What follows belongs to an exercise in optimizing a design on an open flow for small area; a production flow would make more cautious choices. Where RTL was checked, it was by simulation tests only, not by an equivalence proof against the original. Not every run is shown, and edits may drop behaviour that the tests do not exercise. For runs 5, 9, 13, 21 and 22, only the layout was checked, not whether the RTL still works. The clock port is modelled as an ideal driver; clocking choices that lean on that would not hold on a real chip. No activity file was given, so power comes from the tool's default toggle rates.

<file path="design.v">
`timescale 1ns/1ps
module ddr2_ctrl #
  (
   parameter BANK_WIDTH    = 2,
   parameter COL_WIDTH     = 10,
   parameter CS_BITS       = 0,
   parameter CS_NUM        = 1,
   parameter ROW_WIDTH     = 14,
   parameter ADDITIVE_LAT  = 0,
   parameter BURST_LEN     = 4,
   parameter CAS_LAT       = 5,
   parameter ECC_ENABLE    = 0,
   parameter REG_ENABLE    = 1,
   parameter TREFI_NS      = 7800,
   parameter TRAS          = 40000,
   parameter TRCD          = 15000,
   parameter TRRD          = 10000,
   parameter TRFC          = 105000,
   parameter TRP           = 15000,
   parameter TRTP          = 7500,
   parameter TWR           = 15000,
   parameter TWTR          = 10000,
   parameter CLK_PERIOD    = 3000,
   parameter MULTI_BANK_EN = 1,
   parameter TWO_T_TIME_EN = 0,
   parameter DDR_TYPE      = 1
   )
  (
   input                   clk,
   input                   rst,
   input [2:0]             af_cmd,
   input [30:0]            af_addr,
   input                   af_empty,
   input                   phy_init_done,
   output                  ctrl_ref_flag,
   output                  ctrl_af_rden,
   output reg              ctrl_wren,
   output reg              ctrl_rden,
   output [ROW_WIDTH-1:0]  ctrl_addr,
   output [BANK_WIDTH-1:0] ctrl_ba,
   output                  ctrl_ras_n,
   output                  ctrl_cas_n,
   output                  ctrl_we_n,
   output [CS_NUM-1:0]     ctrl_cs_n
   );
  localparam ROW_RANGE_START     = COL_WIDTH;
  localparam ROW_RANGE_END       = ROW_WIDTH + ROW_RANGE_START - 1;
  localparam BANK_RANGE_START    = ROW_RANGE_END + 1;
  localparam BANK_RANGE_END      = BANK_WIDTH + BANK_RANGE_START - 1;
  localparam CS_RANGE_START      = BANK_RANGE_START + BANK_WIDTH;
  localparam CS_RANGE_END        = CS_BITS + CS_RANGE_START - 1;
  localparam CMP_WIDTH            = CS_BITS + BANK_WIDTH + ROW_WIDTH;
  localparam CMP_ROW_RANGE_START  = 0;
  localparam CMP_ROW_RANGE_END    = ROW_WIDTH + CMP_ROW_RANGE_START - 1;
  localparam CMP_BANK_RANGE_START = CMP_ROW_RANGE_END + 1;
  localparam CMP_BANK_RANGE_END   = BANK_WIDTH + CMP_BANK_RANGE_START - 1;
  localparam CMP_CS_RANGE_START   = CMP_BANK_RANGE_END + 1;
  localparam CMP_CS_RANGE_END     = CS_BITS + CMP_CS_RANGE_START-1;
  localparam BURST_LEN_DIV2      = BURST_LEN / 2;
  localparam OPEN_BANK_NUM       = 4;
  localparam CS_BITS_FIX         = (CS_BITS == 0) ? 1 : CS_BITS;
  localparam integer TRAS_CYC = (TRAS + CLK_PERIOD)/CLK_PERIOD;
  localparam integer TRRD_CYC = (TRRD + CLK_PERIOD)/CLK_PERIOD;
  localparam integer TRCD_CYC = (((TRCD + CLK_PERIOD)/CLK_PERIOD) >
                                 ADDITIVE_LAT )?
             ((TRCD+CLK_PERIOD)/ CLK_PERIOD) - ADDITIVE_LAT : 0;
  localparam integer TRFC_CYC = (TRFC + CLK_PERIOD)/CLK_PERIOD;
  localparam integer TRP_CYC =  ((TRP + CLK_PERIOD)/CLK_PERIOD) +1;
  localparam integer TRTP_TMP_MIN = (((TRTP + CLK_PERIOD)/CLK_PERIOD) >= 2)?
                                     ((TRTP + CLK_PERIOD)/CLK_PERIOD) : 2;
  localparam integer TRTP_CYC = TRTP_TMP_MIN + ADDITIVE_LAT
                                + BURST_LEN_DIV2 - 2;
  localparam integer WR_LAT = (DDR_TYPE > 0) ? CAS_LAT + ADDITIVE_LAT - 1 : 1;
  localparam integer TWR_CYC = ((TWR + CLK_PERIOD)/CLK_PERIOD) +
             WR_LAT + BURST_LEN_DIV2 ;
  localparam integer TWTR_TMP_MIN = (TWTR + CLK_PERIOD)/CLK_PERIOD;
  localparam integer TWTR_CYC = (DDR_TYPE > 0) ? (TWTR_TMP_MIN + (CAS_LAT -1)
                                 + BURST_LEN_DIV2 ): 2;
  localparam TRTW_CYC = (DDR_TYPE > 0) ? BURST_LEN_DIV2 + 4 :
             (CAS_LAT == 25) ? 2 + BURST_LEN_DIV2 : CAS_LAT + BURST_LEN_DIV2;
  localparam integer CAS_LAT_RD = (CAS_LAT == 25) ? 2 : CAS_LAT;
  localparam TRAS_COUNT = (TRAS_CYC > 0) ? TRAS_CYC : 0;
  localparam TRCD_COUNT = (TRCD_CYC > 0) ? TRCD_CYC : 0;
  localparam TRRD_COUNT = (TRRD_CYC > 0) ? TRRD_CYC : 0;
  localparam TRFC_COUNT = (TRFC_CYC > 0) ? TRFC_CYC : 0;
  localparam TRP_COUNT  = (TRP_CYC > 0)  ? TRP_CYC  : 0;
  localparam TRTP_COUNT = (TRTP_CYC > 0) ? TRTP_CYC : 0;
  localparam TWR_COUNT  = (TWR_CYC > 0)  ? TWR_CYC  : 0;
  localparam TWTR_COUNT = (TWTR_CYC > 0) ? TWTR_CYC : 0;
  localparam TRTW_COUNT = (TRTW_CYC > 0) ? TRTW_CYC : 0;
  localparam TREFI_COUNT = ((TREFI_NS * 1000)/CLK_PERIOD) - 1;
  localparam   CTRL_IDLE                =     5'h00;
  localparam   CTRL_PRECHARGE           =     5'h01;
  localparam   CTRL_PRECHARGE_WAIT      =     5'h02;
  localparam   CTRL_AUTO_REFRESH        =     5'h03;
  localparam   CTRL_AUTO_REFRESH_WAIT   =     5'h04;
  localparam   CTRL_ACTIVE              =     5'h05;
  localparam   CTRL_ACTIVE_WAIT         =     5'h06;
  localparam   CTRL_BURST_READ          =     5'h07;
  localparam   CTRL_READ_WAIT           =     5'h08;
  localparam   CTRL_BURST_WRITE         =     5'h09;
  localparam   CTRL_WRITE_WAIT          =     5'h0A;
  localparam   CTRL_PRECHARGE_WAIT1     =     5'h0B;
  reg [CMP_WIDTH-1:0]                      act_addr_r;
  wire [30:0]                              af_addr_r;
  reg [30:0]                               af_addr_r1;
  reg [30:0]                               af_addr_r2;
  reg [30:0]                               af_addr_r3;
  wire [2:0]                               af_cmd_r;
  reg [2:0]                                af_cmd_r1;
  reg [2:0]                                af_cmd_r2;
  reg                                      af_valid_r;
  reg                                      af_valid_r1;
  reg                                      af_valid_r2;
  reg [CS_BITS_FIX :0]                     auto_cnt_r;
  reg                                      auto_ref_r;
  reg [(OPEN_BANK_NUM*CMP_WIDTH)-1:0]      bank_cmp_addr_r;
  reg [OPEN_BANK_NUM-1:0]                  bank_hit;
  reg [OPEN_BANK_NUM-1:0]                  bank_hit_r;
  reg [OPEN_BANK_NUM-1:0]                  bank_hit_r1;
  reg [OPEN_BANK_NUM-1:0]                  bank_valid_r;
  reg                                      bank_conflict_r;
  reg                                      conflict_resolved_r;
  reg                                      ctrl_af_rden_r;
  reg                                      conflict_detect_r;
  wire                                     conflict_detect;
  reg                                      cs_change_r;
  reg                                      cs_change_sticky_r;
  reg [ROW_WIDTH-1:0]                      ddr_addr_r;
  wire [ROW_WIDTH-1:0]                     ddr_addr_col;
  wire [ROW_WIDTH-1:0]                     ddr_addr_row;
  reg [BANK_WIDTH-1:0]                     ddr_ba_r;
  reg                                      ddr_cas_n_r;
  reg [CS_NUM-1:0]                         ddr_cs_n_r;
  reg                                      ddr_ras_n_r;
  reg                                      ddr_we_n_r;
  reg [4:0]                                next_state;
  reg                                      no_precharge_wait_r;
  reg                                      no_precharge_r;
  reg                                      no_precharge_r1;
  reg                                      phy_init_done_r;
  reg [4:0]                                precharge_ok_cnt_r;
  reg                                      precharge_ok_r;
  reg [4:0]                                ras_cnt_r;
  reg [3:0]                                rcd_cnt_r;
  reg                                      rcd_cnt_ok_r;
  reg [2:0]                                rdburst_cnt_r;
  reg                                      rdburst_ok_r;
  reg                                      rdburst_rden_ok_r;
  reg                                      rd_af_flag_r;
  wire                                     rd_flag;
  reg                                      rd_flag_r;
  reg [4:0]                                rd_to_wr_cnt_r;
  reg                                      rd_to_wr_ok_r;
  reg                                      ref_flag_r;
  reg [11:0]                               refi_cnt_r;
  reg                                      refi_cnt_ok_r;
  reg                                      rst_r
                                            ;
  reg                                      rst_r1
                                            ;
  reg [7:0]                                rfc_cnt_r;
  reg                                      rfc_ok_r;
  reg [3:0]                                row_miss;
  reg [3:0]                                row_conflict_r;
  reg [3:0]                                rp_cnt_r;
  reg                                      rp_cnt_ok_r;
  reg [CMP_WIDTH-1:0]                      sb_open_add_r;
  reg [4:0]                                state_r;
  reg [4:0]                                state_r1;
  wire                                     sm_rden;
  reg                                      sm_rden_r;
  reg [2:0]                                trrd_cnt_r;
  reg                                      trrd_cnt_ok_r;
  reg [2:0]                                two_t_enable_r;
  reg [CS_NUM-1:0]                         two_t_enable_r1;
  reg [2:0]                                wrburst_cnt_r;
  reg                                      wrburst_ok_r;
  reg                                      wrburst_wren_ok_r;
  wire                                     wr_flag;
  reg                                      wr_flag_r;
  reg [4:0]                                wr_to_rd_cnt_r;
  reg                                      wr_to_rd_ok_r;
  assign sm_rden = ((state_r == CTRL_BURST_WRITE) ||
                    (state_r == CTRL_BURST_READ)) ;
  assign ctrl_af_rden = sm_rden || rd_af_flag_r;
  always @(posedge clk) begin
    rst_r  <= rst;
    rst_r1 <= rst_r;
  end
  assign wr_flag = (af_valid_r2) ? ((af_cmd_r2 == 3'b000) ? 1'b1 : 1'b0): 1'b0;
  assign rd_flag = (af_valid_r2) ? ((af_cmd_r2 == 3'b001) ? 1'b1 : 1'b0): 1'b0;
  always @(posedge clk) begin
    rd_flag_r <= rd_flag;
    wr_flag_r <= wr_flag;
  end
  always @(posedge clk) begin
    if (rst_r1)
      rd_af_flag_r <= 1'd0;
    else if((ctrl_af_rden_r) ||
            (rd_af_flag_r && (af_valid_r || af_valid_r1)))
         rd_af_flag_r <= 1'd0;
    else if (~af_valid_r1 || ~af_valid_r)
         rd_af_flag_r <= 1'd1;
  end
  always @(posedge clk) begin
    if (rst_r1)begin
      af_valid_r <= 1'd0;
    end else begin
      if (ctrl_af_rden_r || sm_rden_r || ~af_valid_r1
          || ~af_valid_r2)begin
        af_valid_r <= ctrl_af_rden_r;
      end
    end
  end
  assign af_addr_r = af_addr;
  assign af_cmd_r = af_cmd;
  always@(posedge clk) begin
    if (rst_r1)begin
      af_valid_r1 <= 1'd0;
      af_addr_r1 <= {31{1'b0}};
      af_cmd_r1 <= {3{1'b0}};
    end else if (~af_valid_r1 || sm_rden_r ||
                  ~af_valid_r2) begin
      af_valid_r1 <= af_valid_r;
      af_addr_r1 <= af_addr_r;
      af_cmd_r1 <= af_cmd_r;
    end
  end
  always@(posedge clk) begin
    if (rst_r1)begin
      af_valid_r2 <= 1'd0;
      af_addr_r2 <= {31{1'b0}};
      af_cmd_r2 <= {3{1'b0}};
      bank_hit_r <= {OPEN_BANK_NUM{1'b0}};
      bank_conflict_r <= 1'b0;
      row_conflict_r <= 4'b0;
    end else if(sm_rden || ~af_valid_r2)begin
      af_valid_r2 <= af_valid_r1;
      af_addr_r2 <= af_addr_r1;
      af_cmd_r2 <= af_cmd_r1;
      if(MULTI_BANK_EN)begin
        bank_hit_r <= bank_hit;
        row_conflict_r <= row_miss;
        bank_conflict_r <= (~(|bank_hit));
      end else begin
        bank_hit_r <= {OPEN_BANK_NUM{1'b0}};
        bank_conflict_r <= 1'd0;
        row_conflict_r[0] <= (af_addr_r1[CS_RANGE_END:ROW_RANGE_START]
                              != sb_open_add_r[CMP_WIDTH-1:0]);
      end
    end
  end  
  generate
    if(CS_NUM > 1) begin: gen_cs_change
       always @(posedge clk) begin
          if(sm_rden || ~af_valid_r2)begin
            cs_change_r <= af_addr_r1[CS_RANGE_END:CS_RANGE_START] !=
                       af_addr_r2[CS_RANGE_END:CS_RANGE_START] ;
            cs_change_sticky_r <=
             af_addr_r1[CS_RANGE_END:CS_RANGE_START] !=
             af_addr_r2[CS_RANGE_END:CS_RANGE_START] ;
          end else
            cs_change_r <= 1'd0;
       end
    end  
    else begin: gen_cs_0
       always @(posedge clk) begin
          cs_change_r <= 1'd0;
          cs_change_sticky_r <= 1'd0;
       end
    end
 endgenerate
  assign conflict_detect = (MULTI_BANK_EN) ?
                           ((|(row_conflict_r[3:0] & bank_hit_r[3:0]))
                            | bank_conflict_r) & af_valid_r2 :
                           row_conflict_r[0] & af_valid_r2;
  always @(posedge clk) begin
    conflict_detect_r <= conflict_detect;
    sm_rden_r <= sm_rden;
    af_addr_r3 <= af_addr_r2;
    ctrl_af_rden_r <= ctrl_af_rden & ~af_empty;
  end
  always @(posedge clk) begin
   conflict_resolved_r <= (act_addr_r ==
                           af_addr_r2[CS_RANGE_END:ROW_RANGE_START]);
    if((state_r == CTRL_ACTIVE))
      act_addr_r <= af_addr_r2[CS_RANGE_END:ROW_RANGE_START];
  end
  genvar bank_i;
  generate  
    if(MULTI_BANK_EN) begin: gen_multi_bank_open
      for (bank_i = 0; bank_i < OPEN_BANK_NUM;
           bank_i = bank_i + 1) begin: gen_bank_hit1
        always @(*) begin
          bank_hit[bank_i]
            = ((bank_cmp_addr_r[(CMP_WIDTH*(bank_i+1))-1:
                                (CMP_WIDTH*bank_i)+ROW_WIDTH] ==
                af_addr_r1[CS_RANGE_END:BANK_RANGE_START]) &&
               bank_valid_r[bank_i]);
          row_miss[bank_i]
            = (bank_cmp_addr_r[(CMP_WIDTH*bank_i)+ROW_WIDTH-1:
                               (CMP_WIDTH*bank_i)] !=
               af_addr_r1[ROW_RANGE_END:ROW_RANGE_START]);
        end
      end
      always @(posedge clk) begin
        no_precharge_wait_r  <= bank_valid_r[3] & bank_conflict_r;
        bank_hit_r1 <= bank_hit_r;
      end
      always@(*)
        no_precharge_r = ~bank_valid_r[3] & bank_conflict_r;
      always@(posedge clk)
        no_precharge_r1 <= no_precharge_r;
      always @(posedge clk) begin
        if ((state_r1 == CTRL_AUTO_REFRESH)) begin
          bank_valid_r    <= {(OPEN_BANK_NUM-1){1'b0}};
          bank_cmp_addr_r <= {(OPEN_BANK_NUM*CMP_WIDTH-1){1'b0}};
        end else begin
          if (state_r1 == CTRL_ACTIVE) begin
            bank_cmp_addr_r[CMP_WIDTH-1:0]
              <= af_addr_r3[CS_RANGE_END:ROW_RANGE_START];
            bank_valid_r[0] <= 1'b1;
            case ({bank_hit_r1[2:0]})
              3'b001: begin
                bank_cmp_addr_r[CMP_WIDTH-1:0]
                  <= af_addr_r3[CS_RANGE_END:ROW_RANGE_START];
                bank_valid_r[0] <= 1'b1;
              end
              3'b010: begin  
                bank_cmp_addr_r[(2*CMP_WIDTH)-1:CMP_WIDTH]
                  <= bank_cmp_addr_r[CMP_WIDTH-1:0];
                bank_valid_r[1] <= bank_valid_r[0];
              end
              3'b100:begin  
                bank_cmp_addr_r[(2*CMP_WIDTH)-1:CMP_WIDTH]
                  <= bank_cmp_addr_r[CMP_WIDTH-1:0];
                bank_cmp_addr_r[(3*CMP_WIDTH)-1:2*CMP_WIDTH]
                  <= bank_cmp_addr_r[(2*CMP_WIDTH)-1:CMP_WIDTH];
                bank_valid_r[1] <= bank_valid_r[0];
                bank_valid_r[2] <= bank_valid_r[1];
              end
              default: begin  
                bank_cmp_addr_r[(2*CMP_WIDTH)-1:CMP_WIDTH]
                  <= bank_cmp_addr_r[CMP_WIDTH-1:0];
                bank_cmp_addr_r[(3*CMP_WIDTH)-1:2*CMP_WIDTH]
                  <= bank_cmp_addr_r[(2*CMP_WIDTH)-1:CMP_WIDTH];
                bank_cmp_addr_r[(4*CMP_WIDTH)-1:3*CMP_WIDTH]
                  <= bank_cmp_addr_r[(3*CMP_WIDTH)-1:2*CMP_WIDTH];
                bank_valid_r[1] <= bank_valid_r[0];
                bank_valid_r[2] <= bank_valid_r[1];
                bank_valid_r[3] <= bank_valid_r[2];
              end
            endcase
          end
        end
      end
    end else begin: gen_single_bank_open  
      always @(posedge clk) begin
        no_precharge_r       <= 1'd0;
        no_precharge_r1      <= 1'd0;
        no_precharge_wait_r  <= 1'd0;
        if (rst_r1)
          sb_open_add_r <= {CMP_WIDTH{1'b0}};
        else if (state_r == CTRL_ACTIVE)
          sb_open_add_r <= af_addr_r2[CS_RANGE_END:ROW_RANGE_START];
      end
    end
  endgenerate
  always @(posedge clk) begin
    if (state_r == CTRL_BURST_WRITE) begin
      wrburst_cnt_r <= BURST_LEN_DIV2;
    end else if (wrburst_cnt_r >= 3'd1)
      wrburst_cnt_r <= wrburst_cnt_r - 1;
  end  
  always @(posedge clk) begin
    if (rst_r1) begin
      ctrl_wren   <= 1'b0;
    end else if (state_r == CTRL_BURST_WRITE) begin
      ctrl_wren   <= 1'b1;
    end else if (wrburst_wren_ok_r)
      ctrl_wren   <= 1'b0;
  end
  always @(posedge clk) begin
    if ((state_r == CTRL_BURST_WRITE)
        && (BURST_LEN_DIV2 > 2))
      wrburst_ok_r <= 1'd0;
    else if ((wrburst_cnt_r <= 3'd3) ||
             (BURST_LEN_DIV2 <= 2))
      wrburst_ok_r <= 1'b1;
  end
  always @(posedge clk) begin
     if(wrburst_cnt_r == 3'd2)
       wrburst_wren_ok_r <=1'b1;
     else
       wrburst_wren_ok_r <= 1'b0;
  end
  always @(posedge clk) begin
   if (state_r == CTRL_BURST_READ) begin
      rdburst_cnt_r <= BURST_LEN_DIV2;
    end else if (rdburst_cnt_r >= 3'd1)
      rdburst_cnt_r <= rdburst_cnt_r - 1;
  end  
   always @(posedge clk) begin
    if (rst_r1) begin
      ctrl_rden   <= 1'b0;
    end else if (state_r == CTRL_BURST_READ) begin
      ctrl_rden   <= 1'b1;
    end else if (rdburst_rden_ok_r)
      ctrl_rden   <= 1'b0;
   end
  always @(posedge clk) begin
    if ((state_r == CTRL_BURST_READ)
        && (BURST_LEN_DIV2 > 2))
      rdburst_ok_r <= 1'd0;
    else if ((rdburst_cnt_r <=( 3'd3 - cs_change_sticky_r)) ||
             (BURST_LEN_DIV2 <= 2))
      rdburst_ok_r <= 1'b1;
  end
  always @(posedge clk) begin
     if (rdburst_cnt_r == 3'd2)
       rdburst_rden_ok_r <= 1'b1;
     else
       rdburst_rden_ok_r <= 1'b0;
  end
  always @(posedge clk) begin
    if (state_r == CTRL_PRECHARGE)
      rp_cnt_r <= TRP_COUNT;
    else if (rp_cnt_r != 4'd0)
      rp_cnt_r <= rp_cnt_r - 1;
  end
  always @(posedge clk) begin
    if (state_r == CTRL_PRECHARGE)
      rp_cnt_ok_r <= 1'd0;
    else if (rp_cnt_r <= 4'd3)
      rp_cnt_ok_r <= 1'd1;
  end
  always @(posedge clk) begin
    if (state_r == CTRL_AUTO_REFRESH)
      rfc_cnt_r <= TRFC_COUNT;
    else if (rfc_cnt_r != 8'd0)
      rfc_cnt_r <= rfc_cnt_r - 1;
  end
  always @(posedge clk) begin
    if (state_r == CTRL_AUTO_REFRESH)
      rfc_ok_r <= 1'b0;
    else if(rfc_cnt_r <= 8'd3)
      rfc_ok_r <= 1'b1;
  end
  always @(posedge clk) begin
    if (state_r == CTRL_ACTIVE)
      rcd_cnt_r <= TRCD_COUNT;
    else if (rcd_cnt_r != 4'd0)
      rcd_cnt_r <= rcd_cnt_r - 1;
  end
  always @(posedge clk) begin
    if ((state_r == CTRL_ACTIVE)
        && (TRCD_COUNT > 2))
      rcd_cnt_ok_r <= 1'd0;
    else if (rcd_cnt_r <= 4'd3)
      rcd_cnt_ok_r <= 1;
  end
  always @(posedge clk) begin
    if (state_r == CTRL_ACTIVE)
      trrd_cnt_r <= TRRD_COUNT;
    else if (trrd_cnt_r != 3'd0)
      trrd_cnt_r <= trrd_cnt_r - 1;
  end
  always @(posedge clk) begin
    if (state_r == CTRL_ACTIVE)
      trrd_cnt_ok_r <= 1'd0;
    else if (trrd_cnt_r <= 3'd3)
      trrd_cnt_ok_r <= 1;
  end
  always @(posedge clk) begin
    if (state_r == CTRL_ACTIVE)
      ras_cnt_r <= TRAS_COUNT;
    else if (ras_cnt_r != 5'd0)
      ras_cnt_r <= ras_cnt_r - 1;
  end
  always @(posedge clk) begin
    if (state_r == CTRL_BURST_READ) begin
      if (precharge_ok_cnt_r < TRTP_COUNT)
        precharge_ok_cnt_r <= TRTP_COUNT;
    end else if (state_r == CTRL_BURST_WRITE)
      precharge_ok_cnt_r <= TWR_COUNT;
    else if (state_r == CTRL_ACTIVE)
      precharge_ok_cnt_r <= TRAS_COUNT;
    else if (precharge_ok_cnt_r != 5'd0)
      precharge_ok_cnt_r <= precharge_ok_cnt_r - 1;
  end
  always @(posedge clk) begin
    if ((state_r == CTRL_BURST_READ) ||
        (state_r == CTRL_BURST_WRITE)||
        (state_r == CTRL_ACTIVE))
      precharge_ok_r <= 1'd0;
    else if(precharge_ok_cnt_r <= 5'd3)
      precharge_ok_r <=1'd1;
  end
  always @(posedge clk) begin
    if (rst_r1)
      wr_to_rd_cnt_r <= 5'd0;
    else if (state_r == CTRL_BURST_WRITE)
      wr_to_rd_cnt_r <= (TWTR_COUNT);
    else if (wr_to_rd_cnt_r != 5'd0)
      wr_to_rd_cnt_r <= wr_to_rd_cnt_r - 1;
  end
  always @(posedge clk) begin
    if (state_r == CTRL_BURST_WRITE)
      wr_to_rd_ok_r <= 1'd0;
    else if (wr_to_rd_cnt_r <= 5'd3)
      wr_to_rd_ok_r <= 1'd1;
  end
  always @(posedge clk) begin
    if (rst_r1)
      rd_to_wr_cnt_r <= 5'd0;
    else if (state_r == CTRL_BURST_READ)
      rd_to_wr_cnt_r <= (TRTW_COUNT);
    else if (rd_to_wr_cnt_r != 5'd0)
      rd_to_wr_cnt_r <= rd_to_wr_cnt_r - 1;
  end
  always @(posedge clk) begin
    if (state_r == CTRL_BURST_READ)
      rd_to_wr_ok_r <= 1'b0;
    else if (rd_to_wr_cnt_r <= 5'd3)
      rd_to_wr_ok_r <= 1'b1;
  end
  always @(posedge clk) begin
     if(refi_cnt_r == (TREFI_COUNT -1))
       refi_cnt_ok_r <= 1'b1;
     else
       refi_cnt_ok_r <= 1'b0;
  end
  always @(posedge clk) begin
    if ((rst_r1) || (refi_cnt_ok_r))  begin
      refi_cnt_r <= 12'd0;
    end else begin
      refi_cnt_r <= refi_cnt_r + 1;
    end
  end  
  always @(posedge clk) begin
    if (refi_cnt_ok_r) begin
      ref_flag_r <= 1'b1;
    end else begin
      ref_flag_r <= 1'b0;
    end
  end  
  assign ctrl_ref_flag = ref_flag_r;
  always @(posedge clk)begin
    if (rst_r1)
      auto_ref_r <= 1'b0;
    else if (ref_flag_r)
      auto_ref_r <= 1'b1;
    else if (state_r == CTRL_AUTO_REFRESH)
      auto_ref_r <= 1'b0;
  end
  always @(posedge clk)begin
    if (rst_r1 || (state_r1 == CTRL_PRECHARGE))
      auto_cnt_r <= 'd0;
    else if (state_r1 == CTRL_AUTO_REFRESH)
      auto_cnt_r <= auto_cnt_r + 1;
  end
  always @(posedge clk)
    phy_init_done_r <= phy_init_done;
  always @(posedge clk)begin
    if (rst_r1) begin
      state_r    <= CTRL_IDLE;
      state_r1 <= CTRL_IDLE;
    end else begin
      state_r    <= next_state;
      state_r1 <= state_r;
    end
  end
  always @(*) begin
    next_state = state_r;
    (* full_case, parallel_case *) case (state_r)
      CTRL_IDLE: begin
        if (phy_init_done_r)
          next_state = CTRL_AUTO_REFRESH;
      end
      CTRL_PRECHARGE: begin
        if (auto_ref_r)
          next_state = CTRL_PRECHARGE_WAIT1;
        else if (no_precharge_wait_r && !TWO_T_TIME_EN)
          next_state = CTRL_ACTIVE;
        else
          next_state = CTRL_PRECHARGE_WAIT;
      end
      CTRL_PRECHARGE_WAIT:begin
        if (rp_cnt_ok_r)begin
          if (auto_ref_r)
            next_state = CTRL_PRECHARGE;
          else
            next_state = CTRL_ACTIVE;
        end
      end
      CTRL_PRECHARGE_WAIT1:
        if (rp_cnt_ok_r)
          next_state = CTRL_AUTO_REFRESH;
      CTRL_AUTO_REFRESH:
        next_state = CTRL_AUTO_REFRESH_WAIT;
      CTRL_AUTO_REFRESH_WAIT:
        if (auto_cnt_r < (CS_NUM))begin
           if (rfc_ok_r )
              next_state = CTRL_AUTO_REFRESH;
           end else if (rfc_ok_r)begin
              if(auto_ref_r)
                next_state = CTRL_PRECHARGE;
              else if  ( wr_flag || rd_flag)
                next_state = CTRL_ACTIVE;
            end
      CTRL_ACTIVE:
        next_state = CTRL_ACTIVE_WAIT;
      CTRL_ACTIVE_WAIT: begin
        if (rcd_cnt_ok_r) begin
          if ((conflict_detect_r && ~conflict_resolved_r) ||
              auto_ref_r) begin
            if (no_precharge_r1 && ~auto_ref_r && trrd_cnt_ok_r)
              next_state = CTRL_ACTIVE;
            else  if(precharge_ok_r)
              next_state = CTRL_PRECHARGE;
          end else if ((wr_flag_r) && (rd_to_wr_ok_r))
            next_state = CTRL_BURST_WRITE;
          else if ((rd_flag_r)&& (wr_to_rd_ok_r))
            next_state = CTRL_BURST_READ;
        end
      end
      CTRL_BURST_WRITE: begin
        if (BURST_LEN_DIV2 == 1) begin
          if (wr_flag)
            next_state = CTRL_BURST_WRITE;
          else
            next_state = CTRL_WRITE_WAIT;
        end else
          next_state = CTRL_WRITE_WAIT;
      end
      CTRL_WRITE_WAIT: begin
        if ((conflict_detect) || auto_ref_r) begin
          if (no_precharge_r && ~auto_ref_r && wrburst_ok_r)
            next_state = CTRL_ACTIVE;
          else if (precharge_ok_r)
            next_state = CTRL_PRECHARGE;
        end else if (wrburst_ok_r && wr_flag)
          next_state = CTRL_BURST_WRITE;
        else if ((rd_flag) && (wr_to_rd_ok_r))
          next_state = CTRL_BURST_READ;
      end
      CTRL_BURST_READ: begin
        if (BURST_LEN_DIV2 == 1) begin
          if (rd_flag)
            next_state = CTRL_BURST_READ;
          else
            next_state = CTRL_READ_WAIT;
        end else
          next_state = CTRL_READ_WAIT;
      end
      CTRL_READ_WAIT: begin
        if ((conflict_detect) || auto_ref_r)begin
          if (no_precharge_r && ~auto_ref_r && rdburst_ok_r)
            next_state = CTRL_ACTIVE;
          else if (precharge_ok_r)
            next_state = CTRL_PRECHARGE;
        end else if (rdburst_ok_r  && rd_flag && ~cs_change_r)
          next_state = CTRL_BURST_READ;
        else if (wr_flag && (rd_to_wr_ok_r))
          next_state = CTRL_BURST_WRITE;
      end
    endcase
  end
  always @(posedge clk) begin
     if ((state_r == CTRL_AUTO_REFRESH) ||
         (state_r == CTRL_ACTIVE) ||
         (state_r == CTRL_PRECHARGE)) begin
       ddr_ras_n_r <= 1'b0;
       two_t_enable_r[0] <= 1'b0;
     end else begin
       if (TWO_T_TIME_EN)
         ddr_ras_n_r <= two_t_enable_r[0] ;
       else
         ddr_ras_n_r <= 1'd1;
       two_t_enable_r[0] <= 1'b1;
     end
  end
  always @(posedge clk)begin
    if ((state_r == CTRL_BURST_WRITE) ||
        (state_r == CTRL_BURST_READ) ||
        (state_r == CTRL_AUTO_REFRESH)) begin
      ddr_cas_n_r <= 1'b0;
      two_t_enable_r[1] <= 1'b0;
    end else begin
      if (TWO_T_TIME_EN)
        ddr_cas_n_r <= two_t_enable_r[1];
      else
        ddr_cas_n_r <= 1'b1;
      two_t_enable_r[1] <= 1'b1;
    end
  end
  always @(posedge clk) begin
    if ((state_r == CTRL_BURST_WRITE) ||
        (state_r == CTRL_PRECHARGE)) begin
      ddr_we_n_r <= 1'b0;
      two_t_enable_r[2] <= 1'b0;
    end else begin
      if(TWO_T_TIME_EN)
        ddr_we_n_r <= two_t_enable_r[2];
      else
        ddr_we_n_r <= 1'b1;
      two_t_enable_r[2] <= 1'b1;
    end
  end
  generate
    if (TWO_T_TIME_EN) begin: gen_addr_col_two_t
      if (COL_WIDTH == ROW_WIDTH-1) begin: gen_ddr_addr_col_0
        assign ddr_addr_col = {af_addr_r3[COL_WIDTH-1:10], 1'b0,
                               af_addr_r3[9:0]};
      end else begin
        if (COL_WIDTH > 10) begin: gen_ddr_addr_col_1
          assign ddr_addr_col = {{(ROW_WIDTH-COL_WIDTH-1){1'b0}},
                                 af_addr_r3[COL_WIDTH-1:10], 1'b0,
                                 af_addr_r3[9:0]};
        end else begin: gen_ddr_addr_col_2
          assign ddr_addr_col = {{(ROW_WIDTH-COL_WIDTH-1){1'b0}}, 1'b0,
                               af_addr_r3[COL_WIDTH-1:0]};
        end
      end
    end else begin: gen_addr_col_one_t
      if (COL_WIDTH == ROW_WIDTH-1) begin: gen_ddr_addr_col_0_1
        assign ddr_addr_col = {af_addr_r2[COL_WIDTH-1:10], 1'b0,
                               af_addr_r2[9:0]};
      end else begin
        if (COL_WIDTH > 10) begin: gen_ddr_addr_col_1_1
          assign ddr_addr_col = {{(ROW_WIDTH-COL_WIDTH-1){1'b0}},
                                 af_addr_r2[COL_WIDTH-1:10], 1'b0,
                                 af_addr_r2[9:0]};
        end else begin: gen_ddr_addr_col_2_1
          assign ddr_addr_col = {{(ROW_WIDTH-COL_WIDTH-1){1'b0}}, 1'b0,
                                 af_addr_r2[COL_WIDTH-1:0]};
        end
      end
    end
  endgenerate
  generate
    if (TWO_T_TIME_EN)
      assign ddr_addr_row = af_addr_r3[ROW_RANGE_END:ROW_RANGE_START];
    else
      assign ddr_addr_row = af_addr_r2[ROW_RANGE_END:ROW_RANGE_START];
  endgenerate
  always @(posedge clk)begin
    if ((state_r == CTRL_ACTIVE) ||
        ((state_r1 == CTRL_ACTIVE) && TWO_T_TIME_EN))
      ddr_addr_r <= ddr_addr_row;
    else if ((state_r == CTRL_BURST_WRITE) ||
             (state_r == CTRL_BURST_READ)  ||
             (((state_r1 == CTRL_BURST_WRITE) ||
               (state_r1 == CTRL_BURST_READ)) &&
              TWO_T_TIME_EN))
      ddr_addr_r <= ddr_addr_col;
    else if (((state_r == CTRL_PRECHARGE)  ||
              ((state_r1 == CTRL_PRECHARGE) && TWO_T_TIME_EN))
             && auto_ref_r) begin
      ddr_addr_r <= {ROW_WIDTH{1'b0}};
      ddr_addr_r[10] <= 1'b1;
    end else if ((state_r == CTRL_PRECHARGE) ||
                 ((state_r1 == CTRL_PRECHARGE) && TWO_T_TIME_EN))
      ddr_addr_r <= {ROW_WIDTH{1'b0}};
    else
      ddr_addr_r <= {ROW_WIDTH{1'b0}};
  end
  always @(posedge clk)begin
    if (((state_r == CTRL_PRECHARGE)  ||
         ((state_r1 == CTRL_PRECHARGE) && TWO_T_TIME_EN)) &&
        bank_conflict_r && MULTI_BANK_EN)
      ddr_ba_r <= bank_cmp_addr_r[(3*CMP_WIDTH)+CMP_BANK_RANGE_END:
                                  (3*CMP_WIDTH)+CMP_BANK_RANGE_START];
    else begin
      if (TWO_T_TIME_EN)
        ddr_ba_r <= af_addr_r3[BANK_RANGE_END:BANK_RANGE_START];
      else
        ddr_ba_r <= af_addr_r2[BANK_RANGE_END:BANK_RANGE_START];
    end
  end
  generate
    if (CS_BITS == 0) begin: gen_ddr_cs_0
      always @(posedge clk)
        if (rst_r1)
          ddr_cs_n_r[0] <= 1'b1;
        else
          ddr_cs_n_r[0] <= 1'b0;
      end else begin: gen_ddr_cs_1
      if(TWO_T_TIME_EN) begin: gen_2t_cs
         always @(posedge clk)
           if (rst_r1)
             ddr_cs_n_r <= {CS_NUM{1'b1}};
           else if ((state_r1 == CTRL_AUTO_REFRESH)) begin
             ddr_cs_n_r <= {CS_NUM{1'b1}};
             ddr_cs_n_r[auto_cnt_r] <= 1'b0;
           end else if (auto_ref_r && (state_r1 == CTRL_PRECHARGE)) begin
             ddr_cs_n_r <= {CS_NUM{1'b0}};
           end else if ((state_r1 == CTRL_PRECHARGE) && ( bank_conflict_r
                    && MULTI_BANK_EN))begin
                  ddr_cs_n_r <= {CS_NUM{1'b1}};
                  ddr_cs_n_r[bank_cmp_addr_r[(3*CMP_WIDTH)+CMP_CS_RANGE_END:
                  (3*CMP_WIDTH)+CMP_CS_RANGE_START]] <= 1'b0;
           end else begin
             ddr_cs_n_r <= {CS_NUM{1'b1}};
             ddr_cs_n_r[af_addr_r3[CS_RANGE_END:CS_RANGE_START]] <= 1'b0;
           end  
        end else begin: gen_1t_cs  
         always @(posedge clk)
           if (rst_r1)
             ddr_cs_n_r <= {CS_NUM{1'b1}};
           else if ((state_r == CTRL_AUTO_REFRESH) ) begin
             ddr_cs_n_r <= {CS_NUM{1'b1}};
             ddr_cs_n_r[auto_cnt_r] <= 1'b0;
           end else if (auto_ref_r && (state_r == CTRL_PRECHARGE) ) begin
             ddr_cs_n_r <= {CS_NUM{1'b0}};
           end else if ((state_r == CTRL_PRECHARGE)  &&
                 (bank_conflict_r && MULTI_BANK_EN))begin
                  ddr_cs_n_r <= {CS_NUM{1'b1}};
                  ddr_cs_n_r[bank_cmp_addr_r[(3*CMP_WIDTH)+CMP_CS_RANGE_END:
                  (3*CMP_WIDTH)+CMP_CS_RANGE_START]] <= 1'b0;
           end else begin
             ddr_cs_n_r <= {CS_NUM{1'b1}};
             ddr_cs_n_r[af_addr_r2[CS_RANGE_END:CS_RANGE_START]] <= 1'b0;
           end  
        end  
    end
  endgenerate
  always @(posedge clk)begin
     if(&two_t_enable_r)
        two_t_enable_r1 <= {CS_NUM{1'b1}};
     else
        two_t_enable_r1 <= {CS_NUM{1'b0}};
  end
  assign ctrl_addr  = ddr_addr_r;
  assign ctrl_ba    = ddr_ba_r;
  assign ctrl_ras_n = ddr_ras_n_r;
  assign ctrl_cas_n = ddr_cas_n_r;
  assign ctrl_we_n  = ddr_we_n_r;
  assign ctrl_cs_n  = (TWO_T_TIME_EN) ?
                      (ddr_cs_n_r | two_t_enable_r1) :
                      ddr_cs_n_r;
endmodule
`timescale 1ns/1ps
module ddr2_ctrl_top (
  input         clk,
  input         rst,
  input  [2:0]  af_cmd,
  input  [30:0] af_addr,
  input         af_empty,
  input         phy_init_done,
  output        ctrl_ref_flag,
  output        ctrl_af_rden,
  output        ctrl_wren,
  output        ctrl_rden,
  output [12:0] ctrl_addr,
  output [1:0]  ctrl_ba,
  output        ctrl_ras_n,
  output        ctrl_cas_n,
  output        ctrl_we_n,
  output [0:0]  ctrl_cs_n
);
  ddr2_ctrl #(
    .BANK_WIDTH    (2),
    .COL_WIDTH     (10),
    .CS_BITS       (0),
    .CS_NUM        (1),
    .ROW_WIDTH     (13),
    .ADDITIVE_LAT  (0),
    .BURST_LEN     (4),
    .CAS_LAT       (5),
    .ECC_ENABLE    (0),
    .REG_ENABLE    (1),
    .TREFI_NS      (7800),
    .TRAS          (45000),
    .TRCD          (15000),
    .TRRD          (10000),
    .TRFC          (127333),
    .TRP           (15000),
    .TRTP          (7500),
    .TWR           (15000),
    .TWTR          (10000),
    .CLK_PERIOD    (3759),
    .MULTI_BANK_EN (1),
    .TWO_T_TIME_EN (0),
    .DDR_TYPE      (1)
  ) u_ctrl (
    .clk           (clk),
    .rst           (rst),
    .af_cmd        (af_cmd),
    .af_addr       (af_addr),
    .af_empty      (af_empty),
    .phy_init_done (phy_init_done),
    .ctrl_ref_flag (ctrl_ref_flag),
    .ctrl_af_rden  (ctrl_af_rden),
    .ctrl_wren     (ctrl_wren),
    .ctrl_rden     (ctrl_rden),
    .ctrl_addr     (ctrl_addr),
    .ctrl_ba       (ctrl_ba),
    .ctrl_ras_n    (ctrl_ras_n),
    .ctrl_cas_n    (ctrl_cas_n),
    .ctrl_we_n     (ctrl_we_n),
    .ctrl_cs_n     (ctrl_cs_n)
  );
endmodule
</file>
<file path="run.sh">
#!/bin/bash
# synth_recipe.tcl (not shown) runs the flow's synth.tcl, then flattens the netlist and writes it again
# the make line also repeats each setting of config.mk as NAME=value (left out here)
make -C /OpenROAD-flow-scripts/flow DESIGN_CONFIG=/design/flow/config.mk WORK_HOME=/design/flow/orfs CLKGATE_MAP_FILE= SYNTH_SCRIPT=/design/flow/synth_recipe.tcl finish
</file>
<file path="config.mk">
export PLATFORM = sky130hd
export DESIGN_NAME = ddr2_ctrl_top
export DESIGN_NICKNAME = ddr2_ctrl_top
export VERILOG_FILES = /design/flow/design.v
export SDC_FILE = /design/flow/constraint.sdc
export NUM_CORES = 4
export LEC_CHECK = 0
export CAP_MARGIN = 20
export CORE_MARGIN = 2
export CORE_UTILIZATION = 40
export PLACE_DENSITY = 0.6
export SLEW_MARGIN = 20
</file>
<file path="constraint.sdc">
create_clock -name core_clock -period 5.0 [get_ports {clk}]
set_input_delay 1.0000 -clock core_clock [delete_from_list [all_inputs] [get_ports {clk}]]
set_output_delay 1.0000 -clock core_clock [all_outputs]
set_load 0.01 [all_outputs]
</file>
==> results.yml, run 1 <==
synthesis:
  synth_compound_gate_area_share_pct: 9.69
  yosysUniqueCellTypes: 73
  syn_area_um2: 11100
  ys_seq_area_share_pct: 51.0
  synthMuxAreaShare_pct: 4.91
  yosys.area_share.simple_pct: 19.2
  synth_top_area_cell: "dfxtp_1"
cts:
  hold_buffers: 0
  numCtsBuffers: 29
  insertion_delay_ns: 0.55
  cts_buffer_depth: 3
finish:
  drive_above_1_share_pct: 6.05
  num-multi-input-gates: 832
  nNonClkBuffers: 61
  multi_input_area_um2: 5020
  sequential_cell_area_um2: 5690
  nClkBuffers: 39
  diodes: 0
worst_setup_path:
  reg2reg_from: "u_ctrl.state_r[1]"
  worstPathCellList: "nor3b_2 > o21a_2 > or2_2 > clkdlybuf4s50_1"
  worstSetupEndpointType: "output pin"
  r2r_slack_ns: 2.27
  cp-startpoint: "u_ctrl.state_r[1]"
detailed_routing:
  drt-total-wl_mm: 23.5
  drt-met1-wl_mm: 11.8
  ant_nets: 0
  highest_layer: "met4"
  drtPass1Iterations: 4
  vias: 7955
sta:
  rsz0062_at_grt: "false"
  final.setup.worst_slack_ns: 1.31
  worst_pin_slew_ns: 0.840
  hold_viol: 0
  skew_ns: 0.0105
global_routing:
  grt_usage_pct: 16.4
  grt_pass1_wl_mm: 38.9
  grt_pass1_vias: 7673
  grt_max_degree: 66
  grt_antenna_before_repair: 0
placement:
  port_buffers: 54
  place.gp.congestion: 0.886
  pre_cts_ws_ns: 1.93
die:
  dieArea_um2: 29200
  nWellTaps: 378
  die_y_um: 171
  dieWidth_um: 171
pwr:
  switchingPower_mw: 1.57
  power.share.sequential_pct: 47.8
  p_int_mw: 4.10
status:
  outcome: "timing/DRC/antenna clean"
flow_run:
  max-cap-violations: 0
## run 1: registers in the layout (all words and copies together), names as in the netlist, 4 cells and up
name	count
u_ctrl.bank_cmp_addr_r	60
u_ctrl.af_addr_r1	25
u_ctrl.af_addr_r2	25
u_ctrl.act_addr_r	15
u_ctrl.af_addr_r3	15
u_ctrl.ddr_addr_r	13
u_ctrl.refi_cnt_r	12
u_ctrl.rfc_cnt_r	8
u_ctrl.precharge_ok_cnt_r	5
u_ctrl.rd_to_wr_cnt_r	5
u_ctrl.state_r1	5
u_ctrl.state_r	5
u_ctrl.wr_to_rd_cnt_r	5
u_ctrl.bank_hit_r	4
u_ctrl.bank_valid_r	4
u_ctrl.rcd_cnt_r	4
u_ctrl.row_conflict_r	4
u_ctrl.rp_cnt_r	4
## run 1: path summary, 6_finish.rpt
path | end | cells past startpoint
worst max register to register | u_ctrl.precharge_ok_cnt_r[1] | 4
worst max-delay path | ctrl_af_rden | 4
worst min-delay path | u_ctrl.rst_r1 | 0
worst min register to register | u_ctrl.rst_r1 | 0
## run 1: synth_stat cells (all sizes together), types with 3 or more instances
master and number:
nor3b 7, nand2b 15, nand4 19, mux2 5
ha 26, edfxtp 20, a211oi 6, or2 5
a311oi 4, xnor2 75, and3 6, nor4 13
o21bai 4, a31oi 7, buf 31, mux2i 49
or3 9, o31ai 3, nand2 199, dfxtp 254
a21o 3, nor2 111, o21ai 17, nor3 28
xor2 28, a21oi 115, o211ai 3, o2111ai 3
inv 36, and2 10, clkbuf 39, nor2b 18
nand3 16
## run 1: cells in the final DEF, fill, tap and decap left out, types with 26 or more instances in the layout
| cell type | instances |
|---|---|
| nand2_1 | 199 |
| a21oi_1 | 114 |
| nor2_1 | 108 |
| mux2i_1 | 49 |
| clkbuf_16 | 29 |
| xor2_1 | 28 |
| ha_1 | 26 |
| clkdlybuf4s50_1 | 54 |
| inv_1 | 35 |
| xnor2_1 | 75 |
| dfxtp_1 | 253 |
| nor3_1 | 27 |
## run 1: power groups by stage
stage | registers (mW) | clock network, mW | logic (mW)
finish | 2.72 | 2.06 | 0.898
global route | 2.75 | 2.20 | 1.05
CTS | 2.71 | 2.12 | 0.908
detailed placement | 2.76 | 0 | 0.902
global placement | 2.75 | 0 | 0.873
floorplan | 2.66 | 0 | 0.776
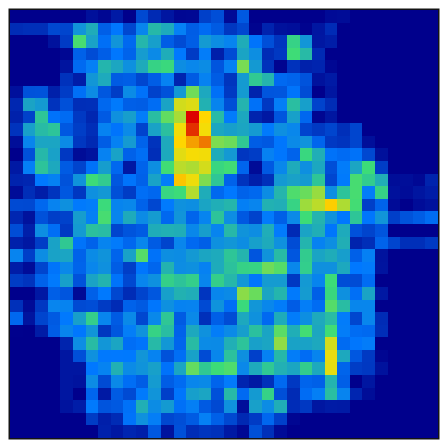
(run_1/wire_density.png)
The die is cut into 34 by 34 equal tiles; dark blue is low, red is high, scaled to the fullest tile. Values are wire area over tile area, all layers added.
fullest tile: 0.61
mean over tiles: 0.13
densest ninth of the die: centre
emptiest ninth of the die: north-east
nearly empty tiles: 23%

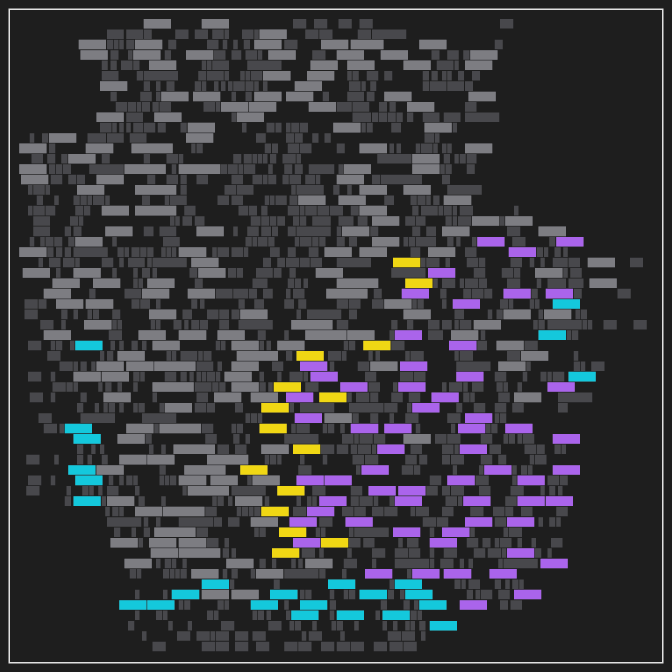
(run_1/registers.png)
Other sequential cells in the stronger grey, the rest of the logic in the fainter grey.
| colour | netlist name | placed flops |
|---|---|---|
| purple | u_ctrl.bank_cmp_addr_r | 60 |
| yellow | u_ctrl.af_addr_r3 | 15 |
| cyan | u_ctrl.af_addr_r1 | 25 |
not coloured: 174

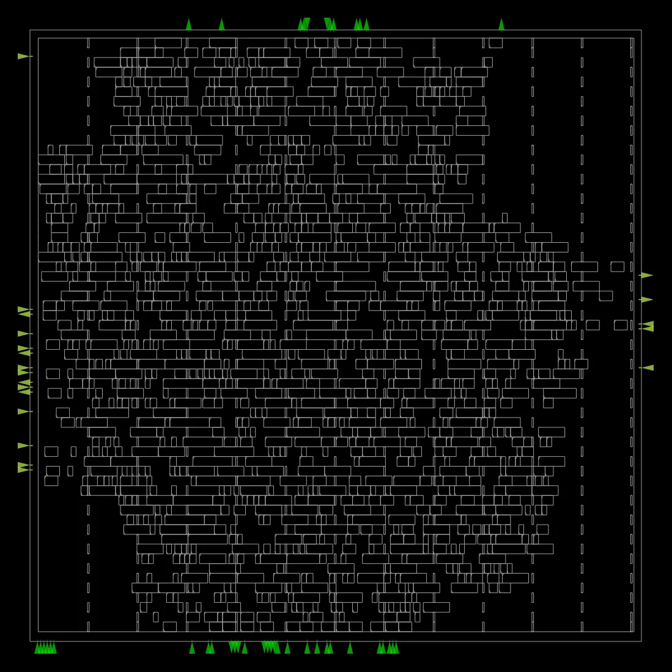
(run_1/final_placement.png)
row count: 61
non-filler cells, final: 1,635
Final Util: 46.5%

## Run 2: files that changed since run 1, shown whole
removed: run.sh
==> design.v <==
`timescale 1ns/1ps
module ddr2_ctrl
  (
   input         clk,
   input         rst,
   input  [2:0]  af_cmd,
   input  [30:0] af_addr,
   input         af_empty,
   input         phy_init_done,
   output        ctrl_ref_flag,
   output        ctrl_af_rden,
   output        ctrl_wren,
   output        ctrl_rden,
   output [12:0] ctrl_addr,
   output [1:0]  ctrl_ba,
   output        ctrl_ras_n,
   output        ctrl_cas_n,
   output        ctrl_we_n,
   output [0:0]  ctrl_cs_n
   );
  localparam [3:0] S_IDLE = 4'b0000;
  localparam [3:0] S_ARW  = 4'b0001;    
  localparam [3:0] S_PW   = 4'b0010;    
  localparam [3:0] S_PW1  = 4'b0011;    
  localparam [3:0] S_AW   = 4'b0100;    
  localparam [3:0] S_WW   = 4'b0110;    
  localparam [3:0] S_RW   = 4'b0111;    
  localparam [3:0] S_AR   = 4'b1001;    
  localparam [3:0] S_PRE  = 4'b1010;    
  localparam [3:0] S_ACT  = 4'b1011;    
  localparam [3:0] S_BW   = 4'b1100;    
  localparam [3:0] S_BR   = 4'b1101;    
  reg [3:0] state_r;
  reg [3:0] next_state;
  wire is_cmd  = state_r[3];
  wire is_bst  = state_r[3] & state_r[2];                   
  wire is_bw   = is_bst & ~state_r[0];
  wire is_br   = is_bst &  state_r[0];
  wire is_ar   = state_r[3] & ~state_r[2] & ~state_r[1];
  wire is_pre  = state_r[3] & ~state_r[2] & state_r[1] & ~state_r[0];
  wire is_act  = state_r[3] & ~state_r[2] & state_r[1] &  state_r[0];
  wire is_arw  = (state_r == S_ARW);
  reg rst_r, rst_r1, cs_n_r;
  always @(posedge clk) begin
    rst_r  <= rst;
    rst_r1 <= rst_r;
    cs_n_r <= rst_r1;
  end
  reg phy_init_done_r;
  always @(posedge clk)
    phy_init_done_r <= phy_init_done;
  reg  [11:0] ref_cnt;
  wire        ref_top  = ref_cnt[11] & ref_cnt[4] & ref_cnt[3];      
  wire        ref_flag = ref_top & ref_cnt[1] & ref_cnt[0];          
  wire        ref_near = ref_top & (ref_cnt[1] ^ ref_cnt[0]);        
  always @(posedge clk) begin
    if (rst_r1 & ~ref_near)
      ref_cnt <= 12'd0;
    else if (~rst_r1 & ref_flag)
      ref_cnt <= 12'd1;
    else
      ref_cnt <= ref_cnt + 12'd1;
  end
  reg auto_ref_r;
  always @(posedge clk) begin
    if (rst_r1)
      auto_ref_r <= 1'b0;
    else if (ref_flag)
      auto_ref_r <= 1'b1;
    else if (is_ar)
      auto_ref_r <= 1'b0;
  end
  reg [5:0] wait_cnt;
  always @(posedge clk) begin
    if (is_ar)
      wait_cnt <= 6'd32;
    else if (is_act)
      wait_cnt <= 6'd2;
    else if (is_pre)
      wait_cnt <= 6'd3;
    else if (wait_cnt != 6'd0)
      wait_cnt <= wait_cnt - 6'd1;
  end
  wire wait_ok  = (wait_cnt == 6'd0);
  wire first_arw = is_arw & wait_cnt[5];    
  reg [2:0] ta_cnt;
  reg       last_wr;
  always @(posedge clk) begin
    if (rst_r1)
      ta_cnt <= 3'd0;
    else if (is_bw)
      ta_cnt <= 3'd7;
    else if (is_br)
      ta_cnt <= 3'd4;
    else if (ta_cnt != 3'd0)
      ta_cnt <= ta_cnt - 3'd1;
  end
  always @(posedge clk) begin
    if (is_bw)
      last_wr <= 1'b1;
    else if (is_br)
      last_wr <= 1'b0;
  end
  wire ta_zero    = (ta_cnt == 3'd0);
  wire wr_to_rd_ok = ~last_wr | ta_zero;
  wire rd_to_wr_ok =  last_wr | ta_zero;
  wire r1_bw      =  last_wr & (ta_cnt == 3'd7);    
  wire r1_br      = ~last_wr & ta_cnt[2];           
  wire sm_rden_r  = r1_bw | r1_br;
  assign ctrl_wren =  last_wr & ta_cnt[2] & ta_cnt[1];
  assign ctrl_rden = ~last_wr & (ta_cnt[2] | (ta_cnt[1] & ta_cnt[0]));
  reg [3:0] pre_cnt;
  always @(posedge clk) begin
    if (is_act)
      pre_cnt <= 4'd10;
    else if (is_bw)
      pre_cnt <= 4'd8;
    else if (is_br)
      pre_cnt <= pre_cnt;
    else if (pre_cnt != 4'd0)
      pre_cnt <= pre_cnt - 4'd1;
  end
  wire precharge_ok = (pre_cnt == 4'd0) & ~r1_br;
  wire sm_rden = is_bst;
  reg  rd_af_flag_r, ctrl_af_rden_r;
  reg  af_valid_r, af_valid_r1, af_valid_r2;
  reg  [1:0]  bank1, bank2;
  reg  [12:0] row1, row2;
  reg  [9:0]  col1, col2;
  reg         rd1, rd2;        
  reg         bank_conflict_r;
  assign ctrl_af_rden = sm_rden | rd_af_flag_r;
  always @(posedge clk) begin
    if (rst_r1)
      rd_af_flag_r <= 1'b0;
    else if (ctrl_af_rden_r | (rd_af_flag_r & (af_valid_r | af_valid_r1)))
      rd_af_flag_r <= 1'b0;
    else if (~af_valid_r1 | ~af_valid_r)
      rd_af_flag_r <= 1'b1;
  end
  always @(posedge clk)
    ctrl_af_rden_r <= ctrl_af_rden & ~af_empty;
  always @(posedge clk) begin
    if (rst_r1)
      af_valid_r <= 1'b0;
    else if (ctrl_af_rden_r | sm_rden_r | ~af_valid_r1 | ~af_valid_r2)
      af_valid_r <= ctrl_af_rden_r;
  end
  wire en1 = ~af_valid_r1 | sm_rden_r | ~af_valid_r2;
  always @(posedge clk) begin
    if (rst_r1) begin
      af_valid_r1 <= 1'b0;
      bank1       <= 2'b00;
    end else if (en1) begin
      af_valid_r1 <= af_valid_r;
      bank1       <= af_addr[24:23];
    end
    if (en1) begin
      row1 <= af_addr[22:10];
      col1 <= af_addr[9:0];
      rd1  <= af_cmd[0];
    end
  end
  wire en2 = sm_rden | ~af_valid_r2;
  always @(posedge clk) begin
    if (rst_r1)
      af_valid_r2 <= 1'b0;
    else if (en2)
      af_valid_r2 <= af_valid_r1;
  end
  reg  [3:0]  bank_open;
  reg  [1:0]  mru0, mru1, mru2;
  reg  [12:0] open_row [0:3];
  wire        all_open = &bank_open;
  wire [1:0]  lru_bank = all_open ? (mru0 ^ mru1 ^ mru2) : 2'b00;
  always @(posedge clk) begin
    if (en2) begin
      bank2 <= bank1;
      row2  <= row1;
      col2  <= col1;
      rd2   <= rd1;
      bank_conflict_r <= ~bank_open[bank1];
    end
  end
  wire act_upd = is_act & ~rst_r1;
  wire hit0 = (mru0 == bank2);
  wire hit1 = (mru1 == bank2);
  always @(posedge clk) begin
    if (first_arw)
      bank_open <= 4'b0000;
    else if (act_upd)
      bank_open[bank2] <= 1'b1;
    if (act_upd) begin
      mru0 <= bank2;
      if (~hit0)
        mru1 <= mru0;
      if (~hit0 & ~hit1)
        mru2 <= mru1;
      open_row[bank2] <= row2;
    end
  end
  wire wr_flag = af_valid_r2 & ~rd2;
  wire rd_flag = af_valid_r2 &  rd2;
  wire row_miss = (open_row[bank2] != row2);
  wire conflict_detect = af_valid_r2 & (bank_conflict_r | row_miss);
  wire no_precharge = bank_conflict_r & ~all_open;
  always @(posedge clk) begin
    if (rst_r1)
      state_r <= S_IDLE;
    else
      state_r <= next_state;
  end
  always @(*) begin
    next_state = state_r;
    case (state_r)
      S_IDLE:
        if (phy_init_done_r)
          next_state = S_AR;
      S_PRE:
        next_state = auto_ref_r ? S_PW1 : S_PW;
      S_PW:
        if (wait_ok)
          next_state = auto_ref_r ? S_PRE : S_ACT;
      S_PW1:
        if (wait_ok)
          next_state = S_AR;
      S_AR:
        next_state = S_ARW;
      S_ARW:
        if (wait_ok) begin
          if (auto_ref_r)
            next_state = S_PRE;
          else if (af_valid_r2)
            next_state = S_ACT;
        end
      S_ACT:
        next_state = S_AW;
      S_AW:
        if (wait_ok) begin
          if (auto_ref_r) begin
            if (precharge_ok)
              next_state = S_PRE;
          end else if (~rd2 & rd_to_wr_ok)
            next_state = S_BW;
          else if (rd2 & wr_to_rd_ok)
            next_state = S_BR;
        end
      S_BW:
        next_state = S_WW;
      S_WW:
        if (conflict_detect | auto_ref_r) begin
          if (no_precharge & ~auto_ref_r)
            next_state = S_ACT;
          else if (precharge_ok)
            next_state = S_PRE;
        end else if (wr_flag)
          next_state = S_BW;
        else if (rd_flag & wr_to_rd_ok)
          next_state = S_BR;
      S_BR:
        next_state = S_RW;
      S_RW:
        if (conflict_detect | auto_ref_r) begin
          if (no_precharge & ~auto_ref_r)
            next_state = S_ACT;
          else if (precharge_ok)
            next_state = S_PRE;
        end else if (rd_flag)
          next_state = S_BR;
        else if (wr_flag & rd_to_wr_ok)
          next_state = S_BW;
      default:
        next_state = state_r;
    endcase
  end
  reg        ras_n_r, cas_n_r, we_n_r;
  reg [12:0] addr_r;
  reg [1:0]  ba_r;
  always @(posedge clk) begin
    ras_n_r <= ~is_cmd | state_r[2];
    cas_n_r <= ~is_cmd | state_r[1];
    we_n_r  <= ~is_cmd | state_r[0];
  end
  always @(posedge clk) begin
    if (is_act)
      addr_r <= row2;
    else if (is_bst)
      addr_r <= {3'b000, col2};
    else
      addr_r <= {2'b00, is_pre & auto_ref_r, 10'd0};
    if (is_pre & bank_conflict_r)
      ba_r <= lru_bank;
    else
      ba_r <= bank2;
  end
  assign ctrl_ref_flag = ref_flag;
  assign ctrl_addr  = addr_r;
  assign ctrl_ba    = ba_r;
  assign ctrl_ras_n = ras_n_r;
  assign ctrl_cas_n = cas_n_r;
  assign ctrl_we_n  = we_n_r;
  assign ctrl_cs_n  = cs_n_r;
endmodule
`timescale 1ns/1ps
module ddr2_ctrl_top (
  input         clk,
  input         rst,
  input  [2:0]  af_cmd,
  input  [30:0] af_addr,
  input         af_empty,
  input         phy_init_done,
  output        ctrl_ref_flag,
  output        ctrl_af_rden,
  output        ctrl_wren,
  output        ctrl_rden,
  output [12:0] ctrl_addr,
  output [1:0]  ctrl_ba,
  output        ctrl_ras_n,
  output        ctrl_cas_n,
  output        ctrl_we_n,
  output [0:0]  ctrl_cs_n
);
  ddr2_ctrl u_ctrl (
    .clk           (clk),
    .rst           (rst),
    .af_cmd        (af_cmd),
    .af_addr       (af_addr),
    .af_empty      (af_empty),
    .phy_init_done (phy_init_done),
    .ctrl_ref_flag (ctrl_ref_flag),
    .ctrl_af_rden  (ctrl_af_rden),
    .ctrl_wren     (ctrl_wren),
    .ctrl_rden     (ctrl_rden),
    .ctrl_addr     (ctrl_addr),
    .ctrl_ba       (ctrl_ba),
    .ctrl_ras_n    (ctrl_ras_n),
    .ctrl_cas_n    (ctrl_cas_n),
    .ctrl_we_n     (ctrl_we_n),
    .ctrl_cs_n     (ctrl_cs_n)
  );
endmodule
==> flow/run.sh <==
#!/bin/bash
# Standard ORFS layout with two changes: ports are buffered with buf_1, and
# CTS inserts no dummy loads. Each tool's output goes to a log file here.
set -euo pipefail
export BUFFER_PORTS_ARGS="-buffer_cell sky130_fd_sc_hd__buf_1"
export CTS_ARGS="-sink_clustering_enable -repair_clock_nets -dont_use_dummy_load"
bash standard.sh > standard.log 2>&1
==> standard.sh <==
#!/bin/bash
# synth_recipe.tcl (not shown) runs the flow's synth.tcl, then flattens the netlist and writes it again
# the make line also repeats each setting of config.mk as NAME=value (left out here)
make -C /OpenROAD-flow-scripts/flow DESIGN_CONFIG=/design/flow/config.mk WORK_HOME=/design/flow/orfs CLKGATE_MAP_FILE= SYNTH_SCRIPT=/design/flow/synth_recipe.tcl "${@:-finish}"
==> run 2 against run 1 <==
  * Critical endpoint is now u_ctrl.state_r[0]
  * Global-route usage down 2.1 points
  * Setup slack better by 0.50 ns
  * Highest routed layer unchanged
  * Sequential cell count down 99
  * Combinational power down 35%
==> results.yml, run 2 <==
finish:
  fillers: 1502
  largest_register_ffs: 52
  multi_input_area_um2: 2060
  final_common_cell: "edfxtp_1"
  drive_above_1_share_pct: 7.35
  stdcell_area_um2: 7650
  nNetsFinal: 590
  top_register: "u_ctrl.open_row"
  fin_cells: 764
  diodes: 0
  sequential_cell_area_um2: 4590
  layout_common_cells: "109 x edfxtp_1, 66 x dfxtp_1, 52 x buf_1"
synthesis:
  synthMuxAreaShare_pct: 6.29
  synth_ff_type: "edfxtp_1"
  synth_top_area_cell: "edfxtp_1"
  synth_compound_gate_area_share_pct: 8.25
  synth_xor_area_share_pct: 4.91
  syn_avg_cell_area_um2: 13.9
  yosysUniqueCellTypes: 56
  synth_commonest_cells: "109 x edfxtp_1, 66 x dfxtp_1, 45 x nor2_1, 26 x xnor2_1, 23 x nand2_1"
  synth_edf_count: 109
  yosysMostFrequentCell: "edfxtp_1"
  syn_area_um2: 6780
  yosys.area_share.simple_pct: 9.54
  ys_seq_area_share_pct: 67.8
  yosys.area.top_type_share_pct: 48.3
sta:
  skew_ns: 0.0216
  setup_violations: 0
  worst_pin_slew_ns: 0.909
  setup-tns-final_ns: 0
  final.setup.worst_slack_ns: 1.81
  post-route-period-util_pct: 63.7
  rsz0062_at_grt: "false"
  finalCriticalPeriod_ns: 3.19
  hold_viol: 0
placement:
  place_area_um2: 7220
  pre_cts_ws_ns: 1.82
  port_buffers: 52
  place.gp.congestion: 0.883
  place_inst: 747
global_routing:
  grt_usage_pct: 14.2
  grt_max_degree: 30
  grt_pass1_wl_mm: 19.9
  grt_pass1_vias: 3892
  grt_antenna_before_repair: 0
cts:
  cts_buffer_depth: 2
  post_cts_buffers: 0
  insertion_delay_ns: 0.42
  clkTransAtPathRegs_ns: 0.06
  h-tree-depth: 4
  root_buffer: "clkbuf_16"
  hold_buffers: 0
  numCtsBuffers: 17
  numClockSinks: 175
hold_path:
  hold_depth: 0
die:
  io_pins: 61
  dieArea_um2: 18000
  row_count: 47
  die_y_um: 134
  dieWidth_um: 134
worst_setup_path:
  path_buf_inv: 0
  worstPathCellList: "mux4_2 > xor2_1 > or3_4 > nor4_4 > o211ai_2 > and2_4 > a311oi_2"
  worstSetupEndpointType: "flip-flop"
  arrival_ns: 3.51
  path_depth: 7
  critPathMaxFanout: 13
  ff2ff_path_depth: 7
  cp-start-kind: "flip-flop"
detailed_routing:
  drtIter0Drc: 218
  vias: 3910
  drtPass1Iterations: 5
  drt-total-wl_mm: 12.1
  ant_nets: 0
pwr:
  finalPower_mw: 3.45
  p_int_mw: 2.53
  power.share.sequential_pct: 53.1
  p_per_area_nw_per_um2: 451
  swShare_pct: 26.8
  switchingPower_mw: 0.925
flow_run:
  max-cap-violations: 0
status:
  outcome: "timing/DRC/antenna clean"
run 2: final cells by class:
cell class / count / area share (%)
sequential: 175 / 60.0
multi-input combinational: 278 / 26.9
clock buffer: 17 / 5.56
tap: 220 / 3.60
timing repair buffer: 57 / 3.04
inverter: 17 / 0.834
run 2: path summary, 6_finish.rpt:
path / start / endpoint / slack (ns)
worst min-delay path: u_ctrl.rst_r / u_ctrl.rst_r1 / 0.33
worst max-delay path: flip-flop / u_ctrl.state_r[0] / 1.81
worst min register to register: u_ctrl.rst_r / u_ctrl.rst_r1 / 0.33
worst max register to register: flip-flop / u_ctrl.state_r[0] / 1.81
run 2: cells by family (layout without fill, tap and decap cells):
group,Yosys count,in the layout
xor+xnor,38,38
fa+ha+maj,7,7
buf+inv,34,91
compound gates,83,83
flops,175,175
mux,21,21
simple gates,129,129
run 2: power groups by stage:
stage,registers [mW],logic (mW),clock network (mW)
detailed placement,1.86,0.579,0
global route,1.85,0.662,1.12
floorplan,1.78,0.497,0
global placement,1.85,0.552,0
finish,1.83,0.582,1.04
CTS,1.83,0.583,1.06
run 2: per-stage QoR:
stage	hold WS, ns	util (%)
after floorplan	0.310	-
after global placement	0.318	43.6
after detailed placement	0.320	43.6
after CTS	0.335	46.1
after global routing	0.342	46.1
final	0.331	46.1
run 2: worst reg2reg max path: stages (launching register included):
cell and delay (ns):
dfxtp_1 0.82, mux4_2 0.60, xor2_1 0.15, or3_4 0.36, nor4_4 0.51, o211ai_2 0.23, and2_4 0.23, a311oi_2 0.18
run 2: layer usage:
layer,global-route usage (%),vias to the layer above,routed length (um)
li1,-,1897,-
met1,19.4,1910,5670
met2,22.2,90,5740
met3,3.14,13,501
met4,6.02,0,175
met5,0,-,0
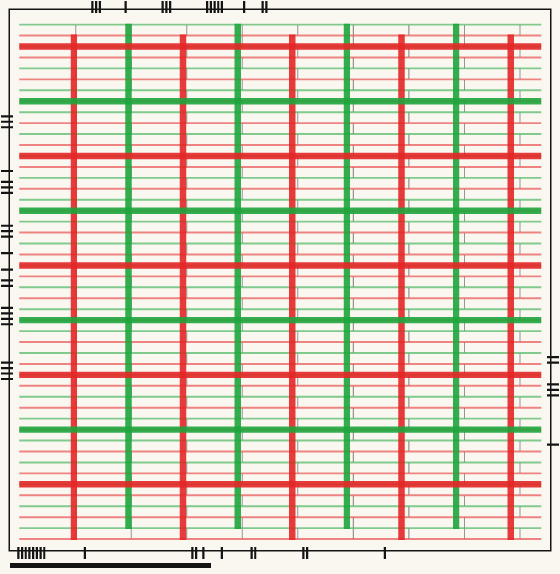
(run_2/pdn.png)
Scale bar: 50 um. Pins as bars on the die edge. Tap cells in grey.
| colour | net |
|---|---|
| green | VDD |
| red | VSS |
signal pins: 61
met5 straps: 9

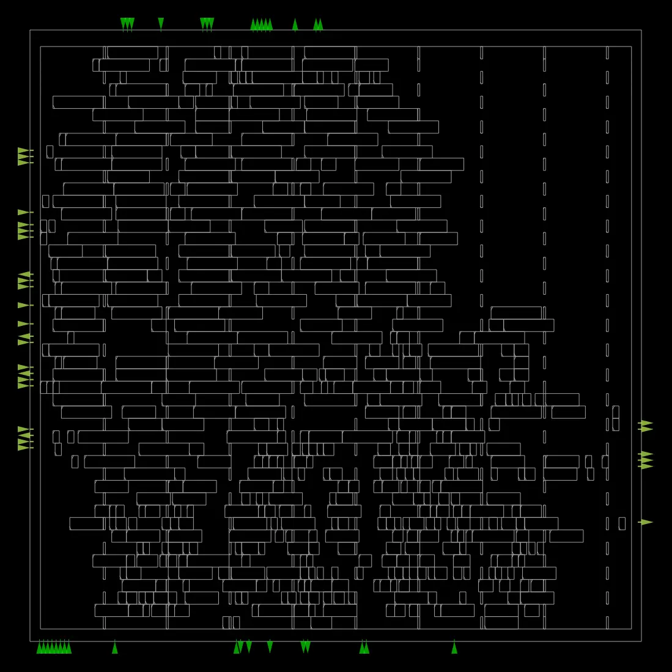
(run_2/final_placement.png)
FF+latch count: 175
tap cells: 220
proportion of cell area occupied by registers: 60.0%
CORE AREA: 16,600 um^2

==> run_2/registers.png <==
Other sequential cells in the stronger grey, the rest of the logic in the fainter grey.
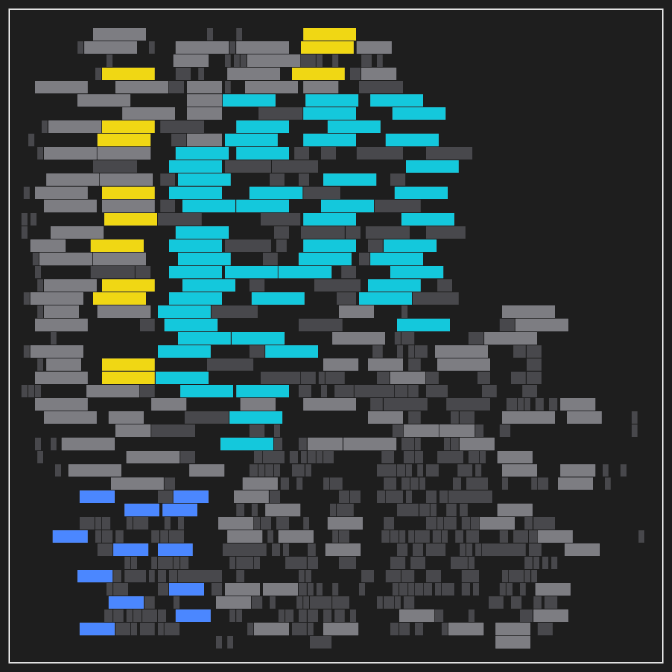

==> run 3: changes to the inputs <==
==> run.sh (new file) <==
#!/bin/bash
# synth_recipe.tcl (not shown) runs the flow's synth.tcl, then flattens the netlist and writes it again
# the make line also repeats each setting of config.mk as NAME=value (left out here)
make -C /OpenROAD-flow-scripts/flow DESIGN_CONFIG=/design/flow/config.mk WORK_HOME=/design/flow/orfs CLKGATE_MAP_FILE= SYNTH_SCRIPT=/design/flow/synth_recipe.tcl finish
removed: flow/run.sh
removed: standard.sh
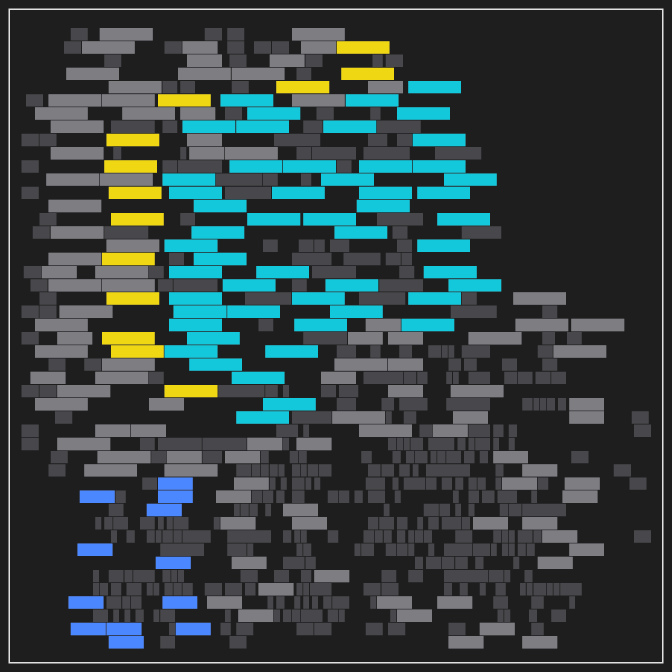
(run_3/registers.png)
Other sequential cells in the stronger grey, the rest of the logic in the fainter grey.
| colour | netlist name | placed flops |
|---|---|---|
| yellow | u_ctrl.row2 | 13 |
| cyan | u_ctrl.open_row | 52 |
| blue | u_ctrl.ref_cnt | 12 |
not coloured: 98

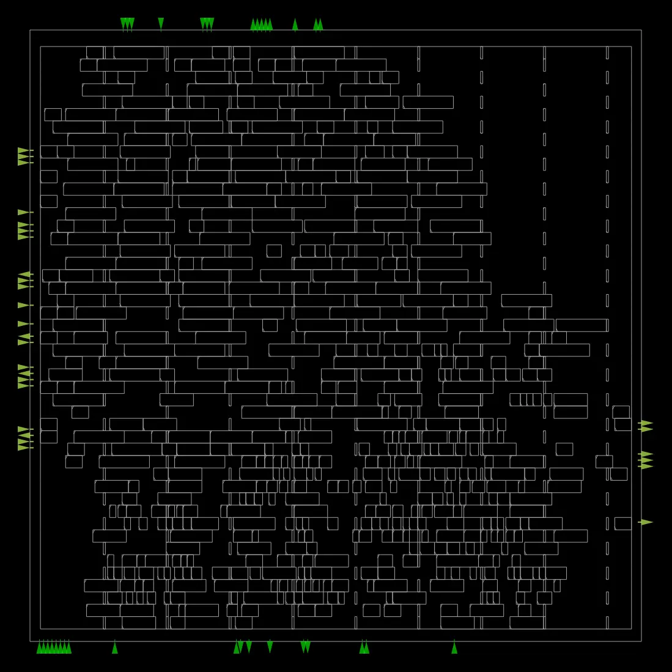
(run_3/final_placement.png)
non-filler cells, final: 779
Final Util: 49.1%
proportion of cell area occupied by registers: 56.4%

==> run 3 against run 2 <==
  * Setup slack worse by 0.012 ns
  * Combinational power increased by 6.5%
  * Final area rose by 6.4%
  * Largest cell class unchanged
==> results.yml, run 3 <==
synthesis:
  synth_top_area_cell: "edfxtp_1"
  synth_ff_type: "edfxtp_1"
  ys_seq_area_share_pct: 67.8
  syn_avg_cell_area_um2: 13.9
  yosysMostFrequentCell: "edfxtp_1"
  synth_edf_count: 109
  syn_area_um2: 6780
  synth_commonest_cells: "109 x edfxtp_1, 66 x dfxtp_1, 45 x nor2_1, 26 x xnor2_1, 23 x nand2_1"
  yosysUniqueCellTypes: 56
worst_setup_path:
  critPathMaxFanout: 15
  r2r_slack_ns: 1.87
  cp-start-kind: "flip-flop"
  ff2ff_path_depth: 7
detailed_routing:
  vias: 3929
  ant_nets: 0
  drtPass1Iterations: 4
  drtIter0Drc: 229
die:
  row_count: 47
  die_y_um: 134
  dieArea_um2: 18000
  dieWidth_um: 134
  io_pins: 61
cts:
  post_cts_buffers: 0
  h-tree-depth: 4
  numClockSinks: 175
  numCtsBuffers: 17
  insertion_delay_ns: 0.43
sta:
  setup-tns-final_ns: 0
  hold_slack_ns: 0.344
  finalCriticalPeriod_ns: 3.20
  rsz0062_at_grt: "false"
  hold_viol: 0
  worst_pin_slew_ns: 0.945
  setup_violations: 0
finish:
  final_common_cell: "edfxtp_1"
  diodes: 0
  nNetsFinal: 590
  top_register: "u_ctrl.open_row"
  layout_common_cells: "109 x edfxtp_1, 66 x dfxtp_1, 52 x clkdlybuf4s50_1"
global_routing:
  grt_antenna_before_repair: 0
  grt_pass1_vias: 3939
hold_path:
  hold_depth: 0
  min_from: "u_ctrl.rst_r"
placement:
  place.gp.congestion: 0.844
status:
  outcome: "timing/DRC/antenna clean"
flow_run:
  max-cap-violations: 0
[run 3: power by group]
group | leakage [nW] | switching, mW | internal, mW | total, mW
sequential | 1.60 | 0.163 | 1.67 | 1.83
clock | 0.292 | 0.616 | 0.673 | 1.29
combinational | 0.987 | 0.307 | 0.313 | 0.620
[run 3: cell families after synthesis]
family	Yosys count	synth area share (%)
XOR/XNOR	38	4.91
adder cells (fa/ha/maj)	7	1.25
buffers and inverters	34	1.99
AO/OA/AOI/OAI	83	8.25
multiplexers	21	6.29
AND/OR/NAND/NOR	129	9.54
flip-flops	175	67.8
[run 3: layer usage]
metal	GRT usage, %	part of all wire [%]	up-vias
li1	-	-	1927
met5	0	0	-
met3	3.17	3.9	16
met1	20.7	47	1905
met2	22.4	47	81
met4	6.20	1.8	0
[run 3: worst max-delay path: stages, from the launching register on]
cell,delay (ns)
dfxtp_1,0.64
nand2_1,0.36
nand2b_1,0.20
clkdlybuf4s50_1,0.56
[run 3: final cells by class]
type / instances / area, um^2
tap: 220 / 275
inverter: 17 / 63.8
multi-input combinational: 278 / 2060
fill: 1430 / 8440
clock buffer: 17 / 425
clock inverter: 15 / 168
timing repair buffer: 57 / 558
sequential: 175 / 4590
[run 3: how the worst max path moves through the flow]
stage                 startpoint                     to  slack [ns]  cells past startpoint
2_1_floorplan  u_ctrl.state_r[3]  u_ctrl.open_row[0][0]        2.28                      4
3_3_place_gp           flip-flop      u_ctrl.state_r[0]        1.84                      7
3_5_place_dp           flip-flop      u_ctrl.state_r[0]        1.82                      7
4_1_cts                flip-flop      u_ctrl.state_r[0]        1.80                      7
5_1_grt                flip-flop      u_ctrl.state_r[0]        1.63                      7
6_report       u_ctrl.state_r[2]           ctrl_af_rden        1.80                      3
[run 3: through the flow]
step           cell area, um^2  total power [mW]  cells  worst slack, ns  utilization (%)
6_report                  8140              3.74    779             1.80             49.1
5_1_grt                   8140              3.92    779             1.63             49.1
4_1_cts                   8140              3.76    779             1.80             49.1
3_5_place_dp              7550              2.47    747             1.82             45.5
3_3_place_gp              7550              2.45    747             1.84             45.5
2_1_floorplan             6780              2.28    487             2.28                -
==> run 4: changes to the inputs <==
--- a/config.mk
+++ b/config.mk
@@ -8,5 +8,8 @@
 export CAP_MARGIN = 20
 export CORE_MARGIN = 2
 export CORE_UTILIZATION = 40
+export CTS_BUF_LIST = sky130_fd_sc_hd__clkbuf_8
+export CTS_CLUSTER_DIAMETER = 100
+export CTS_CLUSTER_SIZE = 30
 export PLACE_DENSITY = 0.6
 export SLEW_MARGIN = 20
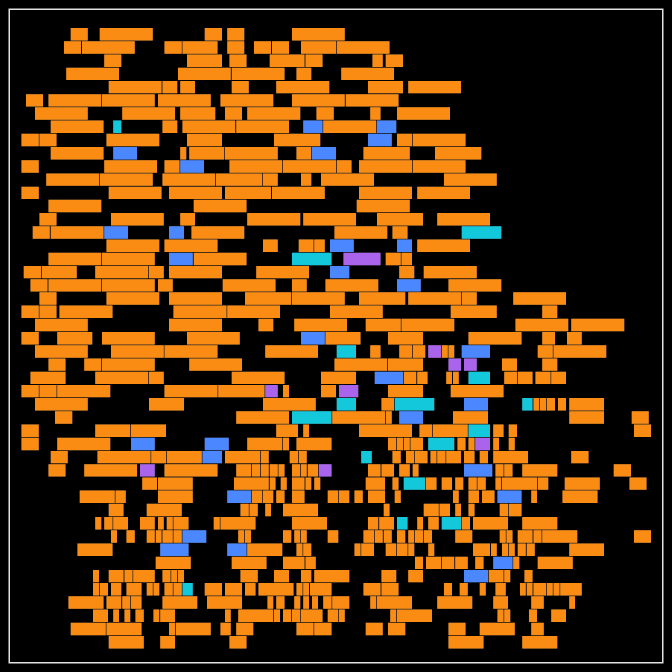
(run_4/drive_strength.png)
| colour | size | cells | share | most used |
|---|---|---|---|---|
| purple | drive 3 to 4 | 9 | 1.6% | buf_4 |
| blue | drive 6 and up | 29 | 5.2% | clkbuf_8 |
| orange | drive 1 or less | 505 | 90% | edfxtp_1 |
| cyan | drive 2 | 16 | 2.9% | mux4_2 |

==> run 4 against run 3 <==
  * Final area is 2.4% lower
  * Sequential share of layout area is 1.4 points higher
  * Count of clock-buffer cells in the layout stayed put
  * Still clean
  * Die area stayed put
  * Largest cell class unchanged
  * Clock skew is 0.00057 ns higher
  * Final cell count stayed put
==> results.yml, run 4 <==
synthesis:
  syn_avg_cell_area_um2: 13.9
  synth_edf_count: 109
  synth_ff_type: "edfxtp_1"
  synth_top_area_cell: "edfxtp_1"
  synth_commonest_cells: "109 x edfxtp_1, 66 x dfxtp_1, 45 x nor2_1, 26 x xnor2_1, 23 x nand2_1"
  yosysUniqueCellTypes: 56
detailed_routing:
  drt-total-wl_mm: 12.4
  drtIter0Drc: 239
  drtPass1Iterations: 4
  ant_nets: 0
  vias: 3913
finish:
  drive_above_1_share_pct: 9.66
  layout_common_cells: "109 x edfxtp_1, 66 x dfxtp_1, 52 x clkdlybuf4s50_1"
  top_register: "u_ctrl.open_row"
  diodes: 0
  multi_input_area_um2: 2060
  largest_register_ffs: 52
  final_common_cell: "edfxtp_1"
  sequential_cell_area_um2: 4590
  fillers: 1458
hold_path:
  min_from: "u_ctrl.rst_r"
  min_to: "u_ctrl.rst_r1"
sta:
  worst_pin_slew_ns: 0.923
  final.setup.worst_slack_ns: 1.77
  skew_ns: 0.00942
  post-route-period-util_pct: 64.5
flow_run:
  max-cap-violations: 0
cts:
  numClockSinks: 175
  cts_buffer_depth: 2
  clkTransAtPathRegs_ns: 0.09
  insertion_delay_ns: 0.46
  root_buffer: "clkbuf_8"
  numCtsBuffers: 17
worst_setup_path:
  r2r_slack_ns: 1.88
  arrival_ns: 2.23
  worstPathCellList: "nand2_1 > nand2b_1 > clkdlybuf4s50_1"
  slowest_delay_ns: 0.65
  r2r-end: "u_ctrl.state_r[0]"
  critPathMaxFanout: 15
  crit_slowest_cell: "dfxtp_1"
  worstSetupEndpointType: "output pin"
  ff2ff_path_depth: 7
global_routing:
  grt_antenna_before_repair: 0
  grt_max_degree: 30
die:
  design.core.area_um2: 16600
  row_count: 47
  dieWidth_um: 134
  dieArea_um2: 18000
  io_pins: 61
pwr:
  finalPower_mw: 3.40
placement:
  port_buffers: 52
status:
  outcome: "timing/DRC/antenna clean"
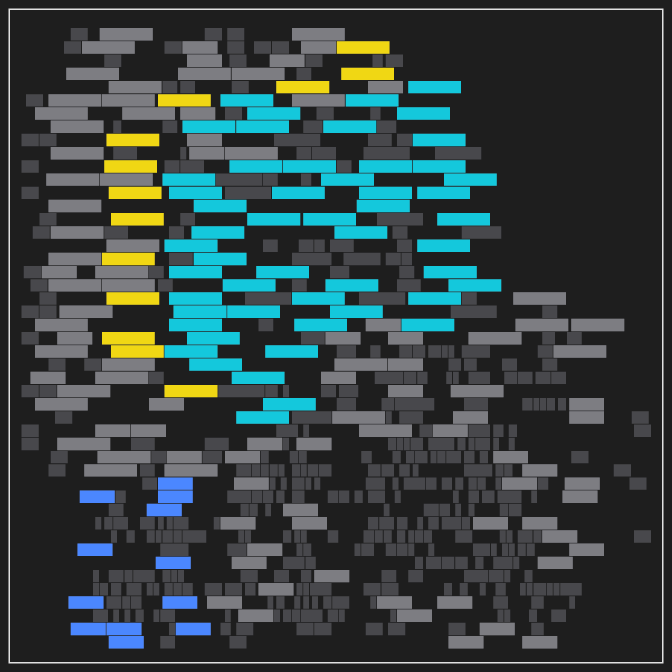
(run_4/registers.png)
Other sequential cells in the stronger grey, the rest of the logic in the fainter grey.
| colour | netlist name | placed flops |
|---|---|---|
| blue | u_ctrl.ref_cnt | 12 |
| yellow | u_ctrl.row2 | 13 |
| cyan | u_ctrl.open_row | 52 |
not coloured: 98

-- run 4: worst max-delay path by stage --
stage                            startpoint               endpoint  slack [ns]  depth (start not counted)
after floorplan           u_ctrl.state_r[3]  u_ctrl.open_row[0][0]        2.28                          4
after global placement            flip-flop      u_ctrl.state_r[0]        1.84                          7
after detailed placement          flip-flop      u_ctrl.state_r[0]        1.82                          7
after CTS                 u_ctrl.state_r[3]           ctrl_af_rden        1.78                          3
after global routing              flip-flop      u_ctrl.state_r[0]        1.63                          7
final                     u_ctrl.state_r[2]           ctrl_af_rden        1.77                          3
-- run 4: cell type report --
class                      count  area share [%]
tap                          220            3.46
inverter                      17           0.802
sequential                   175            57.8
timing repair buffer          57            7.02
clock buffer                  17            2.94
multi-input combinational    278            25.9
clock inverter                15            2.11
-- run 4: critical path: cells and delay by family, from the launching register on --
family,cells,cell delay (ns)
simple gates,2,0.56
flops,1,0.65
buf+inv,1,0.56
-- run 4: layer usage --
layer	part of all wire, %	track usage (%)
met4	1.6	5.38
met3	3.7	3.55
met1	48	20.7
met2	47	22.2
met5	0	0
-- run 4: metrics by stage --
stage | instances | area [um^2] | hold WS (ns)
5_1_grt | 779 | 7950 | 0.357
4_1_cts | 779 | 7950 | 0.350
2_1_floorplan | 487 | 6780 | 0.310
3_3_place_gp | 747 | 7550 | 0.322
3_5_place_dp | 747 | 7550 | 0.326
6_report | 779 | 7950 | 0.345
-- run 4: report_power, final --
| part | switching (mW) | leakage, nW | internal, mW | total, mW |
|---|---|---|---|---|
| combinational | 0.307 | 0.987 | 0.313 | 0.620 |
| sequential | 0.163 | 1.60 | 1.67 | 1.83 |
| clock | 0.572 | 0.205 | 0.380 | 0.952 |
-- run 4: logic make-up after synthesis --
logic type                 synth area share, %
DFF                                       67.8
and+or+nand+nor                           9.54
AOI/OAI and AO/OA                         8.25
xor gates and xnor gates                  4.91
buffers and inverters                     1.99
muxes                                     6.29
adders and majority gates                 1.25
==> run 5: changes to the inputs <==
--- a/design.v
+++ b/design.v
@@ -75,13 +75,18 @@
     if (is_ar)
       wait_cnt <= 6'd32;
     else if (is_act)
-      wait_cnt <= 6'd2;
+      wait_cnt <= 6'd10;
     else if (is_pre)
       wait_cnt <= 6'd3;
+    else if (is_bw)
+      wait_cnt <= 6'd8;
+    else if (is_br)
+      wait_cnt <= wait_cnt;
     else if (wait_cnt != 6'd0)
       wait_cnt <= wait_cnt - 6'd1;
   end
-  wire wait_ok  = (wait_cnt == 6'd0);
+  wire wait_ok   = (wait_cnt == 6'd0);
+  wire rcd_ok    = ~wait_cnt[3] | (wait_cnt[2:0] == 3'd0);   
   wire first_arw = is_arw & wait_cnt[5];    
   reg [2:0] ta_cnt;
   reg       last_wr;
@@ -109,18 +114,7 @@
   wire sm_rden_r  = r1_bw | r1_br;
   assign ctrl_wren =  last_wr & ta_cnt[2] & ta_cnt[1];
   assign ctrl_rden = ~last_wr & (ta_cnt[2] | (ta_cnt[1] & ta_cnt[0]));
-  reg [3:0] pre_cnt;
-  always @(posedge clk) begin
-    if (is_act)
-      pre_cnt <= 4'd10;
-    else if (is_bw)
-      pre_cnt <= 4'd8;
-    else if (is_br)
-      pre_cnt <= pre_cnt;
-    else if (pre_cnt != 4'd0)
-      pre_cnt <= pre_cnt - 4'd1;
-  end
-  wire precharge_ok = (pre_cnt == 4'd0) & ~r1_br;
+  wire precharge_ok = wait_ok & ~r1_br;
   wire sm_rden = is_bst;
   reg  rd_af_flag_r, ctrl_af_rden_r;
   reg  af_valid_r, af_valid_r1, af_valid_r2;
@@ -236,7 +230,7 @@
       S_ACT:
         next_state = S_AW;
       S_AW:
-        if (wait_ok) begin
+        if (rcd_ok) begin
           if (auto_ref_r) begin
             if (precharge_ok)
               next_state = S_PRE;
==> flow/run.sh (new file) <==
#!/bin/bash
# Standard ORFS layout with two changes: ports are buffered with buf_1, and
# CTS inserts no dummy loads and uses small clock buffers. Each tool's output
# goes to a log file here.
set -euo pipefail
export BUFFER_PORTS_ARGS="-buffer_cell sky130_fd_sc_hd__buf_1"
export CTS_ARGS="-sink_clustering_enable -repair_clock_nets -dont_use_dummy_load -buf_list sky130_fd_sc_hd__clkbuf_8 -sink_clustering_size 30 -sink_clustering_max_diameter 100"
bash standard.sh > standard.log 2>&1
==> standard.sh (new file) <==
#!/bin/bash
# synth_recipe.tcl (not shown) runs the flow's synth.tcl, then flattens the netlist and writes it again
# the make line also repeats each setting of config.mk as NAME=value (left out here)
make -C /OpenROAD-flow-scripts/flow DESIGN_CONFIG=/design/flow/config.mk WORK_HOME=/design/flow/orfs CLKGATE_MAP_FILE= SYNTH_SCRIPT=/design/flow/synth_recipe.tcl "${@:-finish}"
--- a/config.mk
+++ b/config.mk
@@ -8,8 +8,5 @@
 export CAP_MARGIN = 20
 export CORE_MARGIN = 2
 export CORE_UTILIZATION = 40
-export CTS_BUF_LIST = sky130_fd_sc_hd__clkbuf_8
-export CTS_CLUSTER_DIAMETER = 100
-export CTS_CLUSTER_SIZE = 30
 export PLACE_DENSITY = 0.6
 export SLEW_MARGIN = 20
removed: run.sh
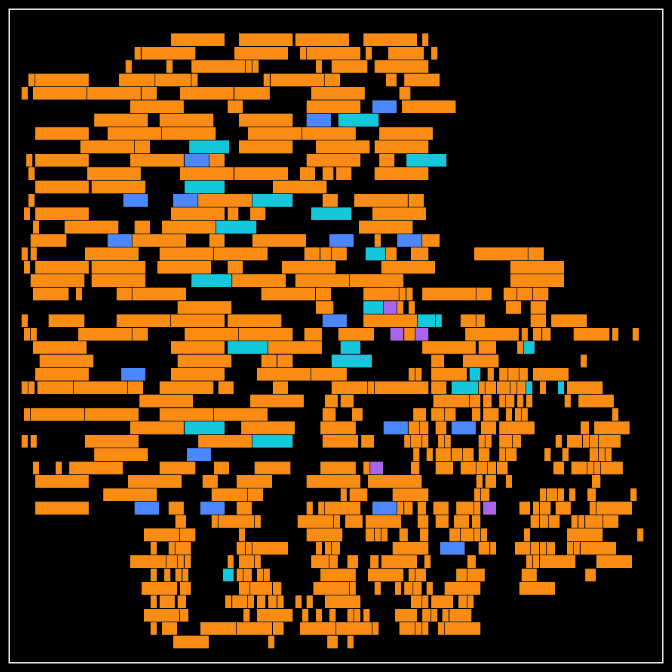
(run_5/drive_strength.png)
| colour | size | cells | share | most used |
|---|---|---|---|---|
| purple | drive 3 to 4 | 5 | 0.92% | buf_4 |
| orange | drive 1 or less | 497 | 92% | edfxtp_1 |
| blue | drive 6 and up | 17 | 3.1% | clkbuf_8 |
| cyan | drive 2 | 23 | 4.2% | mux4_2 |

==> run 5 against run 4 <==
  * Routed wire length decreased by 2.5%
  * Global-route usage is essentially flat
  * Still clean
  * Die area shrank 2.5%
  * Register-to-register slack worse by 0.15 ns
  * Sequential cell count down 4
  * Power fell by 9.8%
  * Sequential power decreased by 2%
  * Combinational power fell by 7.1%
  * Sequential share of layout area grew 4.5 points
==> results.yml, run 5 <==
status:
  outcome: "timing/DRC/antenna clean"
cts:
  cts_tree: "yes"
  root_buffer: "clkbuf_8"
  post_cts_buffers: 0
  hold_buffers: 0
  insertion_delay_ns: 0.44
  numCtsBuffers: 17
  cts_buffer_depth: 2
  clkTransAtPathRegs_ns: 0.09
  h-tree-depth: 4
  numClockSinks: 171
  cts_resized: 0
global_routing:
  grt_pass1_vias: 3962
  grt_usage_pct: 14.7
  grt_max_degree: 30
  globalRouteOverflowTotal: 0
  grt_antenna_before_repair: 0
  grt_pass1_wl_mm: 20.1
worst_setup_path:
  path_class: "reg2reg"
  worstPathCellList: "mux4_2 > xor2_1 > nor4_1 > nand4_1 > o21a_1 > a41o_1 > a2111oi_2"
  crit_slowest_cell: "dfxtp_1"
  worstSetupEndpointType: "flip-flop"
  path_buf_inv: 0
  arrival_ns: 3.61
  crit_family: "flip-flops"
  critPathMaxFanout: 14
  cp.required_ns: 5.33
  cp-start-kind: "flip-flop"
  slowest_delay_ns: 0.88
synthesis:
  synth_commonest_cells: "109 x edfxtp_1, 62 x dfxtp_1, 50 x nor2_1, 39 x nand2_1, 23 x a21oi_1"
  yosysMostFrequentCell: "edfxtp_1"
  yosysWarnings: 1
  synthCells: 490
  synth_area_leaders: "edfxtp_1 50%, dfxtp_1 19%, mux4_2 4.1%"
  synth_top_area_cell: "edfxtp_1"
  syn_area_um2: 6610
  ys_ff_latch: 171
  yosys.area.top_type_share_pct: 49.5
  ys_seq_area_share_pct: 68.3
  yosysUniqueCellTypes: 50
  synth_ff_type: "edfxtp_1"
  syn_avg_cell_area_um2: 13.5
  synth_edf_count: 109
  async_reset_ff_share_pct: 0
finish:
  fin_cells: 758
  area_delta_synth_final_pct: 9.77
  diodes: 0
  drive_above_1_share_pct: 8.30
  layout_common_cells: "109 x edfxtp_1, 62 x dfxtp_1, 52 x buf_1"
  largest_register_ffs: 52
  top_register: "u_ctrl.open_row"
  final_common_cell: "edfxtp_1"
  fillers: 1492
  nNetsFinal: 588
die:
  dieArea_um2: 17600
  row_count: 46
  design.core.area_um2: 16000
  start_util_pct: 41.3
  io_pins: 61
  die_y_um: 133
  dieWidth_um: 133
detailed_routing:
  drtPass1Iterations: 4
  vias_per_cell: 5.07
  ant_nets: 0
  drc: 0
  vias: 3846
  drtIter0Drc: 277
  drt-total-wl_mm: 12.1
sta:
  drv_slew: 0
  slew_headroom_pct: 37.1
  fmax_ghz: 0.305
  final.setup.worst_slack_ns: 1.73
  hold_slack_ns: 0.342
  post-route-period-util_pct: 65.5
  rsz0062_at_grt: "false"
  skew_ns: 0.0286
  setup-tns-final_ns: 0
  finalCriticalPeriod_ns: 3.27
  hold_viol: 0
  setup_violations: 0
  worst_pin_slew_ns: 0.943
placement:
  port_buffers: 52
  pre_cts_ws_ns: 1.65
  dpl.hpwl_mm: 7.90
  place.gp.congestion: 0.836
  place_inst: 741
pwr:
  finalPower_mw: 3.07
  vdd.ir_drop.worst_mv: 0.184
  p_per_area_nw_per_um2: 423
hold_path:
  hp-class: "reg2reg"
flow_run:
  max-cap-violations: 0
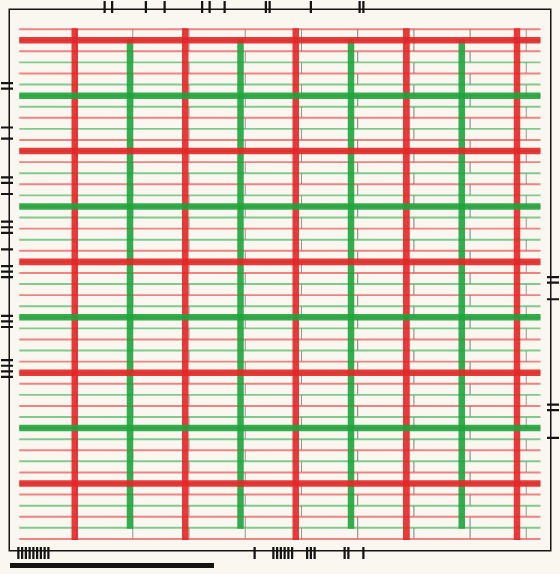
(run_5/pdn.png)
Scale bar: 50 um. Pins as bars on the die edge. Tap cells in grey.
| colour | net |
|---|---|
| red | VSS |
| green | VDD |
signal pins: 61
rows: 46

[run 5: cell count changes after synthesis, moves of 7 or more]
cell	previous run	this run
nand3_1	14	7
clkbuf_1	10	18
nand2_1	23	39
mux4_1	10	0
o21ai_0	19	11
mux4_2	4	12
xnor2_1	26	18
[run 5: worst register-to-register path, cell delays in order (launching register included)]
cell	delay (ns)
dfxtp_1	0.88
mux4_2	0.61
xor2_1	0.16
nor4_1	0.39
nand4_1	0.32
o21a_1	0.25
a41o_1	0.24
a2111oi_2	0.34
[run 5: routing by layer]
metal / GRT usage (%) / wire, um
met1: 18.2 / 5260
met2: 24.2 / 6020
met3: 4.48 / 640
met4: 5.73 / 141
met5: 0 / 0
[run 5: cell families (layout without fill, tap and decap cells)]
family / after synthesis / in the layout / synth area share [%]
xor+xnor: 35 / 35 / 4.64
flops: 171 / 171 / 68.3
simple gates: 130 / 130 / 8.78
buf+inv: 39 / 91 / 2.46
compound gates: 84 / 84 / 8.56
fa+ha+maj: 7 / 7 / 1.29
mux: 24 / 24 / 5.96
[run 5: power by group]
part           switching, mW  internal [mW]
registers              0.161           1.63
logic                  0.323          0.252
clock network          0.401          0.300
total                  0.885           2.18
[run 5: final cells by class]
cell class	instances	area, um^2	area share (%)
repair buffers	57	233	3.21
inverters	17	63.8	0.880
multi-input cells	280	1940	26.7
clock buffers	17	234	3.23
well taps	216	270	3.73
flip-flops and latches	171	4510	62.2
[run 5: metrics by stage]
step,area (um^2),utilization (%)
after global routing,7250,45.3
after CTS,7250,45.3
after floorplan,6610,-
final,7250,45.3
after detailed placement,7020,43.9
after global placement,7020,43.9
[run 5: path summary, 6_finish.rpt]
path         slack (ns)  cells past startpoint    startpoint                 to
max                1.73                      7     flip-flop  u_ctrl.state_r[3]
min                0.34                      0  u_ctrl.rst_r      u_ctrl.rst_r1
max reg2reg        1.73                      7     flip-flop  u_ctrl.state_r[3]
min reg2reg        0.34                      0  u_ctrl.rst_r      u_ctrl.rst_r1
==> run 6: changes to the inputs <==
--- a/design.v
+++ b/design.v
@@ -50,16 +50,17 @@
   always @(posedge clk)
     phy_init_done_r <= phy_init_done;
   reg  [11:0] ref_cnt;
-  wire        ref_top  = ref_cnt[11] & ref_cnt[4] & ref_cnt[3];      
-  wire        ref_flag = ref_top & ref_cnt[1] & ref_cnt[0];          
-  wire        ref_near = ref_top & (ref_cnt[1] ^ ref_cnt[0]);        
+  wire [11:0] ref_nxt  = {ref_cnt[10:0],
+                          ~(ref_cnt[11] ^ ref_cnt[5] ^ ref_cnt[3] ^ ref_cnt[0])};
+  wire        ref_flag = (ref_cnt == 12'd1968);
+  wire        ref_near = (ref_cnt == 12'd2540) | (ref_cnt == 12'd984);
   always @(posedge clk) begin
     if (rst_r1 & ~ref_near)
       ref_cnt <= 12'd0;
     else if (~rst_r1 & ref_flag)
       ref_cnt <= 12'd1;
     else
-      ref_cnt <= ref_cnt + 12'd1;
+      ref_cnt <= ref_nxt;
   end
   reg auto_ref_r;
   always @(posedge clk) begin
@@ -120,7 +121,7 @@
   reg  af_valid_r, af_valid_r1, af_valid_r2;
   reg  [1:0]  bank1, bank2;
   reg  [12:0] row1, row2;
-  reg  [9:0]  col1, col2;
+  reg  [9:0]  col1;
   reg         rd1, rd2;        
   reg         bank_conflict_r;
   assign ctrl_af_rden = sm_rden | rd_af_flag_r;
@@ -171,11 +172,14 @@
     if (en2) begin
       bank2 <= bank1;
       row2  <= row1;
-      col2  <= col1;
       rd2   <= rd1;
       bank_conflict_r <= ~bank_open[bank1];
     end
   end
+  reg [9:0] col_r;
+  always @(posedge clk)
+    if (~af_valid_r2 | sm_rden_r)
+      col_r <= col1;
   wire act_upd = is_act & ~rst_r1;
   wire hit0 = (mru0 == bank2);
   wire hit1 = (mru1 == bank2);
@@ -268,27 +272,25 @@
     endcase
   end
   reg        ras_n_r, cas_n_r, we_n_r;
-  reg [12:0] addr_r;
-  reg [1:0]  ba_r;
   always @(posedge clk) begin
     ras_n_r <= ~is_cmd | state_r[2];
     cas_n_r <= ~is_cmd | state_r[1];
     we_n_r  <= ~is_cmd | state_r[0];
   end
+  reg        a10_r;
+  reg [1:0]  ba_r;
   always @(posedge clk) begin
-    if (is_act)
-      addr_r <= row2;
-    else if (is_bst)
-      addr_r <= {3'b000, col2};
-    else
-      addr_r <= {2'b00, is_pre & auto_ref_r, 10'd0};
+    a10_r <= is_pre & auto_ref_r;
     if (is_pre & bank_conflict_r)
       ba_r <= lru_bank;
     else
       ba_r <= bank2;
   end
+  wire cmd_act = ~ras_n_r & cas_n_r & we_n_r;
+  assign ctrl_addr[12:11] = row2[12:11] & {2{cmd_act}};
+  assign ctrl_addr[10]    = (row2[10] & cmd_act) | a10_r;
+  assign ctrl_addr[9:0]   = (row2[9:0] & {10{cmd_act}}) | (col_r & {10{ras_n_r}});
   assign ctrl_ref_flag = ref_flag;
-  assign ctrl_addr  = addr_r;
   assign ctrl_ba    = ba_r;
   assign ctrl_ras_n = ras_n_r;
   assign ctrl_cas_n = cas_n_r;
==> flow/run.sh (replaced) <==
#!/bin/bash
# Standard ORFS layout with two changes: ports are buffered with buf_1, and
# CTS inserts no dummy loads and uses small clock buffers. Each tool's output
# goes to a log file here.
set -euo pipefail
export BUFFER_PORTS_ARGS="-buffer_cell sky130_fd_sc_hd__buf_1"
export CTS_ARGS="-sink_clustering_enable -repair_clock_nets -dont_use_dummy_load -buf_list sky130_fd_sc_hd__clkbuf_4 sky130_fd_sc_hd__clkbuf_8"
bash standard.sh > standard.log 2>&1
==> config.mk (replaced) <==
export PLATFORM = sky130hd
export DESIGN_NAME = ddr2_ctrl_top
export DESIGN_NICKNAME = ddr2_ctrl_top
export VERILOG_FILES = /design/flow/design.v
export SDC_FILE = /design/flow/constraint.sdc
export NUM_CORES = 4
export LEC_CHECK = 0
export CAP_MARGIN = 0
export CORE_MARGIN = 2
export CORE_UTILIZATION = 70
export PLACE_DENSITY = 0.8
export SLEW_MARGIN = 0
==> run 6 against run 5 <==
  * The run now fails in 4_1_cts
  * Synthesized cell count shrank 8.6%
  * Synthesized area shrank 4.1%
==> results.yml, run 6 <==
synthesis:
  yosysMostFrequentCell: "edfxtp_1"
  yosysUniqueCellTypes: 60
  syn_area_um2: 6340
  synth_edf_count: 109
  ys_ff_latch: 159
  synth_top_area_cell: "edfxtp_1"
  synthCells: 448
  yosysWarnings: 1
  synth_area_leaders: "edfxtp_1 52%, dfxtp_1 16%, mux4_1 2.9%"
  synth_ff_type: "edfxtp_1"
  ys_seq_area_share_pct: 67.5
  async_reset_ff_share_pct: 0
  synth_commonest_cells: "109 x edfxtp_1, 50 x dfxtp_1, 29 x nor2_1, 26 x nand2_1, 20 x o21ai_0"
  yosys.area.top_type_share_pct: 51.7
  syn_avg_cell_area_um2: 14.1
die:
  dieWidth_um: 99.1
  row_count: 34
  die_y_um: 99.1
  io_pins: 61
  start_util_pct: 72.3
placement:
  port_buffers: 52
  place.gp.congestion: 0.892
  dpl.hpwl_mm: 7.55
status:
  stop_stage: "4_1_cts"
  firstError: "[ERROR STA-0564] clock_tree_synthesis positional arguments not supported."
  outcome: "did not finish"
run 6: changes by cell type after synthesis, moves of 10 or more:
cell / delta
nor2_1: -21
and2_1: +13
nand2_1: -13
dfxtp_1: -12
a21oi_1: -10
xnor2_1: -10
run 6: how the worst max path moves through the flow:
stage	startpoint	cells after the start	to	slack (ns)
detailed placement	flip-flop	7	u_ctrl.state_r[0]	2.08
global placement	flip-flop	7	u_ctrl.state_r[2]	2.13
floorplan	u_ctrl.state_r[2]	5	u_ctrl.open_row[2][0]	2.30
run 6: cell families after synthesis:
| kind of cell | count (synthesis) | synth area share [%] |
|---|---|---|
| buffers and inverters | 36 | 2.25 |
| AOI/OAI and AO/OA | 85 | 9.30 |
| adders and majority gates | 6 | 1.15 |
| muxes | 21 | 6.54 |
| xor gates and xnor gates | 26 | 3.59 |
| DFF | 159 | 67.5 |
| and+or+nand+nor | 115 | 9.72 |
run 6: stage by stage:
stage	std cells	hold WS [ns]	cell area [um^2]	power, mW	setup slack [ns]
2_1_floorplan	448	0.310	6340	2.11	2.30
3_3_place_gp	592	0.313	6630	2.25	2.13
3_5_place_dp	592	0.324	6630	2.28	2.08
run 6: power groups by stage:
stage,clock network [mW],registers [mW],logic [mW]
3_5_place_dp,0,1.68,0.599
3_3_place_gp,0,1.67,0.585
2_1_floorplan,0,1.60,0.510
==> run 7: changes to the inputs <==
==> flow/run.sh (replaced) <==
#!/bin/bash
# Standard ORFS layout with two changes: ports are buffered with buf_1, and
# CTS inserts no dummy loads and uses small clock buffers. Each tool's output
# goes to a log file here.
set -euo pipefail
export BUFFER_PORTS_ARGS="-buffer_cell sky130_fd_sc_hd__buf_1"
export CTS_ARGS="-sink_clustering_enable -repair_clock_nets -dont_use_dummy_load -buf_list {sky130_fd_sc_hd__clkbuf_4 sky130_fd_sc_hd__clkbuf_8}"
bash standard.sh > standard.log 2>&1
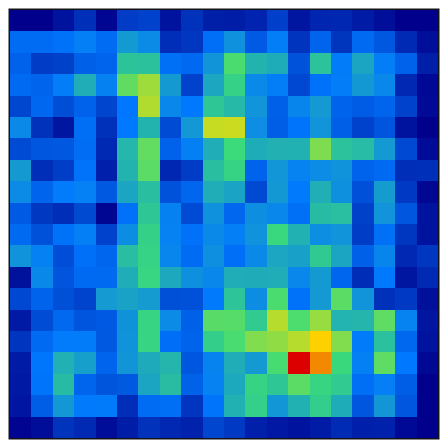
(run_7/wire_density.png)
The die is cut into 20 by 20 equal tiles; dark blue is low, red is high, scaled to the fullest tile. Values are wire area over tile area, all layers added.
densest ninth of the die: south
tiles over half the peak: 7.0%
fullest tile: 0.71
mean over tiles: 0.18
emptiest ninth of the die: north-east

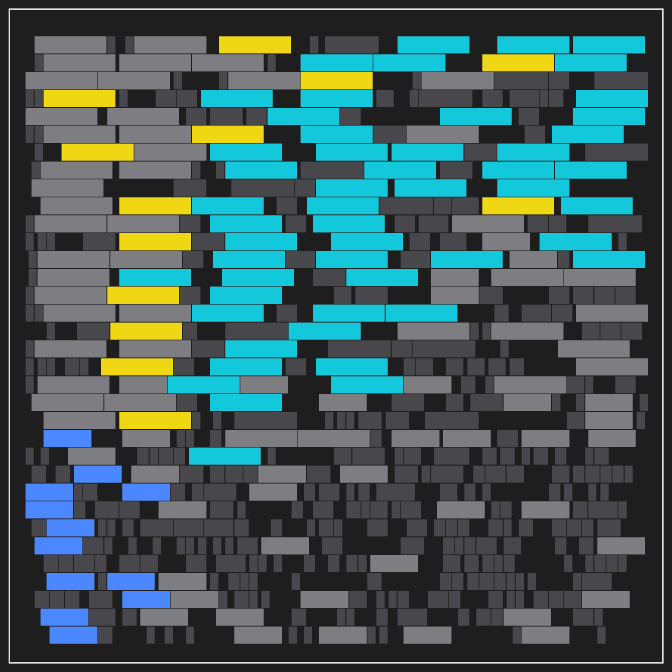
(run_7/registers.png)
Other sequential cells in the stronger grey, the rest of the logic in the fainter grey.
| colour | netlist name | placed flops |
|---|---|---|
| cyan | u_ctrl.open_row | 52 |
| yellow | u_ctrl.row2 | 13 |
| blue | u_ctrl.ref_cnt | 12 |

==> run 7 against run 6 <==
  * Now clean on timing, DRC and antenna
  * Synthesized area unchanged
  * Synthesized cell count did not move
==> results.yml, run 7 <==
cts:
  h-tree-depth: 4
  post_cts_buffers: 0
  cts_buffer_depth: 2
  hold_buffers: 0
  numClockSinks: 159
  numCtsBuffers: 17
  clkTransAtPathRegs_ns: 0.07
  insertion_delay_ns: 0.44
  cts_tree: "yes"
  root_buffer: "clkbuf_8"
  cts_resized: 0
hold_path:
  hp-class: "reg2reg"
die:
  start_util_pct: 72.3
  dieArea_um2: 9830
  row_count: 34
  design.core.area_um2: 8760
  io_pins: 61
  die_y_um: 99.1
  dieWidth_um: 99.1
sta:
  hold_viol: 0
  skew_ns: 0.0407
  setup-tns-final_ns: 0
  drv_slew: 0
  post-route-period-util_pct: 59.6
  fmax_ghz: 0.335
  finalCriticalPeriod_ns: 2.98
  worst_pin_slew_ns: 1.12
  setup_violations: 0
  rsz0062_at_grt: "false"
  slew_headroom_pct: 25.3
synthesis:
  syn_area_um2: 6340
  yosysWarnings: 1
  synth_area_leaders: "edfxtp_1 52%, dfxtp_1 16%, mux4_1 2.9%"
  yosysMostFrequentCell: "edfxtp_1"
  synth_edf_count: 109
  synthCells: 448
  synth_ff_type: "edfxtp_1"
  async_reset_ff_share_pct: 0
  syn_avg_cell_area_um2: 14.1
  ys_seq_area_share_pct: 67.5
  yosysUniqueCellTypes: 60
  yosys.area.top_type_share_pct: 51.7
  ys_ff_latch: 159
  synth_top_area_cell: "edfxtp_1"
  synth_commonest_cells: "109 x edfxtp_1, 50 x dfxtp_1, 29 x nor2_1, 26 x nand2_1, 20 x o21ai_0"
detailed_routing:
  drt-total-wl_mm: 11.3
  drc: 0
  vias: 3743
  drtPass1Iterations: 5
  vias_per_cell: 6.15
  ant_nets: 0
status:
  outcome: "timing/DRC/antenna clean"
worst_setup_path:
  crit_family: "simple AND/OR/NAND/NOR gates"
  cp-start-kind: "flip-flop"
  cp.required_ns: 4.00
  worstSetupEndpointType: "output pin"
  worstPathCellList: "and3b_1 > a22o_1 > buf_1"
  arrival_ns: 1.98
  critPathMaxFanout: 13
  slowest_delay_ns: 0.68
  crit_slowest_cell: "and3b_1"
pwr:
  power_frac_clock_pct: 22.8
  switchingPower_mw: 0.849
  vdd.ir_drop.worst_mv: 0.296
  pwr-share-comb_pct: 20.7
  leakagePower_nw: 2.46
  swShare_pct: 29.0
  power.share.sequential_pct: 56.4
  finalPower_mw: 2.93
  p_per_area_nw_per_um2: 427
  p_int_mw: 2.08
finish:
  final_common_cell: "edfxtp_1"
  diodes: 0
  drive_above_1_share_pct: 8.78
  top_regs: "u_ctrl.open_row x52, u_ctrl.row1 x13, u_ctrl.row2 x13"
  area_delta_synth_final_pct: 8.29
  top_register: "u_ctrl.open_row"
  largest_register_ffs: 52
  layout_common_cells: "109 x edfxtp_1, 52 x buf_1, 50 x dfxtp_1"
  nNetsFinal: 546
placement:
  dpl.hpwl_mm: 7.55
  place.gp.congestion: 0.892
  port_buffers: 52
global_routing:
  grt_pass1_wl_mm: 17.9
  grt_max_degree: 34
  globalRouteOverflowTotal: 0
  grt_usage_pct: 24.3
  grt_antenna_before_repair: 0
flow_run:
  max-cap-violations: 0
run 7: cell counts after synthesis:
No cell type changed its count.
run 7: final cells by class:
cell class / instances / area (um^2)
repair buffers: 57 / 233
fillers: 543 / 1900
flip-flops and latches: 159 / 4270
well taps: 108 / 135
multi-input cells: 253 / 1930
inverters: 15 / 56.3
clock buffers: 17 / 234
run 7: metal layers:
layer	up-vias	track usage (%)	wire, um
met5	-	0	0
met4	0	9.17	208
met3	23	5.62	622
met2	138	37.2	5360
met1	1809	34.7	5120
li1	1773	-	-
run 7: cells by family after synthesis:
kind of cell	after synthesis	synth area share, %
buffers and inverters	36	2.25
adders and majority gates	6	1.15
muxes	21	6.54
xor gates and xnor gates	26	3.59
DFF	159	67.5
AOI/OAI and AO/OA	85	9.30
and+or+nand+nor	115	9.72
run 7: stage by stage:
stage          util (%)  hold WS, ns  instance area (um^2)  setup WS (ns)  instances
2_1_floorplan         -        0.310                  6340           2.30        448
3_3_place_gp       75.6        0.313                  6630           2.13        592
3_5_place_dp       75.6        0.324                  6630           2.08        592
4_1_cts            78.3        0.340                  6860           2.04        609
5_1_grt            78.3        0.351                  6860           1.89        609
6_report           78.3        0.337                  6860           2.02        609
run 7: power by group through the flow:
stage,sequential (mW),clock [mW],combinational (mW)
6_report,1.65,0.669,0.608
3_5_place_dp,1.68,0,0.599
3_3_place_gp,1.67,0,0.585
4_1_cts,1.65,0.681,0.606
5_1_grt,1.67,0.727,0.677
2_1_floorplan,1.60,0,0.510
run 7: worst paths after layout:
path	slack [ns]	to	cells past startpoint	startpoint
min reg2reg	0.34	u_ctrl.rst_r1	0	u_ctrl.rst_r
max	2.02	ctrl_addr[2]	3	u_ctrl.ras_n_r
max reg2reg	2.13	u_ctrl.state_r[0]	7	flip-flop
min	0.34	u_ctrl.rst_r1	0	u_ctrl.rst_r
==> run 8: changes to the inputs <==
==> flow/run.sh (replaced) <==
#!/bin/bash
# Standard ORFS layout with two changes: ports are buffered with buf_1, and
# CTS inserts no dummy loads and uses small clock buffers. Each tool's output
# goes to a log file here.
set -euo pipefail
export BUFFER_PORTS_ARGS="-buffer_cell sky130_fd_sc_hd__buf_1"
export CTS_ARGS="-sink_clustering_enable -repair_clock_nets -dont_use_dummy_load -buf_list sky130_fd_sc_hd__clkbuf_8"
bash standard.sh > standard.log 2>&1
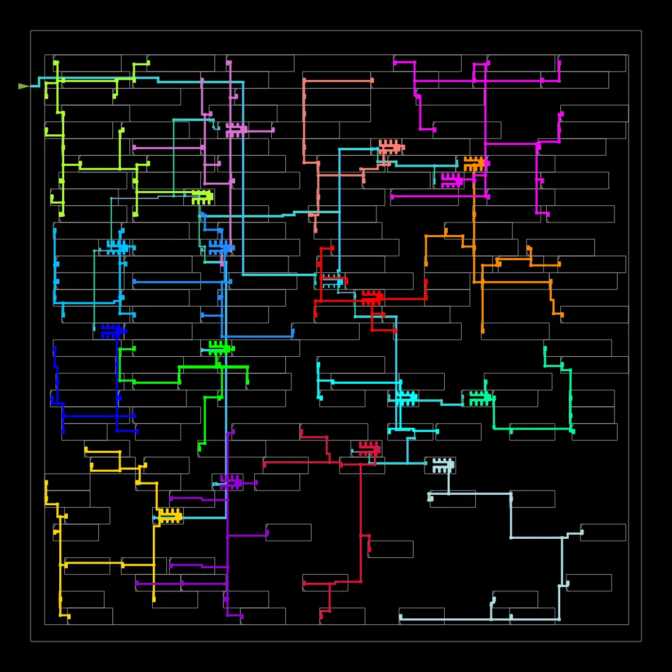
(run_8/cts_layout.png)
Num CTS Buffers: 17
CTS HTree Levels: 4
clk sinks: 159
Root Driver: clkbuf_8
FF+latch count: 159

==> run 8 against run 7 <==
  * Die area did not move
  * Non-clock buffer count stayed put
  * Largest cell class unchanged
  * Still clean on timing, DRC and antenna
  * Hold slack unchanged
  * Count of clock-buffer cells in the layout did not move
  * Final area unchanged
  * Utilization stayed put
  * Via count unchanged
  * Critical path depth is the same
==> results.yml, run 8 <==
status:
  outcome: "timing/DRC/antenna clean"
synthesis:
  async_reset_ff_share_pct: 0
  synth_edf_count: 109
  yosys.area.top_type_share_pct: 51.7
  synthCells: 448
  synth_top_area_cell: "edfxtp_1"
  syn_avg_cell_area_um2: 14.1
  synth_commonest_cells: "109 x edfxtp_1, 50 x dfxtp_1, 29 x nor2_1, 26 x nand2_1, 20 x o21ai_0"
  synth_area_leaders: "edfxtp_1 52%, dfxtp_1 16%, mux4_1 2.9%"
detailed_routing:
  vias: 3743
  drt-total-wl_mm: 11.3
  wl_met3_um: 622
  drc: 0
  drtPass1Iterations: 5
  ant_nets: 0
  vias_per_cell: 6.15
finish:
  nNetsFinal: 546
  drive_above_1_share_pct: 8.78
  largest_register_ffs: 52
  final_core_util_pct: 78.3
  final_common_cell: "edfxtp_1"
  top_register: "u_ctrl.open_row"
worst_setup_path:
  cp-start-kind: "flip-flop"
  arrival_ns: 1.98
  r2r_slack_ns: 2.13
  worstSetupEndpointType: "output pin"
  cp.required_ns: 4.00
  critPathMaxFanout: 13
  cp-startpoint: "u_ctrl.ras_n_r"
sta:
  fmax_ghz: 0.335
  slew_headroom_pct: 25.3
  skew_ns: 0.0407
  worst_pin_slew_ns: 1.12
  setup-tns-final_ns: 0
global_routing:
  grt_max_degree: 34
  grt_pass1_wl_mm: 17.9
cts:
  insertion_delay_ns: 0.44
  clkTransAtPathRegs_ns: 0.07
  cts_tree: "yes"
  post_cts_buffers: 0
flow_run:
  max-cap-violations: 0
pwr:
  vdd.ir_drop.worst_mv: 0.296
  p_per_area_nw_per_um2: 427
hold_path:
  hp-class: "reg2reg"
placement:
  dpl.hpwl_mm: 7.55
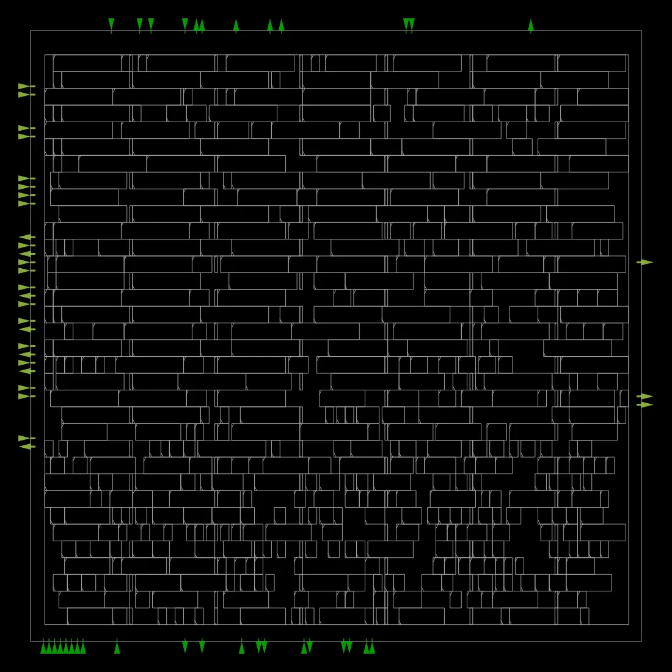
(run_8/final_placement.png)
row count: 34
# fillers: 543
CORE AREA: 8760 um^2
proportion of cell area occupied by registers: 62.3%

==> run 8: logic make-up after synthesis <==
| kind of cell | Yosys count | synth area share, % |
|---|---|---|
| adder cells (fa/ha/maj) | 6 | 1.15 |
| buffers and inverters | 36 | 2.25 |
| AND/OR/NAND/NOR | 115 | 9.72 |
| AO/OA/AOI/OAI | 85 | 9.30 |
| XOR/XNOR | 26 | 3.59 |
| multiplexers | 21 | 6.54 |
| flip-flops | 159 | 67.5 |
==> run 8: how the worst min path moves through the flow <==
stage	startpoint	to	slack [ns]	cells past startpoint
floorplan	u_ctrl.rst_r	u_ctrl.rst_r1	0.31	0
global placement	u_ctrl.rst_r	u_ctrl.rst_r1	0.31	0
detailed placement	u_ctrl.rst_r	u_ctrl.rst_r1	0.32	0
CTS	u_ctrl.rst_r	u_ctrl.rst_r1	0.34	0
global route	u_ctrl.rst_r	u_ctrl.rst_r1	0.35	0
finish	u_ctrl.rst_r	u_ctrl.rst_r1	0.34	0
==> run 8: critical path, stage by stage, from the launching register on <==
cell and delay [ns]:
dfxtp_1 0.47, and3b_1 0.68, a22o_1 0.23, buf_1 0.18
==> run 8: cell type report <==
cell class | instances | area [um^2]
sequential | 159 | 4270
multi-input combinational | 253 | 1930
fill | 543 | 1900
clock buffer | 17 | 234
timing repair buffer | 57 | 233
tap | 108 | 135
inverter | 15 | 56.3
==> run 8: stage by stage <==
step                      instances  power, mW  area (um^2)  hold WS [ns]  setup slack, ns
after floorplan                 448       2.11         6340         0.310             2.30
after global placement          592       2.25         6630         0.313             2.13
after detailed placement        592       2.28         6630         0.324             2.08
after CTS                       609       2.94         6860         0.340             2.04
after global routing            609       3.07         6860         0.351             1.89
final                           609       2.93         6860         0.337             2.02
==> run 8: per-layer routing <==
metal | vias to the layer above | global-route usage [%]
li1 | 1773 | -
met1 | 1809 | 34.7
met2 | 138 | 37.2
met3 | 23 | 5.62
met4 | 0 | 9.17
met5 | - | 0
==> run 8: report_power, final <==
| group | total, mW | internal [mW] | switching [mW] |
|---|---|---|---|
| clock network | 0.669 | 0.300 | 0.369 |
| logic | 0.608 | 0.274 | 0.333 |
| registers | 1.65 | 1.51 | 0.146 |
| total | 2.93 | 2.08 | 0.849 |
==> run 9: changes to the inputs <==
--- a/design.v
+++ b/design.v
@@ -40,6 +40,7 @@
   wire is_pre  = state_r[3] & ~state_r[2] & state_r[1] & ~state_r[0];
   wire is_act  = state_r[3] & ~state_r[2] & state_r[1] &  state_r[0];
   wire is_arw  = (state_r == S_ARW);
+  reg ras_n_r, cas_n_r, we_n_r;    
   reg rst_r, rst_r1, cs_n_r;
   always @(posedge clk) begin
     rst_r  <= rst;
@@ -120,7 +121,7 @@
   reg  rd_af_flag_r, ctrl_af_rden_r;
   reg  af_valid_r, af_valid_r1, af_valid_r2;
   reg  [1:0]  bank1, bank2;
-  reg  [12:0] row1, row2;
+  reg  [12:0] row1;
   reg  [9:0]  col1;
   reg         rd1, rd2;        
   reg         bank_conflict_r;
@@ -166,12 +167,22 @@
   reg  [3:0]  bank_open;
   reg  [1:0]  mru0, mru1, mru2;
   reg  [12:0] open_row [0:3];
+  reg         row_conflict_r;
   wire        all_open = &bank_open;
+  wire        cmd_act = ~ras_n_r & cas_n_r & we_n_r;
+  reg  [1:0]  row_bank;    
+  wire [1:0]  bank1_nxt = rst_r1 ? 2'b00 : en1 ? af_addr[24:23] : bank1;
+  always @(posedge clk)
+    row_bank <= is_act ? bank2 : bank1_nxt;
+  wire [12:0] row_sel = open_row[row_bank];
+  always @(posedge clk)
+    if (en2 & af_valid_r1)
+      open_row[bank1] <= row1;
   wire [1:0]  lru_bank = all_open ? (mru0 ^ mru1 ^ mru2) : 2'b00;
   always @(posedge clk) begin
     if (en2) begin
       bank2 <= bank1;
-      row2  <= row1;
+      row_conflict_r <= (row_sel != row1);
       rd2   <= rd1;
       bank_conflict_r <= ~bank_open[bank1];
     end
@@ -194,13 +205,11 @@
         mru1 <= mru0;
       if (~hit0 & ~hit1)
         mru2 <= mru1;
-      open_row[bank2] <= row2;
     end
   end
   wire wr_flag = af_valid_r2 & ~rd2;
   wire rd_flag = af_valid_r2 &  rd2;
-  wire row_miss = (open_row[bank2] != row2);
-  wire conflict_detect = af_valid_r2 & (bank_conflict_r | row_miss);
+  wire conflict_detect = af_valid_r2 & (bank_conflict_r | row_conflict_r);
   wire no_precharge = bank_conflict_r & ~all_open;
   always @(posedge clk) begin
     if (rst_r1)
@@ -271,7 +280,6 @@
         next_state = state_r;
     endcase
   end
-  reg        ras_n_r, cas_n_r, we_n_r;
   always @(posedge clk) begin
     ras_n_r <= ~is_cmd | state_r[2];
     cas_n_r <= ~is_cmd | state_r[1];
@@ -286,10 +294,9 @@
     else
       ba_r <= bank2;
   end
-  wire cmd_act = ~ras_n_r & cas_n_r & we_n_r;
-  assign ctrl_addr[12:11] = row2[12:11] & {2{cmd_act}};
-  assign ctrl_addr[10]    = (row2[10] & cmd_act) | a10_r;
-  assign ctrl_addr[9:0]   = (row2[9:0] & {10{cmd_act}}) | (col_r & {10{ras_n_r}});
+  assign ctrl_addr[12:11] = row_sel[12:11] & {2{cmd_act}};
+  assign ctrl_addr[10]    = (row_sel[10] & cmd_act) | a10_r;
+  assign ctrl_addr[9:0]   = (row_sel[9:0] & {10{cmd_act}}) | (col_r & {10{ras_n_r}});
   assign ctrl_ref_flag = ref_flag;
   assign ctrl_ba    = ba_r;
   assign ctrl_ras_n = ras_n_r;
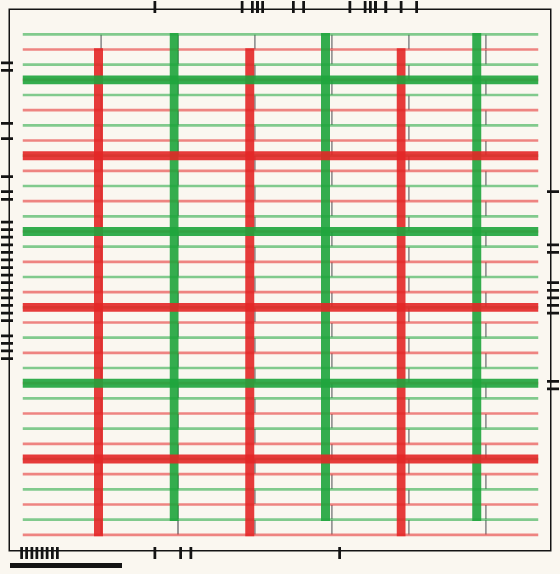
(run_9/pdn.png)
Scale bar: 20 um. Pins as bars on the die edge. Tap cells in grey.
| colour | net |
|---|---|
| red | VSS |
| green | VDD |
tap cells: 105
signal pins: 61
rows: 33
met1 rails: 34
met5 straps: 6

==> run 9 against run 8 <==
  * Clock power down 3%
  * Setup slack worse by 0.38 ns
  * Die area down 4.6%
  * Count of clock-buffer cells in the layout unchanged
  * Highest routed layer unchanged
==> results.yml, run 9 <==
pwr:
  vdd.ir_drop.worst_mv: 0.261
  pg_seq_mw: 1.56
  power.share.sequential_pct: 54.4
  pwr-share-comb_pct: 23.0
  p_per_area_nw_per_um2: 441
detailed_routing:
  drc: 0
  vias_per_cell: 6.30
  vias: 3810
die:
  dieArea_um2: 9380
  start_util_pct: 72.7
  die_y_um: 96.9
worst_setup_path:
  ff2ff_path_depth: 4
  worstSetupEndpointType: "output pin"
  critPathMaxFanout: 13
  cp.required_ns: 4.00
  worstPathCellList: "mux4_2 > a22o_1 > buf_1"
  arrival_ns: 2.37
  r2r-end: "u_ctrl.open_row[0][1]"
  slowest_delay_ns: 0.92
finish:
  nNetsFinal: 545
  top_regs: "u_ctrl.open_row x52, u_ctrl.row1 x13, u_ctrl.ref_cnt x12"
  drive_above_1_share_pct: 8.80
  top_register: "u_ctrl.open_row"
  final_common_cell: "edfxtp_1"
synthesis:
  synth_top_area_cell: "edfxtp_1"
  yosysUniqueCellTypes: 62
  yosysWarnings: 1
  syn_area_um2: 6030
cts:
  cts_tree: "yes"
  cts_buffer_depth: 2
  insertion_delay_ns: 0.43
  hold_buffers: 0
  cts_resized: 0
  numCtsBuffers: 17
  h-tree-depth: 4
hold_path:
  hold_depth: 0
  min_from: "u_ctrl.rst_r"
  hp-class: "reg2reg"
  min_to: "u_ctrl.rst_r1"
global_routing:
  grt_max_degree: 27
sta:
  worst_pin_slew_ns: 1.15
  drv_slew: 0
  hold_viol: 0
  fmax_ghz: 0.297
  finalCriticalPeriod_ns: 3.37
status:
  outcome: "timing/DRC/antenna clean"
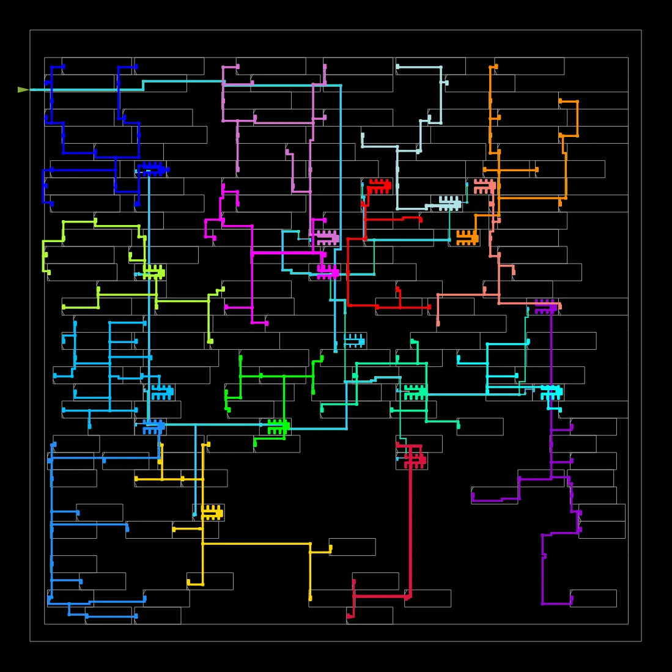
(run_9/cts_layout.png)
FF+latch count: 147
clk sinks: 147

run 9: changes by cell type in the layout (fill, tap and decap cells not counted), moves of 4 or more:
cell	change
nand3_1	+4
a21oi_1	+9
edfxtp_1	-12
xnor2_1	+7
mux2i_1	-4
mux4_1	-7
xor2_1	-5
nor4_1	+5
o21ai_0	-4
mux4_2	+7
run 9: kinds of logic (layout without fill, tap and decap cells):
| family | Yosys count | count (layout) | share of synthesized area [%] |
|---|---|---|---|
| buf+inv | 37 | 86 | 2.45 |
| mux | 17 | 17 | 5.76 |
| fa+ha+maj | 6 | 6 | 1.20 |
| xor+xnor | 28 | 28 | 4.06 |
| flops | 147 | 147 | 64.9 |
| compound gates | 87 | 87 | 10.1 |
| simple gates | 129 | 129 | 11.5 |
run 9: worst max-delay path, delay by kind of cell (launching register included):
family,cells,cell delay (ns)
DFF,1,0.92
muxes,1,0.66
AOI/OAI and AO/OA,1,0.24
buffers and inverters,1,0.14
run 9: worst max path at each step:
| stage | depth (start not counted) | from | slack, ns | to |
|---|---|---|---|---|
| 6_report | 3 | flip-flop | 1.63 | ctrl_addr[4] |
| 5_1_grt | 4 | u_ctrl.state_r[3] | 1.46 | u_ctrl.open_row[0][1] |
| 4_1_cts | 3 | flip-flop | 1.60 | ctrl_addr[4] |
| 3_5_place_dp | 4 | u_ctrl.state_r[3] | 1.73 | u_ctrl.open_row[0][1] |
| 3_3_place_gp | 4 | u_ctrl.state_r[3] | 1.76 | u_ctrl.open_row[0][11] |
| 2_1_floorplan | 5 | u_ctrl.state_r[2] | 2.26 | u_ctrl.open_row[0][0] |
run 9: area by class of cell:
| cell class | instances | area (um^2) | area share, % |
|---|---|---|---|
| sequential | 147 | 3910 | 60.0 |
| tap | 105 | 131 | 2.01 |
| multi-input combinational | 267 | 1980 | 30.3 |
| timing repair buffer | 54 | 210 | 3.22 |
| inverter | 15 | 56.3 | 0.863 |
| clock buffer | 17 | 234 | 3.59 |
run 9: stage by stage:
step                      setup WS (ns)  area, um^2  util [%]
after floorplan                    2.26        6030         -
after global placement             1.76        6290      75.8
after detailed placement           1.73        6290      75.8
after CTS                          1.60        6520      78.6
after global routing               1.46        6520      78.6
final                              1.63        6520      78.6
run 9: routing by layer:
metal,wire length (um),up-vias,track usage (%)
met1,5110,1848,38.3
li1,-,1769,-
met2,4950,168,37.1
met4,238,0,9.86
met5,0,-,0
met3,813,25,6.50
==> run_9/registers.png <==
Other sequential cells in the stronger grey, the rest of the logic in the fainter grey.
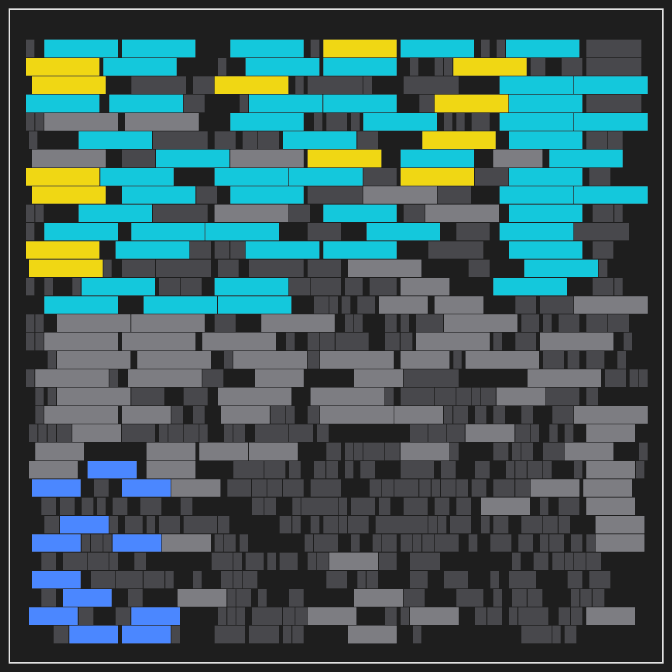

==> run 10: changes to the inputs <==
--- a/design.v
+++ b/design.v
@@ -83,7 +83,7 @@
     else if (is_bw)
       wait_cnt <= 6'd8;
     else if (is_br)
-      wait_cnt <= wait_cnt;
+      wait_cnt <= {wait_cnt[5:1], wait_cnt[0] | wait_ok};    
     else if (wait_cnt != 6'd0)
       wait_cnt <= wait_cnt - 6'd1;
   end
@@ -116,7 +116,6 @@
   wire sm_rden_r  = r1_bw | r1_br;
   assign ctrl_wren =  last_wr & ta_cnt[2] & ta_cnt[1];
   assign ctrl_rden = ~last_wr & (ta_cnt[2] | (ta_cnt[1] & ta_cnt[0]));
-  wire precharge_ok = wait_ok & ~r1_br;
   wire sm_rden = is_bst;
   reg  rd_af_flag_r, ctrl_af_rden_r;
   reg  af_valid_r, af_valid_r1, af_valid_r2;
@@ -207,77 +206,33 @@
         mru2 <= mru1;
     end
   end
-  wire wr_flag = af_valid_r2 & ~rd2;
-  wire rd_flag = af_valid_r2 &  rd2;
-  wire conflict_detect = af_valid_r2 & (bank_conflict_r | row_conflict_r);
-  wire no_precharge = bank_conflict_r & ~all_open;
   always @(posedge clk) begin
     if (rst_r1)
       state_r <= S_IDLE;
     else
       state_r <= next_state;
   end
+  wire is_ww_rw  = (state_r[3:1] == 3'b011);
+  wire req_ready = af_valid_r2 & ~bank_conflict_r & ~row_conflict_r;
+  wire go_pre = wait_ok & (auto_ref_r | (is_ww_rw & af_valid_r2 & ~bank_conflict_r & row_conflict_r));
+  wire go_act = ~auto_ref_r & (((state_r == S_PW) & wait_ok) |
+                               (is_arw & wait_ok & af_valid_r2) |
+                               (is_ww_rw & af_valid_r2 & bank_conflict_r));
+  wire go_bst = ~auto_ref_r & (((state_r == S_AW) & rcd_ok) | (is_ww_rw & req_ready));
+  wire go_bw  = go_bst & ~rd2 & rd_to_wr_ok;
+  wire go_br  = go_bst &  rd2 & wr_to_rd_ok;
   always @(*) begin
-    next_state = state_r;
     case (state_r)
-      S_IDLE:
-        if (phy_init_done_r)
-          next_state = S_AR;
-      S_PRE:
-        next_state = auto_ref_r ? S_PW1 : S_PW;
-      S_PW:
-        if (wait_ok)
-          next_state = auto_ref_r ? S_PRE : S_ACT;
-      S_PW1:
-        if (wait_ok)
-          next_state = S_AR;
-      S_AR:
-        next_state = S_ARW;
-      S_ARW:
-        if (wait_ok) begin
-          if (auto_ref_r)
-            next_state = S_PRE;
-          else if (af_valid_r2)
-            next_state = S_ACT;
-        end
-      S_ACT:
-        next_state = S_AW;
-      S_AW:
-        if (rcd_ok) begin
-          if (auto_ref_r) begin
-            if (precharge_ok)
-              next_state = S_PRE;
-          end else if (~rd2 & rd_to_wr_ok)
-            next_state = S_BW;
-          else if (rd2 & wr_to_rd_ok)
-            next_state = S_BR;
-        end
-      S_BW:
-        next_state = S_WW;
-      S_WW:
-        if (conflict_detect | auto_ref_r) begin
-          if (no_precharge & ~auto_ref_r)
-            next_state = S_ACT;
-          else if (precharge_ok)
-            next_state = S_PRE;
-        end else if (wr_flag)
-          next_state = S_BW;
-        else if (rd_flag & wr_to_rd_ok)
-          next_state = S_BR;
-      S_BR:
-        next_state = S_RW;
-      S_RW:
-        if (conflict_detect | auto_ref_r) begin
-          if (no_precharge & ~auto_ref_r)
-            next_state = S_ACT;
-          else if (precharge_ok)
-            next_state = S_PRE;
-        end else if (rd_flag)
-          next_state = S_BR;
-        else if (wr_flag & rd_to_wr_ok)
-          next_state = S_BW;
+      S_IDLE: next_state = phy_init_done_r ? S_AR : S_IDLE;
+      S_PRE:  next_state = auto_ref_r ? S_PW1 : S_PW;
+      S_PW1:  next_state = wait_ok ? S_AR : S_PW1;
+      S_AR:   next_state = S_ARW;
+      S_ACT:  next_state = S_AW;
+      S_BW:   next_state = S_WW;
+      S_BR:   next_state = S_RW;
       default:
-        next_state = state_r;
+        next_state = go_pre ? S_PRE : go_act ? S_ACT : go_bw ? S_BW :
+                     go_br ? S_BR : state_r;
     endcase
   end
   always @(posedge clk) begin
--- a/flow/run.sh
+++ b/flow/run.sh
@@ -4,5 +4,6 @@
 # goes to a log file here.
 set -euo pipefail
 export BUFFER_PORTS_ARGS="-buffer_cell sky130_fd_sc_hd__buf_1"
+export REMOVE_ABC_BUFFERS=1
 export CTS_ARGS="-sink_clustering_enable -repair_clock_nets -dont_use_dummy_load -buf_list sky130_fd_sc_hd__clkbuf_8"
 bash standard.sh > standard.log 2>&1
--- a/config.mk
+++ b/config.mk
@@ -8,5 +8,6 @@
 export CAP_MARGIN = 0
 export CORE_MARGIN = 2
 export CORE_UTILIZATION = 70
+export GPL_TIMING_DRIVEN = 0
 export PLACE_DENSITY = 0.8
 export SLEW_MARGIN = 0
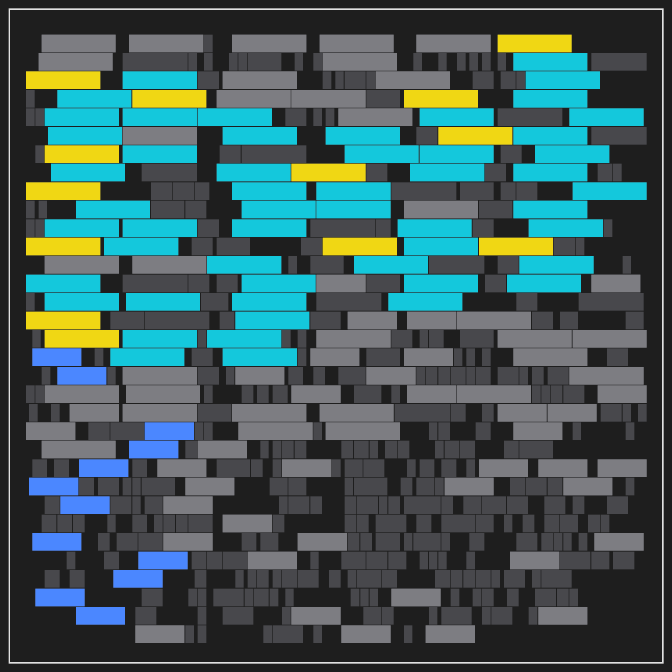
(run_10/registers.png)
Other sequential cells in the stronger grey, the rest of the logic in the fainter grey.
| colour | netlist name | placed flops |
|---|---|---|
| cyan | u_ctrl.open_row | 52 |
| blue | u_ctrl.ref_cnt | 12 |
| yellow | u_ctrl.row1 | 13 |
not coloured: 70

==> run 10 against run 9 <==
  * First-iteration DRC count fell by 35%
  * Register-to-register slack improved by 0.12 ns
  * Clock skew shrank 0.0018 ns
==> results.yml, run 10 <==
hold_path:
  min_from: "u_ctrl.rst_r"
  hp-class: "reg2reg"
  hold_depth: 0
sta:
  drv_slew: 0
  rsz0062_at_grt: "false"
  post-route-period-util_pct: 67.4
  slew_headroom_pct: 16.6
  skew_ns: 0.0335
  hold_viol: 0
  setup_violations: 0
  fmax_ghz: 0.297
synthesis:
  synth_area_leaders: "edfxtp_1 49%, dfxtp_1 17%, mux4_1 4.0%"
  syn_avg_cell_area_um2: 14.1
  synth_edf_count: 97
  yosys.area_share.simple_pct: 10.8
  yosysUniqueCellTypes: 64
  synth_top_area_cell: "edfxtp_1"
  ys_seq_area_share_pct: 66.0
  synth_xor_area_share_pct: 4.58
  synth_ff_type: "edfxtp_1"
  synthMuxAreaShare_pct: 6.44
  syn_area_um2: 5930
cts:
  hold_buffers: 0
  cts_buffer_depth: 2
  h-tree-depth: 4
  post_cts_buffers: 0
  numClockSinks: 147
  cts_resized: 0
  numCtsBuffers: 17
  clkTransAtPathRegs_ns: 0.06
  cts_tree: "yes"
  insertion_delay_ns: 0.43
finish:
  top_register: "u_ctrl.open_row"
  top_regs: "u_ctrl.open_row x52, u_ctrl.row1 x13, u_ctrl.ref_cnt x12"
  largest_register_ffs: 52
  sequential_cell_area_um2: 3910
  drive_above_1_share_pct: 7.81
  layout_common_cells: "97 x edfxtp_1, 52 x buf_1, 50 x dfxtp_1"
  final_common_cell: "edfxtp_1"
  nNetsFinal: 519
  area_delta_synth_final_pct: 7.58
  fillers: 512
pwr:
  finalPower_mw: 2.75
  p_per_area_nw_per_um2: 432
  switchingPower_mw: 0.798
  power_frac_clock_pct: 23.7
  swShare_pct: 29.0
  vdd.ir_drop.worst_mv: 0.226
  p_int_mw: 1.96
worst_setup_path:
  worstPathCellList: "mux4_1 > a22o_1 > buf_1"
  path_buf_inv: 1
  critPathMaxFanout: 13
  crit_slowest_cell: "dfxtp_1"
  ff2ff_path_depth: 5
  path_depth: 3
  cp-start-kind: "flip-flop"
  crit_family: "flip-flops"
  cp.required_ns: 4.00
  reg2reg_from: "u_ctrl.state_r[3]"
  worstSetupEndpointType: "output pin"
global_routing:
  globalRouteOverflowTotal: 0
  grt_pass1_vias: 3338
  grt_pass1_wl_mm: 16.6
  grt_usage_pct: 24.5
die:
  io_pins: 61
  design.core.area_um2: 8220
  row_count: 33
  start_util_pct: 72.2
  dieArea_um2: 9220
detailed_routing:
  vias_per_cell: 5.99
  drtPass1Iterations: 4
  vias: 3470
  drc: 0
status:
  outcome: "timing/DRC/antenna clean"
placement:
  place.gp.congestion: 0.883
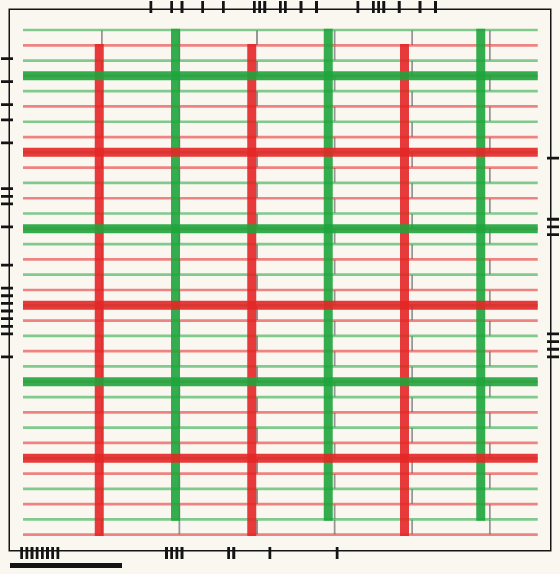
(run_10/pdn.png)
Scale bar: 20 um. Pins as bars on the die edge. Tap cells in grey.
| colour | net |
|---|---|
| red | VSS |
| green | VDD |
signal pins: 61
met4 straps: 6
met1 rails: 34
met5 straps: 6

[run 10: metal layers]
| layer | share of wire (%) | track usage, % | vias to the layer above |
|---|---|---|---|
| met2 | 49 | 37.7 | 112 |
| met1 | 45 | 35.3 | 1696 |
| met3 | 5.3 | 5.48 | 8 |
| met5 | 0 | 0 | - |
| met4 | 0.66 | 7.86 | 0 |
| li1 | - | - | 1654 |
[run 10: power groups by stage]
stage | combinational (mW) | clock (mW) | sequential (mW)
3_5_place_dp | 0.553 | 0 | 1.57
3_3_place_gp | 0.534 | 0 | 1.56
4_1_cts | 0.558 | 0.662 | 1.54
6_report | 0.556 | 0.653 | 1.54
5_1_grt | 0.627 | 0.705 | 1.56
2_1_floorplan | 0.427 | 0 | 1.53
[run 10: layout make-up]
class,count,area share (%)
Sequential cell,147,61.4
Multi-Input combinational cell,239,28.6
Clock buffer,17,3.67
Timing Repair Buffer,53,3.24
Tap cell,105,2.06
Inverter,18,1.06
[run 10: cell families after synthesis]
| group | after synthesis |
|---|---|
| simple gates | 120 |
| buf+inv | 34 |
| fa+ha+maj | 6 |
| flops | 147 |
| compound gates | 65 |
| xor+xnor | 31 |
| mux | 17 |
[run 10: worst paths after layout]
path / end / slack, ns
worst min register to register: u_ctrl.rst_r1 / 0.33
worst min-delay path: u_ctrl.rst_r1 / 0.33
worst max-delay path: ctrl_addr[4] / 1.63
worst max register to register: u_ctrl.open_row[2][8] / 1.87
[run 10: metrics by stage]
step | setup slack [ns] | cells | instance area, um^2 | hold WS (ns)
after floorplan | 2.29 | 404 | 5800 | 0.310
after global routing | 1.51 | 579 | 6380 | 0.344
after detailed placement | 1.90 | 562 | 6140 | 0.314
after CTS | 1.59 | 579 | 6380 | 0.329
final | 1.63 | 579 | 6380 | 0.328
after global placement | 1.18 | 561 | 6130 | 0.312
[run 10: worst register-to-register path, cell delays in order (launching register included)]
cell	delay [ns]
dfxtp_1	0.78
nand2_1	0.37
nand2_1	0.30
and2_1	0.25
nand2_1	0.08
nor2_1	0.94
==> run_10/drive_strength.png <==
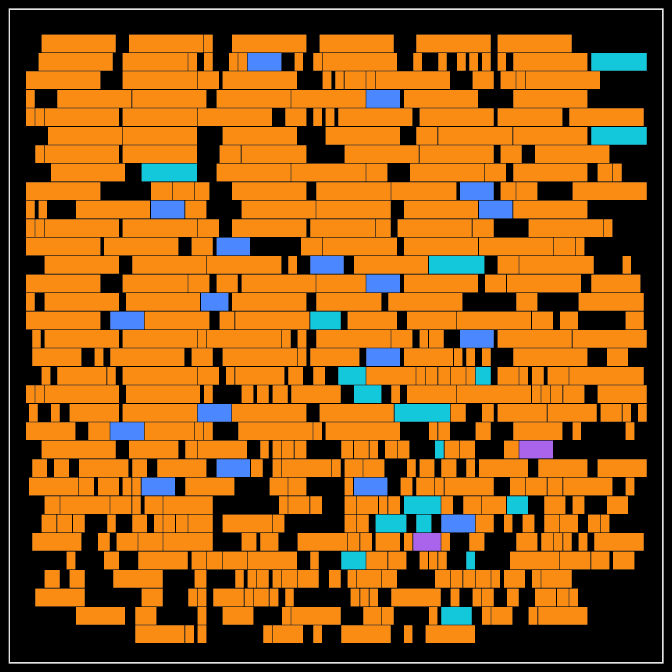

==> run 11: changes to the inputs <==
--- a/flow/run.sh
+++ b/flow/run.sh
@@ -5,5 +5,6 @@
 set -euo pipefail
 export BUFFER_PORTS_ARGS="-buffer_cell sky130_fd_sc_hd__buf_1"
 export REMOVE_ABC_BUFFERS=1
+export RECOVER_POWER=100
 export CTS_ARGS="-sink_clustering_enable -repair_clock_nets -dont_use_dummy_load -buf_list sky130_fd_sc_hd__clkbuf_8"
 bash standard.sh > standard.log 2>&1
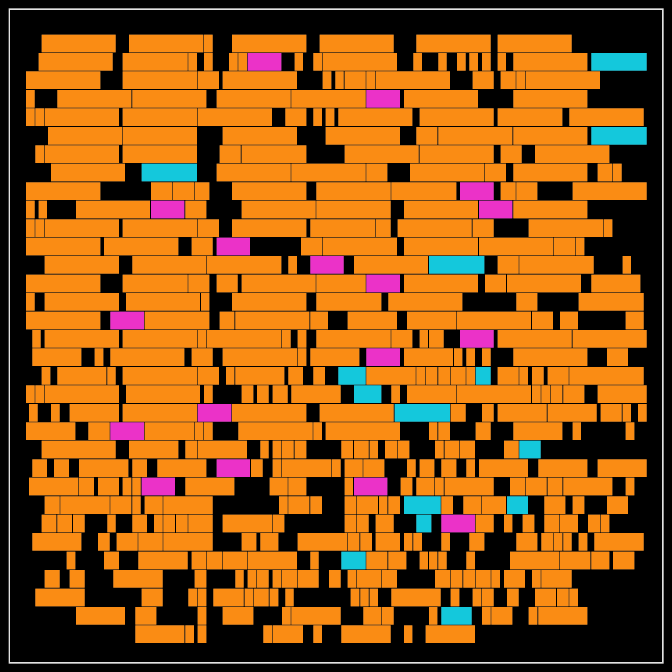
(run_11/drive_strength.png)
| colour | size | cells | share | most used |
|---|---|---|---|---|
| cyan | drive 2 | 14 | 3.0% | mux4_2 |
| magenta | drive 6 and up | 17 | 3.6% | clkbuf_8 |
| orange | drive 1 or less | 443 | 93% | edfxtp_1 |

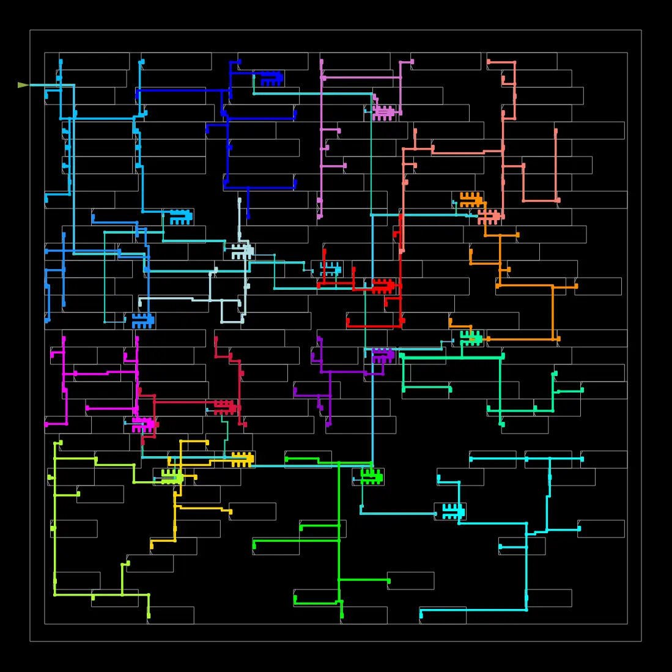
(run_11/cts_layout.png)

==> run 11 against run 10 <==
  * First-iteration DRC count increased by 22%
  * Via count down 0.52%
  * Critical endpoint is now u_ctrl.open_row[0][8]
  * Count of clock-buffer cells in the layout unchanged
  * Combinational power down 2%
  * Largest power group unchanged
  * Clock skew is 0.0015 ns lower
  * Utilization shrank 0.37 points
  * Clock power is essentially flat
  * Sequential cell count unchanged
  * Largest cell class unchanged
  * Still clean
==> results.yml, run 11 <==
cts:
  hold_buffers: 0
  numCtsBuffers: 17
  cts_tree: "yes"
  h-tree-depth: 4
synthesis:
  syn_area_um2: 5930
  synthCells: 420
  synth_ff_type: "edfxtp_1"
  synth_edf_count: 97
  yosysWarnings: 1
  ys_ff_latch: 147
pwr:
  switchingPower_mw: 0.792
  p_int_mw: 1.95
  vdd.ir_drop.worst_mv: 0.226
  pwr-share-comb_pct: 19.9
finish:
  drive_above_1_share_pct: 6.54
  final_common_cell: "edfxtp_1"
  nNetsFinal: 519
  final_core_util_pct: 77.3
  multi_input_area_um2: 1800
  layout_common_cells: "97 x edfxtp_1, 52 x buf_1, 50 x dfxtp_1"
  top_regs: "u_ctrl.open_row x52, u_ctrl.row1 x13, u_ctrl.ref_cnt x12"
  area_delta_synth_final_pct: 7.07
  fin_cells: 579
  largest_register_ffs: 52
  diodes: 0
global_routing:
  busiest_layer: "met2"
  grt_usage_pct: 24.5
  met1_usage_pct: 35.3
  met2_usage_pct: 37.7
  grt_use_met3_pct: 5.48
detailed_routing:
  drtPass1Iterations: 8
  vias_per_cell: 5.96
worst_setup_path:
  path_class: "reg2reg"
  cp-start-kind: "flip-flop"
  cp.required_ns: 5.06
  crit_slowest_cell: "nor3b_1"
  worstSetupEndpointType: "flip-flop"
  worstPathCellList: "nand2_1 > nand2_1 > and2_0 > nor3b_1 > clkbuf_1"
sta:
  setup_violations: 0
  setup-tns-final_ns: 0
  post-route-period-util_pct: 68.9
  skew_ns: 0.0320
  finalCriticalPeriod_ns: 3.45
  hold_viol: 0
die:
  dieArea_um2: 9220
  start_util_pct: 72.2
placement:
  place_inst: 562
status:
  outcome: "timing/DRC/antenna clean"
flow_run:
  max-cap-violations: 0
[run 11: cell counts after synthesis]
No cell type changed its count.
[run 11: logic make-up after synthesis]
group                    synth area share, %
AO/OA/AOI/OAI                           7.66
AND/OR/NAND/NOR                         10.8
buffers and inverters                   3.29
adder cells (fa/ha/maj)                 1.22
flip-flops                              66.0
multiplexers                            6.44
XOR/XNOR                                4.58
[run 11: cell type report]
cell class | count | area share [%]
Clock buffer | 17 | 3.69
Timing Repair Buffer | 53 | 3.13
Multi-Input combinational cell | 239 | 28.4
Inverter | 18 | 1.06
Tap cell | 105 | 2.07
Sequential cell | 147 | 61.6
[run 11: metal layers]
layer	routed length [um]	vias to the layer above
met3	526	8
met2	5130	113
met5	0	-
met4	77	0
li1	-	1650
met1	4780	1681
[run 11: power groups by stage]
stage          clock network [mW]  registers [mW]  logic [mW]
2_1_floorplan                   0            1.53       0.427
3_3_place_gp                    0            1.56       0.534
3_5_place_dp                    0            1.57       0.553
4_1_cts                     0.662            1.54       0.558
5_1_grt                     0.705            1.56       0.617
6_report                    0.654            1.54       0.546
[run 11: final timing paths]
check	from	endpoint	slack (ns)	cells past startpoint
worst max-delay path	u_ctrl.state_r[3]	u_ctrl.open_row[0][8]	1.55	5
worst max register to register	u_ctrl.state_r[3]	u_ctrl.open_row[0][8]	1.55	5
worst min-delay path	u_ctrl.rst_r	u_ctrl.rst_r1	0.33	0
worst min register to register	u_ctrl.rst_r	u_ctrl.rst_r1	0.33	0
[run 11: through the flow]
stage | total power, mW | setup WS (ns) | instance area [um^2] | hold WS [ns]
after floorplan | 1.95 | 2.29 | 5800 | 0.310
after global placement | 2.09 | 1.18 | 6130 | 0.312
final | 2.74 | 1.55 | 6350 | 0.329
after CTS | 2.76 | 1.59 | 6380 | 0.329
after detailed placement | 2.12 | 1.90 | 6140 | 0.314
after global routing | 2.88 | 1.29 | 6350 | 0.344
[run 11: worst register-to-register path, cell delays in order (launching register included)]
cell and delay [ns]:
dfxtp_1 0.73, nand2_1 0.35, nand2_1 0.30, and2_0 0.26, nor3b_1 0.99, clkbuf_1 0.45
==> run 12: changes to the inputs <==
--- a/flow/run.sh
+++ b/flow/run.sh
@@ -4,7 +4,5 @@
 # goes to a log file here.
 set -euo pipefail
 export BUFFER_PORTS_ARGS="-buffer_cell sky130_fd_sc_hd__buf_1"
-export REMOVE_ABC_BUFFERS=1
-export RECOVER_POWER=100
 export CTS_ARGS="-sink_clustering_enable -repair_clock_nets -dont_use_dummy_load -buf_list sky130_fd_sc_hd__clkbuf_8"
 bash standard.sh > standard.log 2>&1
--- a/config.mk
+++ b/config.mk
@@ -8,6 +8,5 @@
 export CAP_MARGIN = 0
 export CORE_MARGIN = 2
 export CORE_UTILIZATION = 70
-export GPL_TIMING_DRIVEN = 0
 export PLACE_DENSITY = 0.8
 export SLEW_MARGIN = 0
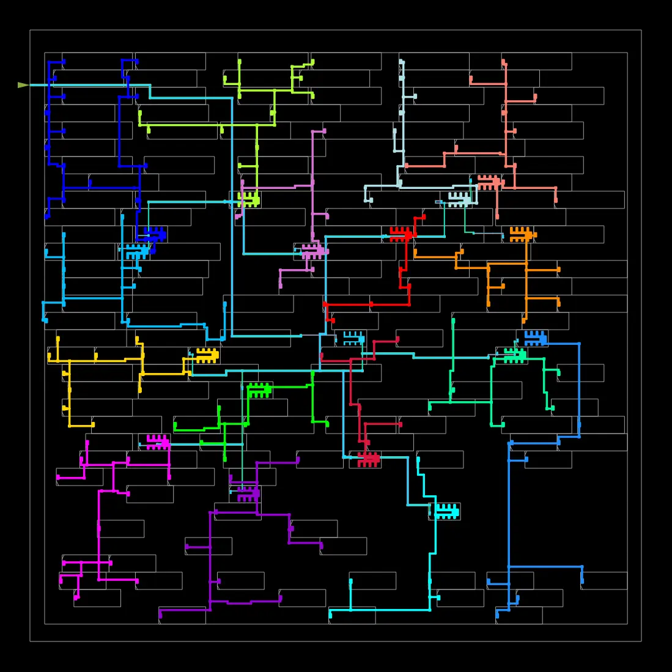
(run_12/cts_layout.png)

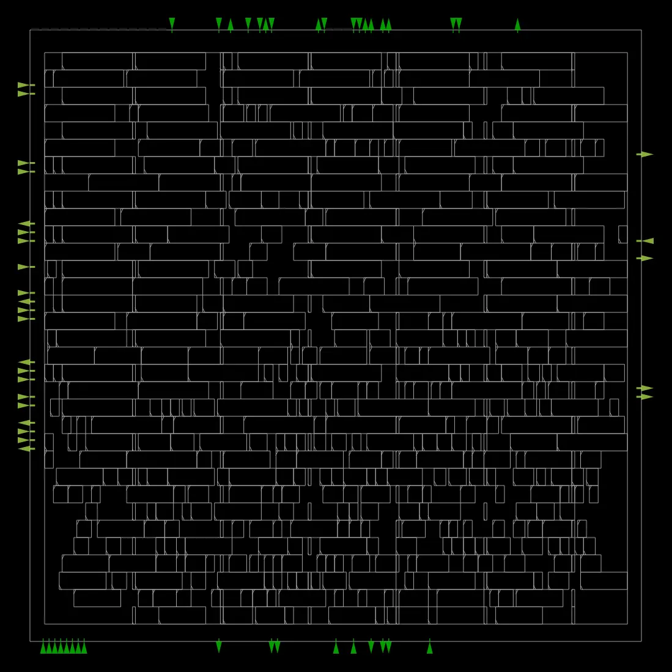
(run_12/final_placement.png)
tap cells: 105
CORE AREA: 8220 um^2
row count: 33
# fillers: 506
proportion of cell area occupied by registers: 61.2%

==> run 12 against run 11 <==
  * Final cell count grew 0.52%
  * Combinational power grew 3%
  * Routed wire length grew 2.5%
  * Power grew 0.36%
==> results.yml, run 12 <==
synthesis:
  synthMuxAreaShare_pct: 6.44
  ys_ff_latch: 147
  yosys.area_share.simple_pct: 10.8
  syn_area_um2: 5930
  synth_ff_type: "edfxtp_1"
  yosysMostFrequentCell: "edfxtp_1"
  synth_area_leaders: "edfxtp_1 49%, dfxtp_1 17%, mux4_1 4.0%"
  yosys.area.top_type_share_pct: 49.1
  yosysWarnings: 1
  ys_seq_area_share_pct: 66.0
  synth_top_area_cell: "edfxtp_1"
  syn_avg_cell_area_um2: 14.1
  synth_commonest_cells: "97 x edfxtp_1, 50 x dfxtp_1, 29 x nor2_1, 24 x nand2_1"
  synth_compound_gate_area_share_pct: 7.66
  synth_xor_area_share_pct: 4.58
  synthAdderAreaFrac_pct: 1.22
  yosysUniqueCellTypes: 64
  synth_edf_count: 97
  synthCells: 420
sta:
  skew_ns: 0.0361
  final.setup.worst_slack_ns: 1.63
  rsz0062_at_grt: "false"
  hold_slack_ns: 0.365
  finalCriticalPeriod_ns: 3.37
  worst_pin_slew_ns: 1.13
  hold_viol: 0
  slew_headroom_pct: 24.4
  drv_slew: 0
  setup_violations: 0
  fmax_ghz: 0.297
  setup-tns-final_ns: 0
  post-route-period-util_pct: 67.3
detailed_routing:
  vias: 3526
  drtPass1Iterations: 5
  drt-wirelength-per-cell_um: 18.5
  drt-total-wl_mm: 10.8
  drc: 0
  vias_per_cell: 6.06
  drtIter0Drc: 214
  ant_nets: 0
flow_run:
  max-cap-violations: 0
global_routing:
  grt_antenna_before_repair: 0
  grt_usage_pct: 25.6
  grt_pass1_wl_mm: 17.0
  grt_pass1_vias: 3294
  globalRouteOverflowTotal: 0
die:
  dieArea_um2: 9220
  die_y_um: 96.0
  io_pins: 61
  start_util_pct: 72.2
worst_setup_path:
  slowest_delay_ns: 0.88
  crit_family: "flip-flops"
  path_class: "reg2out"
  worstPathCellList: "mux4_1 > a22o_1 > buf_1"
  path_buf_inv: 1
  critPathMaxFanout: 13
  crit_slowest_cell: "dfxtp_1"
  cp.required_ns: 4.00
  arrival_ns: 2.37
  cp-start-kind: "flip-flop"
finish:
  final_common_cell: "edfxtp_1"
  drive_above_1_share_pct: 8.39
  area_delta_synth_final_pct: 7.89
  top_regs: "u_ctrl.open_row x52, u_ctrl.row1 x13, u_ctrl.ref_cnt x12"
  diodes: 0
  top_register: "u_ctrl.open_row"
  fin_cells: 582
  layout_common_cells: "97 x edfxtp_1, 52 x buf_1, 50 x dfxtp_1"
  nNetsFinal: 522
  largest_register_ffs: 52
status:
  outcome: "timing/DRC/antenna clean"
cts:
  h-tree-depth: 4
  cts_tree: "yes"
  cts_buffer_depth: 2
  insertion_delay_ns: 0.43
  hold_buffers: 0
  clkTransAtPathRegs_ns: 0.07
  cts_resized: 0
  root_buffer: "clkbuf_8"
  numClockSinks: 147
  numCtsBuffers: 17
pwr:
  vdd.ir_drop.worst_mv: 0.252
  p_per_area_nw_per_um2: 430
  finalPower_mw: 2.75
  leakagePower_nw: 2.31
placement:
  pre_cts_ws_ns: 2.06
  dpl.hpwl_mm: 7.42
  port_buffers: 52
  place.gp.congestion: 0.900
  place_inst: 565
hold_path:
  hp-class: "reg2reg"
run 12: cell counts after synthesis:
No cell type changed its count.
run 12: layer usage:
metal  vias to the layer above  GRT usage [%]  part of all wire [%]
met5                         -              0                     0
met4                         0           7.02                  0.93
met3                        13           6.34                   6.0
met2                       121           39.8                    50
met1                      1731           36.5                    44
li1                       1661              -                     -
run 12: cell families after synthesis:
| family | after synthesis |
|---|---|
| AO/OA/AOI/OAI | 65 |
| XOR/XNOR | 31 |
| multiplexers | 17 |
| buffers and inverters | 34 |
| AND/OR/NAND/NOR | 120 |
| adder cells (fa/ha/maj) | 6 |
| flip-flops | 147 |
run 12: power by group:
| group | switching (mW) | total [mW] | internal [mW] | leakage [nW] |
|---|---|---|---|---|
| Sequential | 0.145 | 1.54 | 1.40 | 1.34 |
| Combinational | 0.301 | 0.560 | 0.259 | 0.842 |
| Clock | 0.349 | 0.648 | 0.299 | 0.122 |
| Total | 0.795 | 2.75 | 1.96 | 2.31 |
run 12: layout make-up:
| type | instances | area (um^2) |
|---|---|---|
| Fill cell | 506 | 1820 |
| Tap cell | 105 | 131 |
| Inverter | 18 | 67.6 |
| Sequential cell | 147 | 3910 |
| Clock buffer | 17 | 234 |
| Multi-Input combinational cell | 239 | 1830 |
| Timing Repair Buffer | 56 | 225 |
run 12: path summary, 6_finish.rpt:
| kind | end | slack (ns) | from | cells past startpoint |
|---|---|---|---|---|
| max | ctrl_addr[9] | 1.63 | flip-flop | 3 |
| min | u_ctrl.rst_r1 | 0.37 | u_ctrl.rst_r | 0 |
| max reg2reg | u_ctrl.open_row[2][5] | 2.17 | u_ctrl.state_r[3] | 6 |
| min reg2reg | u_ctrl.rst_r1 | 0.37 | u_ctrl.rst_r | 0 |
run 12: stage by stage:
step	util, %	cell area (um^2)
after floorplan	-	5930
final	77.9	6400
after detailed placement	75.0	6160
after global routing	77.9	6400
after CTS	77.9	6400
after global placement	75.0	6160
==> run 13: changes to the inputs <==
--- a/design.v
+++ b/design.v
@@ -21,10 +21,10 @@
   localparam [3:0] S_IDLE = 4'b0000;
   localparam [3:0] S_ARW  = 4'b0001;    
   localparam [3:0] S_PW   = 4'b0010;    
-  localparam [3:0] S_PW1  = 4'b0011;    
-  localparam [3:0] S_AW   = 4'b0100;    
-  localparam [3:0] S_WW   = 4'b0110;    
-  localparam [3:0] S_RW   = 4'b0111;    
+  localparam [3:0] S_AW   = 4'b0011;    
+  localparam [3:0] S_WW   = 4'b0100;    
+  localparam [3:0] S_RW   = 4'b0101;    
+  localparam [3:0] S_PW1  = 4'b0110;    
   localparam [3:0] S_AR   = 4'b1001;    
   localparam [3:0] S_PRE  = 4'b1010;    
   localparam [3:0] S_ACT  = 4'b1011;    
@@ -50,16 +50,17 @@
   reg phy_init_done_r;
   always @(posedge clk)
     phy_init_done_r <= phy_init_done;
+  localparam [11:0] REF_S0 = 12'd2756;
+  localparam [11:0] REF_F  = 12'd708;
+  localparam [11:0] REF_H  = 12'd354;
   reg  [11:0] ref_cnt;
+  wire        ref_flag = (ref_cnt == REF_F);
+  wire        ref_hold = (ref_cnt == REF_H);
   wire [11:0] ref_nxt  = {ref_cnt[10:0],
-                          ~(ref_cnt[11] ^ ref_cnt[5] ^ ref_cnt[3] ^ ref_cnt[0])};
-  wire        ref_flag = (ref_cnt == 12'd1968);
-  wire        ref_near = (ref_cnt == 12'd2540) | (ref_cnt == 12'd984);
-  always @(posedge clk) begin
-    if (rst_r1 & ~ref_near)
-      ref_cnt <= 12'd0;
-    else if (~rst_r1 & ref_flag)
-      ref_cnt <= 12'd1;
+                          ~(ref_cnt[11] ^ ref_cnt[5] ^ ref_cnt[3] ^ ref_cnt[0]) ^ ref_flag};
+  always @(posedge clk) begin
+    if (rst_r1 & cs_n_r & ~ref_hold)
+      ref_cnt <= REF_S0;
     else
       ref_cnt <= ref_nxt;
   end
@@ -212,7 +213,7 @@
     else
       state_r <= next_state;
   end
-  wire is_ww_rw  = (state_r[3:1] == 3'b011);
+  wire is_ww_rw  = (state_r[3:1] == 3'b010);
   wire req_ready = af_valid_r2 & ~bank_conflict_r & ~row_conflict_r;
   wire go_pre = wait_ok & (auto_ref_r | (is_ww_rw & af_valid_r2 & ~bank_conflict_r & row_conflict_r));
   wire go_act = ~auto_ref_r & (((state_r == S_PW) & wait_ok) |
@@ -226,10 +227,8 @@
       S_IDLE: next_state = phy_init_done_r ? S_AR : S_IDLE;
       S_PRE:  next_state = auto_ref_r ? S_PW1 : S_PW;
       S_PW1:  next_state = wait_ok ? S_AR : S_PW1;
-      S_AR:   next_state = S_ARW;
-      S_ACT:  next_state = S_AW;
-      S_BW:   next_state = S_WW;
-      S_BR:   next_state = S_RW;
+      S_AR, S_ACT, S_BW, S_BR:
+              next_state = {1'b0, state_r[2:0]};    
       default:
         next_state = go_pre ? S_PRE : go_act ? S_ACT : go_bw ? S_BW :
                      go_br ? S_BR : state_r;
--- a/flow/run.sh
+++ b/flow/run.sh
@@ -4,5 +4,6 @@
 # goes to a log file here.
 set -euo pipefail
 export BUFFER_PORTS_ARGS="-buffer_cell sky130_fd_sc_hd__buf_1"
+export REMOVE_ABC_BUFFERS=1
 export CTS_ARGS="-sink_clustering_enable -repair_clock_nets -dont_use_dummy_load -buf_list sky130_fd_sc_hd__clkbuf_8"
 bash standard.sh > standard.log 2>&1
--- a/config.mk
+++ b/config.mk
@@ -8,5 +8,6 @@
 export CAP_MARGIN = 0
 export CORE_MARGIN = 2
 export CORE_UTILIZATION = 70
+export GPL_TIMING_DRIVEN = 0
 export PLACE_DENSITY = 0.8
 export SLEW_MARGIN = 0
==> run 13 against run 12 <==
  * Still clean on timing, DRC and antenna
  * Sequential power increased by 4%
  * Clock power up 3.7%
  * Sequential share of layout area down 0.64 points
  * Critical path depth increased by 2
  * Utilization rose by 0.43 points
  * First-iteration DRC count increased by 38%
  * Power rose by 7.5%
  * Clock skew decreased by 0.016 ns
  * Count of clock-buffer cells in the layout is the same
  * Critical path type is now reg2reg
  * Critical endpoint is now u_ctrl.open_row[1][8]
  * Largest cell class unchanged
  * Highest routed layer unchanged
==> results.yml, run 13 <==
pwr:
  pwr-share-comb_pct: 23.1
  swShare_pct: 30.9
  p_per_area_nw_per_um2: 457
  p_int_mw: 2.04
  leakagePower_nw: 2.28
  vdd.ir_drop.worst_mv: 0.348
  switchingPower_mw: 0.913
sta:
  slew_headroom_pct: 14.2
  final.setup.worst_slack_ns: 1.64
  finalCriticalPeriod_ns: 3.36
  hold_viol: 0
  setup-tns-final_ns: 0
  fmax_ghz: 0.297
  skew_ns: 0.0197
  worst_pin_slew_ns: 1.28
  setup_violations: 0
  drv_slew: 0
  rsz0062_at_grt: "false"
synthesis:
  yosysMostFrequentCell: "edfxtp_1"
  synth_commonest_cells: "97 x edfxtp_1, 50 x dfxtp_1, 29 x nor2_1, 23 x nand2_1"
  ys_seq_area_share_pct: 65.5
  syn_area_um2: 5980
  yosysUniqueCellTypes: 62
  yosysWarnings: 1
  yosys.area.top_type_share_pct: 48.7
  synthCells: 433
  ys_ff_latch: 147
  async_reset_ff_share_pct: 0
  synth_area_leaders: "edfxtp_1 49%, dfxtp_1 17%, mux4_2 5.3%"
  synth_ff_type: "edfxtp_1"
  synth_top_area_cell: "edfxtp_1"
placement:
  pre_cts_ws_ns: 1.64
  place_inst: 572
  dpl.hpwl_mm: 7.58
  port_buffers: 52
finish:
  layout_common_cells: "97 x edfxtp_1, 52 x buf_1, 50 x dfxtp_1"
  nNetsFinal: 529
  fillers: 512
  drive_above_1_share_pct: 9.09
  diodes: 0
  final_common_cell: "edfxtp_1"
  final_core_util_pct: 78.3
  stdcell_area_um2: 6460
  top_regs: "u_ctrl.open_row x52, u_ctrl.row1 x13, u_ctrl.ref_cnt x12"
  fin_cells: 589
die:
  row_count: 33
  dieArea_um2: 9300
  design.core.area_um2: 8260
  die_y_um: 96.4
  io_pins: 61
  dieWidth_um: 96.4
cts:
  cts_tree: "yes"
  numClockSinks: 147
  numCtsBuffers: 17
  h-tree-depth: 4
  cts_buffer_depth: 2
  post_cts_buffers: 0
  cts_resized: 0
  hold_buffers: 0
  root_buffer: "clkbuf_8"
detailed_routing:
  drtPass1Iterations: 5
  ant_nets: 0
  vias_per_cell: 6.29
  drc: 0
  drtIter0Drc: 295
  vias: 3704
  drt-wirelength-per-cell_um: 19.4
global_routing:
  grt_pass1_wl_mm: 17.8
  grt_max_degree: 29
  grt_antenna_before_repair: 0
  grt_pass1_vias: 3496
worst_setup_path:
  worstSetupEndpointType: "flip-flop"
  path_class: "reg2reg"
  critPathMaxFanout: 28
  cp-start-kind: "flip-flop"
  cp.required_ns: 5.02
  arrival_ns: 3.39
status:
  outcome: "timing/DRC/antenna clean"
hold_path:
  hp-class: "reg2reg"
flow_run:
  max-cap-violations: 0
[run 13: power by group through the flow]
| stage | sequential [mW] | clock (mW) | combinational, mW |
|---|---|---|---|
| after floorplan | 1.57 | 0 | 0.531 |
| after global placement | 1.62 | 0 | 0.647 |
| after detailed placement | 1.62 | 0 | 0.674 |
| after CTS | 1.60 | 0.674 | 0.681 |
| after global routing | 1.63 | 0.719 | 0.767 |
| final | 1.60 | 0.672 | 0.682 |
[run 13: worst paths after layout]
kind	start	to	slack, ns	depth (start not counted)
worst max-delay path	u_ctrl.state_r[3]	u_ctrl.open_row[1][8]	1.64	5
worst min-delay path	u_ctrl.rst_r	u_ctrl.rst_r1	0.35	0
worst min register to register	u_ctrl.rst_r	u_ctrl.rst_r1	0.35	0
worst max register to register	u_ctrl.state_r[3]	u_ctrl.open_row[1][8]	1.64	5
[run 13: layout make-up]
type	instances	area [um^2]	area share [%]
clock buffers	17	234	3.62
inverters	18	67.6	1.05
multi-input cells	249	1910	29.6
flip-flops and latches	147	3910	60.5
well taps	105	131	2.03
repair buffers	53	206	3.19
[run 13: logic make-up (layout without fill, tap and decap cells)]
kind of cell | after synthesis | count (layout) | synth area share [%]
xor+xnor | 31 | 31 | 4.54
simple gates | 118 | 118 | 10.8
compound gates | 73 | 73 | 8.85
flops | 147 | 147 | 65.5
buf+inv | 37 | 88 | 2.64
mux | 21 | 21 | 6.53
fa+ha+maj | 6 | 6 | 1.21
[run 13: routing by layer]
layer  track usage, %  vias to the layer above  wire (um)  part of all wire, %
li1                 -                     1701          -                    -
met1             35.6                     1803       4860                   42
met2             42.6                      181       5570                   49
met3             6.98                       19        826                  7.2
met4             9.04                        0        187                  1.6
met5                0                        -          0                    0
[run 13: worst max-delay path, stage by stage, from the launching register on]
cell     delay, ns
dfxtp_1       0.89
nand2_1       0.42
nand2_1       0.37
and2_1        0.23
nand2_1       0.07
nor2_1        0.96
[run 13: per-stage QoR]
step           total power [mW]  hold WS, ns
2_1_floorplan              2.10        0.310
3_3_place_gp               2.26        0.310
3_5_place_dp               2.30        0.326
4_1_cts                    2.95        0.354
5_1_grt                    3.11        0.358
6_report                   2.96        0.346
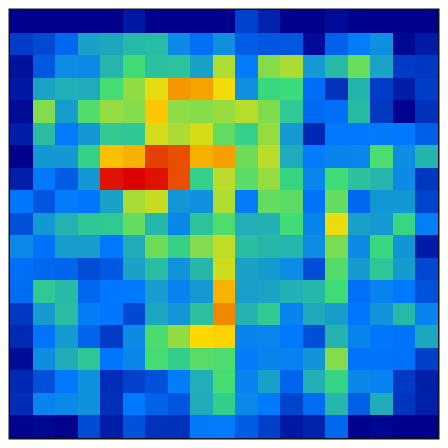
(run_13/wire_density.png)
The die is cut into 19 by 19 equal tiles; dark blue is low, red is high, scaled to the fullest tile. Values are wire area over tile area, all layers added.
densest ninth of the die: centre
fullest tile: 0.60
tiles over half the peak: 19%
nearly empty tiles: 6.9%
mean over tiles: 0.20

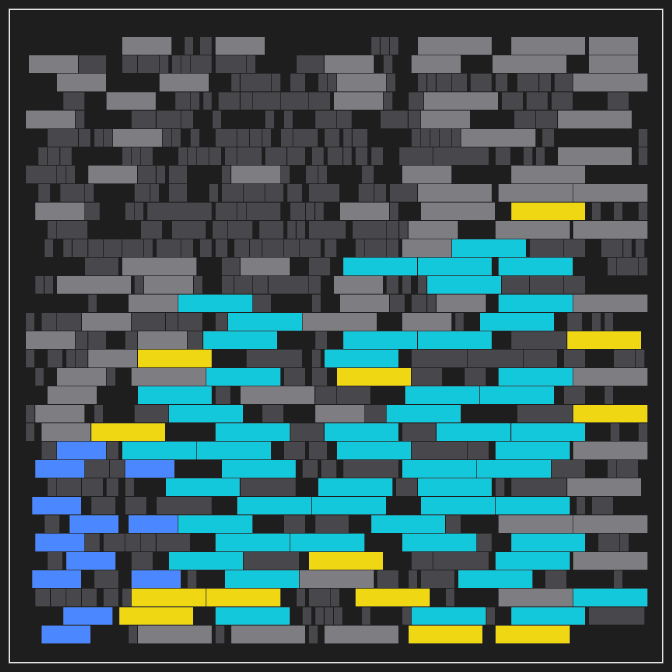
(run_13/registers.png)
Other sequential cells in the stronger grey, the rest of the logic in the fainter grey.
| colour | netlist name | placed flops |
|---|---|---|
| blue | u_ctrl.ref_cnt | 12 |
| cyan | u_ctrl.open_row | 52 |
| yellow | u_ctrl.row1 | 13 |
not coloured: 70

==> run 14: changes to the inputs <==
--- a/design.v
+++ b/design.v
@@ -21,10 +21,10 @@
   localparam [3:0] S_IDLE = 4'b0000;
   localparam [3:0] S_ARW  = 4'b0001;    
   localparam [3:0] S_PW   = 4'b0010;    
-  localparam [3:0] S_AW   = 4'b0011;    
-  localparam [3:0] S_WW   = 4'b0100;    
-  localparam [3:0] S_RW   = 4'b0101;    
-  localparam [3:0] S_PW1  = 4'b0110;    
+  localparam [3:0] S_PW1  = 4'b0011;    
+  localparam [3:0] S_AW   = 4'b0100;    
+  localparam [3:0] S_WW   = 4'b0110;    
+  localparam [3:0] S_RW   = 4'b0111;    
   localparam [3:0] S_AR   = 4'b1001;    
   localparam [3:0] S_PRE  = 4'b1010;    
   localparam [3:0] S_ACT  = 4'b1011;    
@@ -50,17 +50,16 @@
   reg phy_init_done_r;
   always @(posedge clk)
     phy_init_done_r <= phy_init_done;
-  localparam [11:0] REF_S0 = 12'd2756;
-  localparam [11:0] REF_F  = 12'd708;
-  localparam [11:0] REF_H  = 12'd354;
   reg  [11:0] ref_cnt;
-  wire        ref_flag = (ref_cnt == REF_F);
-  wire        ref_hold = (ref_cnt == REF_H);
   wire [11:0] ref_nxt  = {ref_cnt[10:0],
-                          ~(ref_cnt[11] ^ ref_cnt[5] ^ ref_cnt[3] ^ ref_cnt[0]) ^ ref_flag};
-  always @(posedge clk) begin
-    if (rst_r1 & cs_n_r & ~ref_hold)
-      ref_cnt <= REF_S0;
+                          ~(ref_cnt[11] ^ ref_cnt[5] ^ ref_cnt[3] ^ ref_cnt[0])};
+  wire        ref_flag = (ref_cnt == 12'd1968);
+  wire        ref_near = (ref_cnt == 12'd2540) | (ref_cnt == 12'd984);
+  always @(posedge clk) begin
+    if (rst_r1 & ~ref_near)
+      ref_cnt <= 12'd0;
+    else if (~rst_r1 & ref_flag)
+      ref_cnt <= 12'd1;
     else
       ref_cnt <= ref_nxt;
   end
@@ -213,7 +212,7 @@
     else
       state_r <= next_state;
   end
-  wire is_ww_rw  = (state_r[3:1] == 3'b010);
+  wire is_ww_rw  = (state_r[3:1] == 3'b011);
   wire req_ready = af_valid_r2 & ~bank_conflict_r & ~row_conflict_r;
   wire go_pre = wait_ok & (auto_ref_r | (is_ww_rw & af_valid_r2 & ~bank_conflict_r & row_conflict_r));
   wire go_act = ~auto_ref_r & (((state_r == S_PW) & wait_ok) |
@@ -227,8 +226,10 @@
       S_IDLE: next_state = phy_init_done_r ? S_AR : S_IDLE;
       S_PRE:  next_state = auto_ref_r ? S_PW1 : S_PW;
       S_PW1:  next_state = wait_ok ? S_AR : S_PW1;
-      S_AR, S_ACT, S_BW, S_BR:
-              next_state = {1'b0, state_r[2:0]};    
+      S_AR:   next_state = S_ARW;
+      S_ACT:  next_state = S_AW;
+      S_BW:   next_state = S_WW;
+      S_BR:   next_state = S_RW;
       default:
         next_state = go_pre ? S_PRE : go_act ? S_ACT : go_bw ? S_BW :
                      go_br ? S_BR : state_r;
==> flow/run.sh (replaced) <==
#!/bin/bash
# The standard ORFS layout (standard.sh) with these changes:
#  - after the standard synthesis, flow/restructure.tcl re-maps the
#    combinational logic for area (OpenROAD restructure -target area); the
#    registers are kept as the standard synthesis made them;
#  - ports are buffered with buf_1 (BUFFER_PORTS_ARGS);
#  - CTS uses clkbuf_8 and inserts no dummy loads (CTS_ARGS).
# Each tool's output goes to a log file of its own here.
set -euo pipefail
export BUFFER_PORTS_ARGS="-buffer_cell sky130_fd_sc_hd__buf_1"
export REMOVE_ABC_BUFFERS=1
export CTS_ARGS="-sink_clustering_enable -repair_clock_nets -dont_use_dummy_load -buf_list sky130_fd_sc_hd__clkbuf_8"
R=orfs/results/sky130hd/ddr2_ctrl_top/base
LIB=$FLOW_HOME/platforms/sky130hd/lib/sky130_fd_sc_hd__tt_025C_1v80.lib

bash standard.sh synth > standard_synth.log 2>&1
cp $R/1_synth.odb $R/1_synth_std.odb
mkdir -p restructure_work
RS_LIB=$LIB RS_IN=$R/1_synth_std.odb RS_SDC=$R/1_synth.sdc RS_OUT=$R/1_synth_rs.odb \
RS_WORK=$PWD/restructure_work \
  openroad -no_init -exit flow/restructure.tcl > restructure.log 2>&1
cp $R/1_synth_rs.odb $R/1_synth.odb
touch $R/1_synth.sdc

bash standard.sh > standard.log 2>&1
==> flow/restructure.tcl (new file) <==
# Area recovery on the standard synthesis's netlist: OpenROAD's restructure
# re-maps the combinational logic between the registers with ABC for area.
# The registers (their cells and names) are not touched.
read_liberty $::env(RS_LIB)
read_db $::env(RS_IN)
read_sdc $::env(RS_SDC)
set_dont_use [get_lib_cells {sky130_fd_sc_hd__probe_p_8 sky130_fd_sc_hd__probec_p_8 sky130_fd_sc_hd__lpflow_*}]
report_design_area
restructure -target area -liberty_file $::env(RS_LIB) \
  -tielo_port sky130_fd_sc_hd__conb_1/LO -tiehi_port sky130_fd_sc_hd__conb_1/HI \
  -work_dir $::env(RS_WORK)
report_design_area
report_worst_slack
write_db $::env(RS_OUT)
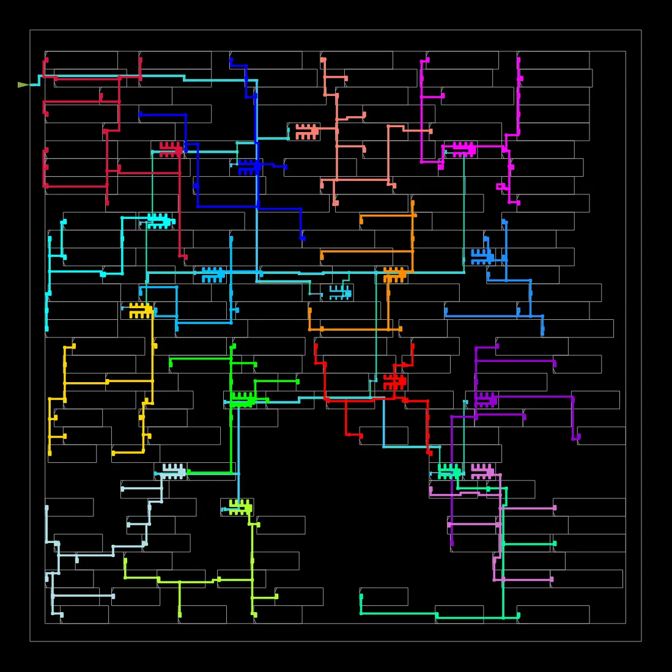
(run_14/cts_layout.png)

==> run 14 against run 13 <==
  * Still clean
  * Critical path depth did not move
  * Setup slack got worse by 1.0 ns
  * Sequential cell count did not move
  * Sequential share of layout area rose by 3.5 points
  * Clock skew rose by 0.0036 ns
  * Hold slack got worse by 0.010 ns
  * Global-route usage rose by 1.0 points
  * Combinational power fell by 24%
  * Register-to-register slack got worse by 0.63 ns
  * Routed wire length fell by 2.4%
==> results.yml, run 14 <==
status:
  outcome: "timing/DRC/antenna clean"
pwr:
  vdd.ir_drop.worst_mv: 0.245
  leakagePower_nw: 1.99
  p_per_area_nw_per_um2: 437
  finalPower_mw: 2.67
die:
  start_util_pct: 72.1
  dieArea_um2: 8650
  die_y_um: 93.0
  dieWidth_um: 93.0
  io_pins: 61
sta:
  post-route-period-util_pct: 87.5
  skew_ns: 0.0233
  slew_headroom_pct: 12.5
  final.setup.worst_slack_ns: 0.624
  hold_viol: 0
  drv_slew: 0
  fmax_ghz: 0.229
  worst_pin_slew_ns: 1.31
  rsz0062_at_grt: "false"
  setup-tns-final_ns: 0
  finalCriticalPeriod_ns: 4.38
  setup_violations: 0
worst_setup_path:
  ff2ff_path_depth: 7
  critPathMaxFanout: 27
  r2r-end: "u_ctrl.row_conflict_r"
  path_class: "reg2out"
  arrival_ns: 3.38
  worstSetupEndpointType: "output pin"
  cp.required_ns: 4.00
  cp-start-kind: "flip-flop"
  r2r_slack_ns: 1.01
detailed_routing:
  drc: 0
  vias: 3836
  ant_nets: 0
  drtIter0Drc: 470
  drtPass1Iterations: 5
  vias_per_cell: 6.25
  drt-total-wl_mm: 11.2
  drt-wirelength-per-cell_um: 18.2
synthesis:
  synthCells: 442
  syn_avg_cell_area_um2: 12.5
  syn_area_um2: 5550
  yosysWarnings: 1
placement:
  port_buffers: 52
  dpl.hpwl_mm: 7.60
  pre_cts_ws_ns: 1.15
  place.gp.congestion: 0.912
cts:
  clkTransAtPathRegs_ns: 0.07
  numClockSinks: 147
  cts_tree: "yes"
  insertion_delay_ns: 0.42
  root_buffer: "clkbuf_8"
  hold_buffers: 0
  cts_resized: 0
  post_cts_buffers: 0
  cts_buffer_depth: 2
  h-tree-depth: 4
  numCtsBuffers: 17
finish:
  drive_above_1_share_pct: 3.52
  largest_register_ffs: 52
  top_regs: "u_ctrl.open_row x52, u_ctrl.row1 x13, u_ctrl.ref_cnt x12"
  nNetsFinal: 552
  sequential_cell_area_um2: 3910
  diodes: 0
  fillers: 462
  final_common_cell: "edfxtp_1"
  layout_common_cells: "97 x edfxtp_1, 52 x buf_1, 50 x dfxtp_1, 50 x clkinv_1, 41 x o22ai_1"
  final_core_util_pct: 79.4
  top_register: "u_ctrl.open_row"
  multi_input_area_um2: 1440
  area_delta_synth_final_pct: 10.1
hold_path:
  min_to: "u_ctrl.rst_r1"
  min_from: "u_ctrl.rst_r"
  hold_depth: 0
  hp-class: "reg2reg"
global_routing:
  grt_usage_pct: 27.5
  globalRouteOverflowTotal: 0
  grt_pass1_vias: 3612
  grt_max_degree: 28
  grt_pass1_wl_mm: 17.8
  grt_antenna_before_repair: 0
flow_run:
  max-cap-violations: 0
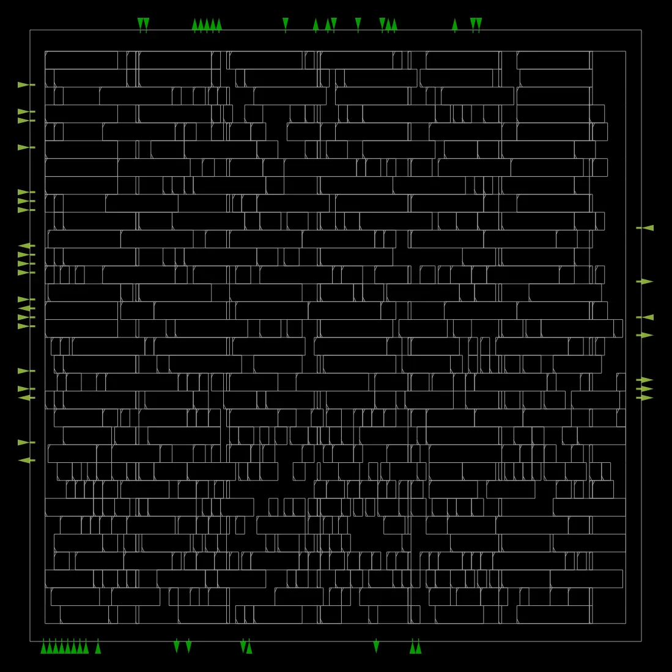
(run_14/final_placement.png)
row count: 32
CORE AREA: 7690 um^2

==> run 14: cell types whose count changed in the layout (fill, tap and decap cells not counted), sizes merged, moves of 14 or more <==
cell    change
clkinv     +50
o22a       +16
mux4       -14
o21ai      +15
inv        -18
o22ai      +37
xnor2      -15
==> run 14: cell type report <==
cell class                 count  area share [%]
inverter                      50            3.07
sequential                   147            64.1
tap                          102            2.09
clock buffer                  17            3.83
multi-input combinational    245            23.6
timing repair buffer          53            3.28
==> run 14: worst max path at each step <==
stage,startpoint,endpoint,cells after the start
global placement,flip-flop,ctrl_addr[9],5
floorplan,flip-flop,ctrl_addr[5],4
CTS,flip-flop,ctrl_addr[4],5
detailed placement,flip-flop,u_ctrl.row_conflict_r,7
finish,flip-flop,ctrl_addr[4],5
global route,flip-flop,ctrl_addr[4],5
==> run 14: where the power goes <==
group,switching [mW],internal (mW)
sequential,0.110,1.39
combinational,0.323,0.196
clock,0.345,0.300
total,0.778,1.89
==> run 14: per-layer routing <==
| metal | global-route usage, % | vias up | part of all wire [%] |
|---|---|---|---|
| li1 | - | 1838 | - |
| met1 | 38.1 | 1803 | 43 |
| met2 | 44.0 | 182 | 49 |
| met3 | 6.20 | 13 | 7.4 |
| met4 | 9.19 | 0 | 1.1 |
| met5 | 0 | - | 0 |
==> run 14: critical path, cell delays in order (launching register included) <==
cell,delay (ns)
dfxtp_1,1.00
clkinv_1,1.03
o22ai_1,0.40
o22a_1,0.24
o21ai_0,0.13
buf_1,0.16
==> run 14: per-stage QoR <==
| step | std cells | hold slack, ns | cell area (um^2) |
|---|---|---|---|
| 2_1_floorplan | 442 | 0.310 | 5550 |
| 3_3_place_gp | 596 | 0.311 | 5870 |
| 3_5_place_dp | 597 | 0.323 | 5870 |
| 4_1_cts | 614 | 0.340 | 6110 |
| 5_1_grt | 614 | 0.357 | 6110 |
| 6_report | 614 | 0.336 | 6110 |
==> run 15: changes to the inputs <==
--- a/flow/run.sh
+++ b/flow/run.sh
@@ -1,8 +1,9 @@
 #!/bin/bash
 # The standard ORFS layout (standard.sh) with these changes:
 #  - after the standard synthesis, flow/restructure.tcl re-maps the
-#    combinational logic for area (OpenROAD restructure -target area); the
-#    registers are kept as the standard synthesis made them;
+#    combinational logic for area (OpenROAD restructure -target area, with
+#    the platform's don't-use cells taken out of the Liberty file it maps
+#    to); the registers are kept as the standard synthesis made them;
 #  - ports are buffered with buf_1 (BUFFER_PORTS_ARGS);
 #  - CTS uses clkbuf_8 and inserts no dummy loads (CTS_ARGS).
 # Each tool's output goes to a log file of its own here.
@@ -16,7 +17,9 @@
 bash standard.sh synth > standard_synth.log 2>&1
 cp $R/1_synth.odb $R/1_synth_std.odb
 mkdir -p restructure_work
-RS_LIB=$LIB RS_IN=$R/1_synth_std.odb RS_SDC=$R/1_synth.sdc RS_OUT=$R/1_synth_rs.odb \
+python3 flow/filter_lib.py $LIB restructure_work/abc.lib > filter_lib.log 2>&1
+RS_LIB=$LIB RS_ABC_LIB=$PWD/restructure_work/abc.lib \
+RS_IN=$R/1_synth_std.odb RS_SDC=$R/1_synth.sdc RS_OUT=$R/1_synth_rs.odb \
 RS_WORK=$PWD/restructure_work \
   openroad -no_init -exit flow/restructure.tcl > restructure.log 2>&1
 cp $R/1_synth_rs.odb $R/1_synth.odb
==> flow/filter_lib.py (new file) <==
"""Write a copy of a Liberty file without the cells the platform marks
don't-use (sky130hd: probe_p_8, probec_p_8 and lpflow_* cells), for
restructure's ABC mapping, which reads the Liberty file directly."""
import re
import sys

src, dst = sys.argv[1], sys.argv[2]
text = open(src).read()
drop = re.compile(r'^sky130_fd_sc_hd__(probe_p_8|probec_p_8|lpflow_\w+)$')
out = []
pos = 0
for m in re.finditer(r'\n(\s*)cell\s*\(\s*"?(\w+)"?\s*\)\s*\{', text):
    if m.start() < pos:
        continue
    # find the end of this cell block by brace matching
    depth = 0
    i = m.end() - 1
    while True:
        c = text[i]
        if c == '{':
            depth += 1
        elif c == '}':
            depth -= 1
            if depth == 0:
                break
        i += 1
    out.append(text[pos:m.start()])
    if not drop.match(m.group(2)):
        out.append(text[m.start():i + 1])
    pos = i + 1
out.append(text[pos:])
open(dst, 'w').write(''.join(out))
==> flow/restructure.tcl (replaced) <==
# Area recovery on the standard synthesis's netlist: OpenROAD's restructure
# re-maps the combinational logic between the registers with ABC for area,
# using a copy of the Liberty file without the platform's don't-use cells.
# The registers (their cells and names) are not touched.
read_liberty $::env(RS_LIB)
read_db $::env(RS_IN)
read_sdc $::env(RS_SDC)
report_design_area
restructure -target area -liberty_file $::env(RS_ABC_LIB) \
  -tielo_port sky130_fd_sc_hd__conb_1/LO -tiehi_port sky130_fd_sc_hd__conb_1/HI \
  -work_dir $::env(RS_WORK)
report_design_area
report_worst_slack
write_db $::env(RS_OUT)
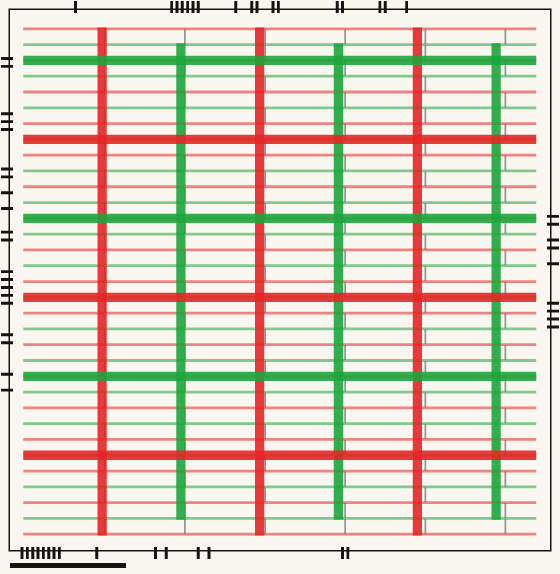
(run_15/pdn.png)
Scale bar: 20 um. Pins as bars on the die edge. Tap cells in grey.
| colour | net |
|---|---|
| red | VSS |
| green | VDD |
tap cells: 102
rows: 32
met1 rails: 33

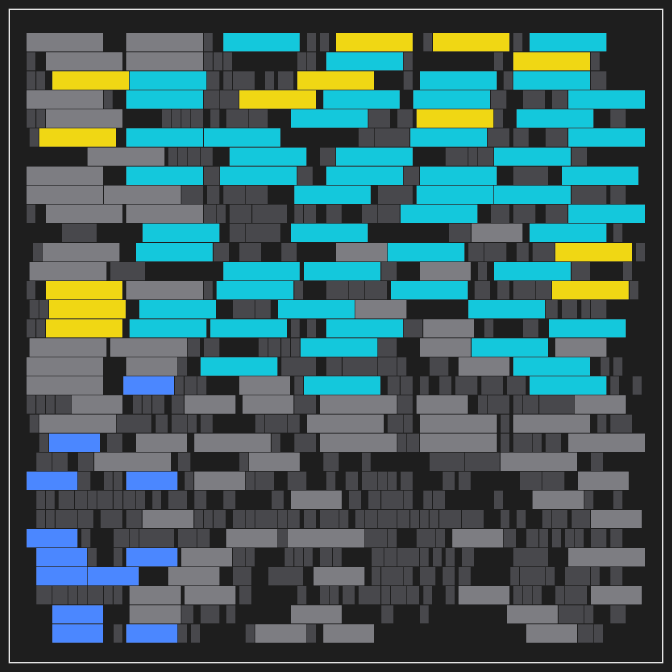
(run_15/registers.png)
Other sequential cells in the stronger grey, the rest of the logic in the fainter grey.
| colour | netlist name | placed flops |
|---|---|---|
| cyan | u_ctrl.open_row | 52 |
| yellow | u_ctrl.row1 | 13 |
| blue | u_ctrl.ref_cnt | 12 |

==> run 15 against run 14 <==
  * Critical endpoint is now ctrl_addr[9]
  * Still clean on timing, DRC and antenna
  * Power increased by 0.64%
  * Maximum frequency decreased by 1.2%
  * First-iteration DRC count decreased by 29%
  * Setup slack got worse by 0.055 ns
  * Sequential share of layout area increased by 0.053 points
  * Hold slack improved by 0.0046 ns
  * Final cell count decreased by 0.16%
==> results.yml, run 15 <==
placement:
  port_buffers: 52
  dpl.hpwl_mm: 7.92
  place.gp.congestion: 0.922
sta:
  post-route-period-util_pct: 88.6
  fmax_ghz: 0.226
  setup-tns-final_ns: 0
  drv_slew: 0
  rsz0062_at_grt: "false"
  setup_violations: 0
  worst_pin_slew_ns: 1.35
  hold_viol: 0
  hold_slack_ns: 0.341
  slew_headroom_pct: 9.96
  skew_ns: 0.0270
worst_setup_path:
  cp.required_ns: 4.00
  arrival_ns: 3.43
  path_class: "reg2out"
  cp-start-kind: "flip-flop"
  critPathMaxFanout: 27
  worstSetupEndpointType: "output pin"
cts:
  cts_tree: "yes"
  numCtsBuffers: 17
  cts_buffer_depth: 2
  h-tree-depth: 4
  post_cts_buffers: 0
  insertion_delay_ns: 0.43
  hold_buffers: 0
  cts_resized: 0
  clkTransAtPathRegs_ns: 0.08
  numClockSinks: 147
detailed_routing:
  drc: 0
  drtIter0Drc: 335
  drtPass1Iterations: 5
  drt-total-wl_mm: 11.7
  vias_per_cell: 6.44
  vias: 3950
  drt-wirelength-per-cell_um: 19.1
finish:
  drive_above_1_share_pct: 3.33
  largest_register_ffs: 52
  nNetsFinal: 551
  top_regs: "u_ctrl.open_row x52, u_ctrl.row1 x13, u_ctrl.ref_cnt x12"
  diodes: 0
  final_common_cell: "edfxtp_1"
  top_register: "u_ctrl.open_row"
pwr:
  vdd.ir_drop.worst_mv: 0.289
  power_frac_clock_pct: 24.2
  p_per_area_nw_per_um2: 440
  leakagePower_nw: 1.98
  pwr-share-comb_pct: 19.6
  p_int_mw: 1.89
  switchingPower_mw: 0.796
  power.share.sequential_pct: 56.2
global_routing:
  globalRouteOverflowTotal: 0
  grt_usage_pct: 28.4
  grt_max_degree: 28
  grt_pass1_wl_mm: 18.1
  grt_antenna_before_repair: 0
die:
  die_y_um: 93.0
  start_util_pct: 72.1
  dieWidth_um: 93.0
  io_pins: 61
  design.core.area_um2: 7690
status:
  outcome: "timing/DRC/antenna clean"
hold_path:
  hp-class: "reg2reg"
synthesis:
  syn_avg_cell_area_um2: 12.5
  synthCells: 442
  syn_area_um2: 5550
  yosysWarnings: 1
flow_run:
  max-cap-violations: 0
run 15: changes by cell type in the layout (fill, tap and decap cells not counted):
cell      delta
buf_2        -1
nand2b_1     -1
o21ai_0      -1
o21ai_1      +1
or2_0        +1
run 15: power groups by stage:
stage          sequential, mW  clock, mW  combinational (mW)
2_1_floorplan            1.50          0               0.367
3_3_place_gp             1.52          0               0.497
3_5_place_dp             1.53          0               0.512
4_1_cts                  1.51      0.662               0.515
5_1_grt                  1.52      0.696               0.579
6_report                 1.51      0.651               0.525
run 15: layout make-up:
cell class                 instances  area (um^2)
sequential                       147         3910
fill                             467         1590
multi-input combinational        245         1440
clock buffer                      17          234
timing repair buffer              52          195
inverter                          50          188
tap                              102          128
run 15: worst paths after layout:
check                    start                     to  slack (ns)  cells after the start
setup / recovery     flip-flop           ctrl_addr[9]        0.57                      5
hold / removal    u_ctrl.rst_r          u_ctrl.rst_r1        0.34                      0
setup reg to reg     flip-flop  u_ctrl.row_conflict_r        0.89                      7
hold reg to reg   u_ctrl.rst_r          u_ctrl.rst_r1        0.34                      0
run 15: critical path, stage by stage (launching register included):
cell and delay, ns:
dfxtp_1 1.03, clkinv_1 1.04, o22ai_1 0.40, o22a_1 0.26, o21ai_0 0.13, buf_1 0.16
run 15: metal layers:
layer | global-route usage, % | vias up | wire length, um
li1 | - | 1829 | -
met1 | 37.9 | 1853 | 4730
met4 | 11.2 | 0 | 240
met2 | 45.4 | 246 | 5660
met5 | 0 | - | 0
met3 | 7.25 | 22 | 1080
run 15: stage by stage:
step	instances	worst slack (ns)	power (mW)	area, um^2	utilization [%]
floorplan	442	2.11	1.87	5550	-
global placement	596	1.12	2.02	5870	76.3
detailed placement	596	1.01	2.04	5870	76.3
CTS	613	0.658	2.68	6100	79.4
global route	613	0.410	2.80	6100	79.4
finish	613	0.570	2.68	6100	79.4
==> run 16: changes to the inputs <==
--- a/design.v
+++ b/design.v
@@ -56,9 +56,12 @@
   wire        ref_flag = (ref_cnt == 12'd1968);
   wire        ref_near = (ref_cnt == 12'd2540) | (ref_cnt == 12'd984);
   always @(posedge clk) begin
-    if (rst_r1 & ~ref_near)
-      ref_cnt <= 12'd0;
-    else if (~rst_r1 & ref_flag)
+    if (rst_r1) begin
+      if (ref_near)
+        ref_cnt <= ref_nxt;
+      else
+        ref_cnt <= 12'd0;
+    end else if (ref_flag)
       ref_cnt <= 12'd1;
     else
       ref_cnt <= ref_nxt;
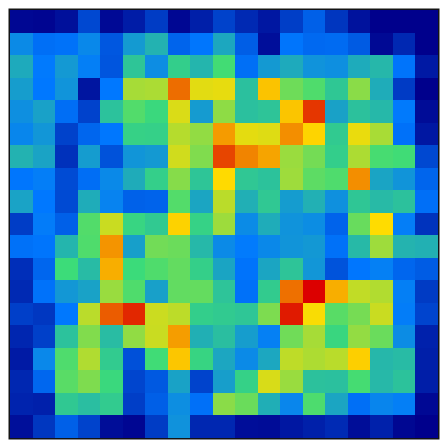
(run_16/wire_density.png)
The die is cut into 19 by 19 equal tiles; dark blue is low, red is high, scaled to the fullest tile. Values are wire area over tile area, all layers added.
densest ninth of the die: centre
emptiest ninth of the die: north-west
fullest tile: 0.59
nearly empty tiles: 3.9%

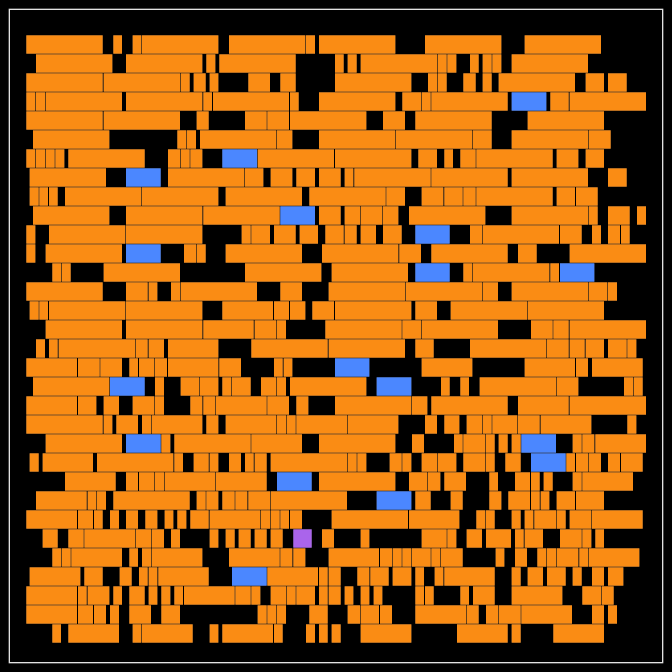
(run_16/drive_strength.png)
| colour | size | cells | share | most used |
|---|---|---|---|---|
| orange | drive 1 or less | 492 | 96% | edfxtp_1 |
| purple | drive 3 to 4 | 1 | 0.20% | buf_4 |
| blue | drive 6 and up | 17 | 3.3% | clkbuf_8 |

==> run 16 against run 15 <==
  * Die area is 0.71% higher
  * Non-clock buffer count up 1
  * Final area increased by 0.80%
  * Synthesized area is 0.74% higher
  * Critical path type unchanged
==> results.yml, run 16 <==
status:
  outcome: "timing/DRC/antenna clean"
worst_setup_path:
  r2r_slack_ns: 0.87
  critPathMaxFanout: 27
  cp-start-kind: "flip-flop"
  cp.required_ns: 4.00
  arrival_ns: 3.46
  ff2ff_path_depth: 7
  path_class: "reg2out"
  worstSetupEndpointType: "output pin"
sta:
  worst_pin_slew_ns: 1.30
  slew_headroom_pct: 12.7
  hold_viol: 0
  setup-tns-final_ns: 0
  fmax_ghz: 0.224
  skew_ns: 0.0326
  drv_slew: 0
  rsz0062_at_grt: "false"
  post-route-period-util_pct: 89.1
  setup_violations: 0
  finalCriticalPeriod_ns: 4.46
die:
  dieArea_um2: 8710
  dieWidth_um: 93.3
  start_util_pct: 72.3
  row_count: 32
  die_y_um: 93.3
  design.core.area_um2: 7730
  io_pins: 61
placement:
  place.gp.congestion: 0.897
  port_buffers: 52
  dpl.hpwl_mm: 7.83
finish:
  area_delta_synth_final_pct: 10.1
  drive_above_1_share_pct: 3.53
  top_register: "u_ctrl.open_row"
  largest_register_ffs: 52
  nNetsFinal: 550
  final_common_cell: "edfxtp_1"
  top_regs: "u_ctrl.open_row x52, u_ctrl.row1 x13, u_ctrl.ref_cnt x12"
  diodes: 0
  layout_common_cells: "97 x edfxtp_1, 52 x buf_1, 50 x dfxtp_1"
detailed_routing:
  drt-wirelength-per-cell_um: 19.2
  drc: 0
  drtIter0Drc: 373
  ant_nets: 0
  drtPass1Iterations: 5
  vias_per_cell: 6.39
  drt-total-wl_mm: 11.8
  vias: 3912
cts:
  cts_buffer_depth: 2
  hold_buffers: 0
  h-tree-depth: 4
  numCtsBuffers: 17
  clkTransAtPathRegs_ns: 0.08
  post_cts_buffers: 0
  cts_resized: 0
  insertion_delay_ns: 0.43
  numClockSinks: 147
  root_buffer: "clkbuf_8"
  cts_tree: "yes"
synthesis:
  syn_area_um2: 5590
  synthCells: 440
  yosysWarnings: 1
  syn_avg_cell_area_um2: 12.7
global_routing:
  grt_antenna_before_repair: 0
  grt_pass1_wl_mm: 18.4
  globalRouteOverflowTotal: 0
  grt_usage_pct: 28.3
  grt_max_degree: 28
  grt_pass1_vias: 3814
pwr:
  vdd.ir_drop.worst_mv: 0.254
  finalPower_mw: 2.68
  leakagePower_nw: 2.02
  p_per_area_nw_per_um2: 436
hold_path:
  hold_depth: 0
  hp-class: "reg2reg"
flow_run:
  max-cap-violations: 0
-- run 16: report_power, final --
part | internal, mW | leakage (nW) | switching (mW)
Sequential | 1.39 | 1.34 | 0.111
Combinational | 0.205 | 0.559 | 0.318
Clock | 0.300 | 0.122 | 0.357
Total | 1.90 | 2.02 | 0.786
-- run 16: through the flow --
stage	util [%]	hold WS [ns]	setup slack [ns]	std cells	instance area (um^2)
after floorplan	-	0.310	1.99	440	5590
after global placement	76.5	0.314	1.12	594	5910
after detailed placement	76.6	0.318	0.983	595	5920
after CTS	79.6	0.312	0.542	612	6150
after global routing	79.6	0.326	0.324	612	6150
final	79.6	0.311	0.543	612	6150
-- run 16: metal layers --
metal	share of wire [%]	vias up	wire length [um]	global-route usage (%)
li1	-	1834	-	-
met1	42	1882	4940	37.8
met2	49	174	5730	45.4
met3	8.0	22	938	7.09
met4	1.4	0	161	10.9
met5	0	-	0	0
-- run 16: final timing paths --
path | start | endpoint
max | flip-flop | ctrl_addr[7]
min | u_ctrl.rst_r | u_ctrl.rst_r1
max reg2reg | flip-flop | u_ctrl.row_conflict_r
min reg2reg | u_ctrl.rst_r | u_ctrl.rst_r1
-- run 16: area by class of cell --
cell class              instances  area [um^2]
inverters                      46          173
flip-flops and latches        147         3910
well taps                     102          128
repair buffers                 53          203
clock buffers                  17          234
multi-input cells             247         1500
fillers                       476         1580
-- run 16: critical path: stages, from the launching register on --
cell      delay [ns]
dfxtp_1         0.98
clkinv_1        0.99
a22o_1          0.43
o22ai_1         0.26
o21ai_0         0.19
buf_1           0.17
==> run_16/registers.png <==
Other sequential cells in the stronger grey, the rest of the logic in the fainter grey.
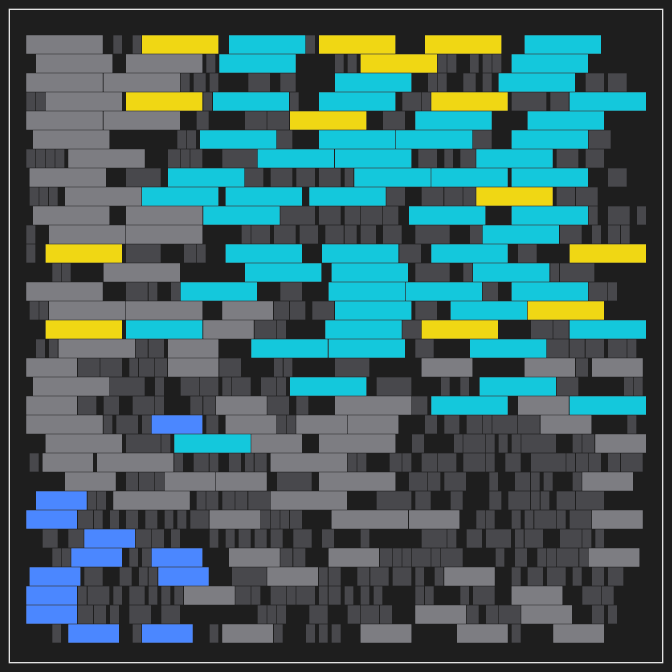

==> run 17: changes to the inputs <==
--- a/design.v
+++ b/design.v
@@ -50,20 +50,21 @@
   reg phy_init_done_r;
   always @(posedge clk)
     phy_init_done_r <= phy_init_done;
+  localparam [11:0] REF_S0 = 12'd2756;
+  localparam [11:0] REF_F  = 12'd708;
+  localparam [11:0] REF_H  = 12'd354;
   reg  [11:0] ref_cnt;
+  wire        ref_flag = (ref_cnt == REF_F);
+  wire        ref_hold = (ref_cnt == REF_H);
   wire [11:0] ref_nxt  = {ref_cnt[10:0],
-                          ~(ref_cnt[11] ^ ref_cnt[5] ^ ref_cnt[3] ^ ref_cnt[0])};
-  wire        ref_flag = (ref_cnt == 12'd1968);
-  wire        ref_near = (ref_cnt == 12'd2540) | (ref_cnt == 12'd984);
+                          ~(ref_cnt[11] ^ ref_cnt[5] ^ ref_cnt[3] ^ ref_cnt[0]) ^ ref_flag};
   always @(posedge clk) begin
-    if (rst_r1) begin
-      if (ref_near)
+    if (rst_r1 & cs_n_r) begin
+      if (ref_hold)
         ref_cnt <= ref_nxt;
       else
-        ref_cnt <= 12'd0;
-    end else if (ref_flag)
-      ref_cnt <= 12'd1;
-    else
+        ref_cnt <= REF_S0;
+    end else
       ref_cnt <= ref_nxt;
   end
   reg auto_ref_r;
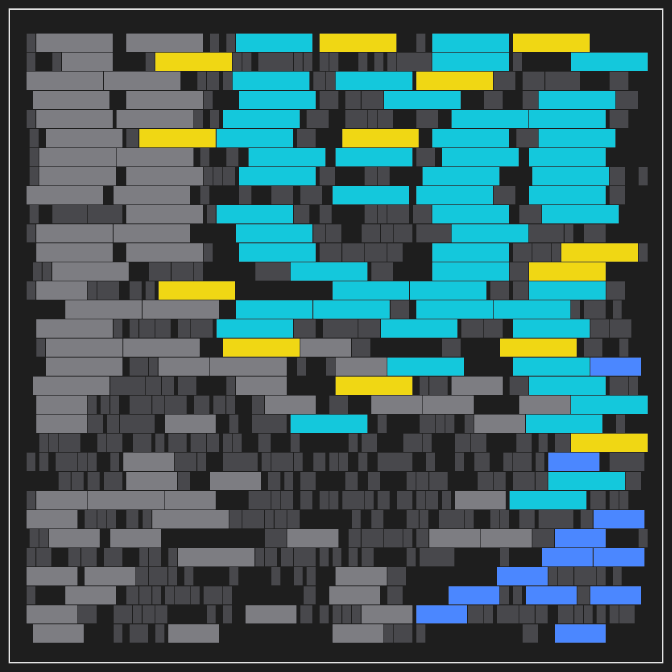
(run_17/registers.png)
Other sequential cells in the stronger grey, the rest of the logic in the fainter grey.
| colour | netlist name | placed flops |
|---|---|---|
| blue | u_ctrl.ref_cnt | 12 |
| yellow | u_ctrl.row1 | 13 |
| cyan | u_ctrl.open_row | 52 |

==> run 17 against run 16 <==
  * Global-route usage shrank 0.70 points
  * Critical path depth is the same
  * Largest cell class unchanged
  * Power grew 1.7%
  * Utilization shrank 0.44 points
  * Routed wire length shrank 4.5%
  * Largest power group unchanged
  * First-iteration DRC count shrank 10%
  * Synthesized cell count shrank 0.45%
==> results.yml, run 17 <==
die:
  design.core.area_um2: 7730
  dieArea_um2: 8660
  start_util_pct: 71.9
  die_y_um: 93.1
  dieWidth_um: 93.1
sta:
  worst_pin_slew_ns: 1.33
  slew_headroom_pct: 11.3
  post-route-period-util_pct: 90.2
  rsz0062_at_grt: "false"
  final.setup.worst_slack_ns: 0.488
finish:
  top_register: "u_ctrl.open_row"
  largest_register_ffs: 52
  area_delta_synth_final_pct: 10.1
  final_common_cell: "edfxtp_1"
  layout_common_cells: "97 x edfxtp_1, 52 x buf_1, 50 x dfxtp_1"
  stdcell_area_um2: 6120
  fillers: 464
  drive_above_1_share_pct: 3.54
pwr:
  leakagePower_nw: 2.03
  finalPower_mw: 2.73
  p_per_area_nw_per_um2: 446
  pwr-share-comb_pct: 19.8
  power_frac_clock_pct: 23.8
  switchingPower_mw: 0.818
  power.share.sequential_pct: 56.4
synthesis:
  syn_area_um2: 5560
worst_setup_path:
  cp.required_ns: 4.00
  worstSetupEndpoint: "ctrl_addr[8]"
  critPathMaxFanout: 27
  cp-start-kind: "flip-flop"
  ff2ff_path_depth: 7
  arrival_ns: 3.51
  path_class: "reg2out"
  worstSetupEndpointType: "output pin"
detailed_routing:
  drtIter0Drc: 335
  ant_nets: 0
  vias: 3818
global_routing:
  grt_pass1_wl_mm: 17.6
  grt_usage_pct: 27.6
placement:
  place_area_um2: 5880
cts:
  hold_buffers: 0
  cts_resized: 0
  cts_buffer_depth: 2
status:
  outcome: "timing/DRC/antenna clean"
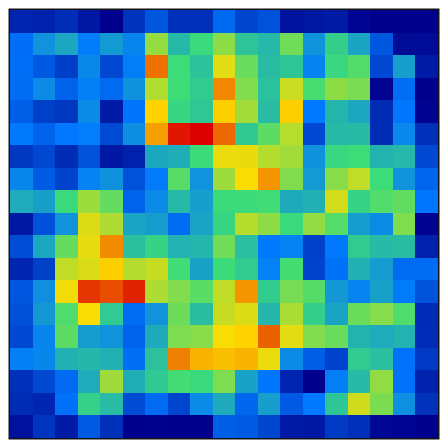
(run_17/wire_density.png)
The die is cut into 19 by 19 equal tiles; dark blue is low, red is high, scaled to the fullest tile. Values are wire area over tile area, all layers added.
nearly empty tiles: 4.7%
tiles over half the peak: 28%
fullest tile: 0.57
mean over tiles: 0.21

## run 17: how the worst min path moves through the flow
stage	from	slack, ns	endpoint	depth (start not counted)
after floorplan	u_ctrl.rst_r	0.31	u_ctrl.rst_r1	0
after global placement	u_ctrl.rst_r	0.32	u_ctrl.rst_r1	0
after detailed placement	u_ctrl.rst_r	0.31	u_ctrl.rst_r1	0
after CTS	u_ctrl.rst_r	0.34	u_ctrl.rst_r1	0
after global routing	u_ctrl.rst_r	0.35	u_ctrl.rst_r1	0
final	u_ctrl.rst_r	0.34	u_ctrl.rst_r1	0
## run 17: routing by layer
layer	GRT usage, %	share of wire (%)	routed length (um)
met1	36.6	43	4850
met5	0	0	0
met4	10.8	1.9	214
met3	9.75	7.7	867
met2	42.5	47	5300
## run 17: metrics by stage
stage | hold WS, ns | instances | utilization, %
floorplan | 0.310 | 438 | -
global placement | 0.317 | 592 | 76.1
detailed placement | 0.315 | 593 | 76.1
CTS | 0.340 | 610 | 79.2
global route | 0.348 | 610 | 79.2
finish | 0.337 | 610 | 79.2
## run 17: power by group through the flow
stage / registers (mW) / clock network [mW] / logic, mW
2_1_floorplan: 1.53 / 0 / 0.381
3_3_place_gp: 1.56 / 0 / 0.513
3_5_place_dp: 1.56 / 0 / 0.529
4_1_cts: 1.54 / 0.655 / 0.533
5_1_grt: 1.55 / 0.704 / 0.602
6_report: 1.54 / 0.650 / 0.541
## run 17: final cells by class
cell class / instances / area [um^2] / share of cell area (%)
clock buffer: 17 / 234 / 3.82
inverter: 43 / 161 / 2.64
multi-input combinational: 248 / 1480 / 24.2
sequential: 147 / 3910 / 64.0
tap: 102 / 128 / 2.09
timing repair buffer: 53 / 200 / 3.27
## run 17: worst max-delay path, stage by stage (launching register included)
cell	delay [ns]
dfxtp_1	0.97
clkinv_1	0.99
a22o_1	0.44
o22ai_1	0.33
o21ai_0	0.19
buf_1	0.16
==> run 18: changes to the inputs <==
--- a/design.v
+++ b/design.v
@@ -173,6 +173,7 @@
   reg         row_conflict_r;
   wire        all_open = &bank_open;
   wire        cmd_act = ~ras_n_r & cas_n_r & we_n_r;
+  wire        cmd_bst =  ras_n_r & ~cas_n_r;
   reg  [1:0]  row_bank;    
   wire [1:0]  bank1_nxt = rst_r1 ? 2'b00 : en1 ? af_addr[24:23] : bank1;
   always @(posedge clk)
@@ -183,8 +184,11 @@
       open_row[bank1] <= row1;
   wire [1:0]  lru_bank = all_open ? (mru0 ^ mru1 ^ mru2) : 2'b00;
   always @(posedge clk) begin
-    if (en2) begin
+    if (rst_r1)
+      bank2 <= 2'b00;
+    else if (en2)
       bank2 <= bank1;
+    if (en2) begin
       row_conflict_r <= (row_sel != row1);
       rd2   <= rd1;
       bank_conflict_r <= ~bank_open[bank1];
@@ -255,7 +259,7 @@
   end
   assign ctrl_addr[12:11] = row_sel[12:11] & {2{cmd_act}};
   assign ctrl_addr[10]    = (row_sel[10] & cmd_act) | a10_r;
-  assign ctrl_addr[9:0]   = (row_sel[9:0] & {10{cmd_act}}) | (col_r & {10{ras_n_r}});
+  assign ctrl_addr[9:0]   = (row_sel[9:0] & {10{cmd_act}}) | (col_r & {10{cmd_bst}});
   assign ctrl_ref_flag = ref_flag;
   assign ctrl_ba    = ba_r;
   assign ctrl_ras_n = ras_n_r;
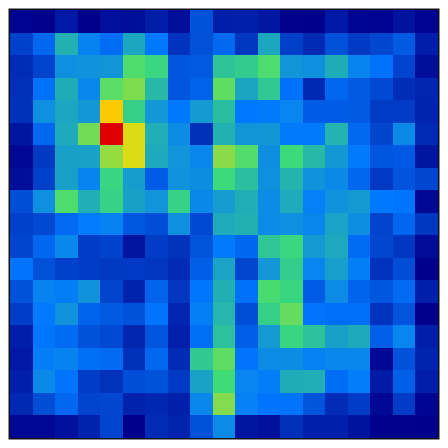
(run_18/wire_density.png)
The die is cut into 19 by 19 equal tiles; dark blue is low, red is high, scaled to the fullest tile. Values are wire area over tile area, all layers added.
tiles over half the peak: 5.3%
nearly empty tiles: 5.8%
mean over tiles: 0.22
fullest tile: 0.95

==> run 18 against run 17 <==
  * Still clean
  * Utilization grew 0.55 points
  * Die area is essentially flat
  * Sequential share of layout area shrank 0.77 points
  * Routed wire length grew 3.3%
  * Via count grew 4.9%
  * Critical path depth is the same
  * Global-route usage grew 0.36 points
  * Register-to-register slack lost 0.36 ns
  * Synthesized area is essentially flat
  * Final cell count grew 0.66%
  * Highest routed layer unchanged
==> results.yml, run 18 <==
cts:
  root_buffer: "clkbuf_8"
  cts_tree: "yes"
  clkTransAtPathRegs_ns: 0.08
  post_cts_buffers: 0
  numCtsBuffers: 17
finish:
  drive_above_1_share_pct: 4.49
  nNetsFinal: 552
  fin_cells: 614
  final_common_cell: "edfxtp_1"
  layout_common_cells: "95 x edfxtp_1, 54 x clkinv_1, 52 x dfxtp_1, 52 x buf_1, 34 x nor2_1"
  fillers: 473
  largest_register_ffs: 52
  diodes: 0
global_routing:
  grt_pass1_vias: 3780
  globalRouteOverflowTotal: 0
  grt_antenna_before_repair: 0
  grt_usage_pct: 28.0
worst_setup_path:
  path_class: "reg2out"
  cp.required_ns: 4.00
  critPathMaxFanout: 27
  crit_family: "buffers and inverters"
  worstSetupEndpointType: "output pin"
  ff2ff_path_depth: 8
  cp-start-kind: "flip-flop"
  slowest_delay_ns: 1.00
  crit_slowest_cell: "dfxtp_1"
  path_buf_inv: 2
  cpMostUsedCell: "o22ai_1"
die:
  design.core.area_um2: 7730
  dieArea_um2: 8670
  io_pins: 61
  die_y_um: 93.1
  dieWidth_um: 93.1
  start_util_pct: 72.0
  row_count: 32
detailed_routing:
  drtPass1Iterations: 6
  drt-total-wl_mm: 11.6
  drc: 0
  vias: 4005
  ant_nets: 0
  vias_per_cell: 6.52
  drt-wirelength-per-cell_um: 18.9
sta:
  setup_violations: 0
  rsz0062_at_grt: "false"
  skew_ns: 0.0292
  hold_viol: 0
  fmax_ghz: 0.221
  finalCriticalPeriod_ns: 4.52
  hold_slack_ns: 0.334
  drv_slew: 0
  final.setup.worst_slack_ns: 0.481
flow_run:
  max-cap-violations: 0
synthesis:
  syn_area_um2: 5560
  yosysWarnings: 1
pwr:
  vdd.ir_drop.worst_mv: 0.325
  p_per_area_nw_per_um2: 443
hold_path:
  hold_depth: 0
status:
  outcome: "timing/DRC/antenna clean"
placement:
  port_buffers: 52
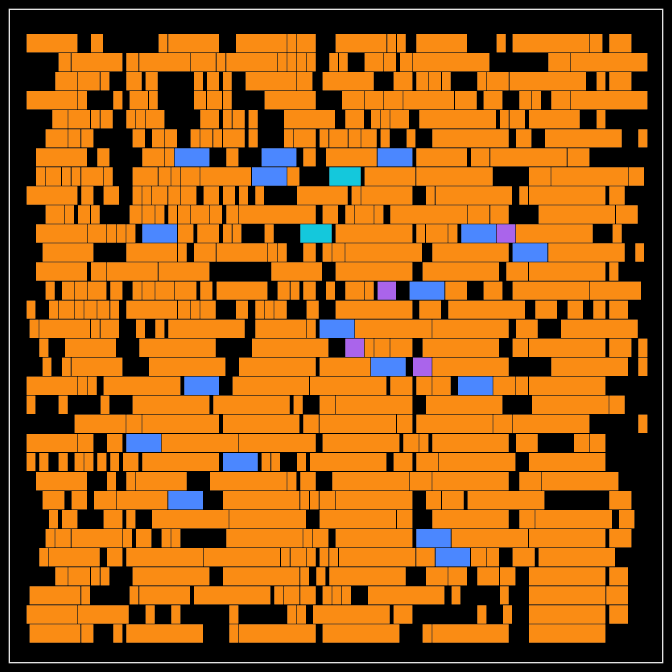
(run_18/drive_strength.png)
| colour | size | cells | share | most used |
|---|---|---|---|---|
| blue | drive 6 and up | 17 | 3.3% | clkbuf_8 |
| purple | drive 3 to 4 | 4 | 0.78% | buf_4 |
| orange | drive 1 or less | 489 | 96% | edfxtp_1 |
| cyan | drive 2 | 2 | 0.39% | nor4_2 |

[run 18: changes by cell type in the layout (fill, tap and decap cells not counted), moves of 3 or more]
cell / change
a21oi_1: +6
a22oi_1: -4
buf_4: +4
clkinv_1: +11
nand2_1: -13
nand3_1: -5
nor2_1: -3
o21a_1: -7
o21ai_0: -8
o22ai_1: +9
o2bb2ai_1: -3
o32ai_1: +3
[run 18: worst register-to-register path, stage by stage (launching register included)]
cell and delay (ns):
dfxtp_1 1.00, clkinv_1 0.98, a22o_1 0.44, o22ai_1 0.35, o22ai_1 0.12, a221oi_1 0.30
nand4_1 0.19, a2111oi_0 0.47, o2111ai_1 0.24
[run 18: metal layers]
metal  wire length [um]  global-route usage [%]  vias up
met3                917                    6.69       36
met5                  0                       0        -
met4                253                    10.7        0
met2               5780                    46.9      246
met1               4660                    35.8     1885
li1                   -                       -     1838
[run 18: path summary, 6_finish.rpt]
check	start	endpoint	slack, ns
setup / recovery	flip-flop	ctrl_addr[3]	0.48
hold / removal	u_ctrl.rst_r	u_ctrl.rst_r1	0.33
setup reg to reg	flip-flop	u_ctrl.row_conflict_r	0.58
hold reg to reg	u_ctrl.rst_r	u_ctrl.rst_r1	0.33
[run 18: area by class of cell]
type | count | area [um^2] | share of cell area, %
multi-input combinational | 238 | 1480 | 24.0
tap | 102 | 128 | 2.07
timing repair buffer | 56 | 225 | 3.66
inverter | 54 | 203 | 3.29
clock buffer | 17 | 234 | 3.80
sequential | 147 | 3890 | 63.2
[run 18: through the flow]
step | util (%) | instance area [um^2] | power (mW)
detailed placement | 76.7 | 5930 | 2.08
finish | 79.7 | 6160 | 2.73
global route | 79.7 | 6160 | 2.84
CTS | 79.7 | 6160 | 2.71
global placement | 76.1 | 5880 | 2.06
floorplan | - | 5560 | 1.90
[run 18: power breakdown]
part	switching [mW]	total (mW)	internal [mW]	leakage [nW]
registers	0.111	1.52	1.41	1.34
clock network	0.346	0.645	0.299	0.122
logic	0.362	0.566	0.205	0.568
==> run 19: changes to the inputs <==
--- a/design.v
+++ b/design.v
@@ -50,21 +50,17 @@
   reg phy_init_done_r;
   always @(posedge clk)
     phy_init_done_r <= phy_init_done;
-  localparam [11:0] REF_S0 = 12'd2756;
-  localparam [11:0] REF_F  = 12'd708;
-  localparam [11:0] REF_H  = 12'd354;
   reg  [11:0] ref_cnt;
-  wire        ref_flag = (ref_cnt == REF_F);
-  wire        ref_hold = (ref_cnt == REF_H);
   wire [11:0] ref_nxt  = {ref_cnt[10:0],
-                          ~(ref_cnt[11] ^ ref_cnt[5] ^ ref_cnt[3] ^ ref_cnt[0]) ^ ref_flag};
-  always @(posedge clk) begin
-    if (rst_r1 & cs_n_r) begin
-      if (ref_hold)
-        ref_cnt <= ref_nxt;
-      else
-        ref_cnt <= REF_S0;
-    end else
+                          ~(ref_cnt[11] ^ ref_cnt[5] ^ ref_cnt[3] ^ ref_cnt[0])};
+  wire        ref_flag = (ref_cnt == 12'd1968);
+  wire        ref_near = (ref_cnt == 12'd2540) | (ref_cnt == 12'd984);
+  always @(posedge clk) begin
+    if (rst_r1 & ~ref_near)
+      ref_cnt <= 12'd0;
+    else if (~rst_r1 & ref_flag)
+      ref_cnt <= 12'd1;
+    else
       ref_cnt <= ref_nxt;
   end
   reg auto_ref_r;
@@ -173,7 +169,6 @@
   reg         row_conflict_r;
   wire        all_open = &bank_open;
   wire        cmd_act = ~ras_n_r & cas_n_r & we_n_r;
-  wire        cmd_bst =  ras_n_r & ~cas_n_r;
   reg  [1:0]  row_bank;    
   wire [1:0]  bank1_nxt = rst_r1 ? 2'b00 : en1 ? af_addr[24:23] : bank1;
   always @(posedge clk)
@@ -184,11 +179,8 @@
       open_row[bank1] <= row1;
   wire [1:0]  lru_bank = all_open ? (mru0 ^ mru1 ^ mru2) : 2'b00;
   always @(posedge clk) begin
-    if (rst_r1)
-      bank2 <= 2'b00;
-    else if (en2)
-      bank2 <= bank1;
     if (en2) begin
+      bank2 <= bank1;
       row_conflict_r <= (row_sel != row1);
       rd2   <= rd1;
       bank_conflict_r <= ~bank_open[bank1];
@@ -259,7 +251,7 @@
   end
   assign ctrl_addr[12:11] = row_sel[12:11] & {2{cmd_act}};
   assign ctrl_addr[10]    = (row_sel[10] & cmd_act) | a10_r;
-  assign ctrl_addr[9:0]   = (row_sel[9:0] & {10{cmd_act}}) | (col_r & {10{cmd_bst}});
+  assign ctrl_addr[9:0]   = (row_sel[9:0] & {10{cmd_act}}) | (col_r & {10{ras_n_r}});
   assign ctrl_ref_flag = ref_flag;
   assign ctrl_ba    = ba_r;
   assign ctrl_ras_n = ras_n_r;
==> flow/run.sh (replaced) <==
#!/bin/bash
# The standard ORFS layout (standard.sh) with these changes:
#  - ports are buffered with buf_1 (BUFFER_PORTS_ARGS);
#  - CTS uses clkbuf_8 and inserts no dummy loads (CTS_ARGS);
#  - after CTS, flow/downsize.tcl gives each logic cell the smallest drive
#    strength of its kind that keeps setup slack above 0.8 ns, hold slack
#    above 0.05 ns and no slew/capacitance violation; the clock tree and the
#    registers are left as they are.
# Each tool's output goes to a log file of its own here.
set -euo pipefail
export BUFFER_PORTS_ARGS="-buffer_cell sky130_fd_sc_hd__buf_1"
export REMOVE_ABC_BUFFERS=1
export CTS_ARGS="-sink_clustering_enable -repair_clock_nets -dont_use_dummy_load -buf_list sky130_fd_sc_hd__clkbuf_8"
bash standard.sh cts > standard_cts.log 2>&1
R=orfs/results/sky130hd/ddr2_ctrl_top/base
DSZ_LIB=$FLOW_HOME/platforms/sky130hd/lib/sky130_fd_sc_hd__tt_025C_1v80.lib \
DSZ_RC=$FLOW_HOME/platforms/sky130hd/setRC.tcl \
DSZ_IN=$R/4_cts.odb DSZ_SDC=$R/4_cts.sdc DSZ_OUT=$R/4_cts_dsz.odb \
DSZ_MIN_SLACK=0.8 DSZ_DONT_USE="" \
  openroad -no_init -exit flow/downsize.tcl > downsize.log 2>&1
cp $R/4_cts_dsz.odb $R/4_cts.odb
bash standard.sh > standard.log 2>&1
==> flow/downsize.tcl (new file) <==
# Area recovery: replace each logic cell by the smallest cell of the same
# function and pin names that keeps the design's timing and slew/cap limits.
# Reads $::env(DSZ_IN) (odb) and $::env(DSZ_SDC), writes $::env(DSZ_OUT).
read_liberty $::env(DSZ_LIB)
read_db $::env(DSZ_IN)
read_sdc $::env(DSZ_SDC)
source $::env(DSZ_RC)
set_propagated_clock [all_clocks]
estimate_parasitics -placement

set min_slack $::env(DSZ_MIN_SLACK)
proc ok_now {} {
  global min_slack
  estimate_parasitics -placement
  set s [sta::worst_slack_cmd max]
  set h [sta::worst_slack_cmd min]
  if { $s < $min_slack * 1e-9 || $h < 0.05e-9 } { return 0 }
  if { [sta::max_slew_violation_count] > 0 } { return 0 }
  if { [sta::max_capacitance_violation_count] > 0 } { return 0 }
  return 1
}
puts "start: setup [sta::worst_slack_cmd max] hold [sta::worst_slack_cmd min]"

# equivalent cells by family name (cell name without the drive suffix)
set lib_cells [get_lib_cells sky130_fd_sc_hd__*]
array set fam {}
foreach lc $lib_cells {
  set n [get_name $lc]
  if { [regexp {^(sky130_fd_sc_hd__\w+?)_(\d+)$} $n -> base drv] } {
    lappend fam($base) $n
  }
}
set saved 0.0
set dont [list]
foreach d $::env(DSZ_DONT_USE) { lappend dont $d }
foreach inst [get_cells *] {
  set m [get_property $inst ref_name]
  if { [string match "*df*" $m] || [string match "*clkbuf*" $m] || [string match "*clkinv*" $m] } { continue }
  if { [string match "*tap*" $m] || [string match "*fill*" $m] || [string match "*decap*" $m] || [string match "*conb*" $m] } { continue }
  if { ![regexp {^(sky130_fd_sc_hd__\w+?)_(\d+)$} $m -> base drv] } { continue }
  if { ![info exists fam($base)] } { continue }
  set a0 [get_property [get_lib_cells $m] area]
  set cands [list]
  foreach c $fam($base) {
    if { $c eq $m } { continue }
    if { [lsearch $dont $c] >= 0 } { continue }
    set a [get_property [get_lib_cells $c] area]
    if { $a < $a0 } { lappend cands [list $a $c] }
  }
  foreach ac [lsort -real -index 0 $cands] {
    set c [lindex $ac 1]
    replace_cell $inst $c
    if { [ok_now] } {
      puts "downsized [get_name $inst] $m -> $c ([expr $a0 - [lindex $ac 0]])"
      set saved [expr $saved + $a0 - [lindex $ac 0]]
      break
    } else {
      replace_cell $inst $m
    }
  }
}
estimate_parasitics -placement
puts "saved $saved um2; setup [sta::worst_slack_cmd max] hold [sta::worst_slack_cmd min]"
write_db $::env(DSZ_OUT)
removed: flow/filter_lib.py
removed: flow/restructure.tcl
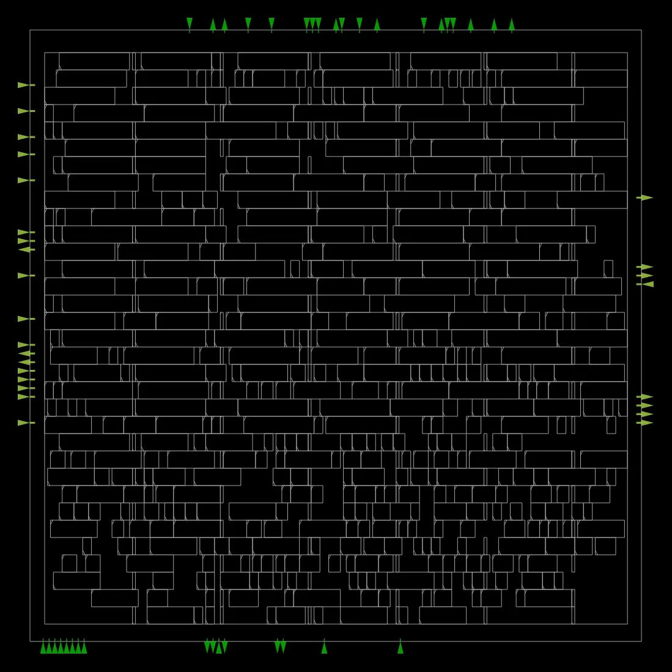
(run_19/final_placement.png)
Final Util: 76.6%
CORE AREA: 8220 um^2
row count: 33
# fillers: 531
proportion of cell area occupied by registers: 62.2%

==> run 19 against run 18 <==
  * Sequential cell count is the same
  * Count of clock-buffer cells in the layout unchanged
  * Global-route usage fell by 3.3 points
  * Sequential share of layout area fell by 1.0 points
==> results.yml, run 19 <==
status:
  outcome: "timing/DRC/antenna clean"
detailed_routing:
  drtIter0Drc: 283
  drt-total-wl_mm: 10.6
  drtPass1Iterations: 4
  vias: 3498
  drt-wirelength-per-cell_um: 18.3
  ant_nets: 0
  vias_per_cell: 6.04
  drc: 0
sta:
  hold_viol: 0
  setup_violations: 0
  skew_ns: 0.0338
  drv_slew: 0
  slew_headroom_pct: 15.8
  fmax_ghz: 0.291
  setup-tns-final_ns: 0
  post-route-period-util_pct: 68.8
  worst_pin_slew_ns: 1.26
  rsz0062_at_grt: "false"
  finalCriticalPeriod_ns: 3.44
finish:
  top_register: "u_ctrl.open_row"
  layout_common_cells: "97 x edfxtp_1, 53 x buf_1, 50 x dfxtp_1"
  nNetsFinal: 519
  final_common_cell: "edfxtp_1"
  sequential_cell_area_um2: 3910
  drive_above_1_share_pct: 7.59
  multi_input_area_um2: 1750
  top_regs: "u_ctrl.open_row x52, u_ctrl.row1 x13, u_ctrl.ref_cnt x12"
  diodes: 0
  area_delta_synth_final_pct: 6.14
  largest_register_ffs: 52
synthesis:
  synth_top_area_cell: "edfxtp_1"
  yosysMostFrequentCell: "edfxtp_1"
  ys_seq_area_share_pct: 66.0
  syn_avg_cell_area_um2: 14.1
  ys_ff_latch: 147
  synth_edf_count: 97
  synth_ff_type: "edfxtp_1"
  yosys.area.top_type_share_pct: 49.1
  syn_area_um2: 5930
  async_reset_ff_share_pct: 0
  yosysWarnings: 1
  synthCells: 420
  yosysUniqueCellTypes: 64
  synth_commonest_cells: "97 x edfxtp_1, 50 x dfxtp_1, 29 x nor2_1, 24 x nand2_1"
  synth_area_leaders: "edfxtp_1 49%, dfxtp_1 17%, mux4_1 4.0%"
worst_setup_path:
  r2r_slack_ns: 1.56
  crit_family: "simple AND/OR/NAND/NOR gates"
  cp.required_ns: 5.06
  slowest_delay_ns: 0.97
  crit_slowest_cell: "nor3b_1"
  cp-start-kind: "flip-flop"
  path_class: "reg2reg"
  cpMostUsedCell: "nand2_1"
  r2r-end: "u_ctrl.open_row[0][8]"
  arrival_ns: 3.50
  worstSetupEndpointType: "flip-flop"
  path_buf_inv: 1
  ff2ff_path_depth: 5
  reg2reg_from: "u_ctrl.state_r[3]"
  worstPathCellList: "nand2_1 > nand2_1 > and2_1 > nor3b_1 > buf_1"
  path_depth: 5
  critPathMaxFanout: 20
pwr:
  p_per_area_nw_per_um2: 434
  vdd.ir_drop.worst_mv: 0.227
  leakagePower_nw: 2.24
  finalPower_mw: 2.73
cts:
  h-tree-depth: 4
  numClockSinks: 147
  cts_resized: 0
  hold_buffers: 0
  insertion_delay_ns: 0.44
  cts_tree: "yes"
  numCtsBuffers: 17
  clkTransAtPathRegs_ns: 0.07
  cts_buffer_depth: 2
  root_buffer: "clkbuf_8"
  post_cts_buffers: 0
hold_path:
  min_to: "u_ctrl.rst_r1"
  min_from: "u_ctrl.rst_r"
  hp-class: "reg2reg"
  hold_depth: 0
die:
  start_util_pct: 72.2
  io_pins: 61
  dieWidth_um: 96.0
  dieArea_um2: 9220
  die_y_um: 96.0
flow_run:
  max-cap-violations: 0
global_routing:
  grt_antenna_before_repair: 0
  grt_max_degree: 28
  globalRouteOverflowTotal: 0
  grt_usage_pct: 24.7
  grt_pass1_wl_mm: 16.7
  grt_pass1_vias: 3328
placement:
  dpl.hpwl_mm: 6.97
  port_buffers: 52
  place.gp.congestion: 0.883
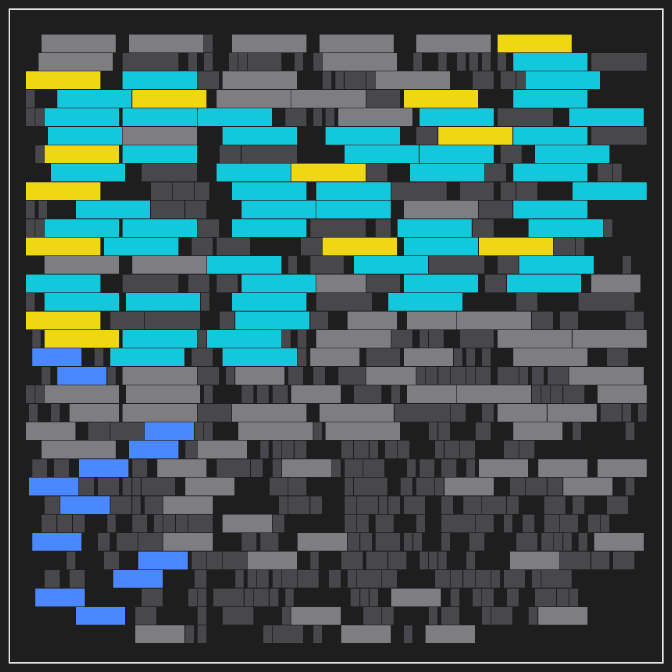
(run_19/registers.png)
Other sequential cells in the stronger grey, the rest of the logic in the fainter grey.
| colour | netlist name | placed flops |
|---|---|---|
| cyan | u_ctrl.open_row | 52 |
| blue | u_ctrl.ref_cnt | 12 |
| yellow | u_ctrl.row1 | 13 |

[run 19: cell families (layout without fill, tap and decap cells)]
logic type,after synthesis,in the layout,synth area share (%)
AND/OR/NAND/NOR,120,120,10.8
multiplexers,17,17,6.44
AO/OA/AOI/OAI,65,65,7.66
XOR/XNOR,31,31,4.58
flip-flops,147,147,66.0
buffers and inverters,34,88,3.29
adder cells (fa/ha/maj),6,6,1.22
[run 19: worst max-delay path by stage]
stage / start / end / slack, ns
after floorplan: u_ctrl.state_r[3] / u_ctrl.open_row[0][0] / 2.29
after global placement: u_ctrl.state_r[3] / u_ctrl.open_row[0][12] / 1.18
after detailed placement: u_ctrl.state_r[3] / u_ctrl.open_row[2][10] / 1.90
after CTS: flip-flop / ctrl_addr[4] / 1.59
after global routing: u_ctrl.state_r[3] / u_ctrl.open_row[0][8] / 1.34
final: u_ctrl.state_r[3] / u_ctrl.open_row[0][8] / 1.56
[run 19: report_power, final]
part / total [mW] / leakage [nW] / internal (mW) / switching, mW
Sequential: 1.54 / 1.34 / 1.40 / 0.142
Combinational: 0.534 / 0.778 / 0.245 / 0.289
Clock: 0.656 / 0.122 / 0.299 / 0.356
Total: 2.73 / 2.24 / 1.94 / 0.787
[run 19: cell type report]
type | count | area share [%]
multi-input combinational | 239 | 27.8
tap | 105 | 2.09
sequential | 147 | 62.2
inverter | 18 | 1.07
clock buffer | 17 | 3.72
timing repair buffer | 53 | 3.16
[run 19: worst reg2reg max path, cell delays in order (launching register included)]
cell	delay [ns]
dfxtp_1	0.74
nand2_1	0.35
nand2_1	0.30
and2_1	0.24
nor3b_1	0.97
buf_1	0.47
[run 19: per-stage QoR]
stage                     hold WS [ns]  worst slack, ns  cells  cell area (um^2)
after floorplan                  0.310             2.29    404              5800
after global placement           0.312             1.18    561              6130
after detailed placement         0.314             1.90    562              6140
after CTS                        0.329             1.59    579              6380
after global routing             0.344             1.34    579              6290
final                            0.328             1.56    579              6290
[run 19: metal layers]
| metal | up-vias | global-route usage, % | wire length, um |
|---|---|---|---|
| li1 | 1646 | - | - |
| met1 | 1721 | 35.9 | 4780 |
| met2 | 121 | 37.6 | 5120 |
| met3 | 10 | 5.48 | 612 |
| met4 | 0 | 7.86 | 88 |
| met5 | - | 0 | 0 |
==> run 20: changes to the inputs <==
--- a/flow/run.sh
+++ b/flow/run.sh
@@ -1,5 +1,8 @@
 #!/bin/bash
 # The standard ORFS layout (standard.sh) with these changes:
+#  - after the standard synthesis, flow/restructure.tcl re-maps the
+#    combinational logic for area (OpenROAD restructure -target area); the
+#    registers are kept as the standard synthesis made them;
 #  - ports are buffered with buf_1 (BUFFER_PORTS_ARGS);
 #  - CTS uses clkbuf_8 and inserts no dummy loads (CTS_ARGS);
 #  - after CTS, flow/downsize.tcl gives each logic cell the smallest drive
@@ -11,10 +14,20 @@
 export BUFFER_PORTS_ARGS="-buffer_cell sky130_fd_sc_hd__buf_1"
 export REMOVE_ABC_BUFFERS=1
 export CTS_ARGS="-sink_clustering_enable -repair_clock_nets -dont_use_dummy_load -buf_list sky130_fd_sc_hd__clkbuf_8"
+R=orfs/results/sky130hd/ddr2_ctrl_top/base
+LIB=$FLOW_HOME/platforms/sky130hd/lib/sky130_fd_sc_hd__tt_025C_1v80.lib
+
+bash standard.sh synth > standard_synth.log 2>&1
+cp $R/1_synth.odb $R/1_synth_std.odb
+mkdir -p restructure_work
+RS_LIB=$LIB RS_IN=$R/1_synth_std.odb RS_SDC=$R/1_synth.sdc RS_OUT=$R/1_synth_rs.odb \
+RS_WORK=$PWD/restructure_work \
+  openroad -no_init -exit flow/restructure.tcl > restructure.log 2>&1
+cp $R/1_synth_rs.odb $R/1_synth.odb
+touch $R/1_synth.sdc
+
 bash standard.sh cts > standard_cts.log 2>&1
-R=orfs/results/sky130hd/ddr2_ctrl_top/base
-DSZ_LIB=$FLOW_HOME/platforms/sky130hd/lib/sky130_fd_sc_hd__tt_025C_1v80.lib \
-DSZ_RC=$FLOW_HOME/platforms/sky130hd/setRC.tcl \
+DSZ_LIB=$LIB DSZ_RC=$FLOW_HOME/platforms/sky130hd/setRC.tcl \
 DSZ_IN=$R/4_cts.odb DSZ_SDC=$R/4_cts.sdc DSZ_OUT=$R/4_cts_dsz.odb \
 DSZ_MIN_SLACK=0.8 DSZ_DONT_USE="" \
   openroad -no_init -exit flow/downsize.tcl > downsize.log 2>&1
==> flow/restructure.tcl (new file) <==
# Area recovery on the standard synthesis's netlist: OpenROAD's restructure
# re-maps the combinational logic between the registers with ABC for area.
# The registers (their cells and names) are not touched.
read_liberty $::env(RS_LIB)
read_db $::env(RS_IN)
read_sdc $::env(RS_SDC)
set_dont_use [get_lib_cells {sky130_fd_sc_hd__probe_p_8 sky130_fd_sc_hd__probec_p_8 sky130_fd_sc_hd__lpflow_*}]
report_design_area
restructure -target area -liberty_file $::env(RS_LIB) \
  -tielo_port sky130_fd_sc_hd__conb_1/LO -tiehi_port sky130_fd_sc_hd__conb_1/HI \
  -work_dir $::env(RS_WORK)
report_design_area
report_worst_slack
write_db $::env(RS_OUT)
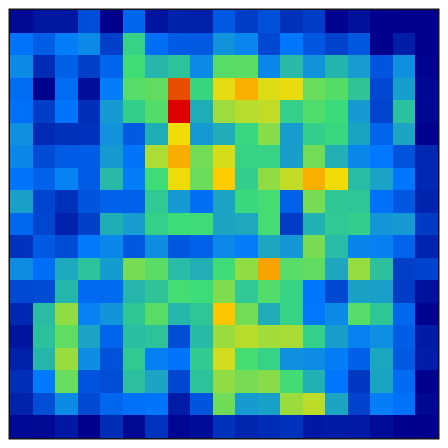
(run_20/wire_density.png)
The die is cut into 19 by 19 equal tiles; dark blue is low, red is high, scaled to the fullest tile. Values are wire area over tile area, all layers added.
mean over tiles: 0.21
tiles over half the peak: 19%
nearly empty tiles: 6.4%
fullest tile: 0.66

==> run 20 against run 19 <==
  * Still clean
  * Final area shrank 3.0%
  * Synthesized cell count grew 5.2%
  * Synthesized area shrank 6.5%
  * Global-route usage grew 2.8 points
  * Critical path depth is the same
  * Setup slack lost 0.94 ns
  * Power shrank 2.3%
  * Clock skew shrank 0.011 ns
  * Sequential power shrank 3%
  * Hold slack gained 0.0079 ns
  * Highest routed layer unchanged
==> results.yml, run 20 <==
global_routing:
  grt_antenna_before_repair: 0
  met2_usage_pct: 44.0
  globalRouteOverflowTotal: 0
  met1_usage_pct: 38.1
  grt_max_degree: 28
  grt_pass1_wl_mm: 17.8
  grt_usage_pct: 27.5
  busiest_layer: "met2"
  grt_use_met3_pct: 6.20
  grt_pass1_vias: 3612
die:
  design.core.area_um2: 7690
  io_pins: 61
  row_count: 32
  dieWidth_um: 93.0
  dieArea_um2: 8650
  die_y_um: 93.0
  start_util_pct: 72.1
cts:
  numClockSinks: 147
  cts_resized: 0
  numCtsBuffers: 17
  clkTransAtPathRegs_ns: 0.07
  post_cts_buffers: 0
  cts_buffer_depth: 2
  cts_tree: "yes"
  root_buffer: "clkbuf_8"
  h-tree-depth: 4
  hold_buffers: 0
  insertion_delay_ns: 0.42
worst_setup_path:
  worstSetupEndpointType: "output pin"
  ff2ff_path_depth: 7
  cp-start-kind: "flip-flop"
  arrival_ns: 3.38
  cp.required_ns: 4.00
  path_class: "reg2out"
  r2r_slack_ns: 1.01
  worstSetupEndpoint: "ctrl_addr[4]"
  critPathMaxFanout: 27
  r2r-end: "u_ctrl.row_conflict_r"
finish:
  nNetsFinal: 552
  final_core_util_pct: 79.4
  final_common_cell: "edfxtp_1"
  layout_common_cells: "97 x edfxtp_1, 52 x buf_1, 50 x dfxtp_1, 50 x clkinv_1, 41 x o22ai_1"
  drive_above_1_share_pct: 3.52
  largest_register_ffs: 52
  diodes: 0
  area_delta_synth_final_pct: 10.1
  top_regs: "u_ctrl.open_row x52, u_ctrl.row1 x13, u_ctrl.ref_cnt x12"
  top_register: "u_ctrl.open_row"
  fin_cells: 614
sta:
  rsz0062_at_grt: "false"
  setup_violations: 0
  fmax_ghz: 0.229
  setup-tns-final_ns: 0
  finalCriticalPeriod_ns: 4.38
  hold_viol: 0
  slew_headroom_pct: 12.5
  drv_slew: 0
  post-route-period-util_pct: 87.5
  skew_ns: 0.0233
  worst_pin_slew_ns: 1.31
hold_path:
  hp-class: "reg2reg"
pwr:
  finalPower_mw: 2.67
  power.share.sequential_pct: 56.4
  p_per_area_nw_per_um2: 437
  pwr-share-comb_pct: 19.4
  vdd.ir_drop.worst_mv: 0.245
  leakagePower_nw: 1.99
  swShare_pct: 29.2
  switchingPower_mw: 0.778
  p_int_mw: 1.89
  power_frac_clock_pct: 24.2
detailed_routing:
  drt-wirelength-per-cell_um: 18.2
  drc: 0
  vias: 3836
  drtPass1Iterations: 5
  drt-total-wl_mm: 11.2
  drtIter0Drc: 470
  ant_nets: 0
  vias_per_cell: 6.25
synthesis:
  yosysWarnings: 1
  syn_area_um2: 5550
  synthCells: 442
  syn_avg_cell_area_um2: 12.5
status:
  outcome: "timing/DRC/antenna clean"
flow_run:
  max-cap-violations: 0
placement:
  place_inst: 597
  dpl.hpwl_mm: 7.60
  port_buffers: 52
  place.gp.congestion: 0.912
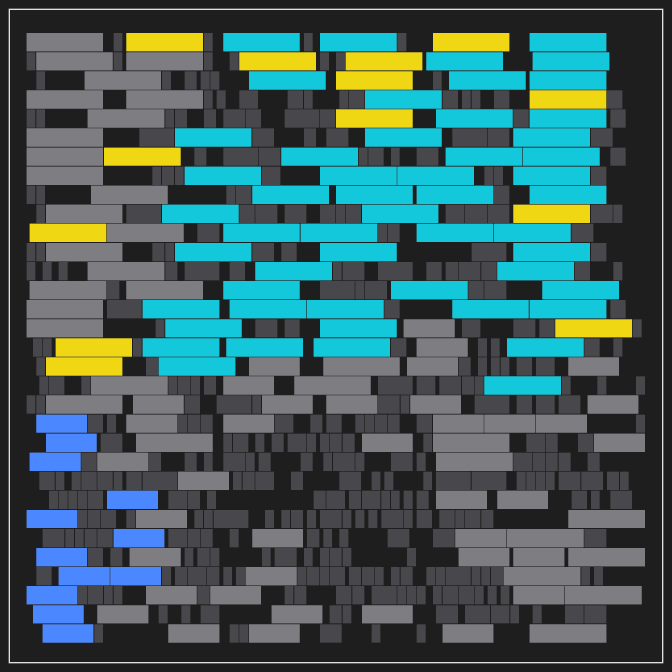
(run_20/registers.png)
Other sequential cells in the stronger grey, the rest of the logic in the fainter grey.
| colour | netlist name | placed flops |
|---|---|---|
| cyan | u_ctrl.open_row | 52 |
| blue | u_ctrl.ref_cnt | 12 |
| yellow | u_ctrl.row1 | 13 |

-- run 20: worst min-delay path by stage --
| stage | start | to | slack (ns) | cells after the start |
|---|---|---|---|---|
| 5_1_grt | u_ctrl.rst_r | u_ctrl.rst_r1 | 0.36 | 0 |
| 2_1_floorplan | u_ctrl.rst_r | u_ctrl.rst_r1 | 0.31 | 0 |
| 4_1_cts | u_ctrl.rst_r | u_ctrl.rst_r1 | 0.34 | 0 |
| 3_5_place_dp | u_ctrl.rst_r | u_ctrl.rst_r1 | 0.32 | 0 |
| 3_3_place_gp | u_ctrl.rst_r | u_ctrl.rst_r1 | 0.31 | 0 |
| 6_report | u_ctrl.rst_r | u_ctrl.rst_r1 | 0.34 | 0 |
-- run 20: per-stage QoR --
step           cell area (um^2)  worst slack [ns]  hold WS, ns
3_5_place_dp               5870              1.15        0.323
6_report                   6110             0.624        0.336
2_1_floorplan              5550              2.11        0.310
5_1_grt                    6110             0.378        0.357
4_1_cts                    6110             0.670        0.340
3_3_place_gp               5870              1.18        0.311
-- run 20: area by class of cell --
| class | instances | area (um^2) |
|---|---|---|
| Timing Repair Buffer | 53 | 200 |
| Fill cell | 462 | 1580 |
| Tap cell | 102 | 128 |
| Sequential cell | 147 | 3910 |
| Multi-Input combinational cell | 245 | 1440 |
| Clock buffer | 17 | 234 |
| Inverter | 50 | 188 |
-- run 20: critical path: stages, from the launching register on --
cell	delay, ns
dfxtp_1	1.00
clkinv_1	1.03
o22ai_1	0.40
o22a_1	0.24
o21ai_0	0.13
buf_1	0.16
-- run 20: per-layer routing --
| layer | routed length [um] | up-vias |
|---|---|---|
| met5 | 0 | - |
| met4 | 124 | 0 |
| met3 | 832 | 13 |
| met2 | 5430 | 182 |
| met1 | 4780 | 1803 |
| li1 | - | 1838 |
-- run 20: power by group through the flow --
stage | sequential [mW] | clock, mW | combinational (mW)
after floorplan | 1.50 | 0 | 0.367
after global placement | 1.52 | 0 | 0.498
after detailed placement | 1.53 | 0 | 0.508
after CTS | 1.50 | 0.654 | 0.510
after global routing | 1.52 | 0.699 | 0.578
final | 1.50 | 0.645 | 0.519
==> run_20/pdn.png <==
Scale bar: 20 um. Pins as bars on the die edge. Tap cells in grey.
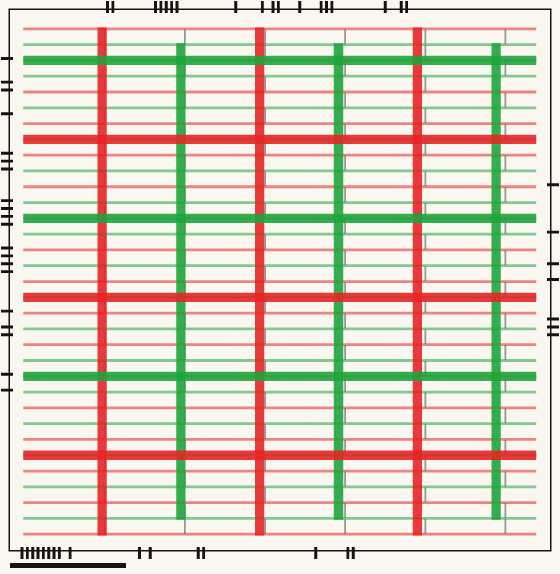

==> run 21: changes to the inputs <==
--- a/design.v
+++ b/design.v
@@ -18,28 +18,15 @@
    output        ctrl_we_n,
    output [0:0]  ctrl_cs_n
    );
-  localparam [3:0] S_IDLE = 4'b0000;
-  localparam [3:0] S_ARW  = 4'b0001;    
-  localparam [3:0] S_PW   = 4'b0010;    
-  localparam [3:0] S_PW1  = 4'b0011;    
-  localparam [3:0] S_AW   = 4'b0100;    
-  localparam [3:0] S_WW   = 4'b0110;    
-  localparam [3:0] S_RW   = 4'b0111;    
-  localparam [3:0] S_AR   = 4'b1001;    
-  localparam [3:0] S_PRE  = 4'b1010;    
-  localparam [3:0] S_ACT  = 4'b1011;    
-  localparam [3:0] S_BW   = 4'b1100;    
-  localparam [3:0] S_BR   = 4'b1101;    
-  reg [3:0] state_r;
-  reg [3:0] next_state;
-  wire is_cmd  = state_r[3];
-  wire is_bst  = state_r[3] & state_r[2];                   
-  wire is_bw   = is_bst & ~state_r[0];
-  wire is_br   = is_bst &  state_r[0];
-  wire is_ar   = state_r[3] & ~state_r[2] & ~state_r[1];
-  wire is_pre  = state_r[3] & ~state_r[2] & state_r[1] & ~state_r[0];
-  wire is_act  = state_r[3] & ~state_r[2] & state_r[1] &  state_r[0];
-  wire is_arw  = (state_r == S_ARW);
+  reg st_idle, st_pre, st_pw, st_pw1, st_ar, st_arw, st_act, st_aw,
+      st_bw, st_ww, st_br, st_rw;
+  wire is_bw   = st_bw;
+  wire is_br   = st_br;
+  wire is_bst  = st_bw | st_br;
+  wire is_ar   = st_ar;
+  wire is_pre  = st_pre;
+  wire is_act  = st_act;
+  wire is_arw  = st_arw;
   reg ras_n_r, cas_n_r, we_n_r;    
   reg rst_r, rst_r1, cs_n_r;
   always @(posedge clk) begin
@@ -83,7 +70,7 @@
     else if (is_bw)
       wait_cnt <= 6'd8;
     else if (is_br)
-      wait_cnt <= {wait_cnt[5:1], wait_cnt[0] | wait_ok};    
+      wait_cnt <= wait_cnt;
     else if (wait_cnt != 6'd0)
       wait_cnt <= wait_cnt - 6'd1;
   end
@@ -116,6 +103,7 @@
   wire sm_rden_r  = r1_bw | r1_br;
   assign ctrl_wren =  last_wr & ta_cnt[2] & ta_cnt[1];
   assign ctrl_rden = ~last_wr & (ta_cnt[2] | (ta_cnt[1] & ta_cnt[0]));
+  wire precharge_ok = wait_ok & ~r1_br;
   wire sm_rden = is_bst;
   reg  rd_af_flag_r, ctrl_af_rden_r;
   reg  af_valid_r, af_valid_r1, af_valid_r2;
@@ -206,39 +194,76 @@
         mru2 <= mru1;
     end
   end
+  wire wr_flag = af_valid_r2 & ~rd2;
+  wire rd_flag = af_valid_r2 &  rd2;
+  wire conflict_detect = af_valid_r2 & (bank_conflict_r | row_conflict_r);
+  wire no_precharge = bank_conflict_r;
+  reg n_idle, n_pre, n_pw, n_pw1, n_ar, n_arw, n_act, n_aw, n_bw, n_ww, n_br, n_rw;
+  always @(*) begin
+    {n_idle, n_pre, n_pw, n_pw1, n_ar, n_arw, n_act, n_aw, n_bw, n_ww, n_br, n_rw} = 12'd0;
+    if (st_idle) begin
+      if (phy_init_done_r) n_ar = 1'b1; else n_idle = 1'b1;
+    end
+    if (st_pre) begin
+      if (auto_ref_r) n_pw1 = 1'b1; else n_pw = 1'b1;
+    end
+    if (st_pw) begin
+      if (~wait_ok) n_pw = 1'b1;
+      else if (auto_ref_r) n_pre = 1'b1;
+      else n_act = 1'b1;
+    end
+    if (st_pw1) begin
+      if (wait_ok) n_ar = 1'b1; else n_pw1 = 1'b1;
+    end
+    if (st_ar)
+      n_arw = 1'b1;
+    if (st_arw) begin
+      if (wait_ok & auto_ref_r) n_pre = 1'b1;
+      else if (wait_ok & af_valid_r2) n_act = 1'b1;
+      else n_arw = 1'b1;
+    end
+    if (st_act)
+      n_aw = 1'b1;
+    if (st_aw) begin
+      if (rcd_ok & auto_ref_r & precharge_ok) n_pre = 1'b1;
+      else if (rcd_ok & ~auto_ref_r & ~rd2 & rd_to_wr_ok) n_bw = 1'b1;
+      else if (rcd_ok & ~auto_ref_r & rd2 & wr_to_rd_ok) n_br = 1'b1;
+      else n_aw = 1'b1;
+    end
+    if (st_bw)
+      n_ww = 1'b1;
+    if (st_ww) begin
+      if (conflict_detect | auto_ref_r) begin
+        if (no_precharge & ~auto_ref_r) n_act = 1'b1;
+        else if (precharge_ok) n_pre = 1'b1;
+        else n_ww = 1'b1;
+      end else if (wr_flag) n_bw = 1'b1;
+      else if (rd_flag & wr_to_rd_ok) n_br = 1'b1;
+      else n_ww = 1'b1;
+    end
+    if (st_br)
+      n_rw = 1'b1;
+    if (st_rw) begin
+      if (conflict_detect | auto_ref_r) begin
+        if (no_precharge & ~auto_ref_r) n_act = 1'b1;
+        else if (precharge_ok) n_pre = 1'b1;
+        else n_rw = 1'b1;
+      end else if (rd_flag) n_br = 1'b1;
+      else if (wr_flag & rd_to_wr_ok) n_bw = 1'b1;
+      else n_rw = 1'b1;
+    end
+  end
   always @(posedge clk) begin
     if (rst_r1)
-      state_r <= S_IDLE;
+      {st_idle, st_pre, st_pw, st_pw1, st_ar, st_arw, st_act, st_aw, st_bw, st_ww, st_br, st_rw} <= 12'b1000_0000_0000;
     else
-      state_r <= next_state;
+      {st_idle, st_pre, st_pw, st_pw1, st_ar, st_arw, st_act, st_aw, st_bw, st_ww, st_br, st_rw} <=
+        {n_idle, n_pre, n_pw, n_pw1, n_ar, n_arw, n_act, n_aw, n_bw, n_ww, n_br, n_rw};
   end
-  wire is_ww_rw  = (state_r[3:1] == 3'b011);
-  wire req_ready = af_valid_r2 & ~bank_conflict_r & ~row_conflict_r;
-  wire go_pre = wait_ok & (auto_ref_r | (is_ww_rw & af_valid_r2 & ~bank_conflict_r & row_conflict_r));
-  wire go_act = ~auto_ref_r & (((state_r == S_PW) & wait_ok) |
-                               (is_arw & wait_ok & af_valid_r2) |
-                               (is_ww_rw & af_valid_r2 & bank_conflict_r));
-  wire go_bst = ~auto_ref_r & (((state_r == S_AW) & rcd_ok) | (is_ww_rw & req_ready));
-  wire go_bw  = go_bst & ~rd2 & rd_to_wr_ok;
-  wire go_br  = go_bst &  rd2 & wr_to_rd_ok;
-  always @(*) begin
-    case (state_r)
-      S_IDLE: next_state = phy_init_done_r ? S_AR : S_IDLE;
-      S_PRE:  next_state = auto_ref_r ? S_PW1 : S_PW;
-      S_PW1:  next_state = wait_ok ? S_AR : S_PW1;
-      S_AR:   next_state = S_ARW;
-      S_ACT:  next_state = S_AW;
-      S_BW:   next_state = S_WW;
-      S_BR:   next_state = S_RW;
-      default:
-        next_state = go_pre ? S_PRE : go_act ? S_ACT : go_bw ? S_BW :
-                     go_br ? S_BR : state_r;
-    endcase
-  end
-  always @(posedge clk) begin
-    ras_n_r <= ~is_cmd | state_r[2];
-    cas_n_r <= ~is_cmd | state_r[1];
-    we_n_r  <= ~is_cmd | state_r[0];
+  always @(posedge clk) begin
+    ras_n_r <= ~(st_ar | st_act | st_pre);
+    cas_n_r <= ~(is_bst | st_ar);
+    we_n_r  <= ~(st_bw | st_pre);
   end
   reg        a10_r;
   reg [1:0]  ba_r;
==> flow/run.sh (replaced) <==
#!/bin/bash
# Standard ORFS layout with two changes: ports are buffered with buf_1, and
# CTS inserts no dummy loads and uses small clock buffers. Each tool's output
# goes to a log file here.
set -euo pipefail
export BUFFER_PORTS_ARGS="-buffer_cell sky130_fd_sc_hd__buf_1"
export CTS_ARGS="-sink_clustering_enable -repair_clock_nets -dont_use_dummy_load -buf_list sky130_fd_sc_hd__clkbuf_8"
bash standard.sh > standard.log 2>&1
--- a/config.mk
+++ b/config.mk
@@ -8,6 +8,5 @@
 export CAP_MARGIN = 0
 export CORE_MARGIN = 2
 export CORE_UTILIZATION = 70
-export GPL_TIMING_DRIVEN = 0
 export PLACE_DENSITY = 0.8
 export SLEW_MARGIN = 0
removed: flow/downsize.tcl
removed: flow/restructure.tcl
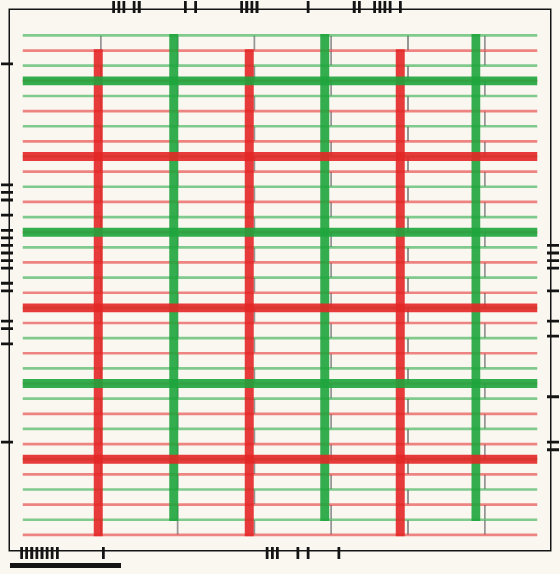
(run_21/pdn.png)
Scale bar: 20 um. Pins as bars on the die edge. Tap cells in grey.
| colour | net |
|---|---|
| red | VSS |
| green | VDD |
tap cells: 105
rows: 33
signal pins: 61
met1 rails: 34
met4 straps: 6

==> run 21 against run 20 <==
  * Highest routed layer unchanged
  * Register-to-register slack better by 1.4 ns
  * Sequential share of layout area is 2.1 points lower
  * Clock skew is 0.0026 ns higher
  * Still clean
==> results.yml, run 21 <==
status:
  outcome: "timing/DRC/antenna clean"
pwr:
  leakagePower_nw: 2.35
  p_per_area_nw_per_um2: 381
  vdd.ir_drop.worst_mv: 0.290
sta:
  drv_slew: 0
  fmax_ghz: 0.287
  setup-tns-final_ns: 0
  setup_violations: 0
  hold_viol: 0
  slew_headroom_pct: 39.3
  final.setup.worst_slack_ns: 1.52
  finalCriticalPeriod_ns: 3.48
  worst_pin_slew_ns: 0.910
  post-route-period-util_pct: 69.7
detailed_routing:
  vias: 3688
  drtIter0Drc: 295
  ant_nets: 0
  drtPass1Iterations: 5
  drt-total-wl_mm: 11.7
  drt-wirelength-per-cell_um: 19.1
  vias_per_cell: 6.02
  drc: 0
placement:
  dpl.hpwl_mm: 7.45
  place.gp.congestion: 0.805
  port_buffers: 52
  place_inst: 596
die:
  die_y_um: 97.1
  start_util_pct: 73.0
  io_pins: 61
  dieWidth_um: 97.1
  dieArea_um2: 9420
finish:
  fillers: 499
  layout_common_cells: "97 x edfxtp_1, 58 x dfxtp_1, 52 x buf_1"
  largest_register_ffs: 52
  nNetsFinal: 553
  final_common_cell: "edfxtp_1"
  area_delta_synth_final_pct: 8.53
  drive_above_1_share_pct: 8.86
  top_regs: "u_ctrl.open_row x52, u_ctrl.row1 x13, u_ctrl.ref_cnt x12"
  top_register: "u_ctrl.open_row"
global_routing:
  grt_usage_pct: 25.6
  grt_pass1_vias: 3693
  grt_max_degree: 25
  grt_antenna_before_repair: 0
  grt_pass1_wl_mm: 18.4
cts:
  post_cts_buffers: 0
  cts_tree: "yes"
  root_buffer: "clkbuf_8"
  insertion_delay_ns: 0.42
  numCtsBuffers: 17
  h-tree-depth: 4
  clkTransAtPathRegs_ns: 0.08
  cts_buffer_depth: 2
  cts_resized: 0
worst_setup_path:
  worstSetupEndpointType: "output pin"
  arrival_ns: 2.48
  cp.required_ns: 4.00
  critPathMaxFanout: 16
  path_class: "reg2out"
synthesis:
  synth_commonest_cells: "97 x edfxtp_1, 58 x dfxtp_1, 36 x nor2_1, 25 x a21oi_1"
  yosys.area.top_type_share_pct: 48.1
  synth_ff_type: "edfxtp_1"
  synthCells: 452
  syn_area_um2: 6060
  synth_top_area_cell: "edfxtp_1"
  yosysWarnings: 1
  yosysMostFrequentCell: "edfxtp_1"
  syn_avg_cell_area_um2: 13.4
  ys_ff_latch: 155
  yosysUniqueCellTypes: 52
hold_path:
  hp-class: "reg2reg"
flow_run:
  max-cap-violations: 0
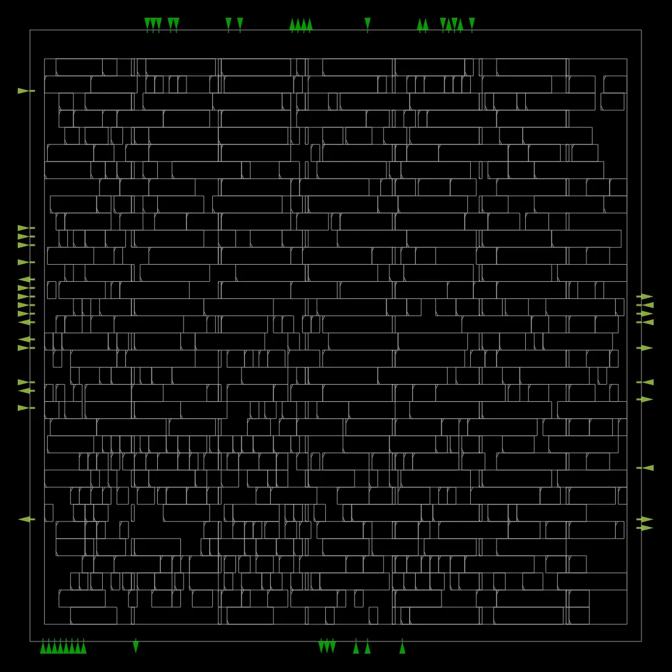
(run_21/final_placement.png)
non-filler cells, final: 613
CORE AREA: 8300 um^2
FF+latch count: 155
proportion of cell area occupied by registers: 61.9%
Final Util: 79.3%

-- run 21: worst paths after layout --
path | start | endpoint | slack (ns) | depth (start not counted)
setup / recovery | flip-flop | ctrl_addr[6] | 1.52 | 5
hold reg to reg | u_ctrl.rst_r | u_ctrl.rst_r1 | 0.33 | 0
hold / removal | u_ctrl.rst_r | u_ctrl.rst_r1 | 0.33 | 0
setup reg to reg | flip-flop | u_ctrl.row_conflict_r | 2.43 | 6
-- run 21: per-layer routing --
layer / vias to the layer above / routed length [um] / global-route usage [%]
met1: 1774 / 4870 / 32.2
met4: 0 / 272 / 11.2
met2: 155 / 5790 / 41.6
li1: 1735 / - / -
met3: 24 / 771 / 7.63
met5: - / 0 / 0
-- run 21: per-stage QoR --
stage / power (mW) / cell area [um^2]
after global placement: 1.83 / 6340
after floorplan: 1.77 / 6060
after detailed placement: 1.85 / 6340
final: 2.50 / 6580
after CTS: 2.51 / 6580
after global routing: 2.61 / 6580
-- run 21: area by class of cell --
class	count	area, um^2	area share [%]
inverter	18	67.6	1.03
sequential	155	4070	61.9
timing repair buffer	59	248	3.77
tap	105	131	2.00
multi-input combinational	259	1820	27.7
clock buffer	17	234	3.56
-- run 21: cell families after synthesis --
logic type,Yosys count,synth area share (%)
DFF,155,67.2
and+or+nand+nor,113,9.79
AOI/OAI and AO/OA,73,7.45
buffers and inverters,38,2.87
muxes,37,7.14
xor gates and xnor gates,30,4.34
adders and majority gates,6,1.20
-- run 21: where the power goes --
part / switching [mW] / total, mW / internal [mW]
registers: 0.0754 / 1.50 / 1.43
logic: 0.171 / 0.324 / 0.153
clock network: 0.377 / 0.677 / 0.300
-- run 21: worst max-delay path, cell delays in order (launching register included) --
cell and delay, ns:
dfxtp_1 0.92, buf_4 0.33, mux2i_1 0.10, mux2_2 0.30, o21ai_0 0.23, buf_1 0.18
==> run_21/drive_strength.png <==
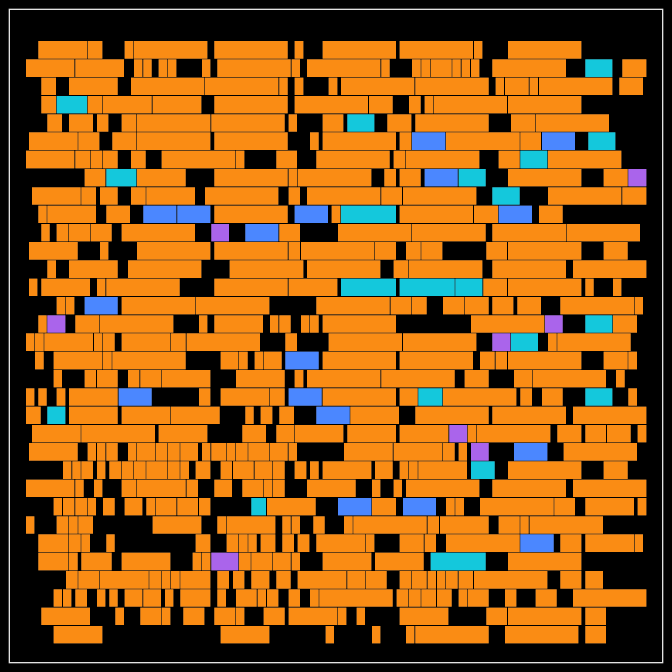

==> run 22: changes to the inputs <==
--- a/design.v
+++ b/design.v
@@ -27,7 +27,6 @@
   wire is_pre  = st_pre;
   wire is_act  = st_act;
   wire is_arw  = st_arw;
-  reg ras_n_r, cas_n_r, we_n_r;    
   reg rst_r, rst_r1, cs_n_r;
   always @(posedge clk) begin
     rst_r  <= rst;
@@ -108,7 +107,7 @@
   reg  rd_af_flag_r, ctrl_af_rden_r;
   reg  af_valid_r, af_valid_r1, af_valid_r2;
   reg  [1:0]  bank1, bank2;
-  reg  [12:0] row1;
+  reg  [12:0] row1, row2;
   reg  [9:0]  col1;
   reg         rd1, rd2;        
   reg         bank_conflict_r;
@@ -154,22 +153,12 @@
   reg  [3:0]  bank_open;
   reg  [1:0]  mru0, mru1, mru2;
   reg  [12:0] open_row [0:3];
-  reg         row_conflict_r;
   wire        all_open = &bank_open;
-  wire        cmd_act = ~ras_n_r & cas_n_r & we_n_r;
-  reg  [1:0]  row_bank;    
-  wire [1:0]  bank1_nxt = rst_r1 ? 2'b00 : en1 ? af_addr[24:23] : bank1;
-  always @(posedge clk)
-    row_bank <= is_act ? bank2 : bank1_nxt;
-  wire [12:0] row_sel = open_row[row_bank];
-  always @(posedge clk)
-    if (en2 & af_valid_r1)
-      open_row[bank1] <= row1;
   wire [1:0]  lru_bank = all_open ? (mru0 ^ mru1 ^ mru2) : 2'b00;
   always @(posedge clk) begin
     if (en2) begin
       bank2 <= bank1;
-      row_conflict_r <= (row_sel != row1);
+      row2  <= row1;
       rd2   <= rd1;
       bank_conflict_r <= ~bank_open[bank1];
     end
@@ -192,11 +181,13 @@
         mru1 <= mru0;
       if (~hit0 & ~hit1)
         mru2 <= mru1;
+      open_row[bank2] <= row2;
     end
   end
   wire wr_flag = af_valid_r2 & ~rd2;
   wire rd_flag = af_valid_r2 &  rd2;
-  wire conflict_detect = af_valid_r2 & (bank_conflict_r | row_conflict_r);
+  wire row_miss = (open_row[bank2] != row2);
+  wire conflict_detect = af_valid_r2 & (bank_conflict_r | row_miss);
   wire no_precharge = bank_conflict_r;
   reg n_idle, n_pre, n_pw, n_pw1, n_ar, n_arw, n_act, n_aw, n_bw, n_ww, n_br, n_rw;
   always @(*) begin
@@ -260,6 +251,7 @@
       {st_idle, st_pre, st_pw, st_pw1, st_ar, st_arw, st_act, st_aw, st_bw, st_ww, st_br, st_rw} <=
         {n_idle, n_pre, n_pw, n_pw1, n_ar, n_arw, n_act, n_aw, n_bw, n_ww, n_br, n_rw};
   end
+  reg        ras_n_r, cas_n_r, we_n_r;
   always @(posedge clk) begin
     ras_n_r <= ~(st_ar | st_act | st_pre);
     cas_n_r <= ~(is_bst | st_ar);
@@ -274,9 +266,10 @@
     else
       ba_r <= bank2;
   end
-  assign ctrl_addr[12:11] = row_sel[12:11] & {2{cmd_act}};
-  assign ctrl_addr[10]    = (row_sel[10] & cmd_act) | a10_r;
-  assign ctrl_addr[9:0]   = (row_sel[9:0] & {10{cmd_act}}) | (col_r & {10{ras_n_r}});
+  wire cmd_act = ~ras_n_r & cas_n_r & we_n_r;
+  assign ctrl_addr[12:11] = row2[12:11] & {2{cmd_act}};
+  assign ctrl_addr[10]    = (row2[10] & cmd_act) | a10_r;
+  assign ctrl_addr[9:0]   = (row2[9:0] & {10{cmd_act}}) | (col_r & {10{ras_n_r}});
   assign ctrl_ref_flag = ref_flag;
   assign ctrl_ba    = ba_r;
   assign ctrl_ras_n = ras_n_r;
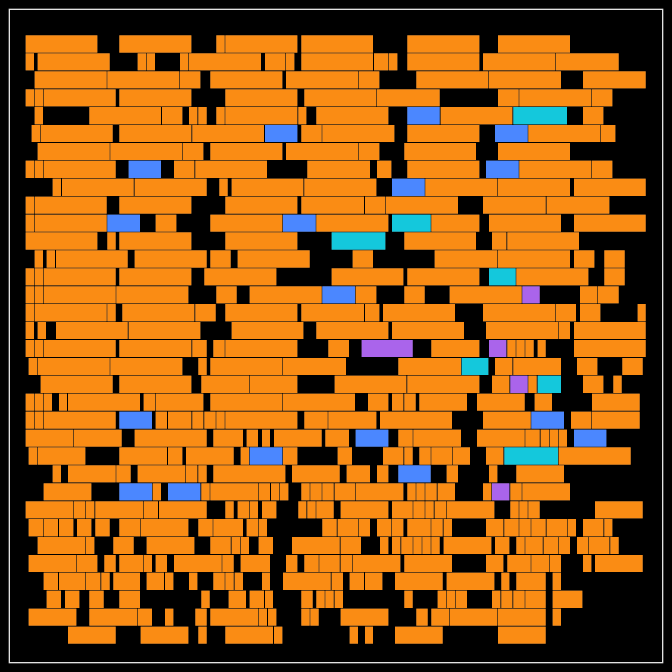
(run_22/drive_strength.png)
| colour | size | cells | share | most used |
|---|---|---|---|---|
| blue | drive 6 and up | 17 | 3.5% | clkbuf_8 |
| orange | drive 1 or less | 456 | 94% | edfxtp_1 |
| cyan | drive 2 | 7 | 1.4% | mux4_2 |
| purple | drive 3 to 4 | 5 | 1.0% | buf_4 |

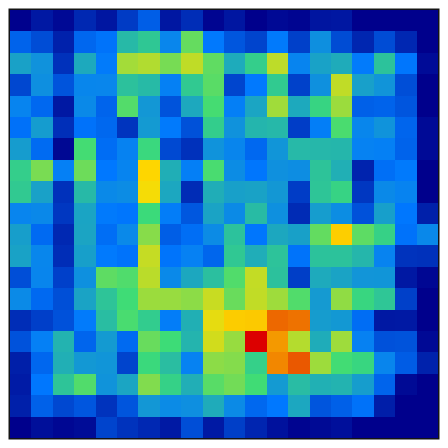
(run_22/wire_density.png)
The die is cut into 20 by 20 equal tiles; dark blue is low, red is high, scaled to the fullest tile. Values are wire area over tile area, all layers added.
tiles over half the peak: 16%
fullest tile: 0.59
nearly empty tiles: 7.5%
mean over tiles: 0.18
densest ninth of the die: south

==> run 22 against run 21 <==
  * Sequential share of layout area is 2.8 points higher
  * Highest routed layer unchanged
  * Final cell count is 3.3% lower
  * Die area is 4.1% higher
  * Setup slack better by 0.25 ns
  * Critical endpoint is now ctrl_addr[0]
==> results.yml, run 22 <==
pwr:
  p_per_area_nw_per_um2: 379
  power_frac_clock_pct: 26.1
  swShare_pct: 23.4
  leakagePower_nw: 2.45
  finalPower_mw: 2.60
placement:
  port_buffers: 52
  dpl.hpwl_mm: 7.38
  place_area_um2: 6620
detailed_routing:
  drtIter0Drc: 247
  drtPass1Iterations: 5
  ant_nets: 0
  drt-wirelength-per-cell_um: 18.3
  drt-total-wl_mm: 10.8
sta:
  skew_ns: 0.0401
  setup_violations: 0
  worst_pin_slew_ns: 1.07
  final.setup.worst_slack_ns: 1.76
synthesis:
  ys_ff_latch: 167
  synth_edf_count: 109
  synth_area_leaders: "edfxtp_1 52%, dfxtp_1 18%, mux4_1 4.6%"
  synth_top_area_cell: "edfxtp_1"
  ys_seq_area_share_pct: 70.2
  synth_commonest_cells: "109 x edfxtp_1, 58 x dfxtp_1, 31 x nor2_1, 23 x xnor2_1, 21 x nand2_1"
  synth_ff_type: "edfxtp_1"
  yosys.area.top_type_share_pct: 51.8
  synthMuxAreaShare_pct: 6.16
  yosys.area_share.simple_pct: 9.07
  syn_avg_cell_area_um2: 14.8
  synthAdderAreaFrac_pct: 1.15
  yosysUniqueCellTypes: 47
die:
  design.core.area_um2: 8720
finish:
  final_core_util_pct: 78.6
  drive_above_1_share_pct: 5.98
  layout_common_cells: "109 x edfxtp_1, 58 x dfxtp_1, 52 x buf_1"
  nNetsFinal: 530
  largest_register_ffs: 52
worst_setup_path:
  critPathMaxFanout: 13
  arrival_ns: 2.24
  path_class: "reg2out"
flow_run:
  max-cap-violations: 0
cts:
  insertion_delay_ns: 0.44
  hold_buffers: 0
  clkTransAtPathRegs_ns: 0.09
  cts_tree: "yes"
  cts_buffer_depth: 2
  cts_resized: 0
global_routing:
  grt_usage_pct: 23.7
  grt_antenna_before_repair: 0
  globalRouteOverflowTotal: 0
  grt_max_degree: 27
status:
  outcome: "timing/DRC/antenna clean"
-- run 22: changes by cell type in the layout (fill, tap and decap cells not counted), sizes merged, moves of 5 or more --
cell / change
a21oi: -6
a22o: +9
edfxtp: +12
mux2: -8
mux2i: -22
mux4: +10
nor2: -5
o21ai: -9
-- run 22: power groups by stage --
stage | registers, mW | clock network [mW] | logic [mW]
2_1_floorplan | 1.62 | 0 | 0.250
5_1_grt | 1.63 | 0.738 | 0.341
3_3_place_gp | 1.65 | 0 | 0.286
4_1_cts | 1.62 | 0.687 | 0.301
6_report | 1.62 | 0.677 | 0.298
3_5_place_dp | 1.65 | 0 | 0.299
-- run 22: metrics by stage --
stage	std cells	hold WS (ns)
finish	593	0.334
global route	593	0.344
CTS	593	0.335
detailed placement	576	0.312
global placement	576	0.311
floorplan	427	0.310
-- run 22: worst paths after layout --
| path | from | to | slack, ns | cells after the start |
|---|---|---|---|---|
| worst min-delay path | u_ctrl.rst_r | u_ctrl.rst_r1 | 0.33 | 0 |
| worst max register to register | flip-flop | u_ctrl.st_rw | 2.03 | 6 |
| worst min register to register | u_ctrl.rst_r | u_ctrl.rst_r1 | 0.33 | 0 |
| worst max-delay path | u_ctrl.ras_n_r | ctrl_addr[0] | 1.76 | 3 |
-- run 22: critical path, cell delays in order (launching register included) --
cell and delay (ns):
dfxtp_1 0.48, nor2_1 0.89, a22o_1 0.27, buf_1 0.17
-- run 22: per-layer routing --
| metal | share of wire (%) | wire length, um | GRT usage, % |
|---|---|---|---|
| met2 | 48 | 5200 | 37.7 |
| met1 | 43 | 4630 | 32.4 |
| met4 | 2.2 | 235 | 8.85 |
| met3 | 6.9 | 750 | 5.82 |
| met5 | 0 | 0 | 0 |
-- run 22: cell type report --
cell class / count / area [um^2]
clock buffers: 17 / 234
fillers: 486 / 1870
inverters: 15 / 56.3
multi-input cells: 230 / 1770
flip-flops and latches: 167 / 4430
well taps: 108 / 135
repair buffers: 56 / 225
-- run 22: cells by family after synthesis --
logic type / Yosys count
mux: 17
compound gates: 67
buf+inv: 30
fa+ha+maj: 6
xor+xnor: 29
simple gates: 111
flops: 167

Setup slack of run 22, layout unchanged: 1.765 ns with ideal ports, 1.733 ns with driving cells assumed (clock clkbuf_16, inputs buf_2), 2.028 ns with port delays also shifted by the 0.452 ns mid clock arrival.
